Context: an optimization exercise on an open-source flow, tuned for small area and a short achievable clock period. The choices shown serve that exercise and are no tape-out recipe. RTL that was checked went through simulation tests only; none was proved equivalent to the original. Some runs may be left out. An edit can pass the tests and still lose a function that they never use. No functional check of the RTL was part of runs 3 to 5, 7 and 8.

**Run 1: placed cells, one colour a class**

Drawn at 1.5 px/um. Fill, decap, tap and diode cells in grey.
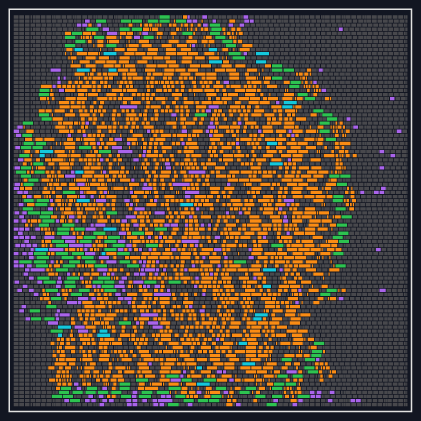
**Run 1: clock nets**

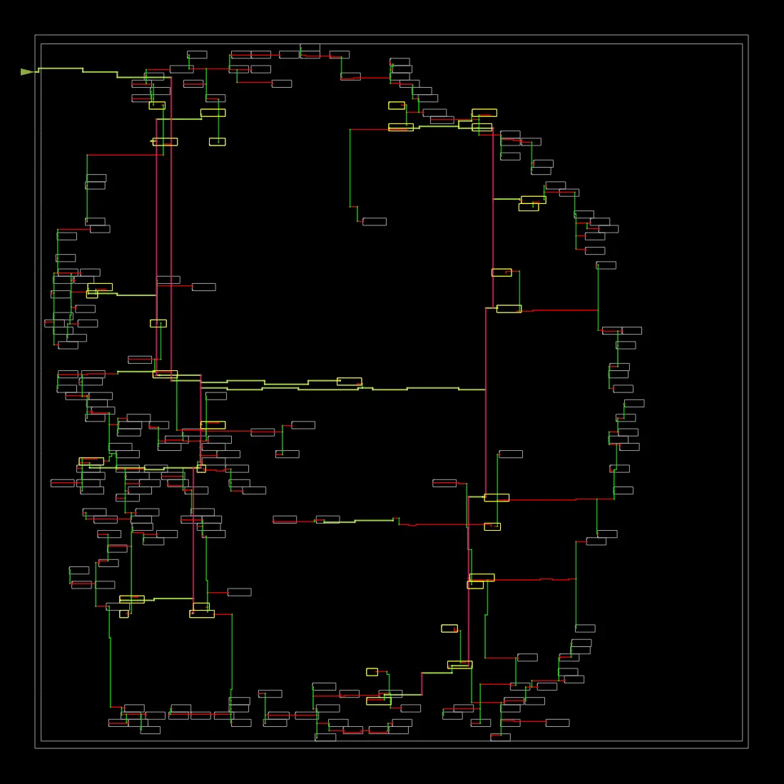
**Run 1: drive-strength map**

Drawn at 2 px/um.
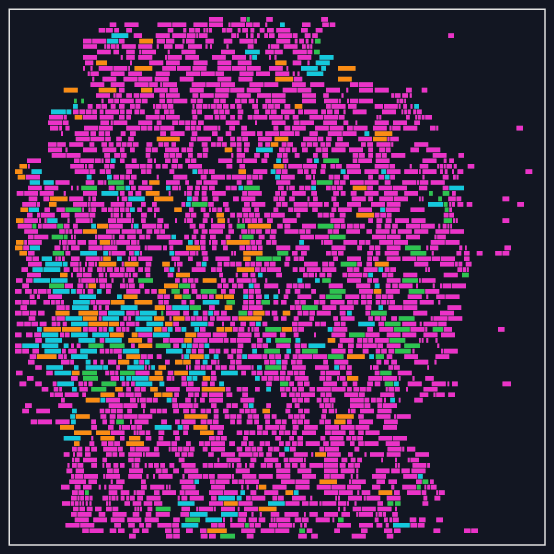
### flow/config.mk
export PLATFORM = sky130hd
export DESIGN_NAME = multiplier_pipelined
export DESIGN_NICKNAME = multiplier_pipelined
export VERILOG_FILES = /design/flow/design.v
export SDC_FILE = /design/flow/constraint.sdc
export NUM_CORES = 4
export LEC_CHECK = 0
export CAP_MARGIN = 20
export CORE_MARGIN = 2
export CORE_UTILIZATION = 40
export SETUP_SLACK_MARGIN = 2.8
export SLEW_MARGIN = 20
export TNS_END_PERCENT = 20
### flow/constraint.sdc
create_clock -name core_clock -period 7.5 [get_ports {clk}]
set_input_delay 1.5000 -clock core_clock [delete_from_list [all_inputs] [get_ports {clk}]]
set_output_delay 1.5000 -clock core_clock [all_outputs]
set_load 0.01 [all_outputs]
### flow/design.v
module multiplier_pipelined(
    input clk,
    input logic[31:0] a,
    input logic[31:0] b,
    output logic[63:0] r
);
    logic [31:0] a_q;
    logic [16:0] one_q;
    logic [15:0] two_q, neg_q;
    logic [11:0] lo_q;
    logic ci_q;
    logic [63:0] p_q, g_q;
    logic [7:0] h0_q, h1_q;
    logic pp1;
    logic pp2;
    logic pp3;
    logic pp4;
    logic pp5;
    logic pp6;
    logic pp7;
    logic pp8;
    logic pp9;
    logic pp10;
    logic pp11;
    logic pp12;
    logic pp13;
    logic pp14;
    logic pp15;
    logic pp16;
    logic pp17;
    logic pp18;
    logic pp19;
    logic pp20;
    logic pp21;
    logic pp22;
    logic pp23;
    logic pp24;
    logic pp25;
    logic pp26;
    logic pp27;
    logic pp28;
    logic pp29;
    logic pp30;
    logic pp31;
    logic pp32;
    logic pp33;
    logic ns34;
    logic pp35;
    logic pp36;
    logic pp37;
    logic pp38;
    logic pp39;
    logic pp40;
    logic pp41;
    logic pp42;
    logic pp43;
    logic pp44;
    logic pp45;
    logic pp46;
    logic pp47;
    logic pp48;
    logic pp49;
    logic pp50;
    logic pp51;
    logic pp52;
    logic pp53;
    logic pp54;
    logic pp55;
    logic pp56;
    logic pp57;
    logic pp58;
    logic pp59;
    logic pp60;
    logic pp61;
    logic pp62;
    logic pp63;
    logic pp64;
    logic pp65;
    logic pp66;
    logic pp67;
    logic ns68;
    logic pp69;
    logic pp70;
    logic pp71;
    logic pp72;
    logic pp73;
    logic pp74;
    logic pp75;
    logic pp76;
    logic pp77;
    logic pp78;
    logic pp79;
    logic pp80;
    logic pp81;
    logic pp82;
    logic pp83;
    logic pp84;
    logic pp85;
    logic pp86;
    logic pp87;
    logic pp88;
    logic pp89;
    logic pp90;
    logic pp91;
    logic pp92;
    logic pp93;
    logic pp94;
    logic pp95;
    logic pp96;
    logic pp97;
    logic pp98;
    logic pp99;
    logic pp100;
    logic pp101;
    logic ns102;
    logic pp103;
    logic pp104;
    logic pp105;
    logic pp106;
    logic pp107;
    logic pp108;
    logic pp109;
    logic pp110;
    logic pp111;
    logic pp112;
    logic pp113;
    logic pp114;
    logic pp115;
    logic pp116;
    logic pp117;
    logic pp118;
    logic pp119;
    logic pp120;
    logic pp121;
    logic pp122;
    logic pp123;
    logic pp124;
    logic pp125;
    logic pp126;
    logic pp127;
    logic pp128;
    logic pp129;
    logic pp130;
    logic pp131;
    logic pp132;
    logic pp133;
    logic pp134;
    logic pp135;
    logic ns136;
    logic pp137;
    logic pp138;
    logic pp139;
    logic pp140;
    logic pp141;
    logic pp142;
    logic pp143;
    logic pp144;
    logic pp145;
    logic pp146;
    logic pp147;
    logic pp148;
    logic pp149;
    logic pp150;
    logic pp151;
    logic pp152;
    logic pp153;
    logic pp154;
    logic pp155;
    logic pp156;
    logic pp157;
    logic pp158;
    logic pp159;
    logic pp160;
    logic pp161;
    logic pp162;
    logic pp163;
    logic pp164;
    logic pp165;
    logic pp166;
    logic pp167;
    logic pp168;
    logic pp169;
    logic ns170;
    logic pp171;
    logic pp172;
    logic pp173;
    logic pp174;
    logic pp175;
    logic pp176;
    logic pp177;
    logic pp178;
    logic pp179;
    logic pp180;
    logic pp181;
    logic pp182;
    logic pp183;
    logic pp184;
    logic pp185;
    logic pp186;
    logic pp187;
    logic pp188;
    logic pp189;
    logic pp190;
    logic pp191;
    logic pp192;
    logic pp193;
    logic pp194;
    logic pp195;
    logic pp196;
    logic pp197;
    logic pp198;
    logic pp199;
    logic pp200;
    logic pp201;
    logic pp202;
    logic pp203;
    logic ns204;
    logic pp205;
    logic pp206;
    logic pp207;
    logic pp208;
    logic pp209;
    logic pp210;
    logic pp211;
    logic pp212;
    logic pp213;
    logic pp214;
    logic pp215;
    logic pp216;
    logic pp217;
    logic pp218;
    logic pp219;
    logic pp220;
    logic pp221;
    logic pp222;
    logic pp223;
    logic pp224;
    logic pp225;
    logic pp226;
    logic pp227;
    logic pp228;
    logic pp229;
    logic pp230;
    logic pp231;
    logic pp232;
    logic pp233;
    logic pp234;
    logic pp235;
    logic pp236;
    logic pp237;
    logic ns238;
    logic pp239;
    logic pp240;
    logic pp241;
    logic pp242;
    logic pp243;
    logic pp244;
    logic pp245;
    logic pp246;
    logic pp247;
    logic pp248;
    logic pp249;
    logic pp250;
    logic pp251;
    logic pp252;
    logic pp253;
    logic pp254;
    logic pp255;
    logic pp256;
    logic pp257;
    logic pp258;
    logic pp259;
    logic pp260;
    logic pp261;
    logic pp262;
    logic pp263;
    logic pp264;
    logic pp265;
    logic pp266;
    logic pp267;
    logic pp268;
    logic pp269;
    logic pp270;
    logic pp271;
    logic ns272;
    logic pp273;
    logic pp274;
    logic pp275;
    logic pp276;
    logic pp277;
    logic pp278;
    logic pp279;
    logic pp280;
    logic pp281;
    logic pp282;
    logic pp283;
    logic pp284;
    logic pp285;
    logic pp286;
    logic pp287;
    logic pp288;
    logic pp289;
    logic pp290;
    logic pp291;
    logic pp292;
    logic pp293;
    logic pp294;
    logic pp295;
    logic pp296;
    logic pp297;
    logic pp298;
    logic pp299;
    logic pp300;
    logic pp301;
    logic pp302;
    logic pp303;
    logic pp304;
    logic pp305;
    logic ns306;
    logic pp307;
    logic pp308;
    logic pp309;
    logic pp310;
    logic pp311;
    logic pp312;
    logic pp313;
    logic pp314;
    logic pp315;
    logic pp316;
    logic pp317;
    logic pp318;
    logic pp319;
    logic pp320;
    logic pp321;
    logic pp322;
    logic pp323;
    logic pp324;
    logic pp325;
    logic pp326;
    logic pp327;
    logic pp328;
    logic pp329;
    logic pp330;
    logic pp331;
    logic pp332;
    logic pp333;
    logic pp334;
    logic pp335;
    logic pp336;
    logic pp337;
    logic pp338;
    logic pp339;
    logic ns340;
    logic pp341;
    logic pp342;
    logic pp343;
    logic pp344;
    logic pp345;
    logic pp346;
    logic pp347;
    logic pp348;
    logic pp349;
    logic pp350;
    logic pp351;
    logic pp352;
    logic pp353;
    logic pp354;
    logic pp355;
    logic pp356;
    logic pp357;
    logic pp358;
    logic pp359;
    logic pp360;
    logic pp361;
    logic pp362;
    logic pp363;
    logic pp364;
    logic pp365;
    logic pp366;
    logic pp367;
    logic pp368;
    logic pp369;
    logic pp370;
    logic pp371;
    logic pp372;
    logic pp373;
    logic ns374;
    logic pp375;
    logic pp376;
    logic pp377;
    logic pp378;
    logic pp379;
    logic pp380;
    logic pp381;
    logic pp382;
    logic pp383;
    logic pp384;
    logic pp385;
    logic pp386;
    logic pp387;
    logic pp388;
    logic pp389;
    logic pp390;
    logic pp391;
    logic pp392;
    logic pp393;
    logic pp394;
    logic pp395;
    logic pp396;
    logic pp397;
    logic pp398;
    logic pp399;
    logic pp400;
    logic pp401;
    logic pp402;
    logic pp403;
    logic pp404;
    logic pp405;
    logic pp406;
    logic pp407;
    logic ns408;
    logic pp409;
    logic pp410;
    logic pp411;
    logic pp412;
    logic pp413;
    logic pp414;
    logic pp415;
    logic pp416;
    logic pp417;
    logic pp418;
    logic pp419;
    logic pp420;
    logic pp421;
    logic pp422;
    logic pp423;
    logic pp424;
    logic pp425;
    logic pp426;
    logic pp427;
    logic pp428;
    logic pp429;
    logic pp430;
    logic pp431;
    logic pp432;
    logic pp433;
    logic pp434;
    logic pp435;
    logic pp436;
    logic pp437;
    logic pp438;
    logic pp439;
    logic pp440;
    logic pp441;
    logic ns442;
    logic pp443;
    logic pp444;
    logic pp445;
    logic pp446;
    logic pp447;
    logic pp448;
    logic pp449;
    logic pp450;
    logic pp451;
    logic pp452;
    logic pp453;
    logic pp454;
    logic pp455;
    logic pp456;
    logic pp457;
    logic pp458;
    logic pp459;
    logic pp460;
    logic pp461;
    logic pp462;
    logic pp463;
    logic pp464;
    logic pp465;
    logic pp466;
    logic pp467;
    logic pp468;
    logic pp469;
    logic pp470;
    logic pp471;
    logic pp472;
    logic pp473;
    logic pp474;
    logic pp475;
    logic ns476;
    logic pp477;
    logic pp478;
    logic pp479;
    logic pp480;
    logic pp481;
    logic pp482;
    logic pp483;
    logic pp484;
    logic pp485;
    logic pp486;
    logic pp487;
    logic pp488;
    logic pp489;
    logic pp490;
    logic pp491;
    logic pp492;
    logic pp493;
    logic pp494;
    logic pp495;
    logic pp496;
    logic pp497;
    logic pp498;
    logic pp499;
    logic pp500;
    logic pp501;
    logic pp502;
    logic pp503;
    logic pp504;
    logic pp505;
    logic pp506;
    logic pp507;
    logic pp508;
    logic pp509;
    logic ns510;
    logic pp511;
    logic pp512;
    logic pp513;
    logic pp514;
    logic pp515;
    logic pp516;
    logic pp517;
    logic pp518;
    logic pp519;
    logic pp520;
    logic pp521;
    logic pp522;
    logic pp523;
    logic pp524;
    logic pp525;
    logic pp526;
    logic pp527;
    logic pp528;
    logic pp529;
    logic pp530;
    logic pp531;
    logic pp532;
    logic pp533;
    logic pp534;
    logic pp535;
    logic pp536;
    logic pp537;
    logic pp538;
    logic pp539;
    logic pp540;
    logic pp541;
    logic pp542;
    logic pp543;
    logic ns544;
    logic pp545;
    logic pp546;
    logic pp547;
    logic pp548;
    logic pp549;
    logic pp550;
    logic pp551;
    logic pp552;
    logic pp553;
    logic pp554;
    logic pp555;
    logic pp556;
    logic pp557;
    logic pp558;
    logic pp559;
    logic pp560;
    logic pp561;
    logic pp562;
    logic pp563;
    logic pp564;
    logic pp565;
    logic pp566;
    logic pp567;
    logic pp568;
    logic pp569;
    logic pp570;
    logic pp571;
    logic pp572;
    logic pp573;
    logic pp574;
    logic pp575;
    logic pp576;
    logic s577;
    logic c578;
    logic s579;
    logic c580;
    logic s581;
    logic c582;
    logic s583;
    logic c584;
    logic s585;
    logic c586;
    logic s587;
    logic c588;
    logic s589;
    logic c590;
    logic s591;
    logic c592;
    logic s593;
    logic c594;
    logic s595;
    logic c596;
    logic s597;
    logic c598;
    logic s599;
    logic c600;
    logic s601;
    logic c602;
    logic s603;
    logic c604;
    logic s605;
    logic c606;
    logic s607;
    logic c608;
    logic s609;
    logic c610;
    logic s611;
    logic c612;
    logic s613;
    logic c614;
    logic s615;
    logic c616;
    logic s617;
    logic c618;
    logic s619;
    logic c620;
    logic s621;
    logic c622;
    logic s623;
    logic c624;
    logic s625;
    logic c626;
    logic s627;
    logic c628;
    logic s629;
    logic c630;
    logic s631;
    logic c632;
    logic s633;
    logic c634;
    logic s635;
    logic c636;
    logic s637;
    logic c638;
    logic s639;
    logic c640;
    logic s641;
    logic c642;
    logic s643;
    logic c644;
    logic s645;
    logic c646;
    logic s647;
    logic c648;
    logic s649;
    logic c650;
    logic s651;
    logic c652;
    logic s653;
    logic c654;
    logic s655;
    logic c656;
    logic s657;
    logic c658;
    logic s659;
    logic c660;
    logic s661;
    logic c662;
    logic s663;
    logic c664;
    logic s665;
    logic c666;
    logic s667;
    logic c668;
    logic s669;
    logic c670;
    logic s671;
    logic c672;
    logic s673;
    logic c674;
    logic s675;
    logic c676;
    logic s677;
    logic c678;
    logic s679;
    logic c680;
    logic s681;
    logic c682;
    logic s683;
    logic c684;
    logic s685;
    logic c686;
    logic s687;
    logic c688;
    logic s689;
    logic c690;
    logic s691;
    logic c692;
    logic s693;
    logic c694;
    logic s695;
    logic c696;
    logic s697;
    logic c698;
    logic s699;
    logic c700;
    logic s701;
    logic c702;
    logic s703;
    logic c704;
    logic s705;
    logic c706;
    logic s707;
    logic c708;
    logic s709;
    logic c710;
    logic s711;
    logic c712;
    logic s713;
    logic c714;
    logic s715;
    logic c716;
    logic s717;
    logic c718;
    logic s719;
    logic c720;
    logic s721;
    logic c722;
    logic s723;
    logic c724;
    logic s725;
    logic c726;
    logic s727;
    logic c728;
    logic s729;
    logic c730;
    logic s731;
    logic c732;
    logic s733;
    logic c734;
    logic s735;
    logic c736;
    logic s737;
    logic c738;
    logic s739;
    logic c740;
    logic s741;
    logic c742;
    logic s743;
    logic c744;
    logic s745;
    logic c746;
    logic s747;
    logic c748;
    logic s749;
    logic c750;
    logic s751;
    logic c752;
    logic s753;
    logic c754;
    logic s755;
    logic c756;
    logic s757;
    logic c758;
    logic s759;
    logic c760;
    logic s761;
    logic c762;
    logic s763;
    logic c764;
    logic s765;
    logic c766;
    logic s767;
    logic c768;
    logic s769;
    logic c770;
    logic s771;
    logic c772;
    logic s773;
    logic c774;
    logic s775;
    logic c776;
    logic s777;
    logic c778;
    logic s779;
    logic c780;
    logic s781;
    logic c782;
    logic s783;
    logic c784;
    logic s785;
    logic c786;
    logic s787;
    logic c788;
    logic s789;
    logic c790;
    logic s791;
    logic c792;
    logic s793;
    logic c794;
    logic s795;
    logic c796;
    logic s797;
    logic c798;
    logic s799;
    logic c800;
    logic s801;
    logic c802;
    logic s803;
    logic c804;
    logic s805;
    logic c806;
    logic s807;
    logic c808;
    logic s809;
    logic c810;
    logic s811;
    logic c812;
    logic s813;
    logic c814;
    logic s815;
    logic c816;
    logic s817;
    logic c818;
    logic s819;
    logic c820;
    logic s821;
    logic c822;
    logic s823;
    logic c824;
    logic s825;
    logic c826;
    logic s827;
    logic c828;
    logic s829;
    logic c830;
    logic s831;
    logic c832;
    logic s833;
    logic c834;
    logic s835;
    logic c836;
    logic s837;
    logic c838;
    logic s839;
    logic c840;
    logic s841;
    logic c842;
    logic s843;
    logic c844;
    logic s845;
    logic c846;
    logic s847;
    logic c848;
    logic s849;
    logic c850;
    logic s851;
    logic c852;
    logic s853;
    logic c854;
    logic s855;
    logic c856;
    logic s857;
    logic c858;
    logic s859;
    logic c860;
    logic s861;
    logic c862;
    logic s863;
    logic c864;
    logic s865;
    logic c866;
    logic s867;
    logic c868;
    logic s869;
    logic c870;
    logic s871;
    logic c872;
    logic s873;
    logic c874;
    logic s875;
    logic c876;
    logic s877;
    logic c878;
    logic s879;
    logic c880;
    logic s881;
    logic c882;
    logic s883;
    logic c884;
    logic s885;
    logic c886;
    logic s887;
    logic c888;
    logic s889;
    logic c890;
    logic s891;
    logic c892;
    logic s893;
    logic c894;
    logic s895;
    logic c896;
    logic s897;
    logic c898;
    logic s899;
    logic c900;
    logic s901;
    logic c902;
    logic s903;
    logic c904;
    logic s905;
    logic c906;
    logic s907;
    logic c908;
    logic s909;
    logic c910;
    logic s911;
    logic c912;
    logic s913;
    logic c914;
    logic s915;
    logic c916;
    logic s917;
    logic c918;
    logic s919;
    logic c920;
    logic s921;
    logic c922;
    logic s923;
    logic c924;
    logic s925;
    logic c926;
    logic s927;
    logic c928;
    logic s929;
    logic c930;
    logic s931;
    logic c932;
    logic s933;
    logic c934;
    logic s935;
    logic c936;
    logic s937;
    logic c938;
    logic s939;
    logic c940;
    logic s941;
    logic c942;
    logic s943;
    logic c944;
    logic s945;
    logic c946;
    logic s947;
    logic c948;
    logic s949;
    logic c950;
    logic s951;
    logic c952;
    logic s953;
    logic c954;
    logic s955;
    logic c956;
    logic s957;
    logic c958;
    logic s959;
    logic c960;
    logic s961;
    logic c962;
    logic s963;
    logic c964;
    logic s965;
    logic c966;
    logic s967;
    logic c968;
    logic s969;
    logic c970;
    logic s971;
    logic c972;
    logic s973;
    logic c974;
    logic s975;
    logic c976;
    logic s977;
    logic c978;
    logic s979;
    logic c980;
    logic s981;
    logic c982;
    logic s983;
    logic c984;
    logic s985;
    logic c986;
    logic s987;
    logic c988;
    logic s989;
    logic c990;
    logic s991;
    logic c992;
    logic s993;
    logic c994;
    logic s995;
    logic c996;
    logic s997;
    logic c998;
    logic s999;
    logic c1000;
    logic s1001;
    logic c1002;
    logic s1003;
    logic c1004;
    logic s1005;
    logic c1006;
    logic s1007;
    logic c1008;
    logic s1009;
    logic c1010;
    logic s1011;
    logic c1012;
    logic s1013;
    logic c1014;
    logic s1015;
    logic c1016;
    logic s1017;
    logic c1018;
    logic s1019;
    logic c1020;
    logic s1021;
    logic c1022;
    logic s1023;
    logic c1024;
    logic s1025;
    logic c1026;
    logic s1027;
    logic c1028;
    logic s1029;
    logic c1030;
    logic s1031;
    logic c1032;
    logic s1033;
    logic c1034;
    logic s1035;
    logic c1036;
    logic s1037;
    logic c1038;
    logic s1039;
    logic c1040;
    logic s1041;
    logic c1042;
    logic s1043;
    logic c1044;
    logic s1045;
    logic c1046;
    logic s1047;
    logic c1048;
    logic s1049;
    logic c1050;
    logic s1051;
    logic c1052;
    logic s1053;
    logic c1054;
    logic s1055;
    logic c1056;
    logic s1057;
    logic c1058;
    logic s1059;
    logic c1060;
    logic s1061;
    logic c1062;
    logic s1063;
    logic c1064;
    logic s1065;
    logic c1066;
    logic s1067;
    logic c1068;
    logic s1069;
    logic c1070;
    logic s1071;
    logic c1072;
    logic s1073;
    logic c1074;
    logic s1075;
    logic c1076;
    logic s1077;
    logic c1078;
    logic s1079;
    logic c1080;
    logic s1081;
    logic c1082;
    logic s1083;
    logic c1084;
    logic s1085;
    logic c1086;
    logic s1087;
    logic c1088;
    logic s1089;
    logic c1090;
    logic s1091;
    logic c1092;
    logic s1093;
    logic c1094;
    logic s1095;
    logic c1096;
    logic s1097;
    logic c1098;
    logic s1099;
    logic c1100;
    logic s1101;
    logic c1102;
    logic s1103;
    logic c1104;
    logic s1105;
    logic c1106;
    logic s1107;
    logic c1108;
    logic s1109;
    logic c1110;
    logic s1111;
    logic c1112;
    logic s1113;
    logic c1114;
    logic s1115;
    logic c1116;
    logic s1117;
    logic c1118;
    logic s1119;
    logic c1120;
    logic s1121;
    logic c1122;
    logic s1123;
    logic c1124;
    logic s1125;
    logic c1126;
    logic s1127;
    logic c1128;
    logic s1129;
    logic c1130;
    logic s1131;
    logic c1132;
    logic s1133;
    logic c1134;
    logic s1135;
    logic c1136;
    logic s1137;
    logic c1138;
    logic s1139;
    logic c1140;
    logic s1141;
    logic c1142;
    logic s1143;
    logic c1144;
    logic s1145;
    logic c1146;
    logic s1147;
    logic c1148;
    logic s1149;
    logic c1150;
    logic s1151;
    logic c1152;
    logic s1153;
    logic c1154;
    logic s1155;
    logic c1156;
    logic s1157;
    logic c1158;
    logic s1159;
    logic c1160;
    logic s1161;
    logic c1162;
    logic s1163;
    logic c1164;
    logic s1165;
    logic c1166;
    logic s1167;
    logic c1168;
    logic s1169;
    logic c1170;
    logic s1171;
    logic c1172;
    logic s1173;
    logic c1174;
    logic s1175;
    logic c1176;
    logic s1177;
    logic c1178;
    logic s1179;
    logic c1180;
    logic s1181;
    logic c1182;
    logic s1183;
    logic c1184;
    logic s1185;
    logic c1186;
    logic s1187;
    logic c1188;
    logic s1189;
    logic c1190;
    logic s1191;
    logic c1192;
    logic s1193;
    logic c1194;
    logic s1195;
    logic c1196;
    logic s1197;
    logic c1198;
    logic s1199;
    logic c1200;
    logic s1201;
    logic c1202;
    logic s1203;
    logic c1204;
    logic s1205;
    logic c1206;
    logic s1207;
    logic c1208;
    logic s1209;
    logic c1210;
    logic s1211;
    logic c1212;
    logic s1213;
    logic c1214;
    logic s1215;
    logic c1216;
    logic s1217;
    logic c1218;
    logic s1219;
    logic c1220;
    logic s1221;
    logic c1222;
    logic s1223;
    logic c1224;
    logic s1225;
    logic c1226;
    logic s1227;
    logic c1228;
    logic s1229;
    logic c1230;
    logic s1231;
    logic c1232;
    logic s1233;
    logic c1234;
    logic s1235;
    logic c1236;
    logic s1237;
    logic c1238;
    logic s1239;
    logic c1240;
    logic s1241;
    logic c1242;
    logic s1243;
    logic c1244;
    logic s1245;
    logic c1246;
    logic s1247;
    logic c1248;
    logic s1249;
    logic c1250;
    logic s1251;
    logic c1252;
    logic s1253;
    logic c1254;
    logic s1255;
    logic c1256;
    logic s1257;
    logic c1258;
    logic s1259;
    logic c1260;
    logic s1261;
    logic c1262;
    logic s1263;
    logic c1264;
    logic s1265;
    logic c1266;
    logic s1267;
    logic c1268;
    logic s1269;
    logic c1270;
    logic s1271;
    logic c1272;
    logic s1273;
    logic c1274;
    logic s1275;
    logic c1276;
    logic s1277;
    logic c1278;
    logic s1279;
    logic c1280;
    logic s1281;
    logic c1282;
    logic s1283;
    logic c1284;
    logic s1285;
    logic c1286;
    logic s1287;
    logic c1288;
    logic s1289;
    logic c1290;
    logic s1291;
    logic c1292;
    logic s1293;
    logic c1294;
    logic s1295;
    logic c1296;
    logic s1297;
    logic c1298;
    logic s1299;
    logic c1300;
    logic s1301;
    logic c1302;
    logic s1303;
    logic c1304;
    logic s1305;
    logic c1306;
    logic s1307;
    logic c1308;
    logic s1309;
    logic c1310;
    logic s1311;
    logic c1312;
    logic s1313;
    logic c1314;
    logic s1315;
    logic c1316;
    logic s1317;
    logic c1318;
    logic s1319;
    logic c1320;
    logic s1321;
    logic c1322;
    logic s1323;
    logic c1324;
    logic s1325;
    logic c1326;
    logic s1327;
    logic c1328;
    logic s1329;
    logic c1330;
    logic s1331;
    logic c1332;
    logic s1333;
    logic c1334;
    logic s1335;
    logic c1336;
    logic s1337;
    logic c1338;
    logic s1339;
    logic c1340;
    logic s1341;
    logic c1342;
    logic s1343;
    logic c1344;
    logic s1345;
    logic c1346;
    logic s1347;
    logic c1348;
    logic s1349;
    logic c1350;
    logic s1351;
    logic c1352;
    logic s1353;
    logic c1354;
    logic s1355;
    logic c1356;
    logic s1357;
    logic c1358;
    logic s1359;
    logic c1360;
    logic s1361;
    logic c1362;
    logic s1363;
    logic c1364;
    logic s1365;
    logic c1366;
    logic s1367;
    logic c1368;
    logic s1369;
    logic c1370;
    logic s1371;
    logic c1372;
    logic s1373;
    logic c1374;
    logic s1375;
    logic c1376;
    logic s1377;
    logic c1378;
    logic s1379;
    logic c1380;
    logic s1381;
    logic c1382;
    logic s1383;
    logic c1384;
    logic s1385;
    logic c1386;
    logic s1387;
    logic c1388;
    logic s1389;
    logic c1390;
    logic s1391;
    logic c1392;
    logic s1393;
    logic c1394;
    logic s1395;
    logic c1396;
    logic s1397;
    logic c1398;
    logic s1399;
    logic c1400;
    logic s1401;
    logic c1402;
    logic s1403;
    logic c1404;
    logic s1405;
    logic c1406;
    logic s1407;
    logic c1408;
    logic s1409;
    logic c1410;
    logic s1411;
    logic c1412;
    logic s1413;
    logic c1414;
    logic s1415;
    logic c1416;
    logic s1417;
    logic c1418;
    logic s1419;
    logic c1420;
    logic s1421;
    logic c1422;
    logic s1423;
    logic c1424;
    logic s1425;
    logic c1426;
    logic s1427;
    logic c1428;
    logic s1429;
    logic c1430;
    logic s1431;
    logic c1432;
    logic s1433;
    logic c1434;
    logic s1435;
    logic c1436;
    logic s1437;
    logic c1438;
    logic s1439;
    logic c1440;
    logic s1441;
    logic c1442;
    logic s1443;
    logic c1444;
    logic s1445;
    logic c1446;
    logic s1447;
    logic c1448;
    logic s1449;
    logic c1450;
    logic s1451;
    logic c1452;
    logic s1453;
    logic c1454;
    logic s1455;
    logic c1456;
    logic s1457;
    logic c1458;
    logic s1459;
    logic c1460;
    logic s1461;
    logic c1462;
    logic s1463;
    logic c1464;
    logic s1465;
    logic c1466;
    logic s1467;
    logic c1468;
    logic s1469;
    logic c1470;
    logic s1471;
    logic c1472;
    logic s1473;
    logic c1474;
    logic s1475;
    logic c1476;
    logic s1477;
    logic c1478;
    logic s1479;
    logic c1480;
    logic s1481;
    logic c1482;
    logic s1483;
    logic c1484;
    logic s1485;
    logic c1486;
    logic s1487;
    logic c1488;
    logic s1489;
    logic c1490;
    logic s1491;
    logic c1492;
    logic s1493;
    logic c1494;
    logic s1495;
    logic c1496;
    logic s1497;
    logic c1498;
    logic s1499;
    logic c1500;
    logic s1501;
    logic c1502;
    logic s1503;
    logic c1504;
    logic s1505;
    logic c1506;
    logic s1507;
    logic c1508;
    logic s1509;
    logic c1510;
    logic s1511;
    logic c1512;
    logic s1513;
    logic c1514;
    logic s1515;
    logic c1516;
    logic s1517;
    logic c1518;
    logic s1519;
    logic c1520;
    logic s1521;
    logic c1522;
    logic s1523;
    logic c1524;
    logic s1525;
    logic c1526;
    logic s1527;
    logic c1528;
    logic s1529;
    logic c1530;
    logic s1531;
    logic c1532;
    logic s1533;
    logic c1534;
    logic s1535;
    logic c1536;
    logic s1537;
    logic c1538;
    logic s1539;
    logic c1540;
    logic s1541;
    logic c1542;
    logic s1543;
    logic c1544;
    logic s1545;
    logic c1546;
    logic s1547;
    logic c1548;
    logic s1549;
    logic c1550;
    logic s1551;
    logic c1552;
    logic s1553;
    logic c1554;
    logic s1555;
    logic c1556;
    logic s1557;
    logic c1558;
    logic s1559;
    logic c1560;
    logic s1561;
    logic c1562;
    logic s1563;
    logic c1564;
    logic s1565;
    logic c1566;
    logic s1567;
    logic c1568;
    logic s1569;
    logic c1570;
    logic s1571;
    logic c1572;
    logic s1573;
    logic c1574;
    logic s1575;
    logic c1576;
    logic s1577;
    logic c1578;
    logic s1579;
    logic c1580;
    logic s1581;
    logic c1582;
    logic s1583;
    logic c1584;
    logic s1585;
    logic c1586;
    logic s1587;
    logic c1588;
    logic s1589;
    logic c1590;
    logic s1591;
    logic c1592;
    logic s1593;
    logic c1594;
    logic s1595;
    logic c1596;
    logic s1597;
    logic c1598;
    logic s1599;
    logic c1600;
    logic s1601;
    logic c1602;
    logic s1603;
    logic c1604;
    logic s1605;
    logic c1606;
    logic s1607;
    logic c1608;
    logic s1609;
    logic c1610;
    logic s1611;
    logic c1612;
    logic s1613;
    logic c1614;
    logic s1615;
    logic c1616;
    logic s1617;
    logic c1618;
    logic s1619;
    logic c1620;
    logic s1621;
    logic c1622;
    logic s1623;
    logic c1624;
    logic s1625;
    logic c1626;
    logic s1627;
    logic c1628;
    logic pg1629;
    logic pg1630;
    logic pp1631;
    logic pg1632;
    logic pp1633;
    logic pg1634;
    logic pp1635;
    logic pg1636;
    logic pp1637;
    logic pg1638;
    logic pp1639;
    logic pg1640;
    logic pp1641;
    logic pg1642;
    logic pp1643;
    logic pg1644;
    logic pp1645;
    logic pg1646;
    logic pp1647;
    logic pg1648;
    logic pp1649;
    logic pg1650;
    logic pp1651;
    logic pg1652;
    logic pp1653;
    logic pg1654;
    logic pp1655;
    logic pg1656;
    logic pp1657;
    logic pg1658;
    logic pp1659;
    logic pg1660;
    logic pp1661;
    logic pg1662;
    logic pp1663;
    logic pg1664;
    logic pp1665;
    logic pg1666;
    logic pp1667;
    logic pg1668;
    logic pp1669;
    logic pg1670;
    logic pp1671;
    logic pg1672;
    logic pg1673;
    logic pg1674;
    logic pp1675;
    logic pg1676;
    logic pp1677;
    logic pg1678;
    logic pp1679;
    logic pg1680;
    logic pp1681;
    logic pg1682;
    logic pp1683;
    logic pg1684;
    logic pp1685;
    logic pg1686;
    logic pp1687;
    logic pg1688;
    logic pp1689;
    logic pg1690;
    logic pp1691;
    logic pg1692;
    logic pp1693;
    logic pg1694;
    logic pp1695;
    logic pg1696;
    logic pp1697;
    logic pg1698;
    logic pp1699;
    logic pg1700;
    logic pp1701;
    logic pg1702;
    logic pp1703;
    logic pg1704;
    logic pp1705;
    logic pg1706;
    logic pp1707;
    logic pg1708;
    logic pp1709;
    logic pg1710;
    logic pp1711;
    logic pg1712;
    logic pp1713;
    logic pg1714;
    logic pg1715;
    logic pg1716;
    logic pg1717;
    logic pg1718;
    logic pp1719;
    logic pg1720;
    logic pp1721;
    logic pg1722;
    logic pp1723;
    logic pg1724;
    logic pp1725;
    logic pg1726;
    logic pp1727;
    logic pg1728;
    logic pp1729;
    logic pg1730;
    logic pp1731;
    logic pg1732;
    logic pp1733;
    logic pg1734;
    logic pp1735;
    logic pg1736;
    logic pp1737;
    logic pg1738;
    logic pp1739;
    logic pg1740;
    logic pp1741;
    logic pg1742;
    logic pp1743;
    logic pg1744;
    logic pp1745;
    logic pg1746;
    logic pp1747;
    logic pg1748;
    logic pp1749;
    logic pg1750;
    logic pp1751;
    logic pg1752;
    logic pg1753;
    logic pg1754;
    logic pg1755;
    logic pg1756;
    logic pg1757;
    logic pg1758;
    logic pg1759;
    logic pg1760;
    logic pp1761;
    logic pg1762;
    logic pp1763;
    logic pg1764;
    logic pp1765;
    logic pg1766;
    logic pp1767;
    logic pg1768;
    logic pp1769;
    logic pg1770;
    logic pp1771;
    logic pg1772;
    logic pp1773;
    logic pg1774;
    logic pp1775;
    logic pg1776;
    logic pp1777;
    logic pg1778;
    logic pp1779;
    logic pg1780;
    logic pp1781;
    logic pg1782;
    logic pp1783;
    logic pg1784;
    logic pp1785;
    logic pg1786;
    logic pg1787;
    logic pg1788;
    logic pg1789;
    logic pg1790;
    logic pg1791;
    logic pg1792;
    logic pg1793;
    logic pg1794;
    logic pg1795;
    logic pg1796;
    logic pg1797;
    logic pg1798;
    logic pg1799;
    logic pg1800;
    logic pg1801;
    logic pg1802;
    logic pg1803;
    logic pg1804;
    logic pg1805;
    logic pg1806;
    logic pg1807;
    logic pg1808;
    logic pg1809;
    logic pg1810;
    logic pg1811;
    logic pg1812;
    logic pg1813;
    logic pg1814;
    logic sm1815;
    logic sm1816;
    logic sm1817;
    logic sm1818;
    logic sm1819;
    logic sm1820;
    logic sm1821;
    logic sm1822;
    logic sm1823;
    logic sm1824;
    logic sm1825;
    logic sm1826;
    logic sm1827;
    logic sm1828;
    logic sm1829;
    logic sm1830;
    logic sm1831;
    logic sm1832;
    logic sm1833;
    logic sm1834;
    logic sm1835;
    logic sm1836;
    logic sm1837;
    logic sm1838;
    logic sm1839;
    logic sm1840;
    logic sm1841;
    logic sm1842;
    logic sm1843;
    logic sm1844;
    logic sm1845;
    logic sm1846;
    logic sm1847;
    logic sm1848;
    logic sm1849;
    logic sm1850;
    logic sm1851;
    logic sm1852;
    logic sm1853;
    logic sm1854;
    logic sm1855;
    logic sm1856;
    logic sm1857;
    logic sm1858;
    always_ff @(posedge clk) begin
        a_q <= a;
        one_q[0] <= b[0] ^ 1'b0;
        two_q[0] <= (b[1] & ~b[0] & ~1'b0) | (~b[1] & b[0] & 1'b0);
        neg_q[0] <= b[1] & ~(b[0] & 1'b0);
        one_q[1] <= b[2] ^ b[1];
        two_q[1] <= (b[3] & ~b[2] & ~b[1]) | (~b[3] & b[2] & b[1]);
        neg_q[1] <= b[3] & ~(b[2] & b[1]);
        one_q[2] <= b[4] ^ b[3];
        two_q[2] <= (b[5] & ~b[4] & ~b[3]) | (~b[5] & b[4] & b[3]);
        neg_q[2] <= b[5] & ~(b[4] & b[3]);
        one_q[3] <= b[6] ^ b[5];
        two_q[3] <= (b[7] & ~b[6] & ~b[5]) | (~b[7] & b[6] & b[5]);
        neg_q[3] <= b[7] & ~(b[6] & b[5]);
        one_q[4] <= b[8] ^ b[7];
        two_q[4] <= (b[9] & ~b[8] & ~b[7]) | (~b[9] & b[8] & b[7]);
        neg_q[4] <= b[9] & ~(b[8] & b[7]);
        one_q[5] <= b[10] ^ b[9];
        two_q[5] <= (b[11] & ~b[10] & ~b[9]) | (~b[11] & b[10] & b[9]);
        neg_q[5] <= b[11] & ~(b[10] & b[9]);
        one_q[6] <= b[12] ^ b[11];
        two_q[6] <= (b[13] & ~b[12] & ~b[11]) | (~b[13] & b[12] & b[11]);
        neg_q[6] <= b[13] & ~(b[12] & b[11]);
        one_q[7] <= b[14] ^ b[13];
        two_q[7] <= (b[15] & ~b[14] & ~b[13]) | (~b[15] & b[14] & b[13]);
        neg_q[7] <= b[15] & ~(b[14] & b[13]);
        one_q[8] <= b[16] ^ b[15];
        two_q[8] <= (b[17] & ~b[16] & ~b[15]) | (~b[17] & b[16] & b[15]);
        neg_q[8] <= b[17] & ~(b[16] & b[15]);
        one_q[9] <= b[18] ^ b[17];
        two_q[9] <= (b[19] & ~b[18] & ~b[17]) | (~b[19] & b[18] & b[17]);
        neg_q[9] <= b[19] & ~(b[18] & b[17]);
        one_q[10] <= b[20] ^ b[19];
        two_q[10] <= (b[21] & ~b[20] & ~b[19]) | (~b[21] & b[20] & b[19]);
        neg_q[10] <= b[21] & ~(b[20] & b[19]);
        one_q[11] <= b[22] ^ b[21];
        two_q[11] <= (b[23] & ~b[22] & ~b[21]) | (~b[23] & b[22] & b[21]);
        neg_q[11] <= b[23] & ~(b[22] & b[21]);
        one_q[12] <= b[24] ^ b[23];
        two_q[12] <= (b[25] & ~b[24] & ~b[23]) | (~b[25] & b[24] & b[23]);
        neg_q[12] <= b[25] & ~(b[24] & b[23]);
        one_q[13] <= b[26] ^ b[25];
        two_q[13] <= (b[27] & ~b[26] & ~b[25]) | (~b[27] & b[26] & b[25]);
        neg_q[13] <= b[27] & ~(b[26] & b[25]);
        one_q[14] <= b[28] ^ b[27];
        two_q[14] <= (b[29] & ~b[28] & ~b[27]) | (~b[29] & b[28] & b[27]);
        neg_q[14] <= b[29] & ~(b[28] & b[27]);
        one_q[15] <= b[30] ^ b[29];
        two_q[15] <= (b[31] & ~b[30] & ~b[29]) | (~b[31] & b[30] & b[29]);
        neg_q[15] <= b[31] & ~(b[30] & b[29]);
        one_q[16] <= b[31];
    end
    assign pp1 = ((one_q[0] & a_q[0])) ^ neg_q[0];
    assign pp2 = ((one_q[0] & a_q[1]) | (two_q[0] & a_q[0])) ^ neg_q[0];
    assign pp3 = ((one_q[0] & a_q[2]) | (two_q[0] & a_q[1])) ^ neg_q[0];
    assign pp4 = ((one_q[0] & a_q[3]) | (two_q[0] & a_q[2])) ^ neg_q[0];
    assign pp5 = ((one_q[0] & a_q[4]) | (two_q[0] & a_q[3])) ^ neg_q[0];
    assign pp6 = ((one_q[0] & a_q[5]) | (two_q[0] & a_q[4])) ^ neg_q[0];
    assign pp7 = ((one_q[0] & a_q[6]) | (two_q[0] & a_q[5])) ^ neg_q[0];
    assign pp8 = ((one_q[0] & a_q[7]) | (two_q[0] & a_q[6])) ^ neg_q[0];
    assign pp9 = ((one_q[0] & a_q[8]) | (two_q[0] & a_q[7])) ^ neg_q[0];
    assign pp10 = ((one_q[0] & a_q[9]) | (two_q[0] & a_q[8])) ^ neg_q[0];
    assign pp11 = ((one_q[0] & a_q[10]) | (two_q[0] & a_q[9])) ^ neg_q[0];
    assign pp12 = ((one_q[0] & a_q[11]) | (two_q[0] & a_q[10])) ^ neg_q[0];
    assign pp13 = ((one_q[0] & a_q[12]) | (two_q[0] & a_q[11])) ^ neg_q[0];
    assign pp14 = ((one_q[0] & a_q[13]) | (two_q[0] & a_q[12])) ^ neg_q[0];
    assign pp15 = ((one_q[0] & a_q[14]) | (two_q[0] & a_q[13])) ^ neg_q[0];
    assign pp16 = ((one_q[0] & a_q[15]) | (two_q[0] & a_q[14])) ^ neg_q[0];
    assign pp17 = ((one_q[0] & a_q[16]) | (two_q[0] & a_q[15])) ^ neg_q[0];
    assign pp18 = ((one_q[0] & a_q[17]) | (two_q[0] & a_q[16])) ^ neg_q[0];
    assign pp19 = ((one_q[0] & a_q[18]) | (two_q[0] & a_q[17])) ^ neg_q[0];
    assign pp20 = ((one_q[0] & a_q[19]) | (two_q[0] & a_q[18])) ^ neg_q[0];
    assign pp21 = ((one_q[0] & a_q[20]) | (two_q[0] & a_q[19])) ^ neg_q[0];
    assign pp22 = ((one_q[0] & a_q[21]) | (two_q[0] & a_q[20])) ^ neg_q[0];
    assign pp23 = ((one_q[0] & a_q[22]) | (two_q[0] & a_q[21])) ^ neg_q[0];
    assign pp24 = ((one_q[0] & a_q[23]) | (two_q[0] & a_q[22])) ^ neg_q[0];
    assign pp25 = ((one_q[0] & a_q[24]) | (two_q[0] & a_q[23])) ^ neg_q[0];
    assign pp26 = ((one_q[0] & a_q[25]) | (two_q[0] & a_q[24])) ^ neg_q[0];
    assign pp27 = ((one_q[0] & a_q[26]) | (two_q[0] & a_q[25])) ^ neg_q[0];
    assign pp28 = ((one_q[0] & a_q[27]) | (two_q[0] & a_q[26])) ^ neg_q[0];
    assign pp29 = ((one_q[0] & a_q[28]) | (two_q[0] & a_q[27])) ^ neg_q[0];
    assign pp30 = ((one_q[0] & a_q[29]) | (two_q[0] & a_q[28])) ^ neg_q[0];
    assign pp31 = ((one_q[0] & a_q[30]) | (two_q[0] & a_q[29])) ^ neg_q[0];
    assign pp32 = ((one_q[0] & a_q[31]) | (two_q[0] & a_q[30])) ^ neg_q[0];
    assign pp33 = ((two_q[0] & a_q[31])) ^ neg_q[0];
    assign ns34 = ~neg_q[0];
    assign pp35 = ((one_q[1] & a_q[0])) ^ neg_q[1];
    assign pp36 = ((one_q[1] & a_q[1]) | (two_q[1] & a_q[0])) ^ neg_q[1];
    assign pp37 = ((one_q[1] & a_q[2]) | (two_q[1] & a_q[1])) ^ neg_q[1];
    assign pp38 = ((one_q[1] & a_q[3]) | (two_q[1] & a_q[2])) ^ neg_q[1];
    assign pp39 = ((one_q[1] & a_q[4]) | (two_q[1] & a_q[3])) ^ neg_q[1];
    assign pp40 = ((one_q[1] & a_q[5]) | (two_q[1] & a_q[4])) ^ neg_q[1];
    assign pp41 = ((one_q[1] & a_q[6]) | (two_q[1] & a_q[5])) ^ neg_q[1];
    assign pp42 = ((one_q[1] & a_q[7]) | (two_q[1] & a_q[6])) ^ neg_q[1];
    assign pp43 = ((one_q[1] & a_q[8]) | (two_q[1] & a_q[7])) ^ neg_q[1];
    assign pp44 = ((one_q[1] & a_q[9]) | (two_q[1] & a_q[8])) ^ neg_q[1];
    assign pp45 = ((one_q[1] & a_q[10]) | (two_q[1] & a_q[9])) ^ neg_q[1];
    assign pp46 = ((one_q[1] & a_q[11]) | (two_q[1] & a_q[10])) ^ neg_q[1];
    assign pp47 = ((one_q[1] & a_q[12]) | (two_q[1] & a_q[11])) ^ neg_q[1];
    assign pp48 = ((one_q[1] & a_q[13]) | (two_q[1] & a_q[12])) ^ neg_q[1];
    assign pp49 = ((one_q[1] & a_q[14]) | (two_q[1] & a_q[13])) ^ neg_q[1];
    assign pp50 = ((one_q[1] & a_q[15]) | (two_q[1] & a_q[14])) ^ neg_q[1];
    assign pp51 = ((one_q[1] & a_q[16]) | (two_q[1] & a_q[15])) ^ neg_q[1];
    assign pp52 = ((one_q[1] & a_q[17]) | (two_q[1] & a_q[16])) ^ neg_q[1];
    assign pp53 = ((one_q[1] & a_q[18]) | (two_q[1] & a_q[17])) ^ neg_q[1];
    assign pp54 = ((one_q[1] & a_q[19]) | (two_q[1] & a_q[18])) ^ neg_q[1];
    assign pp55 = ((one_q[1] & a_q[20]) | (two_q[1] & a_q[19])) ^ neg_q[1];
    assign pp56 = ((one_q[1] & a_q[21]) | (two_q[1] & a_q[20])) ^ neg_q[1];
    assign pp57 = ((one_q[1] & a_q[22]) | (two_q[1] & a_q[21])) ^ neg_q[1];
    assign pp58 = ((one_q[1] & a_q[23]) | (two_q[1] & a_q[22])) ^ neg_q[1];
    assign pp59 = ((one_q[1] & a_q[24]) | (two_q[1] & a_q[23])) ^ neg_q[1];
    assign pp60 = ((one_q[1] & a_q[25]) | (two_q[1] & a_q[24])) ^ neg_q[1];
    assign pp61 = ((one_q[1] & a_q[26]) | (two_q[1] & a_q[25])) ^ neg_q[1];
    assign pp62 = ((one_q[1] & a_q[27]) | (two_q[1] & a_q[26])) ^ neg_q[1];
    assign pp63 = ((one_q[1] & a_q[28]) | (two_q[1] & a_q[27])) ^ neg_q[1];
    assign pp64 = ((one_q[1] & a_q[29]) | (two_q[1] & a_q[28])) ^ neg_q[1];
    assign pp65 = ((one_q[1] & a_q[30]) | (two_q[1] & a_q[29])) ^ neg_q[1];
    assign pp66 = ((one_q[1] & a_q[31]) | (two_q[1] & a_q[30])) ^ neg_q[1];
    assign pp67 = ((two_q[1] & a_q[31])) ^ neg_q[1];
    assign ns68 = ~neg_q[1];
    assign pp69 = ((one_q[2] & a_q[0])) ^ neg_q[2];
    assign pp70 = ((one_q[2] & a_q[1]) | (two_q[2] & a_q[0])) ^ neg_q[2];
    assign pp71 = ((one_q[2] & a_q[2]) | (two_q[2] & a_q[1])) ^ neg_q[2];
    assign pp72 = ((one_q[2] & a_q[3]) | (two_q[2] & a_q[2])) ^ neg_q[2];
    assign pp73 = ((one_q[2] & a_q[4]) | (two_q[2] & a_q[3])) ^ neg_q[2];
    assign pp74 = ((one_q[2] & a_q[5]) | (two_q[2] & a_q[4])) ^ neg_q[2];
    assign pp75 = ((one_q[2] & a_q[6]) | (two_q[2] & a_q[5])) ^ neg_q[2];
    assign pp76 = ((one_q[2] & a_q[7]) | (two_q[2] & a_q[6])) ^ neg_q[2];
    assign pp77 = ((one_q[2] & a_q[8]) | (two_q[2] & a_q[7])) ^ neg_q[2];
    assign pp78 = ((one_q[2] & a_q[9]) | (two_q[2] & a_q[8])) ^ neg_q[2];
    assign pp79 = ((one_q[2] & a_q[10]) | (two_q[2] & a_q[9])) ^ neg_q[2];
    assign pp80 = ((one_q[2] & a_q[11]) | (two_q[2] & a_q[10])) ^ neg_q[2];
    assign pp81 = ((one_q[2] & a_q[12]) | (two_q[2] & a_q[11])) ^ neg_q[2];
    assign pp82 = ((one_q[2] & a_q[13]) | (two_q[2] & a_q[12])) ^ neg_q[2];
    assign pp83 = ((one_q[2] & a_q[14]) | (two_q[2] & a_q[13])) ^ neg_q[2];
    assign pp84 = ((one_q[2] & a_q[15]) | (two_q[2] & a_q[14])) ^ neg_q[2];
    assign pp85 = ((one_q[2] & a_q[16]) | (two_q[2] & a_q[15])) ^ neg_q[2];
    assign pp86 = ((one_q[2] & a_q[17]) | (two_q[2] & a_q[16])) ^ neg_q[2];
    assign pp87 = ((one_q[2] & a_q[18]) | (two_q[2] & a_q[17])) ^ neg_q[2];
    assign pp88 = ((one_q[2] & a_q[19]) | (two_q[2] & a_q[18])) ^ neg_q[2];
    assign pp89 = ((one_q[2] & a_q[20]) | (two_q[2] & a_q[19])) ^ neg_q[2];
    assign pp90 = ((one_q[2] & a_q[21]) | (two_q[2] & a_q[20])) ^ neg_q[2];
    assign pp91 = ((one_q[2] & a_q[22]) | (two_q[2] & a_q[21])) ^ neg_q[2];
    assign pp92 = ((one_q[2] & a_q[23]) | (two_q[2] & a_q[22])) ^ neg_q[2];
    assign pp93 = ((one_q[2] & a_q[24]) | (two_q[2] & a_q[23])) ^ neg_q[2];
    assign pp94 = ((one_q[2] & a_q[25]) | (two_q[2] & a_q[24])) ^ neg_q[2];
    assign pp95 = ((one_q[2] & a_q[26]) | (two_q[2] & a_q[25])) ^ neg_q[2];
    assign pp96 = ((one_q[2] & a_q[27]) | (two_q[2] & a_q[26])) ^ neg_q[2];
    assign pp97 = ((one_q[2] & a_q[28]) | (two_q[2] & a_q[27])) ^ neg_q[2];
    assign pp98 = ((one_q[2] & a_q[29]) | (two_q[2] & a_q[28])) ^ neg_q[2];
    assign pp99 = ((one_q[2] & a_q[30]) | (two_q[2] & a_q[29])) ^ neg_q[2];
    assign pp100 = ((one_q[2] & a_q[31]) | (two_q[2] & a_q[30])) ^ neg_q[2];
    assign pp101 = ((two_q[2] & a_q[31])) ^ neg_q[2];
    assign ns102 = ~neg_q[2];
    assign pp103 = ((one_q[3] & a_q[0])) ^ neg_q[3];
    assign pp104 = ((one_q[3] & a_q[1]) | (two_q[3] & a_q[0])) ^ neg_q[3];
    assign pp105 = ((one_q[3] & a_q[2]) | (two_q[3] & a_q[1])) ^ neg_q[3];
    assign pp106 = ((one_q[3] & a_q[3]) | (two_q[3] & a_q[2])) ^ neg_q[3];
    assign pp107 = ((one_q[3] & a_q[4]) | (two_q[3] & a_q[3])) ^ neg_q[3];
    assign pp108 = ((one_q[3] & a_q[5]) | (two_q[3] & a_q[4])) ^ neg_q[3];
    assign pp109 = ((one_q[3] & a_q[6]) | (two_q[3] & a_q[5])) ^ neg_q[3];
    assign pp110 = ((one_q[3] & a_q[7]) | (two_q[3] & a_q[6])) ^ neg_q[3];
    assign pp111 = ((one_q[3] & a_q[8]) | (two_q[3] & a_q[7])) ^ neg_q[3];
    assign pp112 = ((one_q[3] & a_q[9]) | (two_q[3] & a_q[8])) ^ neg_q[3];
    assign pp113 = ((one_q[3] & a_q[10]) | (two_q[3] & a_q[9])) ^ neg_q[3];
    assign pp114 = ((one_q[3] & a_q[11]) | (two_q[3] & a_q[10])) ^ neg_q[3];
    assign pp115 = ((one_q[3] & a_q[12]) | (two_q[3] & a_q[11])) ^ neg_q[3];
    assign pp116 = ((one_q[3] & a_q[13]) | (two_q[3] & a_q[12])) ^ neg_q[3];
    assign pp117 = ((one_q[3] & a_q[14]) | (two_q[3] & a_q[13])) ^ neg_q[3];
    assign pp118 = ((one_q[3] & a_q[15]) | (two_q[3] & a_q[14])) ^ neg_q[3];
    assign pp119 = ((one_q[3] & a_q[16]) | (two_q[3] & a_q[15])) ^ neg_q[3];
    assign pp120 = ((one_q[3] & a_q[17]) | (two_q[3] & a_q[16])) ^ neg_q[3];
    assign pp121 = ((one_q[3] & a_q[18]) | (two_q[3] & a_q[17])) ^ neg_q[3];
    assign pp122 = ((one_q[3] & a_q[19]) | (two_q[3] & a_q[18])) ^ neg_q[3];
    assign pp123 = ((one_q[3] & a_q[20]) | (two_q[3] & a_q[19])) ^ neg_q[3];
    assign pp124 = ((one_q[3] & a_q[21]) | (two_q[3] & a_q[20])) ^ neg_q[3];
    assign pp125 = ((one_q[3] & a_q[22]) | (two_q[3] & a_q[21])) ^ neg_q[3];
    assign pp126 = ((one_q[3] & a_q[23]) | (two_q[3] & a_q[22])) ^ neg_q[3];
    assign pp127 = ((one_q[3] & a_q[24]) | (two_q[3] & a_q[23])) ^ neg_q[3];
    assign pp128 = ((one_q[3] & a_q[25]) | (two_q[3] & a_q[24])) ^ neg_q[3];
    assign pp129 = ((one_q[3] & a_q[26]) | (two_q[3] & a_q[25])) ^ neg_q[3];
    assign pp130 = ((one_q[3] & a_q[27]) | (two_q[3] & a_q[26])) ^ neg_q[3];
    assign pp131 = ((one_q[3] & a_q[28]) | (two_q[3] & a_q[27])) ^ neg_q[3];
    assign pp132 = ((one_q[3] & a_q[29]) | (two_q[3] & a_q[28])) ^ neg_q[3];
    assign pp133 = ((one_q[3] & a_q[30]) | (two_q[3] & a_q[29])) ^ neg_q[3];
    assign pp134 = ((one_q[3] & a_q[31]) | (two_q[3] & a_q[30])) ^ neg_q[3];
    assign pp135 = ((two_q[3] & a_q[31])) ^ neg_q[3];
    assign ns136 = ~neg_q[3];
    assign pp137 = ((one_q[4] & a_q[0])) ^ neg_q[4];
    assign pp138 = ((one_q[4] & a_q[1]) | (two_q[4] & a_q[0])) ^ neg_q[4];
    assign pp139 = ((one_q[4] & a_q[2]) | (two_q[4] & a_q[1])) ^ neg_q[4];
    assign pp140 = ((one_q[4] & a_q[3]) | (two_q[4] & a_q[2])) ^ neg_q[4];
    assign pp141 = ((one_q[4] & a_q[4]) | (two_q[4] & a_q[3])) ^ neg_q[4];
    assign pp142 = ((one_q[4] & a_q[5]) | (two_q[4] & a_q[4])) ^ neg_q[4];
    assign pp143 = ((one_q[4] & a_q[6]) | (two_q[4] & a_q[5])) ^ neg_q[4];
    assign pp144 = ((one_q[4] & a_q[7]) | (two_q[4] & a_q[6])) ^ neg_q[4];
    assign pp145 = ((one_q[4] & a_q[8]) | (two_q[4] & a_q[7])) ^ neg_q[4];
    assign pp146 = ((one_q[4] & a_q[9]) | (two_q[4] & a_q[8])) ^ neg_q[4];
    assign pp147 = ((one_q[4] & a_q[10]) | (two_q[4] & a_q[9])) ^ neg_q[4];
    assign pp148 = ((one_q[4] & a_q[11]) | (two_q[4] & a_q[10])) ^ neg_q[4];
    assign pp149 = ((one_q[4] & a_q[12]) | (two_q[4] & a_q[11])) ^ neg_q[4];
    assign pp150 = ((one_q[4] & a_q[13]) | (two_q[4] & a_q[12])) ^ neg_q[4];
    assign pp151 = ((one_q[4] & a_q[14]) | (two_q[4] & a_q[13])) ^ neg_q[4];
    assign pp152 = ((one_q[4] & a_q[15]) | (two_q[4] & a_q[14])) ^ neg_q[4];
    assign pp153 = ((one_q[4] & a_q[16]) | (two_q[4] & a_q[15])) ^ neg_q[4];
    assign pp154 = ((one_q[4] & a_q[17]) | (two_q[4] & a_q[16])) ^ neg_q[4];
    assign pp155 = ((one_q[4] & a_q[18]) | (two_q[4] & a_q[17])) ^ neg_q[4];
    assign pp156 = ((one_q[4] & a_q[19]) | (two_q[4] & a_q[18])) ^ neg_q[4];
    assign pp157 = ((one_q[4] & a_q[20]) | (two_q[4] & a_q[19])) ^ neg_q[4];
    assign pp158 = ((one_q[4] & a_q[21]) | (two_q[4] & a_q[20])) ^ neg_q[4];
    assign pp159 = ((one_q[4] & a_q[22]) | (two_q[4] & a_q[21])) ^ neg_q[4];
    assign pp160 = ((one_q[4] & a_q[23]) | (two_q[4] & a_q[22])) ^ neg_q[4];
    assign pp161 = ((one_q[4] & a_q[24]) | (two_q[4] & a_q[23])) ^ neg_q[4];
    assign pp162 = ((one_q[4] & a_q[25]) | (two_q[4] & a_q[24])) ^ neg_q[4];
    assign pp163 = ((one_q[4] & a_q[26]) | (two_q[4] & a_q[25])) ^ neg_q[4];
    assign pp164 = ((one_q[4] & a_q[27]) | (two_q[4] & a_q[26])) ^ neg_q[4];
    assign pp165 = ((one_q[4] & a_q[28]) | (two_q[4] & a_q[27])) ^ neg_q[4];
    assign pp166 = ((one_q[4] & a_q[29]) | (two_q[4] & a_q[28])) ^ neg_q[4];
    assign pp167 = ((one_q[4] & a_q[30]) | (two_q[4] & a_q[29])) ^ neg_q[4];
    assign pp168 = ((one_q[4] & a_q[31]) | (two_q[4] & a_q[30])) ^ neg_q[4];
    assign pp169 = ((two_q[4] & a_q[31])) ^ neg_q[4];
    assign ns170 = ~neg_q[4];
    assign pp171 = ((one_q[5] & a_q[0])) ^ neg_q[5];
    assign pp172 = ((one_q[5] & a_q[1]) | (two_q[5] & a_q[0])) ^ neg_q[5];
    assign pp173 = ((one_q[5] & a_q[2]) | (two_q[5] & a_q[1])) ^ neg_q[5];
    assign pp174 = ((one_q[5] & a_q[3]) | (two_q[5] & a_q[2])) ^ neg_q[5];
    assign pp175 = ((one_q[5] & a_q[4]) | (two_q[5] & a_q[3])) ^ neg_q[5];
    assign pp176 = ((one_q[5] & a_q[5]) | (two_q[5] & a_q[4])) ^ neg_q[5];
    assign pp177 = ((one_q[5] & a_q[6]) | (two_q[5] & a_q[5])) ^ neg_q[5];
    assign pp178 = ((one_q[5] & a_q[7]) | (two_q[5] & a_q[6])) ^ neg_q[5];
    assign pp179 = ((one_q[5] & a_q[8]) | (two_q[5] & a_q[7])) ^ neg_q[5];
    assign pp180 = ((one_q[5] & a_q[9]) | (two_q[5] & a_q[8])) ^ neg_q[5];
    assign pp181 = ((one_q[5] & a_q[10]) | (two_q[5] & a_q[9])) ^ neg_q[5];
    assign pp182 = ((one_q[5] & a_q[11]) | (two_q[5] & a_q[10])) ^ neg_q[5];
    assign pp183 = ((one_q[5] & a_q[12]) | (two_q[5] & a_q[11])) ^ neg_q[5];
    assign pp184 = ((one_q[5] & a_q[13]) | (two_q[5] & a_q[12])) ^ neg_q[5];
    assign pp185 = ((one_q[5] & a_q[14]) | (two_q[5] & a_q[13])) ^ neg_q[5];
    assign pp186 = ((one_q[5] & a_q[15]) | (two_q[5] & a_q[14])) ^ neg_q[5];
    assign pp187 = ((one_q[5] & a_q[16]) | (two_q[5] & a_q[15])) ^ neg_q[5];
    assign pp188 = ((one_q[5] & a_q[17]) | (two_q[5] & a_q[16])) ^ neg_q[5];
    assign pp189 = ((one_q[5] & a_q[18]) | (two_q[5] & a_q[17])) ^ neg_q[5];
    assign pp190 = ((one_q[5] & a_q[19]) | (two_q[5] & a_q[18])) ^ neg_q[5];
    assign pp191 = ((one_q[5] & a_q[20]) | (two_q[5] & a_q[19])) ^ neg_q[5];
    assign pp192 = ((one_q[5] & a_q[21]) | (two_q[5] & a_q[20])) ^ neg_q[5];
    assign pp193 = ((one_q[5] & a_q[22]) | (two_q[5] & a_q[21])) ^ neg_q[5];
    assign pp194 = ((one_q[5] & a_q[23]) | (two_q[5] & a_q[22])) ^ neg_q[5];
    assign pp195 = ((one_q[5] & a_q[24]) | (two_q[5] & a_q[23])) ^ neg_q[5];
    assign pp196 = ((one_q[5] & a_q[25]) | (two_q[5] & a_q[24])) ^ neg_q[5];
    assign pp197 = ((one_q[5] & a_q[26]) | (two_q[5] & a_q[25])) ^ neg_q[5];
    assign pp198 = ((one_q[5] & a_q[27]) | (two_q[5] & a_q[26])) ^ neg_q[5];
    assign pp199 = ((one_q[5] & a_q[28]) | (two_q[5] & a_q[27])) ^ neg_q[5];
    assign pp200 = ((one_q[5] & a_q[29]) | (two_q[5] & a_q[28])) ^ neg_q[5];
    assign pp201 = ((one_q[5] & a_q[30]) | (two_q[5] & a_q[29])) ^ neg_q[5];
    assign pp202 = ((one_q[5] & a_q[31]) | (two_q[5] & a_q[30])) ^ neg_q[5];
    assign pp203 = ((two_q[5] & a_q[31])) ^ neg_q[5];
    assign ns204 = ~neg_q[5];
    assign pp205 = ((one_q[6] & a_q[0])) ^ neg_q[6];
    assign pp206 = ((one_q[6] & a_q[1]) | (two_q[6] & a_q[0])) ^ neg_q[6];
    assign pp207 = ((one_q[6] & a_q[2]) | (two_q[6] & a_q[1])) ^ neg_q[6];
    assign pp208 = ((one_q[6] & a_q[3]) | (two_q[6] & a_q[2])) ^ neg_q[6];
    assign pp209 = ((one_q[6] & a_q[4]) | (two_q[6] & a_q[3])) ^ neg_q[6];
    assign pp210 = ((one_q[6] & a_q[5]) | (two_q[6] & a_q[4])) ^ neg_q[6];
    assign pp211 = ((one_q[6] & a_q[6]) | (two_q[6] & a_q[5])) ^ neg_q[6];
    assign pp212 = ((one_q[6] & a_q[7]) | (two_q[6] & a_q[6])) ^ neg_q[6];
    assign pp213 = ((one_q[6] & a_q[8]) | (two_q[6] & a_q[7])) ^ neg_q[6];
    assign pp214 = ((one_q[6] & a_q[9]) | (two_q[6] & a_q[8])) ^ neg_q[6];
    assign pp215 = ((one_q[6] & a_q[10]) | (two_q[6] & a_q[9])) ^ neg_q[6];
    assign pp216 = ((one_q[6] & a_q[11]) | (two_q[6] & a_q[10])) ^ neg_q[6];
    assign pp217 = ((one_q[6] & a_q[12]) | (two_q[6] & a_q[11])) ^ neg_q[6];
    assign pp218 = ((one_q[6] & a_q[13]) | (two_q[6] & a_q[12])) ^ neg_q[6];
    assign pp219 = ((one_q[6] & a_q[14]) | (two_q[6] & a_q[13])) ^ neg_q[6];
    assign pp220 = ((one_q[6] & a_q[15]) | (two_q[6] & a_q[14])) ^ neg_q[6];
    assign pp221 = ((one_q[6] & a_q[16]) | (two_q[6] & a_q[15])) ^ neg_q[6];
    assign pp222 = ((one_q[6] & a_q[17]) | (two_q[6] & a_q[16])) ^ neg_q[6];
    assign pp223 = ((one_q[6] & a_q[18]) | (two_q[6] & a_q[17])) ^ neg_q[6];
    assign pp224 = ((one_q[6] & a_q[19]) | (two_q[6] & a_q[18])) ^ neg_q[6];
    assign pp225 = ((one_q[6] & a_q[20]) | (two_q[6] & a_q[19])) ^ neg_q[6];
    assign pp226 = ((one_q[6] & a_q[21]) | (two_q[6] & a_q[20])) ^ neg_q[6];
    assign pp227 = ((one_q[6] & a_q[22]) | (two_q[6] & a_q[21])) ^ neg_q[6];
    assign pp228 = ((one_q[6] & a_q[23]) | (two_q[6] & a_q[22])) ^ neg_q[6];
    assign pp229 = ((one_q[6] & a_q[24]) | (two_q[6] & a_q[23])) ^ neg_q[6];
    assign pp230 = ((one_q[6] & a_q[25]) | (two_q[6] & a_q[24])) ^ neg_q[6];
    assign pp231 = ((one_q[6] & a_q[26]) | (two_q[6] & a_q[25])) ^ neg_q[6];
    assign pp232 = ((one_q[6] & a_q[27]) | (two_q[6] & a_q[26])) ^ neg_q[6];
    assign pp233 = ((one_q[6] & a_q[28]) | (two_q[6] & a_q[27])) ^ neg_q[6];
    assign pp234 = ((one_q[6] & a_q[29]) | (two_q[6] & a_q[28])) ^ neg_q[6];
    assign pp235 = ((one_q[6] & a_q[30]) | (two_q[6] & a_q[29])) ^ neg_q[6];
    assign pp236 = ((one_q[6] & a_q[31]) | (two_q[6] & a_q[30])) ^ neg_q[6];
    assign pp237 = ((two_q[6] & a_q[31])) ^ neg_q[6];
    assign ns238 = ~neg_q[6];
    assign pp239 = ((one_q[7] & a_q[0])) ^ neg_q[7];
    assign pp240 = ((one_q[7] & a_q[1]) | (two_q[7] & a_q[0])) ^ neg_q[7];
    assign pp241 = ((one_q[7] & a_q[2]) | (two_q[7] & a_q[1])) ^ neg_q[7];
    assign pp242 = ((one_q[7] & a_q[3]) | (two_q[7] & a_q[2])) ^ neg_q[7];
    assign pp243 = ((one_q[7] & a_q[4]) | (two_q[7] & a_q[3])) ^ neg_q[7];
    assign pp244 = ((one_q[7] & a_q[5]) | (two_q[7] & a_q[4])) ^ neg_q[7];
    assign pp245 = ((one_q[7] & a_q[6]) | (two_q[7] & a_q[5])) ^ neg_q[7];
    assign pp246 = ((one_q[7] & a_q[7]) | (two_q[7] & a_q[6])) ^ neg_q[7];
    assign pp247 = ((one_q[7] & a_q[8]) | (two_q[7] & a_q[7])) ^ neg_q[7];
    assign pp248 = ((one_q[7] & a_q[9]) | (two_q[7] & a_q[8])) ^ neg_q[7];
    assign pp249 = ((one_q[7] & a_q[10]) | (two_q[7] & a_q[9])) ^ neg_q[7];
    assign pp250 = ((one_q[7] & a_q[11]) | (two_q[7] & a_q[10])) ^ neg_q[7];
    assign pp251 = ((one_q[7] & a_q[12]) | (two_q[7] & a_q[11])) ^ neg_q[7];
    assign pp252 = ((one_q[7] & a_q[13]) | (two_q[7] & a_q[12])) ^ neg_q[7];
    assign pp253 = ((one_q[7] & a_q[14]) | (two_q[7] & a_q[13])) ^ neg_q[7];
    assign pp254 = ((one_q[7] & a_q[15]) | (two_q[7] & a_q[14])) ^ neg_q[7];
    assign pp255 = ((one_q[7] & a_q[16]) | (two_q[7] & a_q[15])) ^ neg_q[7];
    assign pp256 = ((one_q[7] & a_q[17]) | (two_q[7] & a_q[16])) ^ neg_q[7];
    assign pp257 = ((one_q[7] & a_q[18]) | (two_q[7] & a_q[17])) ^ neg_q[7];
    assign pp258 = ((one_q[7] & a_q[19]) | (two_q[7] & a_q[18])) ^ neg_q[7];
    assign pp259 = ((one_q[7] & a_q[20]) | (two_q[7] & a_q[19])) ^ neg_q[7];
    assign pp260 = ((one_q[7] & a_q[21]) | (two_q[7] & a_q[20])) ^ neg_q[7];
    assign pp261 = ((one_q[7] & a_q[22]) | (two_q[7] & a_q[21])) ^ neg_q[7];
    assign pp262 = ((one_q[7] & a_q[23]) | (two_q[7] & a_q[22])) ^ neg_q[7];
    assign pp263 = ((one_q[7] & a_q[24]) | (two_q[7] & a_q[23])) ^ neg_q[7];
    assign pp264 = ((one_q[7] & a_q[25]) | (two_q[7] & a_q[24])) ^ neg_q[7];
    assign pp265 = ((one_q[7] & a_q[26]) | (two_q[7] & a_q[25])) ^ neg_q[7];
    assign pp266 = ((one_q[7] & a_q[27]) | (two_q[7] & a_q[26])) ^ neg_q[7];
    assign pp267 = ((one_q[7] & a_q[28]) | (two_q[7] & a_q[27])) ^ neg_q[7];
    assign pp268 = ((one_q[7] & a_q[29]) | (two_q[7] & a_q[28])) ^ neg_q[7];
    assign pp269 = ((one_q[7] & a_q[30]) | (two_q[7] & a_q[29])) ^ neg_q[7];
    assign pp270 = ((one_q[7] & a_q[31]) | (two_q[7] & a_q[30])) ^ neg_q[7];
    assign pp271 = ((two_q[7] & a_q[31])) ^ neg_q[7];
    assign ns272 = ~neg_q[7];
    assign pp273 = ((one_q[8] & a_q[0])) ^ neg_q[8];
    assign pp274 = ((one_q[8] & a_q[1]) | (two_q[8] & a_q[0])) ^ neg_q[8];
    assign pp275 = ((one_q[8] & a_q[2]) | (two_q[8] & a_q[1])) ^ neg_q[8];
    assign pp276 = ((one_q[8] & a_q[3]) | (two_q[8] & a_q[2])) ^ neg_q[8];
    assign pp277 = ((one_q[8] & a_q[4]) | (two_q[8] & a_q[3])) ^ neg_q[8];
    assign pp278 = ((one_q[8] & a_q[5]) | (two_q[8] & a_q[4])) ^ neg_q[8];
    assign pp279 = ((one_q[8] & a_q[6]) | (two_q[8] & a_q[5])) ^ neg_q[8];
    assign pp280 = ((one_q[8] & a_q[7]) | (two_q[8] & a_q[6])) ^ neg_q[8];
    assign pp281 = ((one_q[8] & a_q[8]) | (two_q[8] & a_q[7])) ^ neg_q[8];
    assign pp282 = ((one_q[8] & a_q[9]) | (two_q[8] & a_q[8])) ^ neg_q[8];
    assign pp283 = ((one_q[8] & a_q[10]) | (two_q[8] & a_q[9])) ^ neg_q[8];
    assign pp284 = ((one_q[8] & a_q[11]) | (two_q[8] & a_q[10])) ^ neg_q[8];
    assign pp285 = ((one_q[8] & a_q[12]) | (two_q[8] & a_q[11])) ^ neg_q[8];
    assign pp286 = ((one_q[8] & a_q[13]) | (two_q[8] & a_q[12])) ^ neg_q[8];
    assign pp287 = ((one_q[8] & a_q[14]) | (two_q[8] & a_q[13])) ^ neg_q[8];
    assign pp288 = ((one_q[8] & a_q[15]) | (two_q[8] & a_q[14])) ^ neg_q[8];
    assign pp289 = ((one_q[8] & a_q[16]) | (two_q[8] & a_q[15])) ^ neg_q[8];
    assign pp290 = ((one_q[8] & a_q[17]) | (two_q[8] & a_q[16])) ^ neg_q[8];
    assign pp291 = ((one_q[8] & a_q[18]) | (two_q[8] & a_q[17])) ^ neg_q[8];
    assign pp292 = ((one_q[8] & a_q[19]) | (two_q[8] & a_q[18])) ^ neg_q[8];
    assign pp293 = ((one_q[8] & a_q[20]) | (two_q[8] & a_q[19])) ^ neg_q[8];
    assign pp294 = ((one_q[8] & a_q[21]) | (two_q[8] & a_q[20])) ^ neg_q[8];
    assign pp295 = ((one_q[8] & a_q[22]) | (two_q[8] & a_q[21])) ^ neg_q[8];
    assign pp296 = ((one_q[8] & a_q[23]) | (two_q[8] & a_q[22])) ^ neg_q[8];
    assign pp297 = ((one_q[8] & a_q[24]) | (two_q[8] & a_q[23])) ^ neg_q[8];
    assign pp298 = ((one_q[8] & a_q[25]) | (two_q[8] & a_q[24])) ^ neg_q[8];
    assign pp299 = ((one_q[8] & a_q[26]) | (two_q[8] & a_q[25])) ^ neg_q[8];
    assign pp300 = ((one_q[8] & a_q[27]) | (two_q[8] & a_q[26])) ^ neg_q[8];
    assign pp301 = ((one_q[8] & a_q[28]) | (two_q[8] & a_q[27])) ^ neg_q[8];
    assign pp302 = ((one_q[8] & a_q[29]) | (two_q[8] & a_q[28])) ^ neg_q[8];
    assign pp303 = ((one_q[8] & a_q[30]) | (two_q[8] & a_q[29])) ^ neg_q[8];
    assign pp304 = ((one_q[8] & a_q[31]) | (two_q[8] & a_q[30])) ^ neg_q[8];
    assign pp305 = ((two_q[8] & a_q[31])) ^ neg_q[8];
    assign ns306 = ~neg_q[8];
    assign pp307 = ((one_q[9] & a_q[0])) ^ neg_q[9];
    assign pp308 = ((one_q[9] & a_q[1]) | (two_q[9] & a_q[0])) ^ neg_q[9];
    assign pp309 = ((one_q[9] & a_q[2]) | (two_q[9] & a_q[1])) ^ neg_q[9];
    assign pp310 = ((one_q[9] & a_q[3]) | (two_q[9] & a_q[2])) ^ neg_q[9];
    assign pp311 = ((one_q[9] & a_q[4]) | (two_q[9] & a_q[3])) ^ neg_q[9];
    assign pp312 = ((one_q[9] & a_q[5]) | (two_q[9] & a_q[4])) ^ neg_q[9];
    assign pp313 = ((one_q[9] & a_q[6]) | (two_q[9] & a_q[5])) ^ neg_q[9];
    assign pp314 = ((one_q[9] & a_q[7]) | (two_q[9] & a_q[6])) ^ neg_q[9];
    assign pp315 = ((one_q[9] & a_q[8]) | (two_q[9] & a_q[7])) ^ neg_q[9];
    assign pp316 = ((one_q[9] & a_q[9]) | (two_q[9] & a_q[8])) ^ neg_q[9];
    assign pp317 = ((one_q[9] & a_q[10]) | (two_q[9] & a_q[9])) ^ neg_q[9];
    assign pp318 = ((one_q[9] & a_q[11]) | (two_q[9] & a_q[10])) ^ neg_q[9];
    assign pp319 = ((one_q[9] & a_q[12]) | (two_q[9] & a_q[11])) ^ neg_q[9];
    assign pp320 = ((one_q[9] & a_q[13]) | (two_q[9] & a_q[12])) ^ neg_q[9];
    assign pp321 = ((one_q[9] & a_q[14]) | (two_q[9] & a_q[13])) ^ neg_q[9];
    assign pp322 = ((one_q[9] & a_q[15]) | (two_q[9] & a_q[14])) ^ neg_q[9];
    assign pp323 = ((one_q[9] & a_q[16]) | (two_q[9] & a_q[15])) ^ neg_q[9];
    assign pp324 = ((one_q[9] & a_q[17]) | (two_q[9] & a_q[16])) ^ neg_q[9];
    assign pp325 = ((one_q[9] & a_q[18]) | (two_q[9] & a_q[17])) ^ neg_q[9];
    assign pp326 = ((one_q[9] & a_q[19]) | (two_q[9] & a_q[18])) ^ neg_q[9];
    assign pp327 = ((one_q[9] & a_q[20]) | (two_q[9] & a_q[19])) ^ neg_q[9];
    assign pp328 = ((one_q[9] & a_q[21]) | (two_q[9] & a_q[20])) ^ neg_q[9];
    assign pp329 = ((one_q[9] & a_q[22]) | (two_q[9] & a_q[21])) ^ neg_q[9];
    assign pp330 = ((one_q[9] & a_q[23]) | (two_q[9] & a_q[22])) ^ neg_q[9];
    assign pp331 = ((one_q[9] & a_q[24]) | (two_q[9] & a_q[23])) ^ neg_q[9];
    assign pp332 = ((one_q[9] & a_q[25]) | (two_q[9] & a_q[24])) ^ neg_q[9];
    assign pp333 = ((one_q[9] & a_q[26]) | (two_q[9] & a_q[25])) ^ neg_q[9];
    assign pp334 = ((one_q[9] & a_q[27]) | (two_q[9] & a_q[26])) ^ neg_q[9];
    assign pp335 = ((one_q[9] & a_q[28]) | (two_q[9] & a_q[27])) ^ neg_q[9];
    assign pp336 = ((one_q[9] & a_q[29]) | (two_q[9] & a_q[28])) ^ neg_q[9];
    assign pp337 = ((one_q[9] & a_q[30]) | (two_q[9] & a_q[29])) ^ neg_q[9];
    assign pp338 = ((one_q[9] & a_q[31]) | (two_q[9] & a_q[30])) ^ neg_q[9];
    assign pp339 = ((two_q[9] & a_q[31])) ^ neg_q[9];
    assign ns340 = ~neg_q[9];
    assign pp341 = ((one_q[10] & a_q[0])) ^ neg_q[10];
    assign pp342 = ((one_q[10] & a_q[1]) | (two_q[10] & a_q[0])) ^ neg_q[10];
    assign pp343 = ((one_q[10] & a_q[2]) | (two_q[10] & a_q[1])) ^ neg_q[10];
    assign pp344 = ((one_q[10] & a_q[3]) | (two_q[10] & a_q[2])) ^ neg_q[10];
    assign pp345 = ((one_q[10] & a_q[4]) | (two_q[10] & a_q[3])) ^ neg_q[10];
    assign pp346 = ((one_q[10] & a_q[5]) | (two_q[10] & a_q[4])) ^ neg_q[10];
    assign pp347 = ((one_q[10] & a_q[6]) | (two_q[10] & a_q[5])) ^ neg_q[10];
    assign pp348 = ((one_q[10] & a_q[7]) | (two_q[10] & a_q[6])) ^ neg_q[10];
    assign pp349 = ((one_q[10] & a_q[8]) | (two_q[10] & a_q[7])) ^ neg_q[10];
    assign pp350 = ((one_q[10] & a_q[9]) | (two_q[10] & a_q[8])) ^ neg_q[10];
    assign pp351 = ((one_q[10] & a_q[10]) | (two_q[10] & a_q[9])) ^ neg_q[10];
    assign pp352 = ((one_q[10] & a_q[11]) | (two_q[10] & a_q[10])) ^ neg_q[10];
    assign pp353 = ((one_q[10] & a_q[12]) | (two_q[10] & a_q[11])) ^ neg_q[10];
    assign pp354 = ((one_q[10] & a_q[13]) | (two_q[10] & a_q[12])) ^ neg_q[10];
    assign pp355 = ((one_q[10] & a_q[14]) | (two_q[10] & a_q[13])) ^ neg_q[10];
    assign pp356 = ((one_q[10] & a_q[15]) | (two_q[10] & a_q[14])) ^ neg_q[10];
    assign pp357 = ((one_q[10] & a_q[16]) | (two_q[10] & a_q[15])) ^ neg_q[10];
    assign pp358 = ((one_q[10] & a_q[17]) | (two_q[10] & a_q[16])) ^ neg_q[10];
    assign pp359 = ((one_q[10] & a_q[18]) | (two_q[10] & a_q[17])) ^ neg_q[10];
    assign pp360 = ((one_q[10] & a_q[19]) | (two_q[10] & a_q[18])) ^ neg_q[10];
    assign pp361 = ((one_q[10] & a_q[20]) | (two_q[10] & a_q[19])) ^ neg_q[10];
    assign pp362 = ((one_q[10] & a_q[21]) | (two_q[10] & a_q[20])) ^ neg_q[10];
    assign pp363 = ((one_q[10] & a_q[22]) | (two_q[10] & a_q[21])) ^ neg_q[10];
    assign pp364 = ((one_q[10] & a_q[23]) | (two_q[10] & a_q[22])) ^ neg_q[10];
    assign pp365 = ((one_q[10] & a_q[24]) | (two_q[10] & a_q[23])) ^ neg_q[10];
    assign pp366 = ((one_q[10] & a_q[25]) | (two_q[10] & a_q[24])) ^ neg_q[10];
    assign pp367 = ((one_q[10] & a_q[26]) | (two_q[10] & a_q[25])) ^ neg_q[10];
    assign pp368 = ((one_q[10] & a_q[27]) | (two_q[10] & a_q[26])) ^ neg_q[10];
    assign pp369 = ((one_q[10] & a_q[28]) | (two_q[10] & a_q[27])) ^ neg_q[10];
    assign pp370 = ((one_q[10] & a_q[29]) | (two_q[10] & a_q[28])) ^ neg_q[10];
    assign pp371 = ((one_q[10] & a_q[30]) | (two_q[10] & a_q[29])) ^ neg_q[10];
    assign pp372 = ((one_q[10] & a_q[31]) | (two_q[10] & a_q[30])) ^ neg_q[10];
    assign pp373 = ((two_q[10] & a_q[31])) ^ neg_q[10];
    assign ns374 = ~neg_q[10];
    assign pp375 = ((one_q[11] & a_q[0])) ^ neg_q[11];
    assign pp376 = ((one_q[11] & a_q[1]) | (two_q[11] & a_q[0])) ^ neg_q[11];
    assign pp377 = ((one_q[11] & a_q[2]) | (two_q[11] & a_q[1])) ^ neg_q[11];
    assign pp378 = ((one_q[11] & a_q[3]) | (two_q[11] & a_q[2])) ^ neg_q[11];
    assign pp379 = ((one_q[11] & a_q[4]) | (two_q[11] & a_q[3])) ^ neg_q[11];
    assign pp380 = ((one_q[11] & a_q[5]) | (two_q[11] & a_q[4])) ^ neg_q[11];
    assign pp381 = ((one_q[11] & a_q[6]) | (two_q[11] & a_q[5])) ^ neg_q[11];
    assign pp382 = ((one_q[11] & a_q[7]) | (two_q[11] & a_q[6])) ^ neg_q[11];
    assign pp383 = ((one_q[11] & a_q[8]) | (two_q[11] & a_q[7])) ^ neg_q[11];
    assign pp384 = ((one_q[11] & a_q[9]) | (two_q[11] & a_q[8])) ^ neg_q[11];
    assign pp385 = ((one_q[11] & a_q[10]) | (two_q[11] & a_q[9])) ^ neg_q[11];
    assign pp386 = ((one_q[11] & a_q[11]) | (two_q[11] & a_q[10])) ^ neg_q[11];
    assign pp387 = ((one_q[11] & a_q[12]) | (two_q[11] & a_q[11])) ^ neg_q[11];
    assign pp388 = ((one_q[11] & a_q[13]) | (two_q[11] & a_q[12])) ^ neg_q[11];
    assign pp389 = ((one_q[11] & a_q[14]) | (two_q[11] & a_q[13])) ^ neg_q[11];
    assign pp390 = ((one_q[11] & a_q[15]) | (two_q[11] & a_q[14])) ^ neg_q[11];
    assign pp391 = ((one_q[11] & a_q[16]) | (two_q[11] & a_q[15])) ^ neg_q[11];
    assign pp392 = ((one_q[11] & a_q[17]) | (two_q[11] & a_q[16])) ^ neg_q[11];
    assign pp393 = ((one_q[11] & a_q[18]) | (two_q[11] & a_q[17])) ^ neg_q[11];
    assign pp394 = ((one_q[11] & a_q[19]) | (two_q[11] & a_q[18])) ^ neg_q[11];
    assign pp395 = ((one_q[11] & a_q[20]) | (two_q[11] & a_q[19])) ^ neg_q[11];
    assign pp396 = ((one_q[11] & a_q[21]) | (two_q[11] & a_q[20])) ^ neg_q[11];
    assign pp397 = ((one_q[11] & a_q[22]) | (two_q[11] & a_q[21])) ^ neg_q[11];
    assign pp398 = ((one_q[11] & a_q[23]) | (two_q[11] & a_q[22])) ^ neg_q[11];
    assign pp399 = ((one_q[11] & a_q[24]) | (two_q[11] & a_q[23])) ^ neg_q[11];
    assign pp400 = ((one_q[11] & a_q[25]) | (two_q[11] & a_q[24])) ^ neg_q[11];
    assign pp401 = ((one_q[11] & a_q[26]) | (two_q[11] & a_q[25])) ^ neg_q[11];
    assign pp402 = ((one_q[11] & a_q[27]) | (two_q[11] & a_q[26])) ^ neg_q[11];
    assign pp403 = ((one_q[11] & a_q[28]) | (two_q[11] & a_q[27])) ^ neg_q[11];
    assign pp404 = ((one_q[11] & a_q[29]) | (two_q[11] & a_q[28])) ^ neg_q[11];
    assign pp405 = ((one_q[11] & a_q[30]) | (two_q[11] & a_q[29])) ^ neg_q[11];
    assign pp406 = ((one_q[11] & a_q[31]) | (two_q[11] & a_q[30])) ^ neg_q[11];
    assign pp407 = ((two_q[11] & a_q[31])) ^ neg_q[11];
    assign ns408 = ~neg_q[11];
    assign pp409 = ((one_q[12] & a_q[0])) ^ neg_q[12];
    assign pp410 = ((one_q[12] & a_q[1]) | (two_q[12] & a_q[0])) ^ neg_q[12];
    assign pp411 = ((one_q[12] & a_q[2]) | (two_q[12] & a_q[1])) ^ neg_q[12];
    assign pp412 = ((one_q[12] & a_q[3]) | (two_q[12] & a_q[2])) ^ neg_q[12];
    assign pp413 = ((one_q[12] & a_q[4]) | (two_q[12] & a_q[3])) ^ neg_q[12];
    assign pp414 = ((one_q[12] & a_q[5]) | (two_q[12] & a_q[4])) ^ neg_q[12];
    assign pp415 = ((one_q[12] & a_q[6]) | (two_q[12] & a_q[5])) ^ neg_q[12];
    assign pp416 = ((one_q[12] & a_q[7]) | (two_q[12] & a_q[6])) ^ neg_q[12];
    assign pp417 = ((one_q[12] & a_q[8]) | (two_q[12] & a_q[7])) ^ neg_q[12];
    assign pp418 = ((one_q[12] & a_q[9]) | (two_q[12] & a_q[8])) ^ neg_q[12];
    assign pp419 = ((one_q[12] & a_q[10]) | (two_q[12] & a_q[9])) ^ neg_q[12];
    assign pp420 = ((one_q[12] & a_q[11]) | (two_q[12] & a_q[10])) ^ neg_q[12];
    assign pp421 = ((one_q[12] & a_q[12]) | (two_q[12] & a_q[11])) ^ neg_q[12];
    assign pp422 = ((one_q[12] & a_q[13]) | (two_q[12] & a_q[12])) ^ neg_q[12];
    assign pp423 = ((one_q[12] & a_q[14]) | (two_q[12] & a_q[13])) ^ neg_q[12];
    assign pp424 = ((one_q[12] & a_q[15]) | (two_q[12] & a_q[14])) ^ neg_q[12];
    assign pp425 = ((one_q[12] & a_q[16]) | (two_q[12] & a_q[15])) ^ neg_q[12];
    assign pp426 = ((one_q[12] & a_q[17]) | (two_q[12] & a_q[16])) ^ neg_q[12];
    assign pp427 = ((one_q[12] & a_q[18]) | (two_q[12] & a_q[17])) ^ neg_q[12];
    assign pp428 = ((one_q[12] & a_q[19]) | (two_q[12] & a_q[18])) ^ neg_q[12];
    assign pp429 = ((one_q[12] & a_q[20]) | (two_q[12] & a_q[19])) ^ neg_q[12];
    assign pp430 = ((one_q[12] & a_q[21]) | (two_q[12] & a_q[20])) ^ neg_q[12];
    assign pp431 = ((one_q[12] & a_q[22]) | (two_q[12] & a_q[21])) ^ neg_q[12];
    assign pp432 = ((one_q[12] & a_q[23]) | (two_q[12] & a_q[22])) ^ neg_q[12];
    assign pp433 = ((one_q[12] & a_q[24]) | (two_q[12] & a_q[23])) ^ neg_q[12];
    assign pp434 = ((one_q[12] & a_q[25]) | (two_q[12] & a_q[24])) ^ neg_q[12];
    assign pp435 = ((one_q[12] & a_q[26]) | (two_q[12] & a_q[25])) ^ neg_q[12];
    assign pp436 = ((one_q[12] & a_q[27]) | (two_q[12] & a_q[26])) ^ neg_q[12];
    assign pp437 = ((one_q[12] & a_q[28]) | (two_q[12] & a_q[27])) ^ neg_q[12];
    assign pp438 = ((one_q[12] & a_q[29]) | (two_q[12] & a_q[28])) ^ neg_q[12];
    assign pp439 = ((one_q[12] & a_q[30]) | (two_q[12] & a_q[29])) ^ neg_q[12];
    assign pp440 = ((one_q[12] & a_q[31]) | (two_q[12] & a_q[30])) ^ neg_q[12];
    assign pp441 = ((two_q[12] & a_q[31])) ^ neg_q[12];
    assign ns442 = ~neg_q[12];
    assign pp443 = ((one_q[13] & a_q[0])) ^ neg_q[13];
    assign pp444 = ((one_q[13] & a_q[1]) | (two_q[13] & a_q[0])) ^ neg_q[13];
    assign pp445 = ((one_q[13] & a_q[2]) | (two_q[13] & a_q[1])) ^ neg_q[13];
    assign pp446 = ((one_q[13] & a_q[3]) | (two_q[13] & a_q[2])) ^ neg_q[13];
    assign pp447 = ((one_q[13] & a_q[4]) | (two_q[13] & a_q[3])) ^ neg_q[13];
    assign pp448 = ((one_q[13] & a_q[5]) | (two_q[13] & a_q[4])) ^ neg_q[13];
    assign pp449 = ((one_q[13] & a_q[6]) | (two_q[13] & a_q[5])) ^ neg_q[13];
    assign pp450 = ((one_q[13] & a_q[7]) | (two_q[13] & a_q[6])) ^ neg_q[13];
    assign pp451 = ((one_q[13] & a_q[8]) | (two_q[13] & a_q[7])) ^ neg_q[13];
    assign pp452 = ((one_q[13] & a_q[9]) | (two_q[13] & a_q[8])) ^ neg_q[13];
    assign pp453 = ((one_q[13] & a_q[10]) | (two_q[13] & a_q[9])) ^ neg_q[13];
    assign pp454 = ((one_q[13] & a_q[11]) | (two_q[13] & a_q[10])) ^ neg_q[13];
    assign pp455 = ((one_q[13] & a_q[12]) | (two_q[13] & a_q[11])) ^ neg_q[13];
    assign pp456 = ((one_q[13] & a_q[13]) | (two_q[13] & a_q[12])) ^ neg_q[13];
    assign pp457 = ((one_q[13] & a_q[14]) | (two_q[13] & a_q[13])) ^ neg_q[13];
    assign pp458 = ((one_q[13] & a_q[15]) | (two_q[13] & a_q[14])) ^ neg_q[13];
    assign pp459 = ((one_q[13] & a_q[16]) | (two_q[13] & a_q[15])) ^ neg_q[13];
    assign pp460 = ((one_q[13] & a_q[17]) | (two_q[13] & a_q[16])) ^ neg_q[13];
    assign pp461 = ((one_q[13] & a_q[18]) | (two_q[13] & a_q[17])) ^ neg_q[13];
    assign pp462 = ((one_q[13] & a_q[19]) | (two_q[13] & a_q[18])) ^ neg_q[13];
    assign pp463 = ((one_q[13] & a_q[20]) | (two_q[13] & a_q[19])) ^ neg_q[13];
    assign pp464 = ((one_q[13] & a_q[21]) | (two_q[13] & a_q[20])) ^ neg_q[13];
    assign pp465 = ((one_q[13] & a_q[22]) | (two_q[13] & a_q[21])) ^ neg_q[13];
    assign pp466 = ((one_q[13] & a_q[23]) | (two_q[13] & a_q[22])) ^ neg_q[13];
    assign pp467 = ((one_q[13] & a_q[24]) | (two_q[13] & a_q[23])) ^ neg_q[13];
    assign pp468 = ((one_q[13] & a_q[25]) | (two_q[13] & a_q[24])) ^ neg_q[13];
    assign pp469 = ((one_q[13] & a_q[26]) | (two_q[13] & a_q[25])) ^ neg_q[13];
    assign pp470 = ((one_q[13] & a_q[27]) | (two_q[13] & a_q[26])) ^ neg_q[13];
    assign pp471 = ((one_q[13] & a_q[28]) | (two_q[13] & a_q[27])) ^ neg_q[13];
    assign pp472 = ((one_q[13] & a_q[29]) | (two_q[13] & a_q[28])) ^ neg_q[13];
    assign pp473 = ((one_q[13] & a_q[30]) | (two_q[13] & a_q[29])) ^ neg_q[13];
    assign pp474 = ((one_q[13] & a_q[31]) | (two_q[13] & a_q[30])) ^ neg_q[13];
    assign pp475 = ((two_q[13] & a_q[31])) ^ neg_q[13];
    assign ns476 = ~neg_q[13];
    assign pp477 = ((one_q[14] & a_q[0])) ^ neg_q[14];
    assign pp478 = ((one_q[14] & a_q[1]) | (two_q[14] & a_q[0])) ^ neg_q[14];
    assign pp479 = ((one_q[14] & a_q[2]) | (two_q[14] & a_q[1])) ^ neg_q[14];
    assign pp480 = ((one_q[14] & a_q[3]) | (two_q[14] & a_q[2])) ^ neg_q[14];
    assign pp481 = ((one_q[14] & a_q[4]) | (two_q[14] & a_q[3])) ^ neg_q[14];
    assign pp482 = ((one_q[14] & a_q[5]) | (two_q[14] & a_q[4])) ^ neg_q[14];
    assign pp483 = ((one_q[14] & a_q[6]) | (two_q[14] & a_q[5])) ^ neg_q[14];
    assign pp484 = ((one_q[14] & a_q[7]) | (two_q[14] & a_q[6])) ^ neg_q[14];
    assign pp485 = ((one_q[14] & a_q[8]) | (two_q[14] & a_q[7])) ^ neg_q[14];
    assign pp486 = ((one_q[14] & a_q[9]) | (two_q[14] & a_q[8])) ^ neg_q[14];
    assign pp487 = ((one_q[14] & a_q[10]) | (two_q[14] & a_q[9])) ^ neg_q[14];
    assign pp488 = ((one_q[14] & a_q[11]) | (two_q[14] & a_q[10])) ^ neg_q[14];
    assign pp489 = ((one_q[14] & a_q[12]) | (two_q[14] & a_q[11])) ^ neg_q[14];
    assign pp490 = ((one_q[14] & a_q[13]) | (two_q[14] & a_q[12])) ^ neg_q[14];
    assign pp491 = ((one_q[14] & a_q[14]) | (two_q[14] & a_q[13])) ^ neg_q[14];
    assign pp492 = ((one_q[14] & a_q[15]) | (two_q[14] & a_q[14])) ^ neg_q[14];
    assign pp493 = ((one_q[14] & a_q[16]) | (two_q[14] & a_q[15])) ^ neg_q[14];
    assign pp494 = ((one_q[14] & a_q[17]) | (two_q[14] & a_q[16])) ^ neg_q[14];
    assign pp495 = ((one_q[14] & a_q[18]) | (two_q[14] & a_q[17])) ^ neg_q[14];
    assign pp496 = ((one_q[14] & a_q[19]) | (two_q[14] & a_q[18])) ^ neg_q[14];
    assign pp497 = ((one_q[14] & a_q[20]) | (two_q[14] & a_q[19])) ^ neg_q[14];
    assign pp498 = ((one_q[14] & a_q[21]) | (two_q[14] & a_q[20])) ^ neg_q[14];
    assign pp499 = ((one_q[14] & a_q[22]) | (two_q[14] & a_q[21])) ^ neg_q[14];
    assign pp500 = ((one_q[14] & a_q[23]) | (two_q[14] & a_q[22])) ^ neg_q[14];
    assign pp501 = ((one_q[14] & a_q[24]) | (two_q[14] & a_q[23])) ^ neg_q[14];
    assign pp502 = ((one_q[14] & a_q[25]) | (two_q[14] & a_q[24])) ^ neg_q[14];
    assign pp503 = ((one_q[14] & a_q[26]) | (two_q[14] & a_q[25])) ^ neg_q[14];
    assign pp504 = ((one_q[14] & a_q[27]) | (two_q[14] & a_q[26])) ^ neg_q[14];
    assign pp505 = ((one_q[14] & a_q[28]) | (two_q[14] & a_q[27])) ^ neg_q[14];
    assign pp506 = ((one_q[14] & a_q[29]) | (two_q[14] & a_q[28])) ^ neg_q[14];
    assign pp507 = ((one_q[14] & a_q[30]) | (two_q[14] & a_q[29])) ^ neg_q[14];
    assign pp508 = ((one_q[14] & a_q[31]) | (two_q[14] & a_q[30])) ^ neg_q[14];
    assign pp509 = ((two_q[14] & a_q[31])) ^ neg_q[14];
    assign ns510 = ~neg_q[14];
    assign pp511 = ((one_q[15] & a_q[0])) ^ neg_q[15];
    assign pp512 = ((one_q[15] & a_q[1]) | (two_q[15] & a_q[0])) ^ neg_q[15];
    assign pp513 = ((one_q[15] & a_q[2]) | (two_q[15] & a_q[1])) ^ neg_q[15];
    assign pp514 = ((one_q[15] & a_q[3]) | (two_q[15] & a_q[2])) ^ neg_q[15];
    assign pp515 = ((one_q[15] & a_q[4]) | (two_q[15] & a_q[3])) ^ neg_q[15];
    assign pp516 = ((one_q[15] & a_q[5]) | (two_q[15] & a_q[4])) ^ neg_q[15];
    assign pp517 = ((one_q[15] & a_q[6]) | (two_q[15] & a_q[5])) ^ neg_q[15];
    assign pp518 = ((one_q[15] & a_q[7]) | (two_q[15] & a_q[6])) ^ neg_q[15];
    assign pp519 = ((one_q[15] & a_q[8]) | (two_q[15] & a_q[7])) ^ neg_q[15];
    assign pp520 = ((one_q[15] & a_q[9]) | (two_q[15] & a_q[8])) ^ neg_q[15];
    assign pp521 = ((one_q[15] & a_q[10]) | (two_q[15] & a_q[9])) ^ neg_q[15];
    assign pp522 = ((one_q[15] & a_q[11]) | (two_q[15] & a_q[10])) ^ neg_q[15];
    assign pp523 = ((one_q[15] & a_q[12]) | (two_q[15] & a_q[11])) ^ neg_q[15];
    assign pp524 = ((one_q[15] & a_q[13]) | (two_q[15] & a_q[12])) ^ neg_q[15];
    assign pp525 = ((one_q[15] & a_q[14]) | (two_q[15] & a_q[13])) ^ neg_q[15];
    assign pp526 = ((one_q[15] & a_q[15]) | (two_q[15] & a_q[14])) ^ neg_q[15];
    assign pp527 = ((one_q[15] & a_q[16]) | (two_q[15] & a_q[15])) ^ neg_q[15];
    assign pp528 = ((one_q[15] & a_q[17]) | (two_q[15] & a_q[16])) ^ neg_q[15];
    assign pp529 = ((one_q[15] & a_q[18]) | (two_q[15] & a_q[17])) ^ neg_q[15];
    assign pp530 = ((one_q[15] & a_q[19]) | (two_q[15] & a_q[18])) ^ neg_q[15];
    assign pp531 = ((one_q[15] & a_q[20]) | (two_q[15] & a_q[19])) ^ neg_q[15];
    assign pp532 = ((one_q[15] & a_q[21]) | (two_q[15] & a_q[20])) ^ neg_q[15];
    assign pp533 = ((one_q[15] & a_q[22]) | (two_q[15] & a_q[21])) ^ neg_q[15];
    assign pp534 = ((one_q[15] & a_q[23]) | (two_q[15] & a_q[22])) ^ neg_q[15];
    assign pp535 = ((one_q[15] & a_q[24]) | (two_q[15] & a_q[23])) ^ neg_q[15];
    assign pp536 = ((one_q[15] & a_q[25]) | (two_q[15] & a_q[24])) ^ neg_q[15];
    assign pp537 = ((one_q[15] & a_q[26]) | (two_q[15] & a_q[25])) ^ neg_q[15];
    assign pp538 = ((one_q[15] & a_q[27]) | (two_q[15] & a_q[26])) ^ neg_q[15];
    assign pp539 = ((one_q[15] & a_q[28]) | (two_q[15] & a_q[27])) ^ neg_q[15];
    assign pp540 = ((one_q[15] & a_q[29]) | (two_q[15] & a_q[28])) ^ neg_q[15];
    assign pp541 = ((one_q[15] & a_q[30]) | (two_q[15] & a_q[29])) ^ neg_q[15];
    assign pp542 = ((one_q[15] & a_q[31]) | (two_q[15] & a_q[30])) ^ neg_q[15];
    assign pp543 = ((two_q[15] & a_q[31])) ^ neg_q[15];
    assign ns544 = ~neg_q[15];
    assign pp545 = one_q[16] & a_q[0];
    assign pp546 = one_q[16] & a_q[1];
    assign pp547 = one_q[16] & a_q[2];
    assign pp548 = one_q[16] & a_q[3];
    assign pp549 = one_q[16] & a_q[4];
    assign pp550 = one_q[16] & a_q[5];
    assign pp551 = one_q[16] & a_q[6];
    assign pp552 = one_q[16] & a_q[7];
    assign pp553 = one_q[16] & a_q[8];
    assign pp554 = one_q[16] & a_q[9];
    assign pp555 = one_q[16] & a_q[10];
    assign pp556 = one_q[16] & a_q[11];
    assign pp557 = one_q[16] & a_q[12];
    assign pp558 = one_q[16] & a_q[13];
    assign pp559 = one_q[16] & a_q[14];
    assign pp560 = one_q[16] & a_q[15];
    assign pp561 = one_q[16] & a_q[16];
    assign pp562 = one_q[16] & a_q[17];
    assign pp563 = one_q[16] & a_q[18];
    assign pp564 = one_q[16] & a_q[19];
    assign pp565 = one_q[16] & a_q[20];
    assign pp566 = one_q[16] & a_q[21];
    assign pp567 = one_q[16] & a_q[22];
    assign pp568 = one_q[16] & a_q[23];
    assign pp569 = one_q[16] & a_q[24];
    assign pp570 = one_q[16] & a_q[25];
    assign pp571 = one_q[16] & a_q[26];
    assign pp572 = one_q[16] & a_q[27];
    assign pp573 = one_q[16] & a_q[28];
    assign pp574 = one_q[16] & a_q[29];
    assign pp575 = one_q[16] & a_q[30];
    assign pp576 = one_q[16] & a_q[31];
    assign {c578, s577} = {1'b0, neg_q[1]} + {1'b0, pp3} + {1'b0, pp35};
    assign s579 = pp36 ^ pp4;
    assign c580 = pp36 & pp4;
    assign {c582, s581} = {1'b0, neg_q[2]} + {1'b0, pp37} + {1'b0, pp5};
    assign {c584, s583} = {1'b0, pp69} + {1'b0, c580} + {1'b0, s581};
    assign {c586, s585} = {1'b0, pp38} + {1'b0, pp6} + {1'b0, pp70};
    assign s587 = c582 ^ s585;
    assign c588 = c582 & s585;
    assign {c590, s589} = {1'b0, neg_q[3]} + {1'b0, pp103} + {1'b0, pp39};
    assign {c592, s591} = {1'b0, pp7} + {1'b0, pp71} + {1'b0, c586};
    assign {c594, s593} = {1'b0, s589} + {1'b0, c588} + {1'b0, s591};
    assign {c596, s595} = {1'b0, pp104} + {1'b0, pp40} + {1'b0, pp72};
    assign {c598, s597} = {1'b0, pp8} + {1'b0, c590} + {1'b0, s595};
    assign s599 = c592 ^ s597;
    assign c600 = c592 & s597;
    assign {c602, s601} = {1'b0, neg_q[4]} + {1'b0, pp105} + {1'b0, pp137};
    assign {c604, s603} = {1'b0, pp41} + {1'b0, pp73} + {1'b0, pp9};
    assign {c606, s605} = {1'b0, c596} + {1'b0, s601} + {1'b0, s603};
    assign s607 = c598 ^ s605;
    assign c608 = c598 & s605;
    assign {c610, s609} = {1'b0, pp10} + {1'b0, pp106} + {1'b0, pp138};
    assign {c612, s611} = {1'b0, pp42} + {1'b0, pp74} + {1'b0, c602};
    assign {c614, s613} = {1'b0, c604} + {1'b0, s609} + {1'b0, c606};
    assign {c616, s615} = {1'b0, s611} + {1'b0, c608} + {1'b0, s613};
    assign {c618, s617} = {1'b0, neg_q[5]} + {1'b0, pp107} + {1'b0, pp11};
    assign {c620, s619} = {1'b0, pp139} + {1'b0, pp171} + {1'b0, pp43};
    assign {c622, s621} = {1'b0, pp75} + {1'b0, c610} + {1'b0, s617};
    assign {c624, s623} = {1'b0, s619} + {1'b0, c612} + {1'b0, s621};
    assign s625 = c614 ^ s623;
    assign c626 = c614 & s623;
    assign {c628, s627} = {1'b0, pp108} + {1'b0, pp12} + {1'b0, pp140};
    assign {c630, s629} = {1'b0, pp172} + {1'b0, pp44} + {1'b0, pp76};
    assign {c632, s631} = {1'b0, c618} + {1'b0, c620} + {1'b0, s627};
    assign {c634, s633} = {1'b0, s629} + {1'b0, c622} + {1'b0, s631};
    assign s635 = c624 ^ s633;
    assign c636 = c624 & s633;
    assign {c638, s637} = {1'b0, neg_q[6]} + {1'b0, pp109} + {1'b0, pp13};
    assign {c640, s639} = {1'b0, pp141} + {1'b0, pp173} + {1'b0, pp205};
    assign {c642, s641} = {1'b0, pp45} + {1'b0, pp77} + {1'b0, c628};
    assign {c644, s643} = {1'b0, c630} + {1'b0, s637} + {1'b0, s639};
    assign {c646, s645} = {1'b0, c632} + {1'b0, s641} + {1'b0, s643};
    assign s647 = c634 ^ s645;
    assign c648 = c634 & s645;
    assign {c650, s649} = {1'b0, pp110} + {1'b0, pp14} + {1'b0, pp142};
    assign {c652, s651} = {1'b0, pp174} + {1'b0, pp206} + {1'b0, pp46};
    assign {c654, s653} = {1'b0, pp78} + {1'b0, c638} + {1'b0, c640};
    assign {c656, s655} = {1'b0, s649} + {1'b0, s651} + {1'b0, c642};
    assign {c658, s657} = {1'b0, c644} + {1'b0, s653} + {1'b0, s655};
    assign {c660, s659} = {1'b0, c646} + {1'b0, c648} + {1'b0, s657};
    assign {c662, s661} = {1'b0, neg_q[7]} + {1'b0, pp111} + {1'b0, pp143};
    assign {c664, s663} = {1'b0, pp15} + {1'b0, pp175} + {1'b0, pp207};
    assign {c666, s665} = {1'b0, pp239} + {1'b0, pp47} + {1'b0, pp79};
    assign {c668, s667} = {1'b0, c650} + {1'b0, c652} + {1'b0, s661};
    assign {c670, s669} = {1'b0, s663} + {1'b0, s665} + {1'b0, c654};
    assign {c672, s671} = {1'b0, s667} + {1'b0, c656} + {1'b0, s669};
    assign s673 = c658 ^ s671;
    assign c674 = c658 & s671;
    assign {c676, s675} = {1'b0, pp112} + {1'b0, pp144} + {1'b0, pp16};
    assign {c678, s677} = {1'b0, pp176} + {1'b0, pp208} + {1'b0, pp240};
    assign {c680, s679} = {1'b0, pp48} + {1'b0, pp80} + {1'b0, c662};
    assign {c682, s681} = {1'b0, c664} + {1'b0, c666} + {1'b0, s675};
    assign {c684, s683} = {1'b0, s677} + {1'b0, c668} + {1'b0, s679};
    assign {c686, s685} = {1'b0, s681} + {1'b0, c670} + {1'b0, s683};
    assign {c688, s687} = {1'b0, c672} + {1'b0, s685} + {1'b0, c674};
    assign {c690, s689} = {1'b0, neg_q[8]} + {1'b0, pp113} + {1'b0, pp145};
    assign {c692, s691} = {1'b0, pp17} + {1'b0, pp177} + {1'b0, pp209};
    assign {c694, s693} = {1'b0, pp241} + {1'b0, pp273} + {1'b0, pp49};
    assign {c696, s695} = {1'b0, pp81} + {1'b0, c676} + {1'b0, c678};
    assign {c698, s697} = {1'b0, s689} + {1'b0, s691} + {1'b0, s693};
    assign {c700, s699} = {1'b0, c680} + {1'b0, c682} + {1'b0, s695};
    assign {c702, s701} = {1'b0, s697} + {1'b0, c684} + {1'b0, s699};
    assign s703 = c686 ^ s701;
    assign c704 = c686 & s701;
    assign {c706, s705} = {1'b0, pp114} + {1'b0, pp146} + {1'b0, pp178};
    assign {c708, s707} = {1'b0, pp18} + {1'b0, pp210} + {1'b0, pp242};
    assign {c710, s709} = {1'b0, pp274} + {1'b0, pp50} + {1'b0, pp82};
    assign {c712, s711} = {1'b0, c690} + {1'b0, c692} + {1'b0, c694};
    assign {c714, s713} = {1'b0, s705} + {1'b0, s707} + {1'b0, s709};
    assign {c716, s715} = {1'b0, c696} + {1'b0, c698} + {1'b0, s711};
    assign {c718, s717} = {1'b0, s713} + {1'b0, c700} + {1'b0, s715};
    assign s719 = c702 ^ s717;
    assign c720 = c702 & s717;
    assign {c722, s721} = {1'b0, neg_q[9]} + {1'b0, pp115} + {1'b0, pp147};
    assign {c724, s723} = {1'b0, pp179} + {1'b0, pp19} + {1'b0, pp211};
    assign {c726, s725} = {1'b0, pp243} + {1'b0, pp275} + {1'b0, pp307};
    assign {c728, s727} = {1'b0, pp51} + {1'b0, pp83} + {1'b0, c706};
    assign {c730, s729} = {1'b0, c708} + {1'b0, c710} + {1'b0, s721};
    assign {c732, s731} = {1'b0, s723} + {1'b0, s725} + {1'b0, c712};
    assign {c734, s733} = {1'b0, c714} + {1'b0, s727} + {1'b0, s729};
    assign {c736, s735} = {1'b0, c716} + {1'b0, s731} + {1'b0, s733};
    assign {c738, s737} = {1'b0, c718} + {1'b0, s735} + {1'b0, c720};
    assign {c740, s739} = {1'b0, pp116} + {1'b0, pp148} + {1'b0, pp180};
    assign {c742, s741} = {1'b0, pp20} + {1'b0, pp212} + {1'b0, pp244};
    assign {c744, s743} = {1'b0, pp276} + {1'b0, pp308} + {1'b0, pp52};
    assign {c746, s745} = {1'b0, pp84} + {1'b0, c722} + {1'b0, c724};
    assign {c748, s747} = {1'b0, c726} + {1'b0, s739} + {1'b0, s741};
    assign {c750, s749} = {1'b0, s743} + {1'b0, c728} + {1'b0, c730};
    assign {c752, s751} = {1'b0, s745} + {1'b0, s747} + {1'b0, c732};
    assign {c754, s753} = {1'b0, c734} + {1'b0, s749} + {1'b0, s751};
    assign s755 = c736 ^ s753;
    assign c756 = c736 & s753;
    assign {c758, s757} = {1'b0, neg_q[10]} + {1'b0, pp117} + {1'b0, pp149};
    assign {c760, s759} = {1'b0, pp181} + {1'b0, pp21} + {1'b0, pp213};
    assign {c762, s761} = {1'b0, pp245} + {1'b0, pp277} + {1'b0, pp309};
    assign {c764, s763} = {1'b0, pp341} + {1'b0, pp53} + {1'b0, pp85};
    assign {c766, s765} = {1'b0, c740} + {1'b0, c742} + {1'b0, c744};
    assign {c768, s767} = {1'b0, s757} + {1'b0, s759} + {1'b0, s761};
    assign {c770, s769} = {1'b0, s763} + {1'b0, c746} + {1'b0, c748};
    assign {c772, s771} = {1'b0, s765} + {1'b0, s767} + {1'b0, c750};
    assign {c774, s773} = {1'b0, s769} + {1'b0, c752} + {1'b0, s771};
    assign {c776, s775} = {1'b0, c754} + {1'b0, s773} + {1'b0, c756};
    assign {c778, s777} = {1'b0, pp118} + {1'b0, pp150} + {1'b0, pp182};
    assign {c780, s779} = {1'b0, pp214} + {1'b0, pp22} + {1'b0, pp246};
    assign {c782, s781} = {1'b0, pp278} + {1'b0, pp310} + {1'b0, pp342};
    assign {c784, s783} = {1'b0, pp54} + {1'b0, pp86} + {1'b0, c758};
    assign {c786, s785} = {1'b0, c760} + {1'b0, c762} + {1'b0, c764};
    assign {c788, s787} = {1'b0, s777} + {1'b0, s779} + {1'b0, s781};
    assign {c790, s789} = {1'b0, c766} + {1'b0, c768} + {1'b0, s783};
    assign {c792, s791} = {1'b0, s785} + {1'b0, s787} + {1'b0, c770};
    assign {c794, s793} = {1'b0, s789} + {1'b0, c772} + {1'b0, s791};
    assign s795 = c774 ^ s793;
    assign c796 = c774 & s793;
    assign {c798, s797} = {1'b0, neg_q[11]} + {1'b0, pp119} + {1'b0, pp151};
    assign {c800, s799} = {1'b0, pp183} + {1'b0, pp215} + {1'b0, pp23};
    assign {c802, s801} = {1'b0, pp247} + {1'b0, pp279} + {1'b0, pp311};
    assign {c804, s803} = {1'b0, pp343} + {1'b0, pp375} + {1'b0, pp55};
    assign {c806, s805} = {1'b0, pp87} + {1'b0, c778} + {1'b0, c780};
    assign {c808, s807} = {1'b0, c782} + {1'b0, s797} + {1'b0, s799};
    assign {c810, s809} = {1'b0, s801} + {1'b0, s803} + {1'b0, c784};
    assign {c812, s811} = {1'b0, c786} + {1'b0, c788} + {1'b0, s805};
    assign {c814, s813} = {1'b0, s807} + {1'b0, c790} + {1'b0, s809};
    assign {c816, s815} = {1'b0, s811} + {1'b0, c792} + {1'b0, s813};
    assign s817 = c794 ^ s815;
    assign c818 = c794 & s815;
    assign {c820, s819} = {1'b0, pp120} + {1'b0, pp152} + {1'b0, pp184};
    assign {c822, s821} = {1'b0, pp216} + {1'b0, pp24} + {1'b0, pp248};
    assign {c824, s823} = {1'b0, pp280} + {1'b0, pp312} + {1'b0, pp344};
    assign {c826, s825} = {1'b0, pp376} + {1'b0, pp56} + {1'b0, pp88};
    assign {c828, s827} = {1'b0, c798} + {1'b0, c800} + {1'b0, c802};
    assign {c830, s829} = {1'b0, c804} + {1'b0, s819} + {1'b0, s821};
    assign {c832, s831} = {1'b0, s823} + {1'b0, s825} + {1'b0, c806};
    assign {c834, s833} = {1'b0, c808} + {1'b0, s827} + {1'b0, s829};
    assign {c836, s835} = {1'b0, c810} + {1'b0, c812} + {1'b0, s831};
    assign {c838, s837} = {1'b0, s833} + {1'b0, c814} + {1'b0, s835};
    assign s839 = c816 ^ s837;
    assign c840 = c816 & s837;
    assign {c842, s841} = {1'b0, neg_q[12]} + {1'b0, pp121} + {1'b0, pp153};
    assign {c844, s843} = {1'b0, pp185} + {1'b0, pp217} + {1'b0, pp249};
    assign {c846, s845} = {1'b0, pp25} + {1'b0, pp281} + {1'b0, pp313};
    assign {c848, s847} = {1'b0, pp345} + {1'b0, pp377} + {1'b0, pp409};
    assign {c850, s849} = {1'b0, pp57} + {1'b0, pp89} + {1'b0, c820};
    assign {c852, s851} = {1'b0, c822} + {1'b0, c824} + {1'b0, c826};
    assign {c854, s853} = {1'b0, s841} + {1'b0, s843} + {1'b0, s845};
    assign {c856, s855} = {1'b0, s847} + {1'b0, c828} + {1'b0, c830};
    assign {c858, s857} = {1'b0, s849} + {1'b0, s851} + {1'b0, s853};
    assign {c860, s859} = {1'b0, c832} + {1'b0, c834} + {1'b0, s855};
    assign {c862, s861} = {1'b0, s857} + {1'b0, c836} + {1'b0, s859};
    assign {c864, s863} = {1'b0, c838} + {1'b0, s861} + {1'b0, c840};
    assign {c866, s865} = {1'b0, pp122} + {1'b0, pp154} + {1'b0, pp186};
    assign {c868, s867} = {1'b0, pp218} + {1'b0, pp250} + {1'b0, pp26};
    assign {c870, s869} = {1'b0, pp282} + {1'b0, pp314} + {1'b0, pp346};
    assign {c872, s871} = {1'b0, pp378} + {1'b0, pp410} + {1'b0, pp58};
    assign {c874, s873} = {1'b0, pp90} + {1'b0, c842} + {1'b0, c844};
    assign {c876, s875} = {1'b0, c846} + {1'b0, c848} + {1'b0, s865};
    assign {c878, s877} = {1'b0, s867} + {1'b0, s869} + {1'b0, s871};
    assign {c880, s879} = {1'b0, c850} + {1'b0, c852} + {1'b0, c854};
    assign {c882, s881} = {1'b0, s873} + {1'b0, s875} + {1'b0, s877};
    assign {c884, s883} = {1'b0, c856} + {1'b0, c858} + {1'b0, s879};
    assign {c886, s885} = {1'b0, s881} + {1'b0, c860} + {1'b0, s883};
    assign s887 = c862 ^ s885;
    assign c888 = c862 & s885;
    assign {c890, s889} = {1'b0, neg_q[13]} + {1'b0, pp123} + {1'b0, pp155};
    assign {c892, s891} = {1'b0, pp187} + {1'b0, pp219} + {1'b0, pp251};
    assign {c894, s893} = {1'b0, pp27} + {1'b0, pp283} + {1'b0, pp315};
    assign {c896, s895} = {1'b0, pp347} + {1'b0, pp379} + {1'b0, pp411};
    assign {c898, s897} = {1'b0, pp443} + {1'b0, pp59} + {1'b0, pp91};
    assign {c900, s899} = {1'b0, c866} + {1'b0, c868} + {1'b0, c870};
    assign {c902, s901} = {1'b0, c872} + {1'b0, s889} + {1'b0, s891};
    assign {c904, s903} = {1'b0, s893} + {1'b0, s895} + {1'b0, s897};
    assign {c906, s905} = {1'b0, c874} + {1'b0, c876} + {1'b0, c878};
    assign {c908, s907} = {1'b0, s899} + {1'b0, s901} + {1'b0, s903};
    assign {c910, s909} = {1'b0, c880} + {1'b0, c882} + {1'b0, s905};
    assign {c912, s911} = {1'b0, s907} + {1'b0, c884} + {1'b0, s909};
    assign s913 = c886 ^ s911;
    assign c914 = c886 & s911;
    assign {c916, s915} = {1'b0, pp124} + {1'b0, pp156} + {1'b0, pp188};
    assign {c918, s917} = {1'b0, pp220} + {1'b0, pp252} + {1'b0, pp28};
    assign {c920, s919} = {1'b0, pp284} + {1'b0, pp316} + {1'b0, pp348};
    assign {c922, s921} = {1'b0, pp380} + {1'b0, pp412} + {1'b0, pp444};
    assign {c924, s923} = {1'b0, pp60} + {1'b0, pp92} + {1'b0, c890};
    assign {c926, s925} = {1'b0, c892} + {1'b0, c894} + {1'b0, c896};
    assign {c928, s927} = {1'b0, c898} + {1'b0, s915} + {1'b0, s917};
    assign {c930, s929} = {1'b0, s919} + {1'b0, s921} + {1'b0, c900};
    assign {c932, s931} = {1'b0, c902} + {1'b0, c904} + {1'b0, s923};
    assign {c934, s933} = {1'b0, s925} + {1'b0, s927} + {1'b0, c906};
    assign {c936, s935} = {1'b0, s929} + {1'b0, c908} + {1'b0, s931};
    assign {c938, s937} = {1'b0, c910} + {1'b0, s933} + {1'b0, s935};
    assign s939 = c912 ^ s937;
    assign c940 = c912 & s937;
    assign {c942, s941} = {1'b0, neg_q[14]} + {1'b0, pp125} + {1'b0, pp157};
    assign {c944, s943} = {1'b0, pp189} + {1'b0, pp221} + {1'b0, pp253};
    assign {c946, s945} = {1'b0, pp285} + {1'b0, pp29} + {1'b0, pp317};
    assign {c948, s947} = {1'b0, pp349} + {1'b0, pp381} + {1'b0, pp413};
    assign {c950, s949} = {1'b0, pp445} + {1'b0, pp477} + {1'b0, pp61};
    assign {c952, s951} = {1'b0, pp93} + {1'b0, c916} + {1'b0, c918};
    assign {c954, s953} = {1'b0, c920} + {1'b0, c922} + {1'b0, s941};
    assign {c956, s955} = {1'b0, s943} + {1'b0, s945} + {1'b0, s947};
    assign {c958, s957} = {1'b0, s949} + {1'b0, c924} + {1'b0, c926};
    assign {c960, s959} = {1'b0, c928} + {1'b0, s951} + {1'b0, s953};
    assign {c962, s961} = {1'b0, s955} + {1'b0, c930} + {1'b0, c932};
    assign {c964, s963} = {1'b0, s957} + {1'b0, s959} + {1'b0, c934};
    assign {c966, s965} = {1'b0, c936} + {1'b0, s961} + {1'b0, s963};
    assign {c968, s967} = {1'b0, c938} + {1'b0, c940} + {1'b0, s965};
    assign {c970, s969} = {1'b0, pp126} + {1'b0, pp158} + {1'b0, pp190};
    assign {c972, s971} = {1'b0, pp222} + {1'b0, pp254} + {1'b0, pp286};
    assign {c974, s973} = {1'b0, pp30} + {1'b0, pp318} + {1'b0, pp350};
    assign {c976, s975} = {1'b0, pp382} + {1'b0, pp414} + {1'b0, pp446};
    assign {c978, s977} = {1'b0, pp478} + {1'b0, pp62} + {1'b0, pp94};
    assign {c980, s979} = {1'b0, c942} + {1'b0, c944} + {1'b0, c946};
    assign {c982, s981} = {1'b0, c948} + {1'b0, c950} + {1'b0, s969};
    assign {c984, s983} = {1'b0, s971} + {1'b0, s973} + {1'b0, s975};
    assign {c986, s985} = {1'b0, s977} + {1'b0, c952} + {1'b0, c954};
    assign {c988, s987} = {1'b0, c956} + {1'b0, s979} + {1'b0, s981};
    assign {c990, s989} = {1'b0, s983} + {1'b0, c958} + {1'b0, c960};
    assign {c992, s991} = {1'b0, s985} + {1'b0, s987} + {1'b0, c962};
    assign {c994, s993} = {1'b0, s989} + {1'b0, c964} + {1'b0, s991};
    assign s995 = c966 ^ s993;
    assign c996 = c966 & s993;
    assign {c998, s997} = {1'b0, neg_q[15]} + {1'b0, pp127} + {1'b0, pp159};
    assign {c1000, s999} = {1'b0, pp191} + {1'b0, pp223} + {1'b0, pp255};
    assign {c1002, s1001} = {1'b0, pp287} + {1'b0, pp31} + {1'b0, pp319};
    assign {c1004, s1003} = {1'b0, pp351} + {1'b0, pp383} + {1'b0, pp415};
    assign {c1006, s1005} = {1'b0, pp447} + {1'b0, pp479} + {1'b0, pp511};
    assign {c1008, s1007} = {1'b0, pp63} + {1'b0, pp95} + {1'b0, c970};
    assign {c1010, s1009} = {1'b0, c972} + {1'b0, c974} + {1'b0, c976};
    assign {c1012, s1011} = {1'b0, c978} + {1'b0, s1001} + {1'b0, s1003};
    assign {c1014, s1013} = {1'b0, s1005} + {1'b0, s997} + {1'b0, s999};
    assign {c1016, s1015} = {1'b0, c980} + {1'b0, c982} + {1'b0, c984};
    assign {c1018, s1017} = {1'b0, s1007} + {1'b0, s1009} + {1'b0, s1011};
    assign {c1020, s1019} = {1'b0, s1013} + {1'b0, c986} + {1'b0, c988};
    assign {c1022, s1021} = {1'b0, s1015} + {1'b0, s1017} + {1'b0, c990};
    assign {c1024, s1023} = {1'b0, s1019} + {1'b0, c992} + {1'b0, s1021};
    assign {c1026, s1025} = {1'b0, c994} + {1'b0, s1023} + {1'b0, c996};
    assign {c1028, s1027} = {1'b0, pp128} + {1'b0, pp160} + {1'b0, pp192};
    assign {c1030, s1029} = {1'b0, pp224} + {1'b0, pp256} + {1'b0, pp288};
    assign {c1032, s1031} = {1'b0, pp32} + {1'b0, pp320} + {1'b0, pp352};
    assign {c1034, s1033} = {1'b0, pp384} + {1'b0, pp416} + {1'b0, pp448};
    assign {c1036, s1035} = {1'b0, pp480} + {1'b0, pp512} + {1'b0, pp64};
    assign {c1038, s1037} = {1'b0, pp96} + {1'b0, c1000} + {1'b0, c1002};
    assign {c1040, s1039} = {1'b0, c1004} + {1'b0, c1006} + {1'b0, c998};
    assign {c1042, s1041} = {1'b0, s1027} + {1'b0, s1029} + {1'b0, s1031};
    assign {c1044, s1043} = {1'b0, s1033} + {1'b0, s1035} + {1'b0, c1008};
    assign {c1046, s1045} = {1'b0, c1010} + {1'b0, c1012} + {1'b0, c1014};
    assign {c1048, s1047} = {1'b0, s1037} + {1'b0, s1039} + {1'b0, s1041};
    assign {c1050, s1049} = {1'b0, c1016} + {1'b0, s1043} + {1'b0, c1018};
    assign {c1052, s1051} = {1'b0, s1045} + {1'b0, s1047} + {1'b0, c1020};
    assign {c1054, s1053} = {1'b0, s1049} + {1'b0, c1022} + {1'b0, s1051};
    assign s1055 = c1024 ^ s1053;
    assign c1056 = c1024 & s1053;
    assign {c1058, s1057} = {1'b0, pp545} + {1'b0, pp129} + {1'b0, pp161};
    assign {c1060, s1059} = {1'b0, pp193} + {1'b0, pp225} + {1'b0, pp257};
    assign {c1062, s1061} = {1'b0, pp289} + {1'b0, pp321} + {1'b0, pp33};
    assign {c1064, s1063} = {1'b0, pp353} + {1'b0, pp385} + {1'b0, pp417};
    assign {c1066, s1065} = {1'b0, pp449} + {1'b0, pp481} + {1'b0, pp513};
    assign {c1068, s1067} = {1'b0, pp65} + {1'b0, pp97} + {1'b0, c1028};
    assign {c1070, s1069} = {1'b0, c1030} + {1'b0, c1032} + {1'b0, c1034};
    assign {c1072, s1071} = {1'b0, c1036} + {1'b0, s1057} + {1'b0, s1059};
    assign {c1074, s1073} = {1'b0, s1061} + {1'b0, s1063} + {1'b0, s1065};
    assign {c1076, s1075} = {1'b0, c1038} + {1'b0, c1040} + {1'b0, c1042};
    assign {c1078, s1077} = {1'b0, s1067} + {1'b0, s1069} + {1'b0, s1071};
    assign {c1080, s1079} = {1'b0, s1073} + {1'b0, c1044} + {1'b0, c1046};
    assign {c1082, s1081} = {1'b0, c1048} + {1'b0, s1075} + {1'b0, s1077};
    assign {c1084, s1083} = {1'b0, c1050} + {1'b0, s1079} + {1'b0, s1081};
    assign {c1086, s1085} = {1'b0, c1052} + {1'b0, s1083} + {1'b0, c1054};
    assign {c1088, s1087} = {1'b0, 1'b1} + {1'b0, ns34} + {1'b0, pp546};
    assign {c1090, s1089} = {1'b0, pp130} + {1'b0, pp162} + {1'b0, pp194};
    assign {c1092, s1091} = {1'b0, pp226} + {1'b0, pp258} + {1'b0, pp290};
    assign {c1094, s1093} = {1'b0, pp322} + {1'b0, pp354} + {1'b0, pp386};
    assign {c1096, s1095} = {1'b0, pp418} + {1'b0, pp450} + {1'b0, pp482};
    assign {c1098, s1097} = {1'b0, pp514} + {1'b0, pp66} + {1'b0, pp98};
    assign {c1100, s1099} = {1'b0, s1087} + {1'b0, c1058} + {1'b0, c1060};
    assign {c1102, s1101} = {1'b0, c1062} + {1'b0, c1064} + {1'b0, c1066};
    assign {c1104, s1103} = {1'b0, s1089} + {1'b0, s1091} + {1'b0, s1093};
    assign {c1106, s1105} = {1'b0, s1095} + {1'b0, s1097} + {1'b0, c1068};
    assign {c1108, s1107} = {1'b0, c1070} + {1'b0, c1072} + {1'b0, c1074};
    assign {c1110, s1109} = {1'b0, s1099} + {1'b0, s1101} + {1'b0, s1103};
    assign {c1112, s1111} = {1'b0, c1076} + {1'b0, s1105} + {1'b0, c1078};
    assign {c1114, s1113} = {1'b0, s1107} + {1'b0, s1109} + {1'b0, c1080};
    assign {c1116, s1115} = {1'b0, c1082} + {1'b0, s1111} + {1'b0, s1113};
    assign s1117 = c1084 ^ s1115;
    assign c1118 = c1084 & s1115;
    assign {c1120, s1119} = {1'b0, 1'b1} + {1'b0, pp547} + {1'b0, pp131};
    assign {c1122, s1121} = {1'b0, pp163} + {1'b0, pp195} + {1'b0, pp227};
    assign {c1124, s1123} = {1'b0, pp259} + {1'b0, pp291} + {1'b0, pp323};
    assign {c1126, s1125} = {1'b0, pp355} + {1'b0, pp387} + {1'b0, pp419};
    assign {c1128, s1127} = {1'b0, pp451} + {1'b0, pp483} + {1'b0, pp515};
    assign {c1130, s1129} = {1'b0, pp67} + {1'b0, pp99} + {1'b0, c1088};
    assign {c1132, s1131} = {1'b0, c1090} + {1'b0, c1092} + {1'b0, c1094};
    assign {c1134, s1133} = {1'b0, c1096} + {1'b0, c1098} + {1'b0, s1119};
    assign {c1136, s1135} = {1'b0, s1121} + {1'b0, s1123} + {1'b0, s1125};
    assign {c1138, s1137} = {1'b0, s1127} + {1'b0, s1129} + {1'b0, c1100};
    assign {c1140, s1139} = {1'b0, c1102} + {1'b0, c1104} + {1'b0, s1131};
    assign {c1142, s1141} = {1'b0, s1133} + {1'b0, s1135} + {1'b0, c1106};
    assign {c1144, s1143} = {1'b0, c1108} + {1'b0, s1137} + {1'b0, c1110};
    assign {c1146, s1145} = {1'b0, s1139} + {1'b0, s1141} + {1'b0, c1112};
    assign {c1148, s1147} = {1'b0, s1143} + {1'b0, c1114} + {1'b0, s1145};
    assign {c1150, s1149} = {1'b0, c1116} + {1'b0, s1147} + {1'b0, c1118};
    assign {c1152, s1151} = {1'b0, ns68} + {1'b0, pp548} + {1'b0, pp100};
    assign {c1154, s1153} = {1'b0, pp132} + {1'b0, pp164} + {1'b0, pp196};
    assign {c1156, s1155} = {1'b0, pp228} + {1'b0, pp260} + {1'b0, pp292};
    assign {c1158, s1157} = {1'b0, pp324} + {1'b0, pp356} + {1'b0, pp388};
    assign {c1160, s1159} = {1'b0, pp420} + {1'b0, pp452} + {1'b0, pp484};
    assign {c1162, s1161} = {1'b0, pp516} + {1'b0, c1120} + {1'b0, c1122};
    assign {c1164, s1163} = {1'b0, c1124} + {1'b0, c1126} + {1'b0, c1128};
    assign {c1166, s1165} = {1'b0, s1151} + {1'b0, s1153} + {1'b0, s1155};
    assign {c1168, s1167} = {1'b0, s1157} + {1'b0, s1159} + {1'b0, c1130};
    assign {c1170, s1169} = {1'b0, c1132} + {1'b0, c1134} + {1'b0, c1136};
    assign {c1172, s1171} = {1'b0, s1161} + {1'b0, s1163} + {1'b0, s1165};
    assign {c1174, s1173} = {1'b0, s1167} + {1'b0, c1138} + {1'b0, c1140};
    assign {c1176, s1175} = {1'b0, s1169} + {1'b0, s1171} + {1'b0, c1142};
    assign {c1178, s1177} = {1'b0, c1144} + {1'b0, s1173} + {1'b0, s1175};
    assign {c1180, s1179} = {1'b0, c1146} + {1'b0, s1177} + {1'b0, c1148};
    assign {c1182, s1181} = {1'b0, 1'b1} + {1'b0, pp549} + {1'b0, pp101};
    assign {c1184, s1183} = {1'b0, pp133} + {1'b0, pp165} + {1'b0, pp197};
    assign {c1186, s1185} = {1'b0, pp229} + {1'b0, pp261} + {1'b0, pp293};
    assign {c1188, s1187} = {1'b0, pp325} + {1'b0, pp357} + {1'b0, pp389};
    assign {c1190, s1189} = {1'b0, pp421} + {1'b0, pp453} + {1'b0, pp485};
    assign {c1192, s1191} = {1'b0, pp517} + {1'b0, c1152} + {1'b0, c1154};
    assign {c1194, s1193} = {1'b0, c1156} + {1'b0, c1158} + {1'b0, c1160};
    assign {c1196, s1195} = {1'b0, s1181} + {1'b0, s1183} + {1'b0, s1185};
    assign {c1198, s1197} = {1'b0, s1187} + {1'b0, s1189} + {1'b0, c1162};
    assign {c1200, s1199} = {1'b0, c1164} + {1'b0, c1166} + {1'b0, s1191};
    assign {c1202, s1201} = {1'b0, s1193} + {1'b0, c1168} + {1'b0, s1195};
    assign {c1204, s1203} = {1'b0, c1170} + {1'b0, s1197} + {1'b0, c1172};
    assign {c1206, s1205} = {1'b0, s1199} + {1'b0, s1201} + {1'b0, c1174};
    assign {c1208, s1207} = {1'b0, s1203} + {1'b0, c1176} + {1'b0, s1205};
    assign s1209 = c1178 ^ s1207;
    assign c1210 = c1178 & s1207;
    assign {c1212, s1211} = {1'b0, ns102} + {1'b0, pp550} + {1'b0, pp134};
    assign {c1214, s1213} = {1'b0, pp166} + {1'b0, pp198} + {1'b0, pp230};
    assign {c1216, s1215} = {1'b0, pp262} + {1'b0, pp294} + {1'b0, pp326};
    assign {c1218, s1217} = {1'b0, pp358} + {1'b0, pp390} + {1'b0, pp422};
    assign {c1220, s1219} = {1'b0, pp454} + {1'b0, pp486} + {1'b0, pp518};
    assign {c1222, s1221} = {1'b0, c1182} + {1'b0, c1184} + {1'b0, c1186};
    assign {c1224, s1223} = {1'b0, c1188} + {1'b0, c1190} + {1'b0, s1211};
    assign {c1226, s1225} = {1'b0, s1213} + {1'b0, s1215} + {1'b0, s1217};
    assign {c1228, s1227} = {1'b0, s1219} + {1'b0, c1192} + {1'b0, c1194};
    assign {c1230, s1229} = {1'b0, c1196} + {1'b0, s1221} + {1'b0, s1223};
    assign {c1232, s1231} = {1'b0, s1225} + {1'b0, c1198} + {1'b0, c1200};
    assign {c1234, s1233} = {1'b0, s1227} + {1'b0, c1202} + {1'b0, s1229};
    assign {c1236, s1235} = {1'b0, c1204} + {1'b0, s1231} + {1'b0, s1233};
    assign {c1238, s1237} = {1'b0, c1206} + {1'b0, s1235} + {1'b0, c1208};
    assign {c1240, s1239} = {1'b0, 1'b1} + {1'b0, pp551} + {1'b0, pp135};
    assign {c1242, s1241} = {1'b0, pp167} + {1'b0, pp199} + {1'b0, pp231};
    assign {c1244, s1243} = {1'b0, pp263} + {1'b0, pp295} + {1'b0, pp327};
    assign {c1246, s1245} = {1'b0, pp359} + {1'b0, pp391} + {1'b0, pp423};
    assign {c1248, s1247} = {1'b0, pp455} + {1'b0, pp487} + {1'b0, pp519};
    assign {c1250, s1249} = {1'b0, c1212} + {1'b0, c1214} + {1'b0, c1216};
    assign {c1252, s1251} = {1'b0, c1218} + {1'b0, c1220} + {1'b0, s1239};
    assign {c1254, s1253} = {1'b0, s1241} + {1'b0, s1243} + {1'b0, s1245};
    assign {c1256, s1255} = {1'b0, s1247} + {1'b0, c1222} + {1'b0, c1224};
    assign {c1258, s1257} = {1'b0, c1226} + {1'b0, s1249} + {1'b0, s1251};
    assign {c1260, s1259} = {1'b0, s1253} + {1'b0, c1228} + {1'b0, c1230};
    assign {c1262, s1261} = {1'b0, s1255} + {1'b0, s1257} + {1'b0, c1232};
    assign {c1264, s1263} = {1'b0, c1234} + {1'b0, s1259} + {1'b0, s1261};
    assign s1265 = c1236 ^ s1263;
    assign c1266 = c1236 & s1263;
    assign {c1268, s1267} = {1'b0, ns136} + {1'b0, pp552} + {1'b0, pp168};
    assign {c1270, s1269} = {1'b0, pp200} + {1'b0, pp232} + {1'b0, pp264};
    assign {c1272, s1271} = {1'b0, pp296} + {1'b0, pp328} + {1'b0, pp360};
    assign {c1274, s1273} = {1'b0, pp392} + {1'b0, pp424} + {1'b0, pp456};
    assign {c1276, s1275} = {1'b0, pp488} + {1'b0, pp520} + {1'b0, c1240};
    assign {c1278, s1277} = {1'b0, c1242} + {1'b0, c1244} + {1'b0, c1246};
    assign {c1280, s1279} = {1'b0, c1248} + {1'b0, s1267} + {1'b0, s1269};
    assign {c1282, s1281} = {1'b0, s1271} + {1'b0, s1273} + {1'b0, c1250};
    assign {c1284, s1283} = {1'b0, c1252} + {1'b0, c1254} + {1'b0, s1275};
    assign {c1286, s1285} = {1'b0, s1277} + {1'b0, s1279} + {1'b0, c1256};
    assign {c1288, s1287} = {1'b0, s1281} + {1'b0, c1258} + {1'b0, s1283};
    assign {c1290, s1289} = {1'b0, c1260} + {1'b0, s1285} + {1'b0, s1287};
    assign {c1292, s1291} = {1'b0, c1262} + {1'b0, s1289} + {1'b0, c1264};
    assign {c1294, s1293} = {1'b0, 1'b1} + {1'b0, pp553} + {1'b0, pp169};
    assign {c1296, s1295} = {1'b0, pp201} + {1'b0, pp233} + {1'b0, pp265};
    assign {c1298, s1297} = {1'b0, pp297} + {1'b0, pp329} + {1'b0, pp361};
    assign {c1300, s1299} = {1'b0, pp393} + {1'b0, pp425} + {1'b0, pp457};
    assign {c1302, s1301} = {1'b0, pp489} + {1'b0, pp521} + {1'b0, c1268};
    assign {c1304, s1303} = {1'b0, c1270} + {1'b0, c1272} + {1'b0, c1274};
    assign {c1306, s1305} = {1'b0, s1293} + {1'b0, s1295} + {1'b0, s1297};
    assign {c1308, s1307} = {1'b0, s1299} + {1'b0, c1276} + {1'b0, c1278};
    assign {c1310, s1309} = {1'b0, c1280} + {1'b0, s1301} + {1'b0, s1303};
    assign {c1312, s1311} = {1'b0, s1305} + {1'b0, c1282} + {1'b0, c1284};
    assign {c1314, s1313} = {1'b0, s1307} + {1'b0, s1309} + {1'b0, c1286};
    assign {c1316, s1315} = {1'b0, c1288} + {1'b0, s1311} + {1'b0, s1313};
    assign s1317 = c1290 ^ s1315;
    assign c1318 = c1290 & s1315;
    assign {c1320, s1319} = {1'b0, ns170} + {1'b0, pp554} + {1'b0, pp202};
    assign {c1322, s1321} = {1'b0, pp234} + {1'b0, pp266} + {1'b0, pp298};
    assign {c1324, s1323} = {1'b0, pp330} + {1'b0, pp362} + {1'b0, pp394};
    assign {c1326, s1325} = {1'b0, pp426} + {1'b0, pp458} + {1'b0, pp490};
    assign {c1328, s1327} = {1'b0, pp522} + {1'b0, c1294} + {1'b0, c1296};
    assign {c1330, s1329} = {1'b0, c1298} + {1'b0, c1300} + {1'b0, s1319};
    assign {c1332, s1331} = {1'b0, s1321} + {1'b0, s1323} + {1'b0, s1325};
    assign {c1334, s1333} = {1'b0, c1302} + {1'b0, c1304} + {1'b0, c1306};
    assign {c1336, s1335} = {1'b0, s1327} + {1'b0, s1329} + {1'b0, s1331};
    assign {c1338, s1337} = {1'b0, c1308} + {1'b0, c1310} + {1'b0, s1333};
    assign {c1340, s1339} = {1'b0, s1335} + {1'b0, c1312} + {1'b0, s1337};
    assign {c1342, s1341} = {1'b0, c1314} + {1'b0, s1339} + {1'b0, c1316};
    assign {c1344, s1343} = {1'b0, 1'b1} + {1'b0, pp555} + {1'b0, pp203};
    assign {c1346, s1345} = {1'b0, pp235} + {1'b0, pp267} + {1'b0, pp299};
    assign {c1348, s1347} = {1'b0, pp331} + {1'b0, pp363} + {1'b0, pp395};
    assign {c1350, s1349} = {1'b0, pp427} + {1'b0, pp459} + {1'b0, pp491};
    assign {c1352, s1351} = {1'b0, pp523} + {1'b0, c1320} + {1'b0, c1322};
    assign {c1354, s1353} = {1'b0, c1324} + {1'b0, c1326} + {1'b0, s1343};
    assign {c1356, s1355} = {1'b0, s1345} + {1'b0, s1347} + {1'b0, s1349};
    assign {c1358, s1357} = {1'b0, c1328} + {1'b0, c1330} + {1'b0, c1332};
    assign {c1360, s1359} = {1'b0, s1351} + {1'b0, s1353} + {1'b0, s1355};
    assign {c1362, s1361} = {1'b0, c1334} + {1'b0, c1336} + {1'b0, s1357};
    assign {c1364, s1363} = {1'b0, s1359} + {1'b0, c1338} + {1'b0, s1361};
    assign s1365 = c1340 ^ s1363;
    assign c1366 = c1340 & s1363;
    assign {c1368, s1367} = {1'b0, ns204} + {1'b0, pp556} + {1'b0, pp236};
    assign {c1370, s1369} = {1'b0, pp268} + {1'b0, pp300} + {1'b0, pp332};
    assign {c1372, s1371} = {1'b0, pp364} + {1'b0, pp396} + {1'b0, pp428};
    assign {c1374, s1373} = {1'b0, pp460} + {1'b0, pp492} + {1'b0, pp524};
    assign {c1376, s1375} = {1'b0, c1344} + {1'b0, c1346} + {1'b0, c1348};
    assign {c1378, s1377} = {1'b0, c1350} + {1'b0, s1367} + {1'b0, s1369};
    assign {c1380, s1379} = {1'b0, s1371} + {1'b0, s1373} + {1'b0, c1352};
    assign {c1382, s1381} = {1'b0, c1354} + {1'b0, c1356} + {1'b0, s1375};
    assign {c1384, s1383} = {1'b0, s1377} + {1'b0, c1358} + {1'b0, s1379};
    assign {c1386, s1385} = {1'b0, c1360} + {1'b0, s1381} + {1'b0, c1362};
    assign {c1388, s1387} = {1'b0, s1383} + {1'b0, c1364} + {1'b0, s1385};
    assign {c1390, s1389} = {1'b0, 1'b1} + {1'b0, pp557} + {1'b0, pp237};
    assign {c1392, s1391} = {1'b0, pp269} + {1'b0, pp301} + {1'b0, pp333};
    assign {c1394, s1393} = {1'b0, pp365} + {1'b0, pp397} + {1'b0, pp429};
    assign {c1396, s1395} = {1'b0, pp461} + {1'b0, pp493} + {1'b0, pp525};
    assign {c1398, s1397} = {1'b0, c1368} + {1'b0, c1370} + {1'b0, c1372};
    assign {c1400, s1399} = {1'b0, c1374} + {1'b0, s1389} + {1'b0, s1391};
    assign {c1402, s1401} = {1'b0, s1393} + {1'b0, s1395} + {1'b0, c1376};
    assign {c1404, s1403} = {1'b0, c1378} + {1'b0, s1397} + {1'b0, s1399};
    assign {c1406, s1405} = {1'b0, c1380} + {1'b0, c1382} + {1'b0, s1401};
    assign {c1408, s1407} = {1'b0, s1403} + {1'b0, c1384} + {1'b0, s1405};
    assign s1409 = c1386 ^ s1407;
    assign c1410 = c1386 & s1407;
    assign {c1412, s1411} = {1'b0, ns238} + {1'b0, pp558} + {1'b0, pp270};
    assign {c1414, s1413} = {1'b0, pp302} + {1'b0, pp334} + {1'b0, pp366};
    assign {c1416, s1415} = {1'b0, pp398} + {1'b0, pp430} + {1'b0, pp462};
    assign {c1418, s1417} = {1'b0, pp494} + {1'b0, pp526} + {1'b0, c1390};
    assign {c1420, s1419} = {1'b0, c1392} + {1'b0, c1394} + {1'b0, c1396};
    assign {c1422, s1421} = {1'b0, s1411} + {1'b0, s1413} + {1'b0, s1415};
    assign {c1424, s1423} = {1'b0, c1398} + {1'b0, c1400} + {1'b0, s1417};
    assign {c1426, s1425} = {1'b0, s1419} + {1'b0, s1421} + {1'b0, c1402};
    assign {c1428, s1427} = {1'b0, c1404} + {1'b0, s1423} + {1'b0, c1406};
    assign {c1430, s1429} = {1'b0, s1425} + {1'b0, c1408} + {1'b0, s1427};
    assign {c1432, s1431} = {1'b0, 1'b1} + {1'b0, pp559} + {1'b0, pp271};
    assign {c1434, s1433} = {1'b0, pp303} + {1'b0, pp335} + {1'b0, pp367};
    assign {c1436, s1435} = {1'b0, pp399} + {1'b0, pp431} + {1'b0, pp463};
    assign {c1438, s1437} = {1'b0, pp495} + {1'b0, pp527} + {1'b0, c1412};
    assign {c1440, s1439} = {1'b0, c1414} + {1'b0, c1416} + {1'b0, s1431};
    assign {c1442, s1441} = {1'b0, s1433} + {1'b0, s1435} + {1'b0, c1418};
    assign {c1444, s1443} = {1'b0, c1420} + {1'b0, c1422} + {1'b0, s1437};
    assign {c1446, s1445} = {1'b0, s1439} + {1'b0, c1424} + {1'b0, s1441};
    assign {c1448, s1447} = {1'b0, s1443} + {1'b0, c1426} + {1'b0, s1445};
    assign s1449 = c1428 ^ s1447;
    assign c1450 = c1428 & s1447;
    assign {c1452, s1451} = {1'b0, ns272} + {1'b0, pp560} + {1'b0, pp304};
    assign {c1454, s1453} = {1'b0, pp336} + {1'b0, pp368} + {1'b0, pp400};
    assign {c1456, s1455} = {1'b0, pp432} + {1'b0, pp464} + {1'b0, pp496};
    assign {c1458, s1457} = {1'b0, pp528} + {1'b0, c1432} + {1'b0, c1434};
    assign {c1460, s1459} = {1'b0, c1436} + {1'b0, s1451} + {1'b0, s1453};
    assign {c1462, s1461} = {1'b0, s1455} + {1'b0, c1438} + {1'b0, c1440};
    assign {c1464, s1463} = {1'b0, s1457} + {1'b0, s1459} + {1'b0, c1442};
    assign {c1466, s1465} = {1'b0, c1444} + {1'b0, s1461} + {1'b0, c1446};
    assign {c1468, s1467} = {1'b0, s1463} + {1'b0, c1448} + {1'b0, s1465};
    assign {c1470, s1469} = {1'b0, 1'b1} + {1'b0, pp561} + {1'b0, pp305};
    assign {c1472, s1471} = {1'b0, pp337} + {1'b0, pp369} + {1'b0, pp401};
    assign {c1474, s1473} = {1'b0, pp433} + {1'b0, pp465} + {1'b0, pp497};
    assign {c1476, s1475} = {1'b0, pp529} + {1'b0, c1452} + {1'b0, c1454};
    assign {c1478, s1477} = {1'b0, c1456} + {1'b0, s1469} + {1'b0, s1471};
    assign {c1480, s1479} = {1'b0, s1473} + {1'b0, c1458} + {1'b0, c1460};
    assign {c1482, s1481} = {1'b0, s1475} + {1'b0, s1477} + {1'b0, c1462};
    assign {c1484, s1483} = {1'b0, s1479} + {1'b0, c1464} + {1'b0, s1481};
    assign s1485 = c1466 ^ s1483;
    assign c1486 = c1466 & s1483;
    assign {c1488, s1487} = {1'b0, ns306} + {1'b0, pp562} + {1'b0, pp338};
    assign {c1490, s1489} = {1'b0, pp370} + {1'b0, pp402} + {1'b0, pp434};
    assign {c1492, s1491} = {1'b0, pp466} + {1'b0, pp498} + {1'b0, pp530};
    assign {c1494, s1493} = {1'b0, c1470} + {1'b0, c1472} + {1'b0, c1474};
    assign {c1496, s1495} = {1'b0, s1487} + {1'b0, s1489} + {1'b0, s1491};
    assign {c1498, s1497} = {1'b0, c1476} + {1'b0, c1478} + {1'b0, s1493};
    assign {c1500, s1499} = {1'b0, s1495} + {1'b0, c1480} + {1'b0, s1497};
    assign {c1502, s1501} = {1'b0, c1482} + {1'b0, s1499} + {1'b0, c1484};
    assign {c1504, s1503} = {1'b0, 1'b1} + {1'b0, pp563} + {1'b0, pp339};
    assign {c1506, s1505} = {1'b0, pp371} + {1'b0, pp403} + {1'b0, pp435};
    assign {c1508, s1507} = {1'b0, pp467} + {1'b0, pp499} + {1'b0, pp531};
    assign {c1510, s1509} = {1'b0, c1488} + {1'b0, c1490} + {1'b0, c1492};
    assign {c1512, s1511} = {1'b0, s1503} + {1'b0, s1505} + {1'b0, s1507};
    assign {c1514, s1513} = {1'b0, c1494} + {1'b0, c1496} + {1'b0, s1509};
    assign {c1516, s1515} = {1'b0, s1511} + {1'b0, c1498} + {1'b0, s1513};
    assign s1517 = c1500 ^ s1515;
    assign c1518 = c1500 & s1515;
    assign {c1520, s1519} = {1'b0, ns340} + {1'b0, pp564} + {1'b0, pp372};
    assign {c1522, s1521} = {1'b0, pp404} + {1'b0, pp436} + {1'b0, pp468};
    assign {c1524, s1523} = {1'b0, pp500} + {1'b0, pp532} + {1'b0, c1504};
    assign {c1526, s1525} = {1'b0, c1506} + {1'b0, c1508} + {1'b0, s1519};
    assign {c1528, s1527} = {1'b0, s1521} + {1'b0, c1510} + {1'b0, c1512};
    assign {c1530, s1529} = {1'b0, s1523} + {1'b0, s1525} + {1'b0, c1514};
    assign {c1532, s1531} = {1'b0, s1527} + {1'b0, c1516} + {1'b0, s1529};
    assign {c1534, s1533} = {1'b0, 1'b1} + {1'b0, pp565} + {1'b0, pp373};
    assign {c1536, s1535} = {1'b0, pp405} + {1'b0, pp437} + {1'b0, pp469};
    assign {c1538, s1537} = {1'b0, pp501} + {1'b0, pp533} + {1'b0, c1520};
    assign {c1540, s1539} = {1'b0, c1522} + {1'b0, s1533} + {1'b0, s1535};
    assign {c1542, s1541} = {1'b0, c1524} + {1'b0, c1526} + {1'b0, s1537};
    assign {c1544, s1543} = {1'b0, s1539} + {1'b0, c1528} + {1'b0, s1541};
    assign s1545 = c1530 ^ s1543;
    assign c1546 = c1530 & s1543;
    assign {c1548, s1547} = {1'b0, ns374} + {1'b0, pp566} + {1'b0, pp406};
    assign {c1550, s1549} = {1'b0, pp438} + {1'b0, pp470} + {1'b0, pp502};
    assign {c1552, s1551} = {1'b0, pp534} + {1'b0, c1534} + {1'b0, c1536};
    assign {c1554, s1553} = {1'b0, s1547} + {1'b0, s1549} + {1'b0, c1538};
    assign {c1556, s1555} = {1'b0, c1540} + {1'b0, s1551} + {1'b0, c1542};
    assign {c1558, s1557} = {1'b0, s1553} + {1'b0, c1544} + {1'b0, s1555};
    assign {c1560, s1559} = {1'b0, 1'b1} + {1'b0, pp567} + {1'b0, pp407};
    assign {c1562, s1561} = {1'b0, pp439} + {1'b0, pp471} + {1'b0, pp503};
    assign {c1564, s1563} = {1'b0, pp535} + {1'b0, c1548} + {1'b0, c1550};
    assign {c1566, s1565} = {1'b0, s1559} + {1'b0, s1561} + {1'b0, c1552};
    assign {c1568, s1567} = {1'b0, s1563} + {1'b0, c1554} + {1'b0, s1565};
    assign s1569 = c1556 ^ s1567;
    assign c1570 = c1556 & s1567;
    assign {c1572, s1571} = {1'b0, ns408} + {1'b0, pp568} + {1'b0, pp440};
    assign {c1574, s1573} = {1'b0, pp472} + {1'b0, pp504} + {1'b0, pp536};
    assign {c1576, s1575} = {1'b0, c1560} + {1'b0, c1562} + {1'b0, s1571};
    assign {c1578, s1577} = {1'b0, s1573} + {1'b0, c1564} + {1'b0, s1575};
    assign {c1580, s1579} = {1'b0, c1566} + {1'b0, s1577} + {1'b0, c1568};
    assign {c1582, s1581} = {1'b0, 1'b1} + {1'b0, pp569} + {1'b0, pp441};
    assign {c1584, s1583} = {1'b0, pp473} + {1'b0, pp505} + {1'b0, pp537};
    assign {c1586, s1585} = {1'b0, c1572} + {1'b0, c1574} + {1'b0, s1581};
    assign {c1588, s1587} = {1'b0, s1583} + {1'b0, c1576} + {1'b0, s1585};
    assign s1589 = c1578 ^ s1587;
    assign c1590 = c1578 & s1587;
    assign {c1592, s1591} = {1'b0, ns442} + {1'b0, pp570} + {1'b0, pp474};
    assign {c1594, s1593} = {1'b0, pp506} + {1'b0, pp538} + {1'b0, c1582};
    assign {c1596, s1595} = {1'b0, c1584} + {1'b0, s1591} + {1'b0, c1586};
    assign {c1598, s1597} = {1'b0, s1593} + {1'b0, c1588} + {1'b0, s1595};
    assign {c1600, s1599} = {1'b0, 1'b1} + {1'b0, pp571} + {1'b0, pp475};
    assign {c1602, s1601} = {1'b0, pp507} + {1'b0, pp539} + {1'b0, c1592};
    assign {c1604, s1603} = {1'b0, s1599} + {1'b0, c1594} + {1'b0, s1601};
    assign s1605 = c1596 ^ s1603;
    assign c1606 = c1596 & s1603;
    assign {c1608, s1607} = {1'b0, ns476} + {1'b0, pp572} + {1'b0, pp508};
    assign {c1610, s1609} = {1'b0, pp540} + {1'b0, c1600} + {1'b0, s1607};
    assign {c1612, s1611} = {1'b0, c1602} + {1'b0, s1609} + {1'b0, c1604};
    assign {c1614, s1613} = {1'b0, 1'b1} + {1'b0, pp573} + {1'b0, pp509};
    assign {c1616, s1615} = {1'b0, pp541} + {1'b0, c1608} + {1'b0, s1613};
    assign s1617 = c1610 ^ s1615;
    assign c1618 = c1610 & s1615;
    assign {c1620, s1619} = {1'b0, ns510} + {1'b0, pp574} + {1'b0, pp542};
    assign {c1622, s1621} = {1'b0, c1614} + {1'b0, s1619} + {1'b0, c1616};
    assign {c1624, s1623} = {1'b0, 1'b1} + {1'b0, pp575} + {1'b0, pp543};
    assign s1625 = c1620 ^ s1623;
    assign c1626 = c1620 & s1623;
    assign {c1628, s1627} = {1'b0, ns544} + {1'b0, pp576} + {1'b0, c1624};
    logic [12:0] lo_sum;
    assign lo_sum = {1'b0, {c626, c616, s615, c600, c594, s593, s587, s583, s579, s577, pp2, neg_q[0]}} + {1'b0, {s635, s625, 1'b0, s607, s599, 1'b0, c584, 1'b0, c578, 1'b0, 1'b0, pp1}};
    logic [7:0] hi0, hi1;
    assign hi0 = {c1626, s1625, c1618, s1617, c1606, s1605, c1590, s1589} + {s1627, c1622, s1621, c1612, s1611, c1598, s1597, c1580};
    assign hi1 = {c1626, s1625, c1618, s1617, c1606, s1605, c1590, s1589} + {s1627, c1622, s1621, c1612, s1611, c1598, s1597, c1580} + 8'd1;
    always_ff @(posedge clk) begin
        lo_q <= lo_sum[11:0];
        ci_q <= lo_sum[12];
        p_q[12] <= c636 ^ s647;
        g_q[12] <= c636 & s647;
        p_q[13] <= s659;
        p_q[14] <= s673 ^ c660;
        g_q[14] <= s673 & c660;
        p_q[15] <= s687;
        p_q[16] <= s703 ^ c688;
        g_q[16] <= s703 & c688;
        p_q[17] <= c704 ^ s719;
        g_q[17] <= c704 & s719;
        p_q[18] <= s737;
        p_q[19] <= s755 ^ c738;
        g_q[19] <= s755 & c738;
        p_q[20] <= s775;
        p_q[21] <= s795 ^ c776;
        g_q[21] <= s795 & c776;
        p_q[22] <= c796 ^ s817;
        g_q[22] <= c796 & s817;
        p_q[23] <= c818 ^ s839;
        g_q[23] <= c818 & s839;
        p_q[24] <= s863;
        p_q[25] <= s887 ^ c864;
        g_q[25] <= s887 & c864;
        p_q[26] <= c888 ^ s913;
        g_q[26] <= c888 & s913;
        p_q[27] <= c914 ^ s939;
        g_q[27] <= c914 & s939;
        p_q[28] <= s967;
        p_q[29] <= s995 ^ c968;
        g_q[29] <= s995 & c968;
        p_q[30] <= s1025;
        p_q[31] <= s1055 ^ c1026;
        g_q[31] <= s1055 & c1026;
        p_q[32] <= c1056 ^ s1085;
        g_q[32] <= c1056 & s1085;
        p_q[33] <= s1117 ^ c1086;
        g_q[33] <= s1117 & c1086;
        p_q[34] <= s1149;
        p_q[35] <= s1179 ^ c1150;
        g_q[35] <= s1179 & c1150;
        p_q[36] <= s1209 ^ c1180;
        g_q[36] <= s1209 & c1180;
        p_q[37] <= c1210 ^ s1237;
        g_q[37] <= c1210 & s1237;
        p_q[38] <= c1238 ^ s1265;
        g_q[38] <= c1238 & s1265;
        p_q[39] <= c1266 ^ s1291;
        g_q[39] <= c1266 & s1291;
        p_q[40] <= c1292 ^ s1317;
        g_q[40] <= c1292 & s1317;
        p_q[41] <= c1318 ^ s1341;
        g_q[41] <= c1318 & s1341;
        p_q[42] <= s1365 ^ c1342;
        g_q[42] <= s1365 & c1342;
        p_q[43] <= c1366 ^ s1387;
        g_q[43] <= c1366 & s1387;
        p_q[44] <= s1409 ^ c1388;
        g_q[44] <= s1409 & c1388;
        p_q[45] <= c1410 ^ s1429;
        g_q[45] <= c1410 & s1429;
        p_q[46] <= c1430 ^ s1449;
        g_q[46] <= c1430 & s1449;
        p_q[47] <= c1450 ^ s1467;
        g_q[47] <= c1450 & s1467;
        p_q[48] <= c1468 ^ s1485;
        g_q[48] <= c1468 & s1485;
        p_q[49] <= c1486 ^ s1501;
        g_q[49] <= c1486 & s1501;
        p_q[50] <= s1517 ^ c1502;
        g_q[50] <= s1517 & c1502;
        p_q[51] <= c1518 ^ s1531;
        g_q[51] <= c1518 & s1531;
        p_q[52] <= c1532 ^ s1545;
        g_q[52] <= c1532 & s1545;
        p_q[53] <= c1546 ^ s1557;
        g_q[53] <= c1546 & s1557;
        p_q[54] <= s1569 ^ c1558;
        g_q[54] <= s1569 & c1558;
        p_q[55] <= c1570 ^ s1579;
        g_q[55] <= c1570 & s1579;
        h0_q <= hi0;
        h1_q <= hi1;
    end
    assign pg1629 = g_q[12] | (p_q[12] & ci_q);
    assign pg1630 = g_q[14];
    assign pp1631 = p_q[14] & p_q[13];
    assign pg1632 = g_q[16];
    assign pp1633 = p_q[16] & p_q[15];
    assign pg1634 = 1'b0 | (p_q[18] & g_q[17]);
    assign pp1635 = p_q[18] & p_q[17];
    assign pg1636 = 1'b0 | (p_q[20] & g_q[19]);
    assign pp1637 = p_q[20] & p_q[19];
    assign pg1638 = g_q[22] | (p_q[22] & g_q[21]);
    assign pp1639 = p_q[22] & p_q[21];
    assign pg1640 = 1'b0 | (p_q[24] & g_q[23]);
    assign pp1641 = p_q[24] & p_q[23];
    assign pg1642 = g_q[26] | (p_q[26] & g_q[25]);
    assign pp1643 = p_q[26] & p_q[25];
    assign pg1644 = 1'b0 | (p_q[28] & g_q[27]);
    assign pp1645 = p_q[28] & p_q[27];
    assign pg1646 = 1'b0 | (p_q[30] & g_q[29]);
    assign pp1647 = p_q[30] & p_q[29];
    assign pg1648 = g_q[32] | (p_q[32] & g_q[31]);
    assign pp1649 = p_q[32] & p_q[31];
    assign pg1650 = 1'b0 | (p_q[34] & g_q[33]);
    assign pp1651 = p_q[34] & p_q[33];
    assign pg1652 = g_q[36] | (p_q[36] & g_q[35]);
    assign pp1653 = p_q[36] & p_q[35];
    assign pg1654 = g_q[38] | (p_q[38] & g_q[37]);
    assign pp1655 = p_q[38] & p_q[37];
    assign pg1656 = g_q[40] | (p_q[40] & g_q[39]);
    assign pp1657 = p_q[40] & p_q[39];
    assign pg1658 = g_q[42] | (p_q[42] & g_q[41]);
    assign pp1659 = p_q[42] & p_q[41];
    assign pg1660 = g_q[44] | (p_q[44] & g_q[43]);
    assign pp1661 = p_q[44] & p_q[43];
    assign pg1662 = g_q[46] | (p_q[46] & g_q[45]);
    assign pp1663 = p_q[46] & p_q[45];
    assign pg1664 = g_q[48] | (p_q[48] & g_q[47]);
    assign pp1665 = p_q[48] & p_q[47];
    assign pg1666 = g_q[50] | (p_q[50] & g_q[49]);
    assign pp1667 = p_q[50] & p_q[49];
    assign pg1668 = g_q[52] | (p_q[52] & g_q[51]);
    assign pp1669 = p_q[52] & p_q[51];
    assign pg1670 = g_q[54] | (p_q[54] & g_q[53]);
    assign pp1671 = p_q[54] & p_q[53];
    assign pg1672 = 1'b0 | (p_q[13] & pg1629);
    assign pg1673 = pg1630 | (pp1631 & pg1629);
    assign pg1674 = g_q[17] | (p_q[17] & pg1632);
    assign pp1675 = p_q[17] & pp1633;
    assign pg1676 = pg1634 | (pp1635 & pg1632);
    assign pp1677 = pp1635 & pp1633;
    assign pg1678 = g_q[21] | (p_q[21] & pg1636);
    assign pp1679 = p_q[21] & pp1637;
    assign pg1680 = pg1638 | (pp1639 & pg1636);
    assign pp1681 = pp1639 & pp1637;
    assign pg1682 = g_q[25] | (p_q[25] & pg1640);
    assign pp1683 = p_q[25] & pp1641;
    assign pg1684 = pg1642 | (pp1643 & pg1640);
    assign pp1685 = pp1643 & pp1641;
    assign pg1686 = g_q[29] | (p_q[29] & pg1644);
    assign pp1687 = p_q[29] & pp1645;
    assign pg1688 = pg1646 | (pp1647 & pg1644);
    assign pp1689 = pp1647 & pp1645;
    assign pg1690 = g_q[33] | (p_q[33] & pg1648);
    assign pp1691 = p_q[33] & pp1649;
    assign pg1692 = pg1650 | (pp1651 & pg1648);
    assign pp1693 = pp1651 & pp1649;
    assign pg1694 = g_q[37] | (p_q[37] & pg1652);
    assign pp1695 = p_q[37] & pp1653;
    assign pg1696 = pg1654 | (pp1655 & pg1652);
    assign pp1697 = pp1655 & pp1653;
    assign pg1698 = g_q[41] | (p_q[41] & pg1656);
    assign pp1699 = p_q[41] & pp1657;
    assign pg1700 = pg1658 | (pp1659 & pg1656);
    assign pp1701 = pp1659 & pp1657;
    assign pg1702 = g_q[45] | (p_q[45] & pg1660);
    assign pp1703 = p_q[45] & pp1661;
    assign pg1704 = pg1662 | (pp1663 & pg1660);
    assign pp1705 = pp1663 & pp1661;
    assign pg1706 = g_q[49] | (p_q[49] & pg1664);
    assign pp1707 = p_q[49] & pp1665;
    assign pg1708 = pg1666 | (pp1667 & pg1664);
    assign pp1709 = pp1667 & pp1665;
    assign pg1710 = g_q[53] | (p_q[53] & pg1668);
    assign pp1711 = p_q[53] & pp1669;
    assign pg1712 = pg1670 | (pp1671 & pg1668);
    assign pp1713 = pp1671 & pp1669;
    assign pg1714 = 1'b0 | (p_q[15] & pg1673);
    assign pg1715 = pg1632 | (pp1633 & pg1673);
    assign pg1716 = pg1674 | (pp1675 & pg1673);
    assign pg1717 = pg1676 | (pp1677 & pg1673);
    assign pg1718 = g_q[23] | (p_q[23] & pg1680);
    assign pp1719 = p_q[23] & pp1681;
    assign pg1720 = pg1640 | (pp1641 & pg1680);
    assign pp1721 = pp1641 & pp1681;
    assign pg1722 = pg1682 | (pp1683 & pg1680);
    assign pp1723 = pp1683 & pp1681;
    assign pg1724 = pg1684 | (pp1685 & pg1680);
    assign pp1725 = pp1685 & pp1681;
    assign pg1726 = g_q[31] | (p_q[31] & pg1688);
    assign pp1727 = p_q[31] & pp1689;
    assign pg1728 = pg1648 | (pp1649 & pg1688);
    assign pp1729 = pp1649 & pp1689;
    assign pg1730 = pg1690 | (pp1691 & pg1688);
    assign pp1731 = pp1691 & pp1689;
    assign pg1732 = pg1692 | (pp1693 & pg1688);
    assign pp1733 = pp1693 & pp1689;
    assign pg1734 = g_q[39] | (p_q[39] & pg1696);
    assign pp1735 = p_q[39] & pp1697;
    assign pg1736 = pg1656 | (pp1657 & pg1696);
    assign pp1737 = pp1657 & pp1697;
    assign pg1738 = pg1698 | (pp1699 & pg1696);
    assign pp1739 = pp1699 & pp1697;
    assign pg1740 = pg1700 | (pp1701 & pg1696);
    assign pp1741 = pp1701 & pp1697;
    assign pg1742 = g_q[47] | (p_q[47] & pg1704);
    assign pp1743 = p_q[47] & pp1705;
    assign pg1744 = pg1664 | (pp1665 & pg1704);
    assign pp1745 = pp1665 & pp1705;
    assign pg1746 = pg1706 | (pp1707 & pg1704);
    assign pp1747 = pp1707 & pp1705;
    assign pg1748 = pg1708 | (pp1709 & pg1704);
    assign pp1749 = pp1709 & pp1705;
    assign pg1750 = g_q[55] | (p_q[55] & pg1712);
    assign pp1751 = p_q[55] & pp1713;
    assign pg1752 = g_q[19] | (p_q[19] & pg1717);
    assign pg1753 = pg1636 | (pp1637 & pg1717);
    assign pg1754 = pg1678 | (pp1679 & pg1717);
    assign pg1755 = pg1680 | (pp1681 & pg1717);
    assign pg1756 = pg1718 | (pp1719 & pg1717);
    assign pg1757 = pg1720 | (pp1721 & pg1717);
    assign pg1758 = pg1722 | (pp1723 & pg1717);
    assign pg1759 = pg1724 | (pp1725 & pg1717);
    assign pg1760 = g_q[35] | (p_q[35] & pg1732);
    assign pp1761 = p_q[35] & pp1733;
    assign pg1762 = pg1652 | (pp1653 & pg1732);
    assign pp1763 = pp1653 & pp1733;
    assign pg1764 = pg1694 | (pp1695 & pg1732);
    assign pp1765 = pp1695 & pp1733;
    assign pg1766 = pg1696 | (pp1697 & pg1732);
    assign pp1767 = pp1697 & pp1733;
    assign pg1768 = pg1734 | (pp1735 & pg1732);
    assign pp1769 = pp1735 & pp1733;
    assign pg1770 = pg1736 | (pp1737 & pg1732);
    assign pp1771 = pp1737 & pp1733;
    assign pg1772 = pg1738 | (pp1739 & pg1732);
    assign pp1773 = pp1739 & pp1733;
    assign pg1774 = pg1740 | (pp1741 & pg1732);
    assign pp1775 = pp1741 & pp1733;
    assign pg1776 = g_q[51] | (p_q[51] & pg1748);
    assign pp1777 = p_q[51] & pp1749;
    assign pg1778 = pg1668 | (pp1669 & pg1748);
    assign pp1779 = pp1669 & pp1749;
    assign pg1780 = pg1710 | (pp1711 & pg1748);
    assign pp1781 = pp1711 & pp1749;
    assign pg1782 = pg1712 | (pp1713 & pg1748);
    assign pp1783 = pp1713 & pp1749;
    assign pg1784 = pg1750 | (pp1751 & pg1748);
    assign pp1785 = pp1751 & pp1749;
    assign pg1786 = g_q[27] | (p_q[27] & pg1759);
    assign pg1787 = pg1644 | (pp1645 & pg1759);
    assign pg1788 = pg1686 | (pp1687 & pg1759);
    assign pg1789 = pg1688 | (pp1689 & pg1759);
    assign pg1790 = pg1726 | (pp1727 & pg1759);
    assign pg1791 = pg1728 | (pp1729 & pg1759);
    assign pg1792 = pg1730 | (pp1731 & pg1759);
    assign pg1793 = pg1732 | (pp1733 & pg1759);
    assign pg1794 = pg1760 | (pp1761 & pg1759);
    assign pg1795 = pg1762 | (pp1763 & pg1759);
    assign pg1796 = pg1764 | (pp1765 & pg1759);
    assign pg1797 = pg1766 | (pp1767 & pg1759);
    assign pg1798 = pg1768 | (pp1769 & pg1759);
    assign pg1799 = pg1770 | (pp1771 & pg1759);
    assign pg1800 = pg1772 | (pp1773 & pg1759);
    assign pg1801 = pg1774 | (pp1775 & pg1759);
    assign pg1802 = g_q[43] | (p_q[43] & pg1801);
    assign pg1803 = pg1660 | (pp1661 & pg1801);
    assign pg1804 = pg1702 | (pp1703 & pg1801);
    assign pg1805 = pg1704 | (pp1705 & pg1801);
    assign pg1806 = pg1742 | (pp1743 & pg1801);
    assign pg1807 = pg1744 | (pp1745 & pg1801);
    assign pg1808 = pg1746 | (pp1747 & pg1801);
    assign pg1809 = pg1748 | (pp1749 & pg1801);
    assign pg1810 = pg1776 | (pp1777 & pg1801);
    assign pg1811 = pg1778 | (pp1779 & pg1801);
    assign pg1812 = pg1780 | (pp1781 & pg1801);
    assign pg1813 = pg1782 | (pp1783 & pg1801);
    assign pg1814 = pg1784 | (pp1785 & pg1801);
    assign sm1815 = p_q[12] ^ ci_q;
    assign sm1816 = p_q[13] ^ pg1629;
    assign sm1817 = p_q[14] ^ pg1672;
    assign sm1818 = p_q[15] ^ pg1673;
    assign sm1819 = p_q[16] ^ pg1714;
    assign sm1820 = p_q[17] ^ pg1715;
    assign sm1821 = p_q[18] ^ pg1716;
    assign sm1822 = p_q[19] ^ pg1717;
    assign sm1823 = p_q[20] ^ pg1752;
    assign sm1824 = p_q[21] ^ pg1753;
    assign sm1825 = p_q[22] ^ pg1754;
    assign sm1826 = p_q[23] ^ pg1755;
    assign sm1827 = p_q[24] ^ pg1756;
    assign sm1828 = p_q[25] ^ pg1757;
    assign sm1829 = p_q[26] ^ pg1758;
    assign sm1830 = p_q[27] ^ pg1759;
    assign sm1831 = p_q[28] ^ pg1786;
    assign sm1832 = p_q[29] ^ pg1787;
    assign sm1833 = p_q[30] ^ pg1788;
    assign sm1834 = p_q[31] ^ pg1789;
    assign sm1835 = p_q[32] ^ pg1790;
    assign sm1836 = p_q[33] ^ pg1791;
    assign sm1837 = p_q[34] ^ pg1792;
    assign sm1838 = p_q[35] ^ pg1793;
    assign sm1839 = p_q[36] ^ pg1794;
    assign sm1840 = p_q[37] ^ pg1795;
    assign sm1841 = p_q[38] ^ pg1796;
    assign sm1842 = p_q[39] ^ pg1797;
    assign sm1843 = p_q[40] ^ pg1798;
    assign sm1844 = p_q[41] ^ pg1799;
    assign sm1845 = p_q[42] ^ pg1800;
    assign sm1846 = p_q[43] ^ pg1801;
    assign sm1847 = p_q[44] ^ pg1802;
    assign sm1848 = p_q[45] ^ pg1803;
    assign sm1849 = p_q[46] ^ pg1804;
    assign sm1850 = p_q[47] ^ pg1805;
    assign sm1851 = p_q[48] ^ pg1806;
    assign sm1852 = p_q[49] ^ pg1807;
    assign sm1853 = p_q[50] ^ pg1808;
    assign sm1854 = p_q[51] ^ pg1809;
    assign sm1855 = p_q[52] ^ pg1810;
    assign sm1856 = p_q[53] ^ pg1811;
    assign sm1857 = p_q[54] ^ pg1812;
    assign sm1858 = p_q[55] ^ pg1813;
    assign r[63:56] = pg1814 ? h1_q : h0_q;
    assign r[55:0] = {sm1858, sm1857, sm1856, sm1855, sm1854, sm1853, sm1852, sm1851, sm1850, sm1849, sm1848, sm1847, sm1846, sm1845, sm1844, sm1843, sm1842, sm1841, sm1840, sm1839, sm1838, sm1837, sm1836, sm1835, sm1834, sm1833, sm1832, sm1831, sm1830, sm1829, sm1828, sm1827, sm1826, sm1825, sm1824, sm1823, sm1822, sm1821, sm1820, sm1819, sm1818, sm1817, sm1816, sm1815, lo_q[11], lo_q[10], lo_q[9], lo_q[8], lo_q[7], lo_q[6], lo_q[5], lo_q[4], lo_q[3], lo_q[2], lo_q[1], lo_q[0]};
endmodule
### flow/run.sh
#!/bin/bash
# synth_recipe.tcl (not shown) runs the flow's synth.tcl, then flattens the netlist and writes it again
# the make line also repeats each setting of config.mk as NAME=value (left out here)
make -C /OpenROAD-flow-scripts/flow DESIGN_CONFIG=/design/flow/config.mk WORK_HOME=/design/flow/orfs CLKGATE_MAP_FILE= SYNTH_SCRIPT=/design/flow/synth_recipe.tcl finish
==> summary.txt, run 1 <==
Floorplan
  • Die Area: 71,400 um2
  • Initial Util: 40.4%
  • Well Taps: 931
  • DIE WIDTH: 267 um

Route
  • Top Layer Used: met5
  • WL met1: 37.3 mm
  • Detail Route Antenna Nets: 0

Timing
  • Final hold vios: 0
  • # setup viols final: 0
  • Slew HR: 58.7%
  • RSZ-0062 raised after global routing: yes
  • Hold Slack: 854 ps
  • Tmin final: 4900 ps

GRT
  • Number of global-route vias before repair: 23.6k
  • Routing usage on met2: 42.3%
  • GR Util All Layers: 28.6%

Layout
  • Non-clk invs: 219
  • Multi-input combinational area share: 67.9%
  • Max-area cell class: multi-input combinational cells
  • Number of diodes: 0
  • Non-CTS buffers: 323

Logic synthesis
  • Yosys reg bits: 190
  • Post-synth top area cell: fa_1
  • Syn_area_per_cell: 10.2 um2
  • Synth cell count leaders: a22oi_1 (496), fa_1 (473), xnor2_1 (442)
  • Post-synth top area share: 34.2%
  • Top_reg_cell synth: dfxtp_1
  • Synth Area in Compound Gates: 16.0%
  • Async SR Flop Fraction: 0%

Worst setup path
  • Worst-path fanout max: 8
  • Buffers & Inverters on Critical Path: 3
  • CP endpoint kind: output port
  • Crit Path Class: flip-flop to output port
  • CP top delay family: compound AO/OA/AOI/OAI gates
  • Critical Path Start Type: flip-flop
  • Worst R2R End: p_q[39]
  • R2R cell count: 12

Place
  • GPL Wtd Cong: 0.957
  • Number of port buffers: 128
  • Pre-CTS setup slack: 1860 ps
  • Dpl cells: 3,543

Min path
  • Hold WC Path Type: flip-flop to flip-flop
  • WHS Path Cells: 4
  • Hold EP: lo_q[3]

Status
  • Status: timing/DRC/antenna clean
-- 'placed cells, one colour a class' (at the start) --
flops -> green  # cells 190
other buffers and delay cells -> purple  # cells 323
combinational and other logic -> orange  # cells 2,211
clock drivers and dummy loads -> cyan  # cells 32

-- 'clock nets' (at the start) --
CTS buffer count: 17
num sequential: 190

-- 'drive-strength map' (at the start) --
_0 and _1 cells -> magenta  # cells 2,344, share 85%, most used a22oi_1
_3 and _4 cells -> cyan  # cells 187, share 6.8%, most used buf_4
_6 and larger -> orange  # cells 134, share 4.9%, most used buf_6
_2 cells -> green  # cells 91, share 3.3%, most used fa_2

-- run 1: worst max-delay path by stage --
stage | endpoint | depth (start not counted)
global route | r[58] | 12
floorplan | p_q[31] | 13
CTS | r[61] | 12
global placement | p_q[31] | 13
finish | r[61] | 12
detailed placement | p_q[31] | 13
-- run 1: sequential cells by signal, indices dropped and copies added (netlist names), 8 cells and up --
name   count
a_q       32
one_q     17
h0_q       8
h1_q       8
lo_q      12
g_q       35
neg_q     16
p_q       44
two_q     16
-- run 1: layout by cell type, fill, tap and decap left out, types with 69 or more instances in the layout --
| cell type | count |
|---|---|
| nand2_1 | 69 |
| buf_4 | 109 |
| fa_1 | 440 |
| ha_1 | 120 |
| xor2_1 | 140 |
| clkdlybuf4s50_1 | 107 |
| a22oi_1 | 484 |
| inv_1 | 207 |
| xnor2_1 | 437 |
| dfxtp_1 | 116 |
-- run 1: tightest hold or removal path, cell delays in order (launching register included) --
cell	delay [ps]
dfxtp_4	390
nand2_1	60
o21ai_0	70
ha_1	210
xnor2_1	90
==> run 1 -> run 2 <==
--- a/flow/config.mk
+++ b/flow/config.mk
@@ -8,6 +8,5 @@
 export CAP_MARGIN = 20
 export CORE_MARGIN = 2
 export CORE_UTILIZATION = 40
-export SETUP_SLACK_MARGIN = 2.8
+export SETUP_SLACK_MARGIN = 2.0
 export SLEW_MARGIN = 20
-export TNS_END_PERCENT = 20
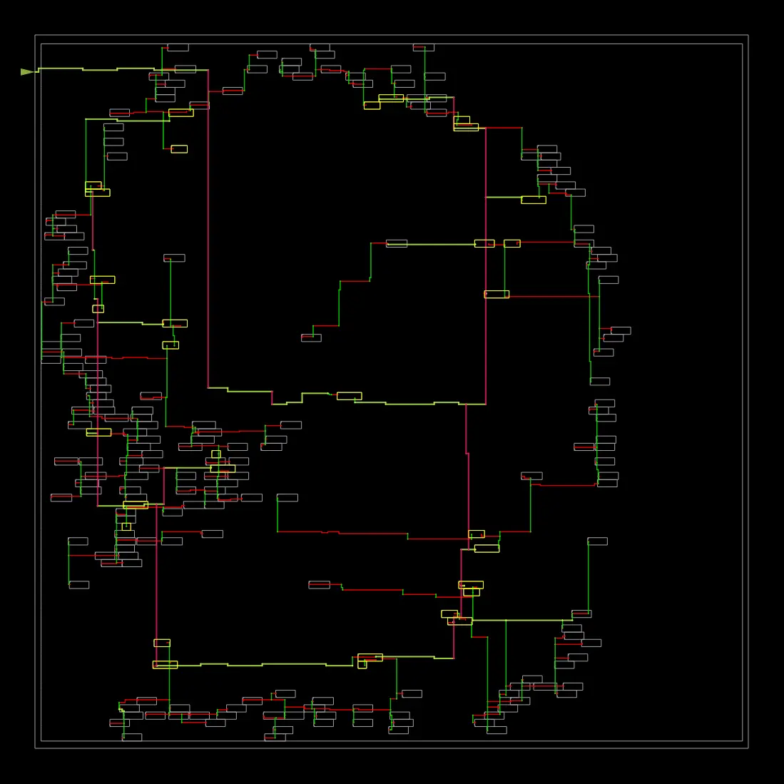
**Above:** run 2 (clock nets).
Post-Route Skew: 27.4 ps
Clock Buffer Count: 17

==> summary.txt, run 2 <==
Status
  • Status: timing/DRC/antenna clean

GRT
  • GR Util All Layers: 26.5%
  • Number of global-route vias before repair: 22.3k
  • Routing usage on met2: 39.6%

Timing
  • Hold Slack: 761 ps
  • Slew HR: 33.1%
  • Tmin final: 5410 ps
  • Final hold vios: 0

Layout
  • Most frequent cells in the layout: a22oi_1 (496), fa_1 (473), xnor2_1 (441)
  • Max reg flops: 44
  • Max-area cell class: multi-input combinational cells
  • Biggest regs: p_q x44, g_q x35, a_q x32
  • Number of diodes: 0
  • Commonest non-fill, non-tap cell in the layout: a22oi_1
  • Multi-input combinational area share: 72.0%
  • Top reg by flops: p_q
  • Num sequential: 190
  • Non-clk invs: 219

Worst setup path
  • Worst R2R End: p_q[31]
  • Crit Path Class: flip-flop to flip-flop
  • Critical Path Start Type: flip-flop
  • CP endpoint kind: flip-flop
  • R2R cell count: 12

Place
  • Number of port buffers: 128
  • GPL Wtd Cong: 0.937
  • Pre-CTS setup slack: 1830 ps

Floorplan
  • Well Taps: 931
  • DIE WIDTH: 267 um
  • Die Area: 71,400 um2
  • Initial Util: 40.4%

Min path
  • Hold WC Path Type: flip-flop to flip-flop
  • Hold EP: lo_q[0]

Logic synthesis
  • Synth Area in Compound Gates: 16.0%
  • Post-synth top area cell: fa_1
  • Yosys reg bits: 190
  • Synth cell count leaders: a22oi_1 (496), fa_1 (473), xnor2_1 (442)
  • Top_reg_cell synth: dfxtp_1
  • Syn_area_per_cell: 10.2 um2
  • Post-synth top area share: 34.2%

Route
  • Detail Route Antenna Nets: 0
  • WL met1: 36.5 mm
  • Top Layer Used: met4
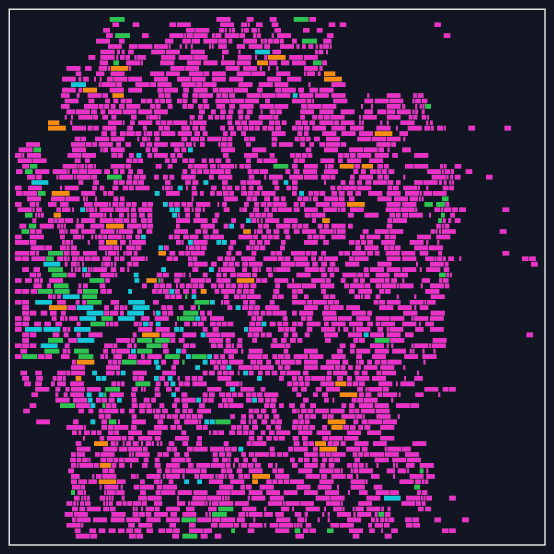
**Above:** run 2 (drive-strength map).
Drawn at 2 px/um.
_0 and _1 cells -> magenta  # cells 2,432, share 92%, most used a22oi_1
_6 and larger -> orange  # cells 38, share 1.4%, most used clkbuf_16
_2 cells -> green  # cells 74, share 2.8%, most used dfxtp_2
_3 and _4 cells -> cyan  # cells 92, share 3.5%, most used buf_4
Area growth syn-to-layout: 8.93%
Non-CTS buffers: 203
final setup margin: 2090 ps
Final Cell Area: 30,200 um2

## run 2: cell types whose count changed in the layout (fill, tap and decap cells not counted), sizes merged
| cell | previous run | this run |
|---|---|---|
| bufbuf | 6 | 0 |
| dlymetal6s2s | 4 | 0 |
| inv | 227 | 226 |
| clkinv | 7 | 8 |
| clkdlybuf4s50 | 107 | 128 |
| buf | 199 | 75 |
| clkbuf | 18 | 17 |
| dlygate4sd2 | 6 | 0 |
## run 2: worst max path at each step
stage	start	end	slack [ps]	cells after the start
after floorplan	neg_q[3]	p_q[31]	2420	14
after global routing	two_q[13]	h1_q[7]	1940	18
after global placement	one_q[4]	p_q[31]	1770	13
final	two_q[10]	p_q[31]	2090	12
after CTS	a_q[2]	p_q[31]	2010	13
after detailed placement	a_q[15]	p_q[31]	1830	12
## run 2: critical path: cells and delay by family (launching register included)
| family | cells | cell delay (ps) |
|---|---|---|
| fa+ha+maj | 9 | 3860 |
| xor+xnor | 1 | 220 |
| buf+inv | 1 | 50 |
| flops | 1 | 990 |
| compound gates | 1 | 180 |
==> run 2 -> run 3 <==
--- a/flow/design.v
+++ b/flow/design.v
@@ -7,10 +7,7 @@
     logic [31:0] a_q;
     logic [16:0] one_q;
     logic [15:0] two_q, neg_q;
-    logic [11:0] lo_q;
-    logic ci_q;
-    logic [63:0] p_q, g_q;
-    logic [7:0] h0_q, h1_q;
+    logic [63:0] hx_q, hy_q;
     logic pp1;
     logic pp2;
     logic pp3;
@@ -1639,236 +1636,6 @@
     logic c1626;
     logic s1627;
     logic c1628;
-    logic pg1629;
-    logic pg1630;
-    logic pp1631;
-    logic pg1632;
-    logic pp1633;
-    logic pg1634;
-    logic pp1635;
-    logic pg1636;
-    logic pp1637;
-    logic pg1638;
-    logic pp1639;
-    logic pg1640;
-    logic pp1641;
-    logic pg1642;
-    logic pp1643;
-    logic pg1644;
-    logic pp1645;
-    logic pg1646;
-    logic pp1647;
-    logic pg1648;
-    logic pp1649;
-    logic pg1650;
-    logic pp1651;
-    logic pg1652;
-    logic pp1653;
-    logic pg1654;
-    logic pp1655;
-    logic pg1656;
-    logic pp1657;
-    logic pg1658;
-    logic pp1659;
-    logic pg1660;
-    logic pp1661;
-    logic pg1662;
-    logic pp1663;
-    logic pg1664;
-    logic pp1665;
-    logic pg1666;
-    logic pp1667;
-    logic pg1668;
-    logic pp1669;
-    logic pg1670;
-    logic pp1671;
-    logic pg1672;
-    logic pg1673;
-    logic pg1674;
-    logic pp1675;
-    logic pg1676;
-    logic pp1677;
-    logic pg1678;
-    logic pp1679;
-    logic pg1680;
-    logic pp1681;
-    logic pg1682;
-    logic pp1683;
-    logic pg1684;
-    logic pp1685;
-    logic pg1686;
-    logic pp1687;
-    logic pg1688;
-    logic pp1689;
-    logic pg1690;
-    logic pp1691;
-    logic pg1692;
-    logic pp1693;
-    logic pg1694;
-    logic pp1695;
-    logic pg1696;
-    logic pp1697;
-    logic pg1698;
-    logic pp1699;
-    logic pg1700;
-    logic pp1701;
-    logic pg1702;
-    logic pp1703;
-    logic pg1704;
-    logic pp1705;
-    logic pg1706;
-    logic pp1707;
-    logic pg1708;
-    logic pp1709;
-    logic pg1710;
-    logic pp1711;
-    logic pg1712;
-    logic pp1713;
-    logic pg1714;
-    logic pg1715;
-    logic pg1716;
-    logic pg1717;
-    logic pg1718;
-    logic pp1719;
-    logic pg1720;
-    logic pp1721;
-    logic pg1722;
-    logic pp1723;
-    logic pg1724;
-    logic pp1725;
-    logic pg1726;
-    logic pp1727;
-    logic pg1728;
-    logic pp1729;
-    logic pg1730;
-    logic pp1731;
-    logic pg1732;
-    logic pp1733;
-    logic pg1734;
-    logic pp1735;
-    logic pg1736;
-    logic pp1737;
-    logic pg1738;
-    logic pp1739;
-    logic pg1740;
-    logic pp1741;
-    logic pg1742;
-    logic pp1743;
-    logic pg1744;
-    logic pp1745;
-    logic pg1746;
-    logic pp1747;
-    logic pg1748;
-    logic pp1749;
-    logic pg1750;
-    logic pp1751;
-    logic pg1752;
-    logic pg1753;
-    logic pg1754;
-    logic pg1755;
-    logic pg1756;
-    logic pg1757;
-    logic pg1758;
-    logic pg1759;
-    logic pg1760;
-    logic pp1761;
-    logic pg1762;
-    logic pp1763;
-    logic pg1764;
-    logic pp1765;
-    logic pg1766;
-    logic pp1767;
-    logic pg1768;
-    logic pp1769;
-    logic pg1770;
-    logic pp1771;
-    logic pg1772;
-    logic pp1773;
-    logic pg1774;
-    logic pp1775;
-    logic pg1776;
-    logic pp1777;
-    logic pg1778;
-    logic pp1779;
-    logic pg1780;
-    logic pp1781;
-    logic pg1782;
-    logic pp1783;
-    logic pg1784;
-    logic pp1785;
-    logic pg1786;
-    logic pg1787;
-    logic pg1788;
-    logic pg1789;
-    logic pg1790;
-    logic pg1791;
-    logic pg1792;
-    logic pg1793;
-    logic pg1794;
-    logic pg1795;
-    logic pg1796;
-    logic pg1797;
-    logic pg1798;
-    logic pg1799;
-    logic pg1800;
-    logic pg1801;
-    logic pg1802;
-    logic pg1803;
-    logic pg1804;
-    logic pg1805;
-    logic pg1806;
-    logic pg1807;
-    logic pg1808;
-    logic pg1809;
-    logic pg1810;
-    logic pg1811;
-    logic pg1812;
-    logic pg1813;
-    logic pg1814;
-    logic sm1815;
-    logic sm1816;
-    logic sm1817;
-    logic sm1818;
-    logic sm1819;
-    logic sm1820;
-    logic sm1821;
-    logic sm1822;
-    logic sm1823;
-    logic sm1824;
-    logic sm1825;
-    logic sm1826;
-    logic sm1827;
-    logic sm1828;
-    logic sm1829;
-    logic sm1830;
-    logic sm1831;
-    logic sm1832;
-    logic sm1833;
-    logic sm1834;
-    logic sm1835;
-    logic sm1836;
-    logic sm1837;
-    logic sm1838;
-    logic sm1839;
-    logic sm1840;
-    logic sm1841;
-    logic sm1842;
-    logic sm1843;
-    logic sm1844;
-    logic sm1845;
-    logic sm1846;
-    logic sm1847;
-    logic sm1848;
-    logic sm1849;
-    logic sm1850;
-    logic sm1851;
-    logic sm1852;
-    logic sm1853;
-    logic sm1854;
-    logic sm1855;
-    logic sm1856;
-    logic sm1857;
-    logic sm1858;
     always_ff @(posedge clk) begin
         a_q <= a;
         one_q[0] <= b[0] ^ 1'b0;
@@ -3057,327 +2824,12 @@
     assign s1625 = c1620 ^ s1623;
     assign c1626 = c1620 & s1623;
     assign {c1628, s1627} = {1'b0, ns544} + {1'b0, pp576} + {1'b0, c1624};
-    logic [12:0] lo_sum;
-    assign lo_sum = {1'b0, {c626, c616, s615, c600, c594, s593, s587, s583, s579, s577, pp2, neg_q[0]}} + {1'b0, {s635, s625, 1'b0, s607, s599, 1'b0, c584, 1'b0, c578, 1'b0, 1'b0, pp1}};
-    logic [7:0] hi0, hi1;
-    assign hi0 = {c1626, s1625, c1618, s1617, c1606, s1605, c1590, s1589} + {s1627, c1622, s1621, c1612, s1611, c1598, s1597, c1580};
-    assign hi1 = {c1626, s1625, c1618, s1617, c1606, s1605, c1590, s1589} + {s1627, c1622, s1621, c1612, s1611, c1598, s1597, c1580} + 8'd1;
+    logic [63:0] hx, hy;
+    assign hx = {c1626, s1625, c1618, s1617, c1606, s1605, c1590, s1589, c1570, s1569, c1546, c1532, c1518, s1517, c1486, c1468, c1450, c1430, c1410, s1409, c1366, s1365, c1318, c1292, c1266, c1238, c1210, s1209, s1179, s1149, s1117, c1056, s1055, s1025, s995, s967, c914, c888, s887, s863, c818, c796, s795, s775, s755, s737, c704, s703, s687, s673, s659, c636, c626, c616, s615, c600, c594, s593, s587, s583, s579, s577, pp2, neg_q[0]};
+    assign hy = {s1627, c1622, s1621, c1612, s1611, c1598, s1597, c1580, s1579, c1558, s1557, s1545, s1531, c1502, s1501, s1485, s1467, s1449, s1429, c1388, s1387, c1342, s1341, s1317, s1291, s1265, s1237, c1180, c1150, 1'b0, c1086, s1085, c1026, 1'b0, c968, 1'b0, s939, s913, c864, 1'b0, s839, s817, c776, 1'b0, c738, 1'b0, s719, c688, 1'b0, c660, 1'b0, s647, s635, s625, 1'b0, s607, s599, 1'b0, c584, 1'b0, c578, 1'b0, 1'b0, pp1};
     always_ff @(posedge clk) begin
-        lo_q <= lo_sum[11:0];
-        ci_q <= lo_sum[12];
-        p_q[12] <= c636 ^ s647;
-        g_q[12] <= c636 & s647;
-        p_q[13] <= s659;
-        p_q[14] <= s673 ^ c660;
-        g_q[14] <= s673 & c660;
-        p_q[15] <= s687;
-        p_q[16] <= s703 ^ c688;
-        g_q[16] <= s703 & c688;
-        p_q[17] <= c704 ^ s719;
-        g_q[17] <= c704 & s719;
-        p_q[18] <= s737;
-        p_q[19] <= s755 ^ c738;
-        g_q[19] <= s755 & c738;
-        p_q[20] <= s775;
-        p_q[21] <= s795 ^ c776;
-        g_q[21] <= s795 & c776;
-        p_q[22] <= c796 ^ s817;
-        g_q[22] <= c796 & s817;
-        p_q[23] <= c818 ^ s839;
-        g_q[23] <= c818 & s839;
-        p_q[24] <= s863;
-        p_q[25] <= s887 ^ c864;
-        g_q[25] <= s887 & c864;
-        p_q[26] <= c888 ^ s913;
-        g_q[26] <= c888 & s913;
-        p_q[27] <= c914 ^ s939;
-        g_q[27] <= c914 & s939;
-        p_q[28] <= s967;
-        p_q[29] <= s995 ^ c968;
-        g_q[29] <= s995 & c968;
-        p_q[30] <= s1025;
-        p_q[31] <= s1055 ^ c1026;
-        g_q[31] <= s1055 & c1026;
-        p_q[32] <= c1056 ^ s1085;
-        g_q[32] <= c1056 & s1085;
-        p_q[33] <= s1117 ^ c1086;
-        g_q[33] <= s1117 & c1086;
-        p_q[34] <= s1149;
-        p_q[35] <= s1179 ^ c1150;
-        g_q[35] <= s1179 & c1150;
-        p_q[36] <= s1209 ^ c1180;
-        g_q[36] <= s1209 & c1180;
-        p_q[37] <= c1210 ^ s1237;
-        g_q[37] <= c1210 & s1237;
-        p_q[38] <= c1238 ^ s1265;
-        g_q[38] <= c1238 & s1265;
-        p_q[39] <= c1266 ^ s1291;
-        g_q[39] <= c1266 & s1291;
-        p_q[40] <= c1292 ^ s1317;
-        g_q[40] <= c1292 & s1317;
-        p_q[41] <= c1318 ^ s1341;
-        g_q[41] <= c1318 & s1341;
-        p_q[42] <= s1365 ^ c1342;
-        g_q[42] <= s1365 & c1342;
-        p_q[43] <= c1366 ^ s1387;
-        g_q[43] <= c1366 & s1387;
-        p_q[44] <= s1409 ^ c1388;
-        g_q[44] <= s1409 & c1388;
-        p_q[45] <= c1410 ^ s1429;
-        g_q[45] <= c1410 & s1429;
-        p_q[46] <= c1430 ^ s1449;
-        g_q[46] <= c1430 & s1449;
-        p_q[47] <= c1450 ^ s1467;
-        g_q[47] <= c1450 & s1467;
-        p_q[48] <= c1468 ^ s1485;
-        g_q[48] <= c1468 & s1485;
-        p_q[49] <= c1486 ^ s1501;
-        g_q[49] <= c1486 & s1501;
-        p_q[50] <= s1517 ^ c1502;
-        g_q[50] <= s1517 & c1502;
-        p_q[51] <= c1518 ^ s1531;
-        g_q[51] <= c1518 & s1531;
-        p_q[52] <= c1532 ^ s1545;
-        g_q[52] <= c1532 & s1545;
-        p_q[53] <= c1546 ^ s1557;
-        g_q[53] <= c1546 & s1557;
-        p_q[54] <= s1569 ^ c1558;
-        g_q[54] <= s1569 & c1558;
-        p_q[55] <= c1570 ^ s1579;
-        g_q[55] <= c1570 & s1579;
-        h0_q <= hi0;
-        h1_q <= hi1;
+        hx_q <= hx;
+        hy_q <= hy;
     end
-    assign pg1629 = g_q[12] | (p_q[12] & ci_q);
-    assign pg1630 = g_q[14];
-    assign pp1631 = p_q[14] & p_q[13];
-    assign pg1632 = g_q[16];
-    assign pp1633 = p_q[16] & p_q[15];
-    assign pg1634 = 1'b0 | (p_q[18] & g_q[17]);
-    assign pp1635 = p_q[18] & p_q[17];
-    assign pg1636 = 1'b0 | (p_q[20] & g_q[19]);
-    assign pp1637 = p_q[20] & p_q[19];
-    assign pg1638 = g_q[22] | (p_q[22] & g_q[21]);
-    assign pp1639 = p_q[22] & p_q[21];
-    assign pg1640 = 1'b0 | (p_q[24] & g_q[23]);
-    assign pp1641 = p_q[24] & p_q[23];
-    assign pg1642 = g_q[26] | (p_q[26] & g_q[25]);
-    assign pp1643 = p_q[26] & p_q[25];
-    assign pg1644 = 1'b0 | (p_q[28] & g_q[27]);
-    assign pp1645 = p_q[28] & p_q[27];
-    assign pg1646 = 1'b0 | (p_q[30] & g_q[29]);
-    assign pp1647 = p_q[30] & p_q[29];
-    assign pg1648 = g_q[32] | (p_q[32] & g_q[31]);
-    assign pp1649 = p_q[32] & p_q[31];
-    assign pg1650 = 1'b0 | (p_q[34] & g_q[33]);
-    assign pp1651 = p_q[34] & p_q[33];
-    assign pg1652 = g_q[36] | (p_q[36] & g_q[35]);
-    assign pp1653 = p_q[36] & p_q[35];
-    assign pg1654 = g_q[38] | (p_q[38] & g_q[37]);
-    assign pp1655 = p_q[38] & p_q[37];
-    assign pg1656 = g_q[40] | (p_q[40] & g_q[39]);
-    assign pp1657 = p_q[40] & p_q[39];
-    assign pg1658 = g_q[42] | (p_q[42] & g_q[41]);
-    assign pp1659 = p_q[42] & p_q[41];
-    assign pg1660 = g_q[44] | (p_q[44] & g_q[43]);
-    assign pp1661 = p_q[44] & p_q[43];
-    assign pg1662 = g_q[46] | (p_q[46] & g_q[45]);
-    assign pp1663 = p_q[46] & p_q[45];
-    assign pg1664 = g_q[48] | (p_q[48] & g_q[47]);
-    assign pp1665 = p_q[48] & p_q[47];
-    assign pg1666 = g_q[50] | (p_q[50] & g_q[49]);
-    assign pp1667 = p_q[50] & p_q[49];
-    assign pg1668 = g_q[52] | (p_q[52] & g_q[51]);
-    assign pp1669 = p_q[52] & p_q[51];
-    assign pg1670 = g_q[54] | (p_q[54] & g_q[53]);
-    assign pp1671 = p_q[54] & p_q[53];
-    assign pg1672 = 1'b0 | (p_q[13] & pg1629);
-    assign pg1673 = pg1630 | (pp1631 & pg1629);
-    assign pg1674 = g_q[17] | (p_q[17] & pg1632);
-    assign pp1675 = p_q[17] & pp1633;
-    assign pg1676 = pg1634 | (pp1635 & pg1632);
-    assign pp1677 = pp1635 & pp1633;
-    assign pg1678 = g_q[21] | (p_q[21] & pg1636);
-    assign pp1679 = p_q[21] & pp1637;
-    assign pg1680 = pg1638 | (pp1639 & pg1636);
-    assign pp1681 = pp1639 & pp1637;
-    assign pg1682 = g_q[25] | (p_q[25] & pg1640);
-    assign pp1683 = p_q[25] & pp1641;
-    assign pg1684 = pg1642 | (pp1643 & pg1640);
-    assign pp1685 = pp1643 & pp1641;
-    assign pg1686 = g_q[29] | (p_q[29] & pg1644);
-    assign pp1687 = p_q[29] & pp1645;
-    assign pg1688 = pg1646 | (pp1647 & pg1644);
-    assign pp1689 = pp1647 & pp1645;
-    assign pg1690 = g_q[33] | (p_q[33] & pg1648);
-    assign pp1691 = p_q[33] & pp1649;
-    assign pg1692 = pg1650 | (pp1651 & pg1648);
-    assign pp1693 = pp1651 & pp1649;
-    assign pg1694 = g_q[37] | (p_q[37] & pg1652);
-    assign pp1695 = p_q[37] & pp1653;
-    assign pg1696 = pg1654 | (pp1655 & pg1652);
-    assign pp1697 = pp1655 & pp1653;
-    assign pg1698 = g_q[41] | (p_q[41] & pg1656);
-    assign pp1699 = p_q[41] & pp1657;
-    assign pg1700 = pg1658 | (pp1659 & pg1656);
-    assign pp1701 = pp1659 & pp1657;
-    assign pg1702 = g_q[45] | (p_q[45] & pg1660);
-    assign pp1703 = p_q[45] & pp1661;
-    assign pg1704 = pg1662 | (pp1663 & pg1660);
-    assign pp1705 = pp1663 & pp1661;
-    assign pg1706 = g_q[49] | (p_q[49] & pg1664);
-    assign pp1707 = p_q[49] & pp1665;
-    assign pg1708 = pg1666 | (pp1667 & pg1664);
-    assign pp1709 = pp1667 & pp1665;
-    assign pg1710 = g_q[53] | (p_q[53] & pg1668);
-    assign pp1711 = p_q[53] & pp1669;
-    assign pg1712 = pg1670 | (pp1671 & pg1668);
-    assign pp1713 = pp1671 & pp1669;
-    assign pg1714 = 1'b0 | (p_q[15] & pg1673);
-    assign pg1715 = pg1632 | (pp1633 & pg1673);
-    assign pg1716 = pg1674 | (pp1675 & pg1673);
-    assign pg1717 = pg1676 | (pp1677 & pg1673);
-    assign pg1718 = g_q[23] | (p_q[23] & pg1680);
-    assign pp1719 = p_q[23] & pp1681;
-    assign pg1720 = pg1640 | (pp1641 & pg1680);
-    assign pp1721 = pp1641 & pp1681;
-    assign pg1722 = pg1682 | (pp1683 & pg1680);
-    assign pp1723 = pp1683 & pp1681;
-    assign pg1724 = pg1684 | (pp1685 & pg1680);
-    assign pp1725 = pp1685 & pp1681;
-    assign pg1726 = g_q[31] | (p_q[31] & pg1688);
-    assign pp1727 = p_q[31] & pp1689;
-    assign pg1728 = pg1648 | (pp1649 & pg1688);
-    assign pp1729 = pp1649 & pp1689;
-    assign pg1730 = pg1690 | (pp1691 & pg1688);
-    assign pp1731 = pp1691 & pp1689;
-    assign pg1732 = pg1692 | (pp1693 & pg1688);
-    assign pp1733 = pp1693 & pp1689;
-    assign pg1734 = g_q[39] | (p_q[39] & pg1696);
-    assign pp1735 = p_q[39] & pp1697;
-    assign pg1736 = pg1656 | (pp1657 & pg1696);
-    assign pp1737 = pp1657 & pp1697;
-    assign pg1738 = pg1698 | (pp1699 & pg1696);
-    assign pp1739 = pp1699 & pp1697;
-    assign pg1740 = pg1700 | (pp1701 & pg1696);
-    assign pp1741 = pp1701 & pp1697;
-    assign pg1742 = g_q[47] | (p_q[47] & pg1704);
-    assign pp1743 = p_q[47] & pp1705;
-    assign pg1744 = pg1664 | (pp1665 & pg1704);
-    assign pp1745 = pp1665 & pp1705;
-    assign pg1746 = pg1706 | (pp1707 & pg1704);
-    assign pp1747 = pp1707 & pp1705;
-    assign pg1748 = pg1708 | (pp1709 & pg1704);
-    assign pp1749 = pp1709 & pp1705;
-    assign pg1750 = g_q[55] | (p_q[55] & pg1712);
-    assign pp1751 = p_q[55] & pp1713;
-    assign pg1752 = g_q[19] | (p_q[19] & pg1717);
-    assign pg1753 = pg1636 | (pp1637 & pg1717);
-    assign pg1754 = pg1678 | (pp1679 & pg1717);
-    assign pg1755 = pg1680 | (pp1681 & pg1717);
-    assign pg1756 = pg1718 | (pp1719 & pg1717);
-    assign pg1757 = pg1720 | (pp1721 & pg1717);
-    assign pg1758 = pg1722 | (pp1723 & pg1717);
-    assign pg1759 = pg1724 | (pp1725 & pg1717);
-    assign pg1760 = g_q[35] | (p_q[35] & pg1732);
-    assign pp1761 = p_q[35] & pp1733;
-    assign pg1762 = pg1652 | (pp1653 & pg1732);
-    assign pp1763 = pp1653 & pp1733;
-    assign pg1764 = pg1694 | (pp1695 & pg1732);
-    assign pp1765 = pp1695 & pp1733;
-    assign pg1766 = pg1696 | (pp1697 & pg1732);
-    assign pp1767 = pp1697 & pp1733;
-    assign pg1768 = pg1734 | (pp1735 & pg1732);
-    assign pp1769 = pp1735 & pp1733;
-    assign pg1770 = pg1736 | (pp1737 & pg1732);
-    assign pp1771 = pp1737 & pp1733;
-    assign pg1772 = pg1738 | (pp1739 & pg1732);
-    assign pp1773 = pp1739 & pp1733;
-    assign pg1774 = pg1740 | (pp1741 & pg1732);
-    assign pp1775 = pp1741 & pp1733;
-    assign pg1776 = g_q[51] | (p_q[51] & pg1748);
-    assign pp1777 = p_q[51] & pp1749;
-    assign pg1778 = pg1668 | (pp1669 & pg1748);
-    assign pp1779 = pp1669 & pp1749;
-    assign pg1780 = pg1710 | (pp1711 & pg1748);
-    assign pp1781 = pp1711 & pp1749;
-    assign pg1782 = pg1712 | (pp1713 & pg1748);
-    assign pp1783 = pp1713 & pp1749;
-    assign pg1784 = pg1750 | (pp1751 & pg1748);
-    assign pp1785 = pp1751 & pp1749;
-    assign pg1786 = g_q[27] | (p_q[27] & pg1759);
-    assign pg1787 = pg1644 | (pp1645 & pg1759);
-    assign pg1788 = pg1686 | (pp1687 & pg1759);
-    assign pg1789 = pg1688 | (pp1689 & pg1759);
-    assign pg1790 = pg1726 | (pp1727 & pg1759);
-    assign pg1791 = pg1728 | (pp1729 & pg1759);
-    assign pg1792 = pg1730 | (pp1731 & pg1759);
-    assign pg1793 = pg1732 | (pp1733 & pg1759);
-    assign pg1794 = pg1760 | (pp1761 & pg1759);
-    assign pg1795 = pg1762 | (pp1763 & pg1759);
-    assign pg1796 = pg1764 | (pp1765 & pg1759);
-    assign pg1797 = pg1766 | (pp1767 & pg1759);
-    assign pg1798 = pg1768 | (pp1769 & pg1759);
-    assign pg1799 = pg1770 | (pp1771 & pg1759);
-    assign pg1800 = pg1772 | (pp1773 & pg1759);
-    assign pg1801 = pg1774 | (pp1775 & pg1759);
-    assign pg1802 = g_q[43] | (p_q[43] & pg1801);
-    assign pg1803 = pg1660 | (pp1661 & pg1801);
-    assign pg1804 = pg1702 | (pp1703 & pg1801);
-    assign pg1805 = pg1704 | (pp1705 & pg1801);
-    assign pg1806 = pg1742 | (pp1743 & pg1801);
-    assign pg1807 = pg1744 | (pp1745 & pg1801);
-    assign pg1808 = pg1746 | (pp1747 & pg1801);
-    assign pg1809 = pg1748 | (pp1749 & pg1801);
-    assign pg1810 = pg1776 | (pp1777 & pg1801);
-    assign pg1811 = pg1778 | (pp1779 & pg1801);
-    assign pg1812 = pg1780 | (pp1781 & pg1801);
-    assign pg1813 = pg1782 | (pp1783 & pg1801);
-    assign pg1814 = pg1784 | (pp1785 & pg1801);
-    assign sm1815 = p_q[12] ^ ci_q;
-    assign sm1816 = p_q[13] ^ pg1629;
-    assign sm1817 = p_q[14] ^ pg1672;
-    assign sm1818 = p_q[15] ^ pg1673;
-    assign sm1819 = p_q[16] ^ pg1714;
-    assign sm1820 = p_q[17] ^ pg1715;
-    assign sm1821 = p_q[18] ^ pg1716;
-    assign sm1822 = p_q[19] ^ pg1717;
-    assign sm1823 = p_q[20] ^ pg1752;
-    assign sm1824 = p_q[21] ^ pg1753;
-    assign sm1825 = p_q[22] ^ pg1754;
-    assign sm1826 = p_q[23] ^ pg1755;
-    assign sm1827 = p_q[24] ^ pg1756;
-    assign sm1828 = p_q[25] ^ pg1757;
-    assign sm1829 = p_q[26] ^ pg1758;
-    assign sm1830 = p_q[27] ^ pg1759;
-    assign sm1831 = p_q[28] ^ pg1786;
-    assign sm1832 = p_q[29] ^ pg1787;
-    assign sm1833 = p_q[30] ^ pg1788;
-    assign sm1834 = p_q[31] ^ pg1789;
-    assign sm1835 = p_q[32] ^ pg1790;
-    assign sm1836 = p_q[33] ^ pg1791;
-    assign sm1837 = p_q[34] ^ pg1792;
-    assign sm1838 = p_q[35] ^ pg1793;
-    assign sm1839 = p_q[36] ^ pg1794;
-    assign sm1840 = p_q[37] ^ pg1795;
-    assign sm1841 = p_q[38] ^ pg1796;
-    assign sm1842 = p_q[39] ^ pg1797;
-    assign sm1843 = p_q[40] ^ pg1798;
-    assign sm1844 = p_q[41] ^ pg1799;
-    assign sm1845 = p_q[42] ^ pg1800;
-    assign sm1846 = p_q[43] ^ pg1801;
-    assign sm1847 = p_q[44] ^ pg1802;
-    assign sm1848 = p_q[45] ^ pg1803;
-    assign sm1849 = p_q[46] ^ pg1804;
-    assign sm1850 = p_q[47] ^ pg1805;
-    assign sm1851 = p_q[48] ^ pg1806;
-    assign sm1852 = p_q[49] ^ pg1807;
-    assign sm1853 = p_q[50] ^ pg1808;
-    assign sm1854 = p_q[51] ^ pg1809;
-    assign sm1855 = p_q[52] ^ pg1810;
-    assign sm1856 = p_q[53] ^ pg1811;
-    assign sm1857 = p_q[54] ^ pg1812;
-    assign sm1858 = p_q[55] ^ pg1813;
-    assign r[63:56] = pg1814 ? h1_q : h0_q;
-    assign r[55:0] = {sm1858, sm1857, sm1856, sm1855, sm1854, sm1853, sm1852, sm1851, sm1850, sm1849, sm1848, sm1847, sm1846, sm1845, sm1844, sm1843, sm1842, sm1841, sm1840, sm1839, sm1838, sm1837, sm1836, sm1835, sm1834, sm1833, sm1832, sm1831, sm1830, sm1829, sm1828, sm1827, sm1826, sm1825, sm1824, sm1823, sm1822, sm1821, sm1820, sm1819, sm1818, sm1817, sm1816, sm1815, lo_q[11], lo_q[10], lo_q[9], lo_q[8], lo_q[7], lo_q[6], lo_q[5], lo_q[4], lo_q[3], lo_q[2], lo_q[1], lo_q[0]};
+    assign r = hx_q + hy_q;
 endmodule
--- a/flow/config.mk
+++ b/flow/config.mk
@@ -8,5 +8,4 @@
 export CAP_MARGIN = 20
 export CORE_MARGIN = 2
 export CORE_UTILIZATION = 40
-export SETUP_SLACK_MARGIN = 2.0
 export SLEW_MARGIN = 20
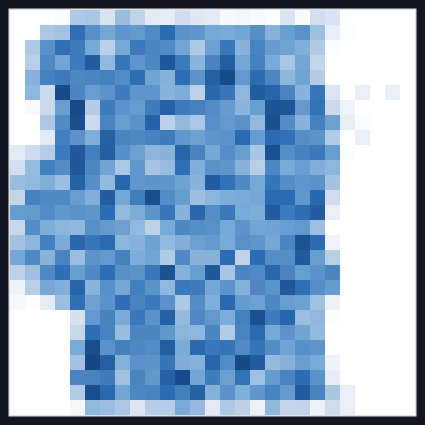
**Above:** run 3 (cell area per tile).
Drawn at 1.5 px/um. 27 x 27 tiles, from white (low) to dark blue (high), 0 to 100% covered.
tiles over 75% full = 10%
nearly empty tiles = 24%
fullest tile = 91%
mean over tiles = 41%

==> summary.txt, run 3 <==
Logic synthesis
  • Synth area leaders: fa_1 (33%), xnor2_1 (16%), dfxtp_1 (14%)
  • Post-synth top area share: 33.4%
  • Async SR Flop Fraction: 0%
  • Synth Area in Compound Gates: 17.8%
  • Top_reg_cell synth: dfxtp_1
  • Yosys reg bits: 196
  • Synth cell count leaders: xnor2_1 (505), a22oi_1 (496), fa_1 (472)
  • Post-synth top area cell: fa_1

Place
  • Number of port buffers: 128
  • GPL Wtd Cong: 0.938
  • Pre-CTS setup slack: 1840 ps
  • Dpl cells: 3,690

Layout
  • Area growth syn-to-layout: 9.46%
  • Max reg flops: 64
  • Top reg by flops: hx_q
  • Final Cell Area: 31,000 um2
  • Number of diodes: 0
  • Biggest regs: hx_q x64, hy_q x51, a_q x32
  • Commonest non-fill, non-tap cell in the layout: xnor2_1
  • Most frequent cells in the layout: xnor2_1 (505), a22oi_1 (496), fa_1 (472)

Timing
  • Final hold vios: 0
  • Hold Slack: 713 ps
  • Tmin final: 6110 ps
  • Slew HR: 16.2%
  • Post-Route Skew: 22.4 ps
  • RSZ-0062 raised after global routing: no
  • # setup viols final: 0

Worst setup path
  • CP top delay family: compound AO/OA/AOI/OAI gates
  • CP endpoint kind: output port
  • Worst setup path endpoint: r[56]
  • Worst-path fanout max: 8
  • Critical path origin: hx_q[11]
  • Crit path DAT: 4610 ps
  • WP depth: 12
  • Crit Path Class: flip-flop to output port
  • Buffers & Inverters on Critical Path: 2

Route
  • Vias per cell: 6.25
  • Drt initial violations: 3,418
  • Detail Route Antenna Nets: 0

Floorplan
  • DIE WIDTH: 270 um
  • Initial Util: 40.4%
  • Die Area: 72,900 um2

Min path
  • Hold EP: hy_q[3]
  • Hold WC Path Type: flip-flop to flip-flop
  • WHS Path Cells: 1

Clock network
  • CTS buffer count: 17

Status
  • Status: timing/DRC/antenna clean

GRT
  • Number of global-route vias before repair: 24.7k
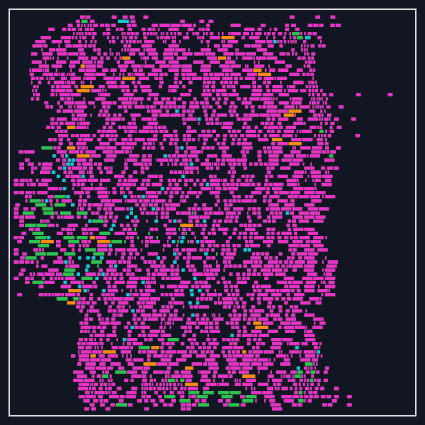
**Above:** run 3 (drive-strength map).
Drawn at 1.5 px/um.
_6 and larger -> orange  # cells 32, share 1.2%, most used clkbuf_16
_2 cells -> green  # cells 78, share 2.8%, most used dfxtp_2
_3 and _4 cells -> cyan  # cells 84, share 3.0%, most used buf_4
_0 and _1 cells -> magenta  # cells 2,588, share 93%, most used xnor2_1

## run 3: cell types whose count changed after synthesis, sizes merged, moves of 12 or more
| cell | before | now |
|---|---|---|
| xnor2 | 442 | 505 |
| xor2 | 142 | 86 |
| buf | 82 | 38 |
| a21o | 8 | 37 |
| o21ai | 28 | 50 |
| a21oi | 32 | 53 |
| and3 | 3 | 15 |
| nand2 | 71 | 83 |
## run 3: layer usage
metal  up-vias  GRT usage [%]  share of wire, %
met4         6           15.9               6.1
met2      1810           42.4                44
met5         -              0             0.048
met1     11596           35.2                38
li1       9390              -                 -
met3       454           9.39                13
## run 3: layout make-up
cell class                 count  area share (%)
inverter                     210            2.54
multi-input combinational   2134            72.6
tap                          940            3.80
clock buffer                  17            1.37
timing repair buffer         210            6.12
clock inverter                15           0.731
sequential                   196            12.9
## Run 4: files that changed since run 3, shown whole
==> flow/design.v <==
module multiplier_pipelined(
    input clk,
    input logic[31:0] a,
    input logic[31:0] b,
    output logic[63:0] r
);
    logic [31:0] pp_lo_lo;
    logic [31:0] pp_hi_lo;
    logic [31:0] pp_lo_hi;
    logic [31:0] pp_hi_hi;
    logic[15:0] a_hi, a_lo, b_hi, b_lo;
    assign a_hi = a[31:16];
    assign a_lo = a[15:0];
    assign b_hi = b[31:16];
    assign b_lo = b[15:0];
    always_ff @(posedge clk) begin
        pp_lo_lo <= a_lo * b_lo;
        pp_hi_lo <= a_hi * b_lo;
        pp_lo_hi <= a_lo * b_hi;
        pp_hi_hi <= a_hi * b_hi;
        r <= { pp_hi_hi , 32'h00000000}
             +
             { 32'h00000000, pp_lo_lo}
             +
             { 16'h0000, pp_hi_lo, 16'h0000}
             +
             { 16'h0000, pp_lo_hi, 16'h0000};
    end
endmodule
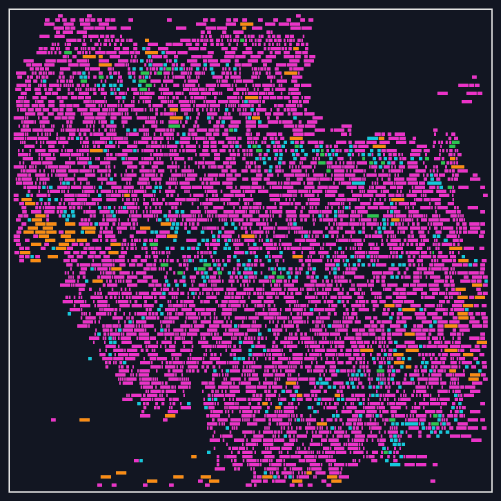
**Above:** run 4 (drive-strength map).
Drawn at 1.5 px/um.
_3 and _4 cells -> cyan  # cells 405, share 8.3%, most used buf_4
_0 and _1 cells -> magenta  # cells 4,316, share 89%, most used inv_1
_2 cells -> green  # cells 43, share 0.88%, most used a21oi_2
_6 and larger -> orange  # cells 101, share 2.1%, most used buf_12
final setup margin: 206 ps
Area growth syn-to-layout: 18.3%

==> summary.txt, run 4 <==
Clock network
  • CTS buffer count: 17

Timing
  • Final hold vios: 0
  • Post-Route Skew: 33.3 ps

Worst setup path
  • Crit path DAT: 7680 ps
  • CP endpoint kind: flip-flop
  • CP top delay family: adder cells
  • Buffers & Inverters on Critical Path: 8
  • Worst-path fanout max: 8
  • Critical path origin: b[3]
  • Critical Path Start Type: input port
  • R2R cell count: 13
  • Worst setup path endpoint: pp_hi_lo[28]
  • Crit Path Class: input port to flip-flop
  • Worst R2R End: r[63]
  • WP depth: 23

Logic synthesis
  • Synth Area in Compound Gates: 6.20%
  • Yosys reg bits: 192
  • Post-synth top area cell: fa_1
  • Syn_area_per_cell: 9.05 um2
  • Synth area leaders: fa_1 (40%), ha_1 (14%), dfxtp_1 (9.6%)
  • Synth cell count leaders: inv_1 (961), fa_1 (809), nand2_1 (624)

Place
  • Number of port buffers: 128
  • GPL Wtd Cong: 0.902

Route
  • DR WL met2: 49.8 mm
  • WL met3: 7.04 mm
  • Drt initial violations: 1,735

Min path
  • Hold EP: r[15]
  • WHS Path Cells: 0

Floorplan
  • Initial Util: 40.2%

Status
  • Status: timing/DRC/antenna clean

Layout
  • Top reg by flops: r
  • Most frequent cells in the layout: inv_1 (961), fa_1 (807), nand2_1 (624)

GRT
  • Routing usage on met2: 36.4%
  • Number of global-route vias before repair: 32.5k
  • Met1 usage: 29.9%
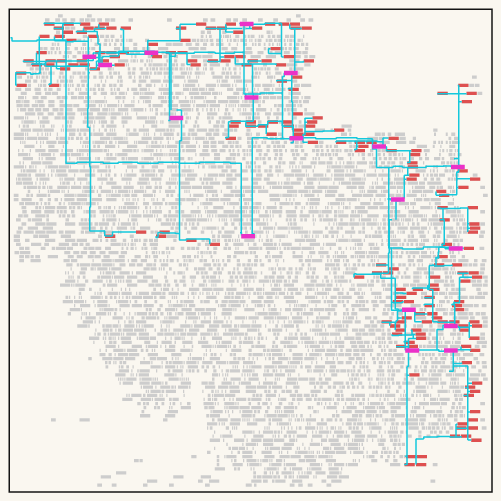
**Above:** run 4 (clock network drawn from the DEF).
Drawn at 1.5 px/um.
flip-flops -> red  # count 192
clock wires -> cyan  # length 3,360 um
clock drivers -> magenta  # count 17
routed clock nets = 18
flops lie = widely spread

run 4: cell count changes after synthesis, moves of 78 or more:
cell / previous run / this run
inv_1: 196 / 961
nand2_1: 83 / 624
a22oi_1: 496 / 1
and2_1: 21 / 474
xnor2_1: 505 / 103
fa_1: 472 / 809
ha_1: 115 / 448
a21oi_1: 53 / 131
run 4: cells by family after synthesis:
group | after synthesis
XOR/XNOR | 152
flip-flops | 192
AO/OA/AOI/OAI | 381
adder cells (fa/ha/maj) | 1257
buffers and inverters | 1163
AND/OR/NAND/NOR | 1293
run 4: layout make-up:
| cell class | count | area, um2 |
|---|---|---|
| antenna | 3 | 7.51 |
| clock buffer | 19 | 443 |
| clock inverter | 13 | 144 |
| fill | 9579 | 52400 |
| inverter | 962 | 3610 |
| multi-input combinational | 3083 | 32100 |
| sequential | 192 | 3840 |
| tap | 1298 | 1620 |
| timing repair buffer | 596 | 5670 |
run 4: stage by stage:
stage	worst slack (ps)	std cells	instance area (um2)
2_1_floorplan	265	4438	40200
3_3_place_gp	-439	6125	46600
3_5_place_dp	-518	6125	46600
4_1_cts	17.5	6157	47200
5_1_grt	-45.2	6163	47500
6_report	206	6166	47500
==> run 5: too many edits to list; what changed since run 4 <==
flow/design.v: 29 -> 2806 lines; modules unchanged: 0
  multiplier_pipelined: edited, 29 -> 2783 lines
  mul_fa: new, 4 lines
  mul_aoi: new, 3 lines
  mul_oai: new, 3 lines
  mul_nand: new, 3 lines
  mul_nor: new, 3 lines
  mul_inv: new, 3 lines
  mul_ha: new, 4 lines
==> module mul_inv as of run 5 <==
module mul_inv(input a, output y);
    assign y = ~a;
endmodule
==> module mul_fa as of run 5 <==
module mul_fa(input a, input b, input c, output s, output co);
    assign s = a ^ b ^ c;
    assign co = (a & b) | (a & c) | (b & c);
endmodule
==> module mul_nand as of run 5 <==
module mul_nand(input a, input b, output y);
    assign y = ~(a & b);
endmodule
==> module mul_aoi as of run 5 <==
module mul_aoi(input a, input b, input c, output y);
    assign y = ~(a | (b & c));
endmodule
==> module mul_ha as of run 5 <==
module mul_ha(input a, input b, output s, output co);
    assign s = a ^ b;
    assign co = a & b;
endmodule
==> module mul_oai as of run 5 <==
module mul_oai(input a, input b, input c, output y);
    assign y = ~(a & (b | c));
endmodule
==> module mul_nor as of run 5 <==
module mul_nor(input a, input b, output y);
    assign y = ~(a | b);
endmodule
==> flow/flow/run.sh (new file) <==
#!/bin/bash
# The standard layout (standard.sh, unchanged synthesis and steps), except that the
# input and output ports are buffered with sky130_fd_sc_hd__buf_2 cells rather than the cell
# buffer_ports picks by default (clkdlybuf4s50_1, a slow delay cell). Every port still gets a buffer.
set -euo pipefail
export BUFFER_PORTS_ARGS="-buffer_cell sky130_fd_sc_hd__buf_2"
bash standard.sh > standard_flow.log 2>&1
==> flow/standard.sh (new file) <==
#!/bin/bash
# synth_recipe.tcl (not shown) runs the flow's synth.tcl, then flattens the netlist and writes it again
# the make line also repeats each setting of config.mk as NAME=value (left out here)
make -C /OpenROAD-flow-scripts/flow DESIGN_CONFIG=/design/flow/config.mk WORK_HOME=/design/flow/orfs CLKGATE_MAP_FILE= SYNTH_SCRIPT=/design/flow/synth_recipe.tcl "${@:-finish}"
--- a/flow/config.mk
+++ b/flow/config.mk
@@ -9,3 +9,5 @@
 export CORE_MARGIN = 2
 export CORE_UTILIZATION = 40
+export SETUP_SLACK_MARGIN = 3.6
 export SLEW_MARGIN = 20
+export SYNTH_HIERARCHICAL = 1
removed: flow/run.sh
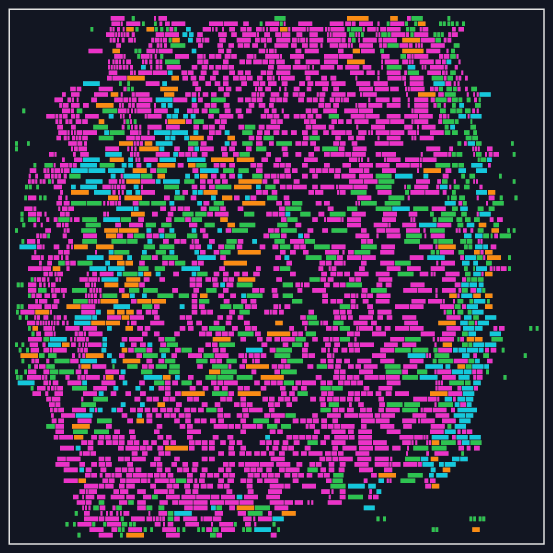
**Above:** run 5 (drive-strength map).
Drawn at 2 px/um.
_2 cells -> green  # cells 502, share 17%, most used buf_2
_6 and larger -> orange  # cells 127, share 4.2%, most used buf_6
_0 and _1 cells -> magenta  # cells 2,116, share 71%, most used a22o_1
_3 and _4 cells -> cyan  # cells 244, share 8.2%, most used buf_4
Area growth syn-to-layout: 20.0%
Non-CTS buffers: 336
final setup margin: 3430 ps
Final Cell Area: 33,100 um2

==> summary.txt, run 5 <==
Worst setup path
  • CP endpoint kind: flip-flop
  • Buffers & Inverters on Critical Path: 2
  • Crit Path Class: flip-flop to flip-flop
  • Worst-path fanout max: 8
  • R2R cell count: 11
  • Crit path DAT: 4550 ps

Logic synthesis
  • Syn_area_per_cell: 9.21 um2
  • Yosys reg bits: 241
  • Post-synth top area share: 19.7%
  • Async SR Flop Fraction: 0%

Route
  • Drt initial violations: 3,622
  • Vias per cell: 6.68

Min path
  • Hold WC Path Type: flip-flop to flip-flop

Layout
  • Most frequent cells in the layout: a22o_1 (302), xnor2_1 (279), fa_1 (218)
  • Sequential cell area: 5020 um2
  • Commonest non-fill, non-tap cell in the layout: a22o_1

Clock network
  • CTS buffer count: 26

Status
  • Status: timing/DRC/antenna clean

Place
  • Cell Area, Placed: 28,500 um2
  • Pre-CTS setup slack: 2790 ps
  • GPL Wtd Cong: 0.986

GRT
  • GR Util All Layers: 31.9%

Timing
  • # setup viols final: 0
  • RSZ-0062 raised after global routing: yes
  • Slew HR: 34.7%
  • Hold Slack: 904 ps
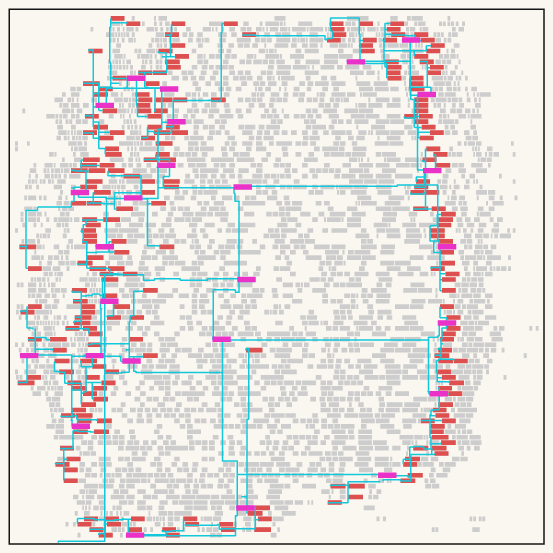
**Above:** run 5 (clock network drawn from the DEF).
Drawn at 2 px/um.
clock drivers -> magenta  # count 26
flip-flops -> red  # count 241
clock wires -> cyan  # length 3,460 um
routed clock nets = 27
Worst-Skew Late Latency: 600 ps
Post-Route Skew: 32.6 ps

==> run 5: final cells by class <==
type                    instances  share of cell area [%]
multi-input cells            2266                    68.5
flip-flops and latches        241                    15.2
repair buffers                336                    9.13
well taps                     882                    3.33
clock buffers                  31                    2.11
inverters                      98                    1.14
clock inverters                17                   0.556
diodes                          2                  0.0151
==> run 5: repair_timing <==
item	CTS	global route
cloned	11	1
pin swaps	63	113
endpoints found under the setup margin	115	92
buffers inserted	77	27
resized for setup	375	222
==> run 5: per-layer routing <==
metal,track usage (%),routed length (um),vias to the layer above
met4,12.3,5880,6
met3,12.8,17000,437
met2,46.7,48200,1997
li1,-,-,10786
met1,41.9,45900,12641
met5,0.485,129,-
==> run 5: final timing paths <==
check,startpoint,end,slack (ps)
worst max-delay path,a_q[17],gn_q[15],3430
worst min-delay path,a_q[31],p_q[63],900
worst max register to register,a_q[17],gn_q[15],3430
worst min register to register,a_q[31],p_q[63],900
==> run 5: kinds of logic after synthesis <==
family / count (synthesis)
AO/OA/AOI/OAI: 986
buffers and inverters: 488
AND/OR/NAND/NOR: 444
flip-flops: 241
XOR/XNOR: 435
adder cells (fa/ha/maj): 401
==> run 6: too many edits to list; what changed since run 5 <==
flow/design.v: 2806 -> 3292 lines; modules unchanged: 7
  multiplier_pipelined: edited, 2783 -> 3269 lines
--- a/flow/config.mk
+++ b/flow/config.mk
@@ -9,5 +9,5 @@
 export CORE_MARGIN = 2
 export CORE_UTILIZATION = 40
-export SETUP_SLACK_MARGIN = 3.6
+export SETUP_SLACK_MARGIN = 3.3
 export SLEW_MARGIN = 20
 export SYNTH_HIERARCHICAL = 1
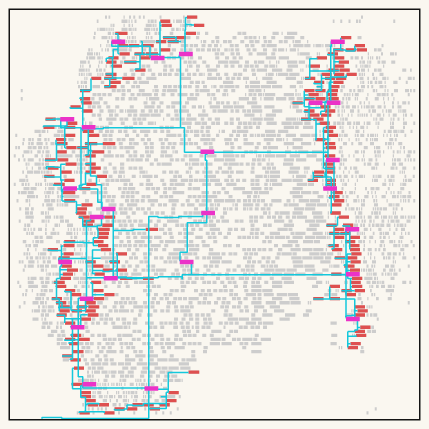
**Above:** run 6 (clock network drawn from the DEF).
Drawn at 1.5 px/um.
clock wires -> cyan  # length 3,160 um
clock drivers -> magenta  # count 25
flip-flops -> red  # count 241
flops lie = widely spread

==> summary.txt, run 6 <==
Worst setup path
  • Critical Path Start Type: flip-flop
  • Crit Path Class: flip-flop to flip-flop
  • Crit path DAT: 4700 ps
  • CP endpoint kind: flip-flop
  • Buffers & Inverters on Critical Path: 0

Layout
  • Number of diodes: 1
  • Max-area cell class: multi-input combinational cells
  • Fraction of area in registers: 15.8%
  • Clock Buffer Count: 30
  • Multi-Input Combinational: 2,496
  • Biggest regs: gn_q x47, tn_q x47, a3_q x34
  • Final Non-Filler Cells: 4,075
  • Signal buf overhead: 4.93%
  • Non-clk invs: 112
  • Most frequent cells in the layout: a22o_1 (302), xnor2_1 (294), a221oi_1 (276)
  • Clock-cell share: 3.04%
  • Num sequential: 241

Status
  • Status: timing/DRC/antenna clean

Place
  • Pre-CTS setup slack: 2930 ps
  • Cell Area, Placed: 29,800 um2
  • Dpl cells: 4,027

Route
  • Detail Route Antenna Nets: 0
  • Drt initial violations: 3,650
  • Vias per cell: 6.40

Clock network
  • Worst-Skew Late Latency: 580 ps
  • Post_cts resized: 45
  • Post-CTS setup repair buffer count: 1

Logic synthesis
  • Post-synth top area cell: fa_1
  • Syn_area_per_cell: 8.92 um2
  • Synth cell count leaders: a221oi_1 (302), a22o_1 (302), clkbuf_1 (297)
  • Synth area leaders: fa_1 (19%), dfxtp_1 (17%), a221oi_1 (9.2%)
  • Top_reg_cell synth: dfxtp_1
  • Post-synth top area share: 18.8%

Timing
  • Tmin final: 4260 ps
  • # setup viols final: 0
  • Hold Slack: 574 ps
  • Final hold vios: 0
  • RSZ-0062 raised after global routing: yes

Floorplan
  • Initial Util: 40.4%
  • DIE WIDTH: 273 um
  • Well Taps: 950
  • Die Area: 74,400 um2
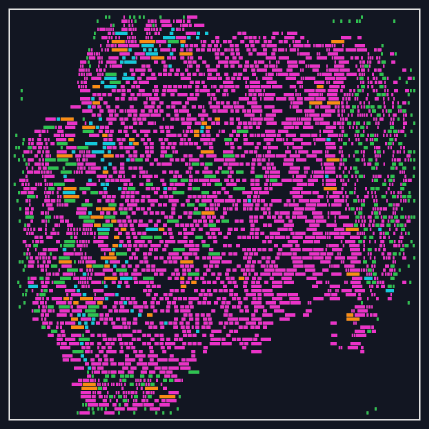
**Above:** run 6 (drive-strength map).
Drawn at 1.5 px/um.
_6 and larger -> orange  # cells 67, share 2.1%, most used buf_6
_3 and _4 cells -> cyan  # cells 95, share 3.0%, most used buf_4
_2 cells -> green  # cells 349, share 11%, most used buf_2
_0 and _1 cells -> magenta  # cells 2,613, share 84%, most used a22o_1
Area growth syn-to-layout: 8.13%
Final Cell Area: 31,200 um2
Non-CTS buffers: 231
final setup margin: 3240 ps

==> run 6: routing by layer <==
| layer | up-vias | global-route usage [%] | wire, um |
|---|---|---|---|
| met2 | 1826 | 39.5 | 42900 |
| li1 | 11395 | - | - |
| met1 | 12462 | 38.1 | 44300 |
| met3 | 382 | 12.0 | 16000 |
| met4 | 4 | 9.22 | 4370 |
| met5 | - | 0.770 | 118 |
==> run 6: path summary, 6_finish.rpt <==
| check | start | endpoint | slack [ps] | depth (start not counted) |
|---|---|---|---|---|
| max | a3_q[30] | gn_q[17] | 3240 | 9 |
| min | neg_q[0] | lo_q[0] | 570 | 1 |
| max reg2reg | a3_q[30] | gn_q[17] | 3240 | 9 |
| min reg2reg | neg_q[0] | lo_q[0] | 570 | 1 |
==> run 6: Yosys stat by module (local to each module, per instance) <==
module | area [um2] | cells
mul_oai | 5.00 | 1
mul_nor | 3.75 | 1
multiplier_pipelined | 20200 | 2405
mul_ha | 12.5 | 1
mul_inv | 3.75 | 1
mul_aoi | 8.76 | 1
mul_nand | 3.75 | 1
mul_fa | 20.0 | 1
==> run 7: too many edits to list; what changed since run 6 <==
flow/design.v: 3292 -> 3298 lines; modules unchanged: 7
  multiplier_pipelined: edited, 3269 -> 3275 lines
==> flow/run.sh (new file) <==
#!/bin/bash
# synth_recipe.tcl (not shown) runs the flow's synth.tcl, then flattens the netlist and writes it again
# the make line also repeats each setting of config.mk as NAME=value (left out here)
make -C /OpenROAD-flow-scripts/flow DESIGN_CONFIG=/design/flow/config.mk WORK_HOME=/design/flow/orfs CLKGATE_MAP_FILE= SYNTH_SCRIPT=/design/flow/synth_recipe.tcl finish
--- a/flow/config.mk
+++ b/flow/config.mk
@@ -9,5 +9,6 @@
 export CORE_MARGIN = 2
 export CORE_UTILIZATION = 40
-export SETUP_SLACK_MARGIN = 3.3
+export SETUP_SLACK_MARGIN = 3.0
 export SLEW_MARGIN = 20
 export SYNTH_HIERARCHICAL = 1
+export TNS_END_PERCENT = 20
removed: flow/flow/run.sh
removed: flow/standard.sh
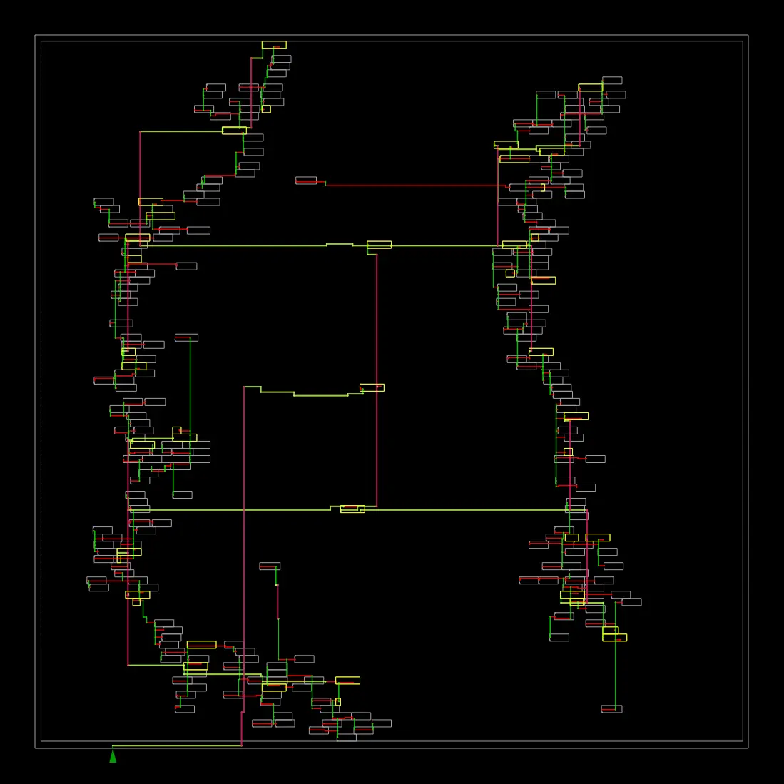
**Above:** run 7 (clock nets).
Worst-Skew Late Latency: 570 ps
Post-Route Skew: 24.1 ps
CTS sink count: 227

==> summary.txt, run 7 <==
Status
  • Status: timing/DRC/antenna clean

Place
  • Number of port buffers: 128
  • GPL Wtd Cong: 0.987
  • Cell Area, Placed: 30,300 um2
  • Dpl cells: 3,929

Clock network
  • Post-CTS setup repair buffer count: 5

Timing
  • # setup viols final: 0
  • Final hold vios: 0
  • Hold Slack: 880 ps
  • Final setup margin: 2840 ps

Logic synthesis
  • Async SR Flop Fraction: 0%
  • Yosys reg bits: 227
  • Synth cell count leaders: xnor2_1 (390), a221oi_1 (302), a22o_1 (302), clkbuf_1 (302), fa_1 (280)

Worst setup path
  • FF-to-FF Start: a_q[25]
  • Critical Path Start Type: flip-flop
  • R2R cell count: 9
  • Crit Path Class: flip-flop to output port

Layout
  • Fillers: 6,788
  • Final Cell Area: 31,900 um2
  • Final Non-Filler Cells: 3,978

Route
  • Vias per cell: 6.69
  • Detail Route Antenna Nets: 0

Floorplan
  • Initial Util: 40.2%

Min path
  • Hold WC Path Type: flip-flop to flip-flop
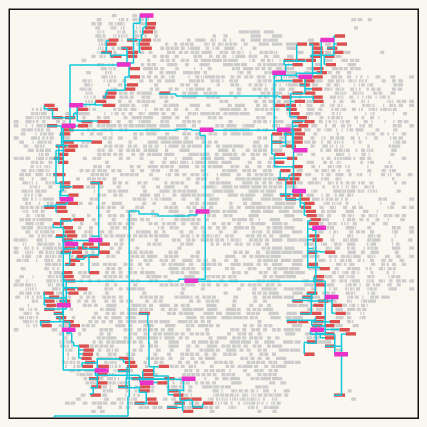
**Above:** run 7 (clock network drawn from the DEF).
Drawn at 1.5 px/um.
flip-flops -> red  # count 227
clock drivers -> magenta  # count 25
clock wires -> cyan  # length 3,180 um
routed clock nets = 26
flops lie = widely spread

[run 7: per-module statistics from Yosys, one instance, submodules excluded]
module | copies in the design | flops+latches | cell area [um2]
mul_oai | 128 | 0 | 5.00
mul_nor | 92 | 0 | 3.75
mul_nand | 128 | 0 | 3.75
mul_fa | 279 | 0 | 20.0
mul_ha | 36 | 0 | 12.5
multiplier_pipelined | 1 | 227 | 19700
mul_aoi | 154 | 0 | 8.76
mul_inv | 20 | 0 | 3.75
[run 7: metal layers]
metal,GRT usage (%),vias to the layer above,share of wire (%)
met5,0,-,0.0069
met1,39.1,12979,39
met2,44.9,2034,42
met3,11.1,463,14
li1,-,11135,-
met4,13.3,2,5.4
[run 7: cell type report]
type | instances | area share (%)
multi-input cells | 2440 | 71.8
flip-flops and latches | 227 | 14.4
repair buffers | 223 | 6.27
well taps | 950 | 3.73
clock buffers | 31 | 2.16
inverters | 96 | 1.13
clock inverters | 11 | 0.506
[run 7: critical path, stage by stage, from the launching register on]
cell	delay [ps]
dfxtp_1	320
ha_2	410
nand2_1	140
nor2_2	200
nand2_1	190
o21ai_4	250
inv_1	60
o21ai_1	260
xor2_1	190
clkdlybuf4s50_1	580
==> run 7 -> run 8 <==
--- a/flow/config.mk
+++ b/flow/config.mk
@@ -8,7 +8,6 @@
 export CAP_MARGIN = 20
 export CORE_MARGIN = 2
 export CORE_UTILIZATION = 40
-export SETUP_SLACK_MARGIN = 3.0
+export SETUP_SLACK_MARGIN = 3.2
 export SLEW_MARGIN = 20
 export SYNTH_HIERARCHICAL = 1
-export TNS_END_PERCENT = 20
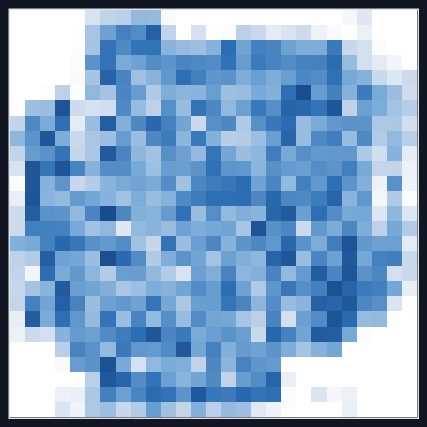
**Above:** run 8 (cell area per tile).
Drawn at 1.5 px/um. 27 x 27 tiles, from white (low) to dark blue (high), 0 to 100% covered.
tiles over 75% full = 8.9%
mean over tiles = 43%
fullest tile = 89%

==> summary.txt, run 8 <==
Clock network
  • CTS sink count: 227

Layout
  • Most frequent cells in the layout: xnor2_1 (387), a22o_1 (302), a221oi_1 (281)
  • Commonest non-fill, non-tap cell in the layout: xnor2_1
  • Sequential cell area: 4650 um2
  • Multi-input combinational cell area: 23,700 um2

Timing
  • # setup viols final: 0
  • Hold Slack: 753 ps
  • Tmin final: 4340 ps
  • Final setup margin: 3160 ps

Worst setup path
  • CP top delay family: compound AO/OA/AOI/OAI gates
  • Most Frequent Cell on Critical Path: a21oi_2
  • R2R cell count: 9
  • CP endpoint kind: output port
  • Worst-path fanout max: 4
  • Crit path DAT: 2840 ps
  • Critical Path Start Type: flip-flop
  • Worst-path cell chain: ha_4 -> a21oi_2 -> o21ai_2 -> a21oi_2 -> o21ai_4 -> a21oi_2 -> xnor2_1 -> clkdlybuf4s50_1
  • FF-to-FF Start: a3_q[17]
  • Buffers & Inverters on Critical Path: 1

Logic synthesis
  • Syn_area_per_cell: 9.17 um2
  • Synth cell count leaders: xnor2_1 (390), a221oi_1 (302), a22o_1 (302), clkbuf_1 (302), fa_1 (280)
  • Post-synth top area share: 19.6%
  • Top_reg_cell synth: dfxtp_1
  • Synth Area in Compound Gates: 30.9%
  • Post-synth top area cell: fa_1

Place
  • GPL Wtd Cong: 0.992
  • Number of port buffers: 128
  • Dpl cells: 3,928
  • Pre-CTS setup slack: 2700 ps
  • Cell Area, Placed: 30,200 um2

Status
  • Status: timing/DRC/antenna clean

Min path
  • Worst Hold Launch: a3_q[0]

Route
  • WL met3: 14.3 mm
  • WL met1: 44.1 mm

GRT
  • GR Util All Layers: 29.2%

Floorplan
  • DIE WIDTH: 272 um
  • Initial Util: 40.2%
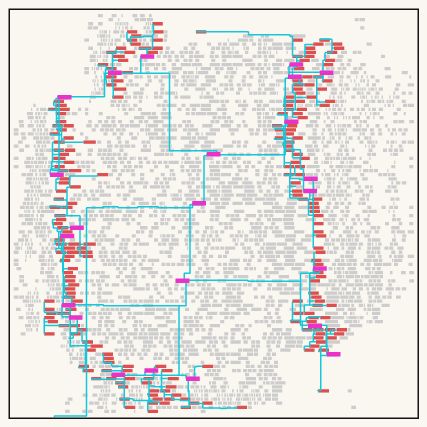
**Above:** run 8 (clock network drawn from the DEF).
Drawn at 1.5 px/um.
flip-flops -> red  # count 227
clock drivers -> magenta  # count 23
clock wires -> cyan  # length 2,980 um
flops lie = widely spread

## run 8: cell count changes in the layout (fill, tap and decap cells not counted), moves of 21 or more
| cell | previous run | this run |
|---|---|---|
| clkdlybuf4s50_1 | 123 | 87 |
| nand2_1 | 211 | 175 |
| nand2_2 | 10 | 46 |
| buf_6 | 2 | 27 |
| nor2_4 | 17 | 42 |
| dlygate4sd2_1 | 4 | 25 |
## run 8: worst reg2reg max path, stage by stage, from the launching register on
cell	delay, ps
dfxtp_1	810
a22o_1	230
a221oi_1	50
xnor2_1	170
fa_2	640
fa_1	470
fa_1	390
fa_1	470
fa_1	400
fa_1	440
## run 8: worst max-delay path by stage
stage,end,cells after the start,start
after floorplan,p_q[29],11,a_q[16]
after global placement,p_q[29],10,s4_q[4]
after detailed placement,p_q[29],10,s4_q[4]
after CTS,r[55],9,y_q[2]
after global routing,r[62],9,y_q[39]
final,r[41],8,x_q[14]
## run 8: final cells by class
class / instances / share of cell area, %
multi-input combinational: 2440 / 72.0
clock inverter: 10 / 0.334
clock buffer: 30 / 1.98
timing repair buffer: 243 / 6.83
tap: 950 / 3.61
sequential: 227 / 14.1
inverter: 96 / 1.09

==> screenshots <==
Clock nets.
shot_01.png
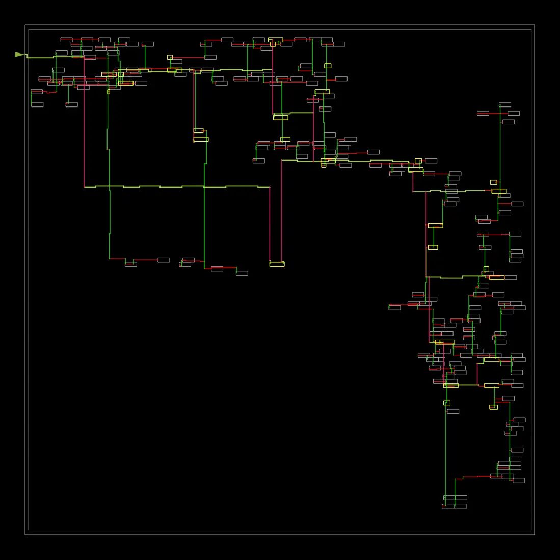
shot_02.png
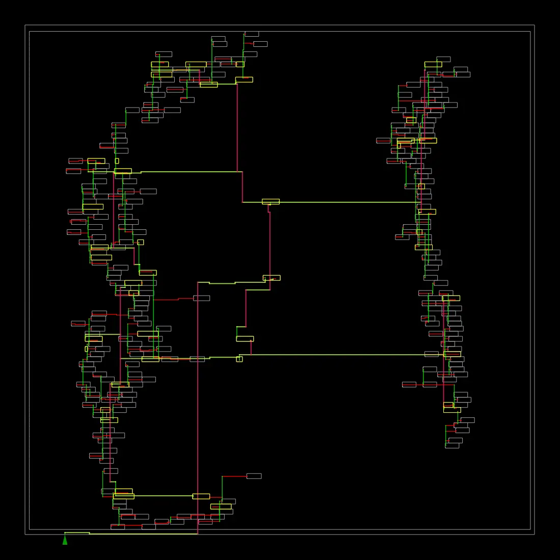
shot_03.png
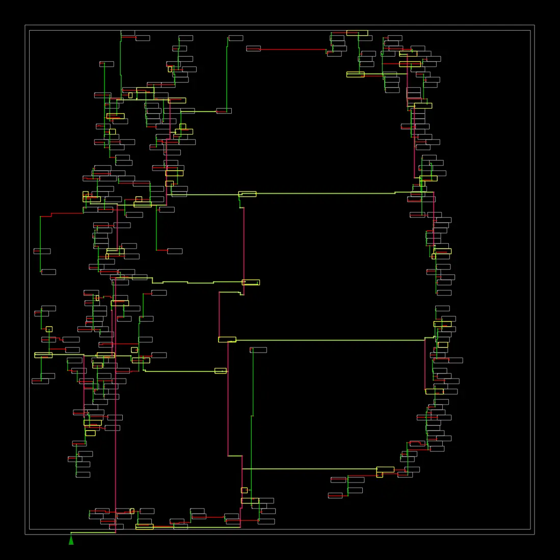
shot_04.png
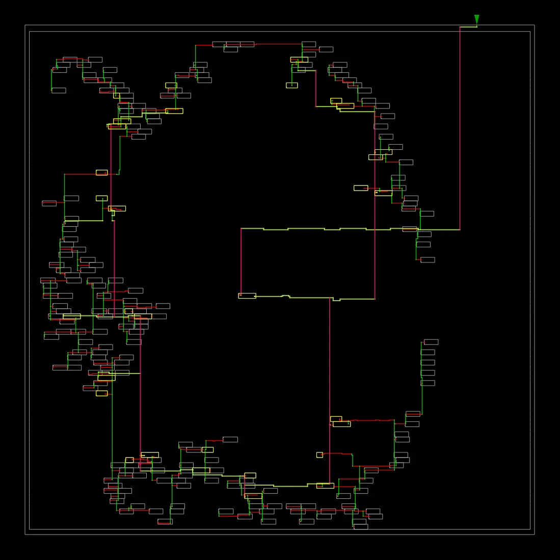
shot_05.png
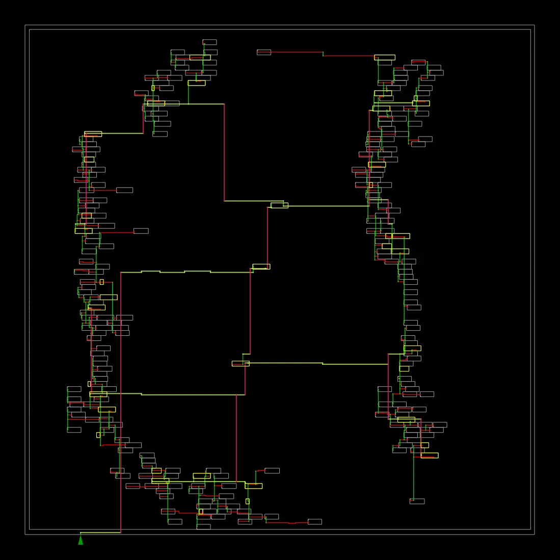
shot_05.png: run 8
shot_04.png: run 3
shot_01.png: run 4
shot_03.png: run 5
shot_02.png: run 6


==> layout pictures side by side <==
Cell area per tile.
image #1
Drawn at 1.5 px/um. 27 x 27 tiles, from white (low) to dark blue (high), 0 to 100% covered.
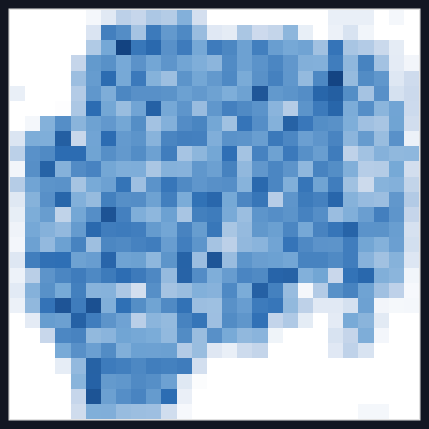
image #2
Drawn at 1.5 px/um. 27 x 27 tiles, from white (low) to dark blue (high), 0 to 100% covered.
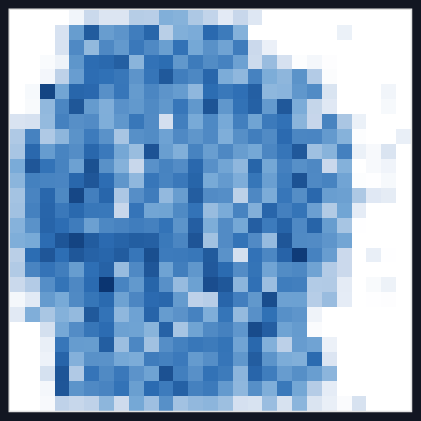
image #3
Drawn at 1.5 px/um. 27 x 27 tiles, from white (low) to dark blue (high), 0 to 100% covered.
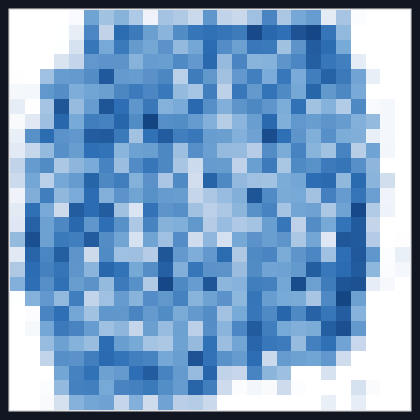
image #4
Drawn at 1 px/um. 32 x 32 tiles, from white (low) to dark blue (high), 0 to 100% covered.
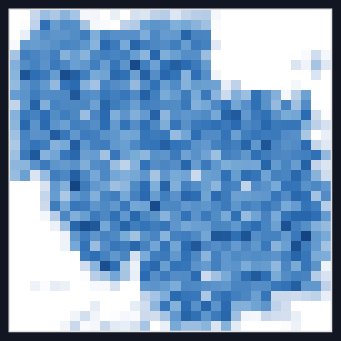
image #5
Drawn at 1.5 px/um. 27 x 27 tiles, from white (low) to dark blue (high), 0 to 100% covered.
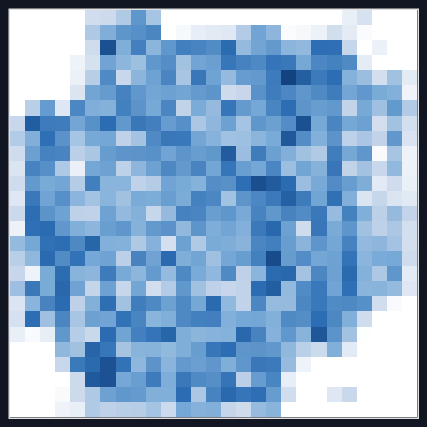
Image #1 comes from run 6.
Image #4 comes from run 4.
Image #3 comes from run 5.
Image #5 comes from run 7.
Image #2 comes from run 1.
- largest die: image #4

[afterwards: timing with drivers on the ports]
In the flow no input, the clock included, has a driving cell. The finished layouts below were timed again as built, in two steps.
Step 1 assumes that a clkbuf_16 drives the clock port and a buf_2 every other input.
Step 2 adds t to the input delays and takes it off the output delays; t is the mean of the earliest and latest rising clock arrival at the registers after step 1. Input paths then give back, and output paths get back, about the clock's delay inside the block.
a / b / c = ideal ports / drivers / drivers and shift; a / b = the first two.
run	shift t [ns]	setup WS [ns]	worst setup path after step 2	slew at the worst register clock pin (ns)	worst data-port slew with drivers (ns)
run 1	0.583	2.600 / 2.535 / 2.672	register to register	0.10 / 0.10	0.08
run 2	0.577	2.085 / 2.060 / 2.085	register to register	0.10 / 0.10	0.05
run 3	0.579	1.391 / 1.324 / 1.903	register to output	0.09 / 0.09	0.04
run 4	0.575	0.206 / 0.249 / -0.326	input to register	0.11 / 0.11	0.06
run 5	0.641	3.431 / 3.413 / 3.431	register to register	0.07 / 0.07	0.07
run 6	0.628	3.238 / 3.238 / 3.238	register to register	0.08 / 0.08	0.06
run 7	0.621	2.837 / 2.772 / 2.859	register to register	0.07 / 0.07	0.05
run 8	0.599	3.163 / 3.097 / 2.853	input to register	0.07 / 0.07	0.04
Met with ideal ports but missed after step 2: setup timing in run 4. The setup slack of run 4, which loses most, moves by +0.043 ns with the drivers and by -0.532 ns with both steps.
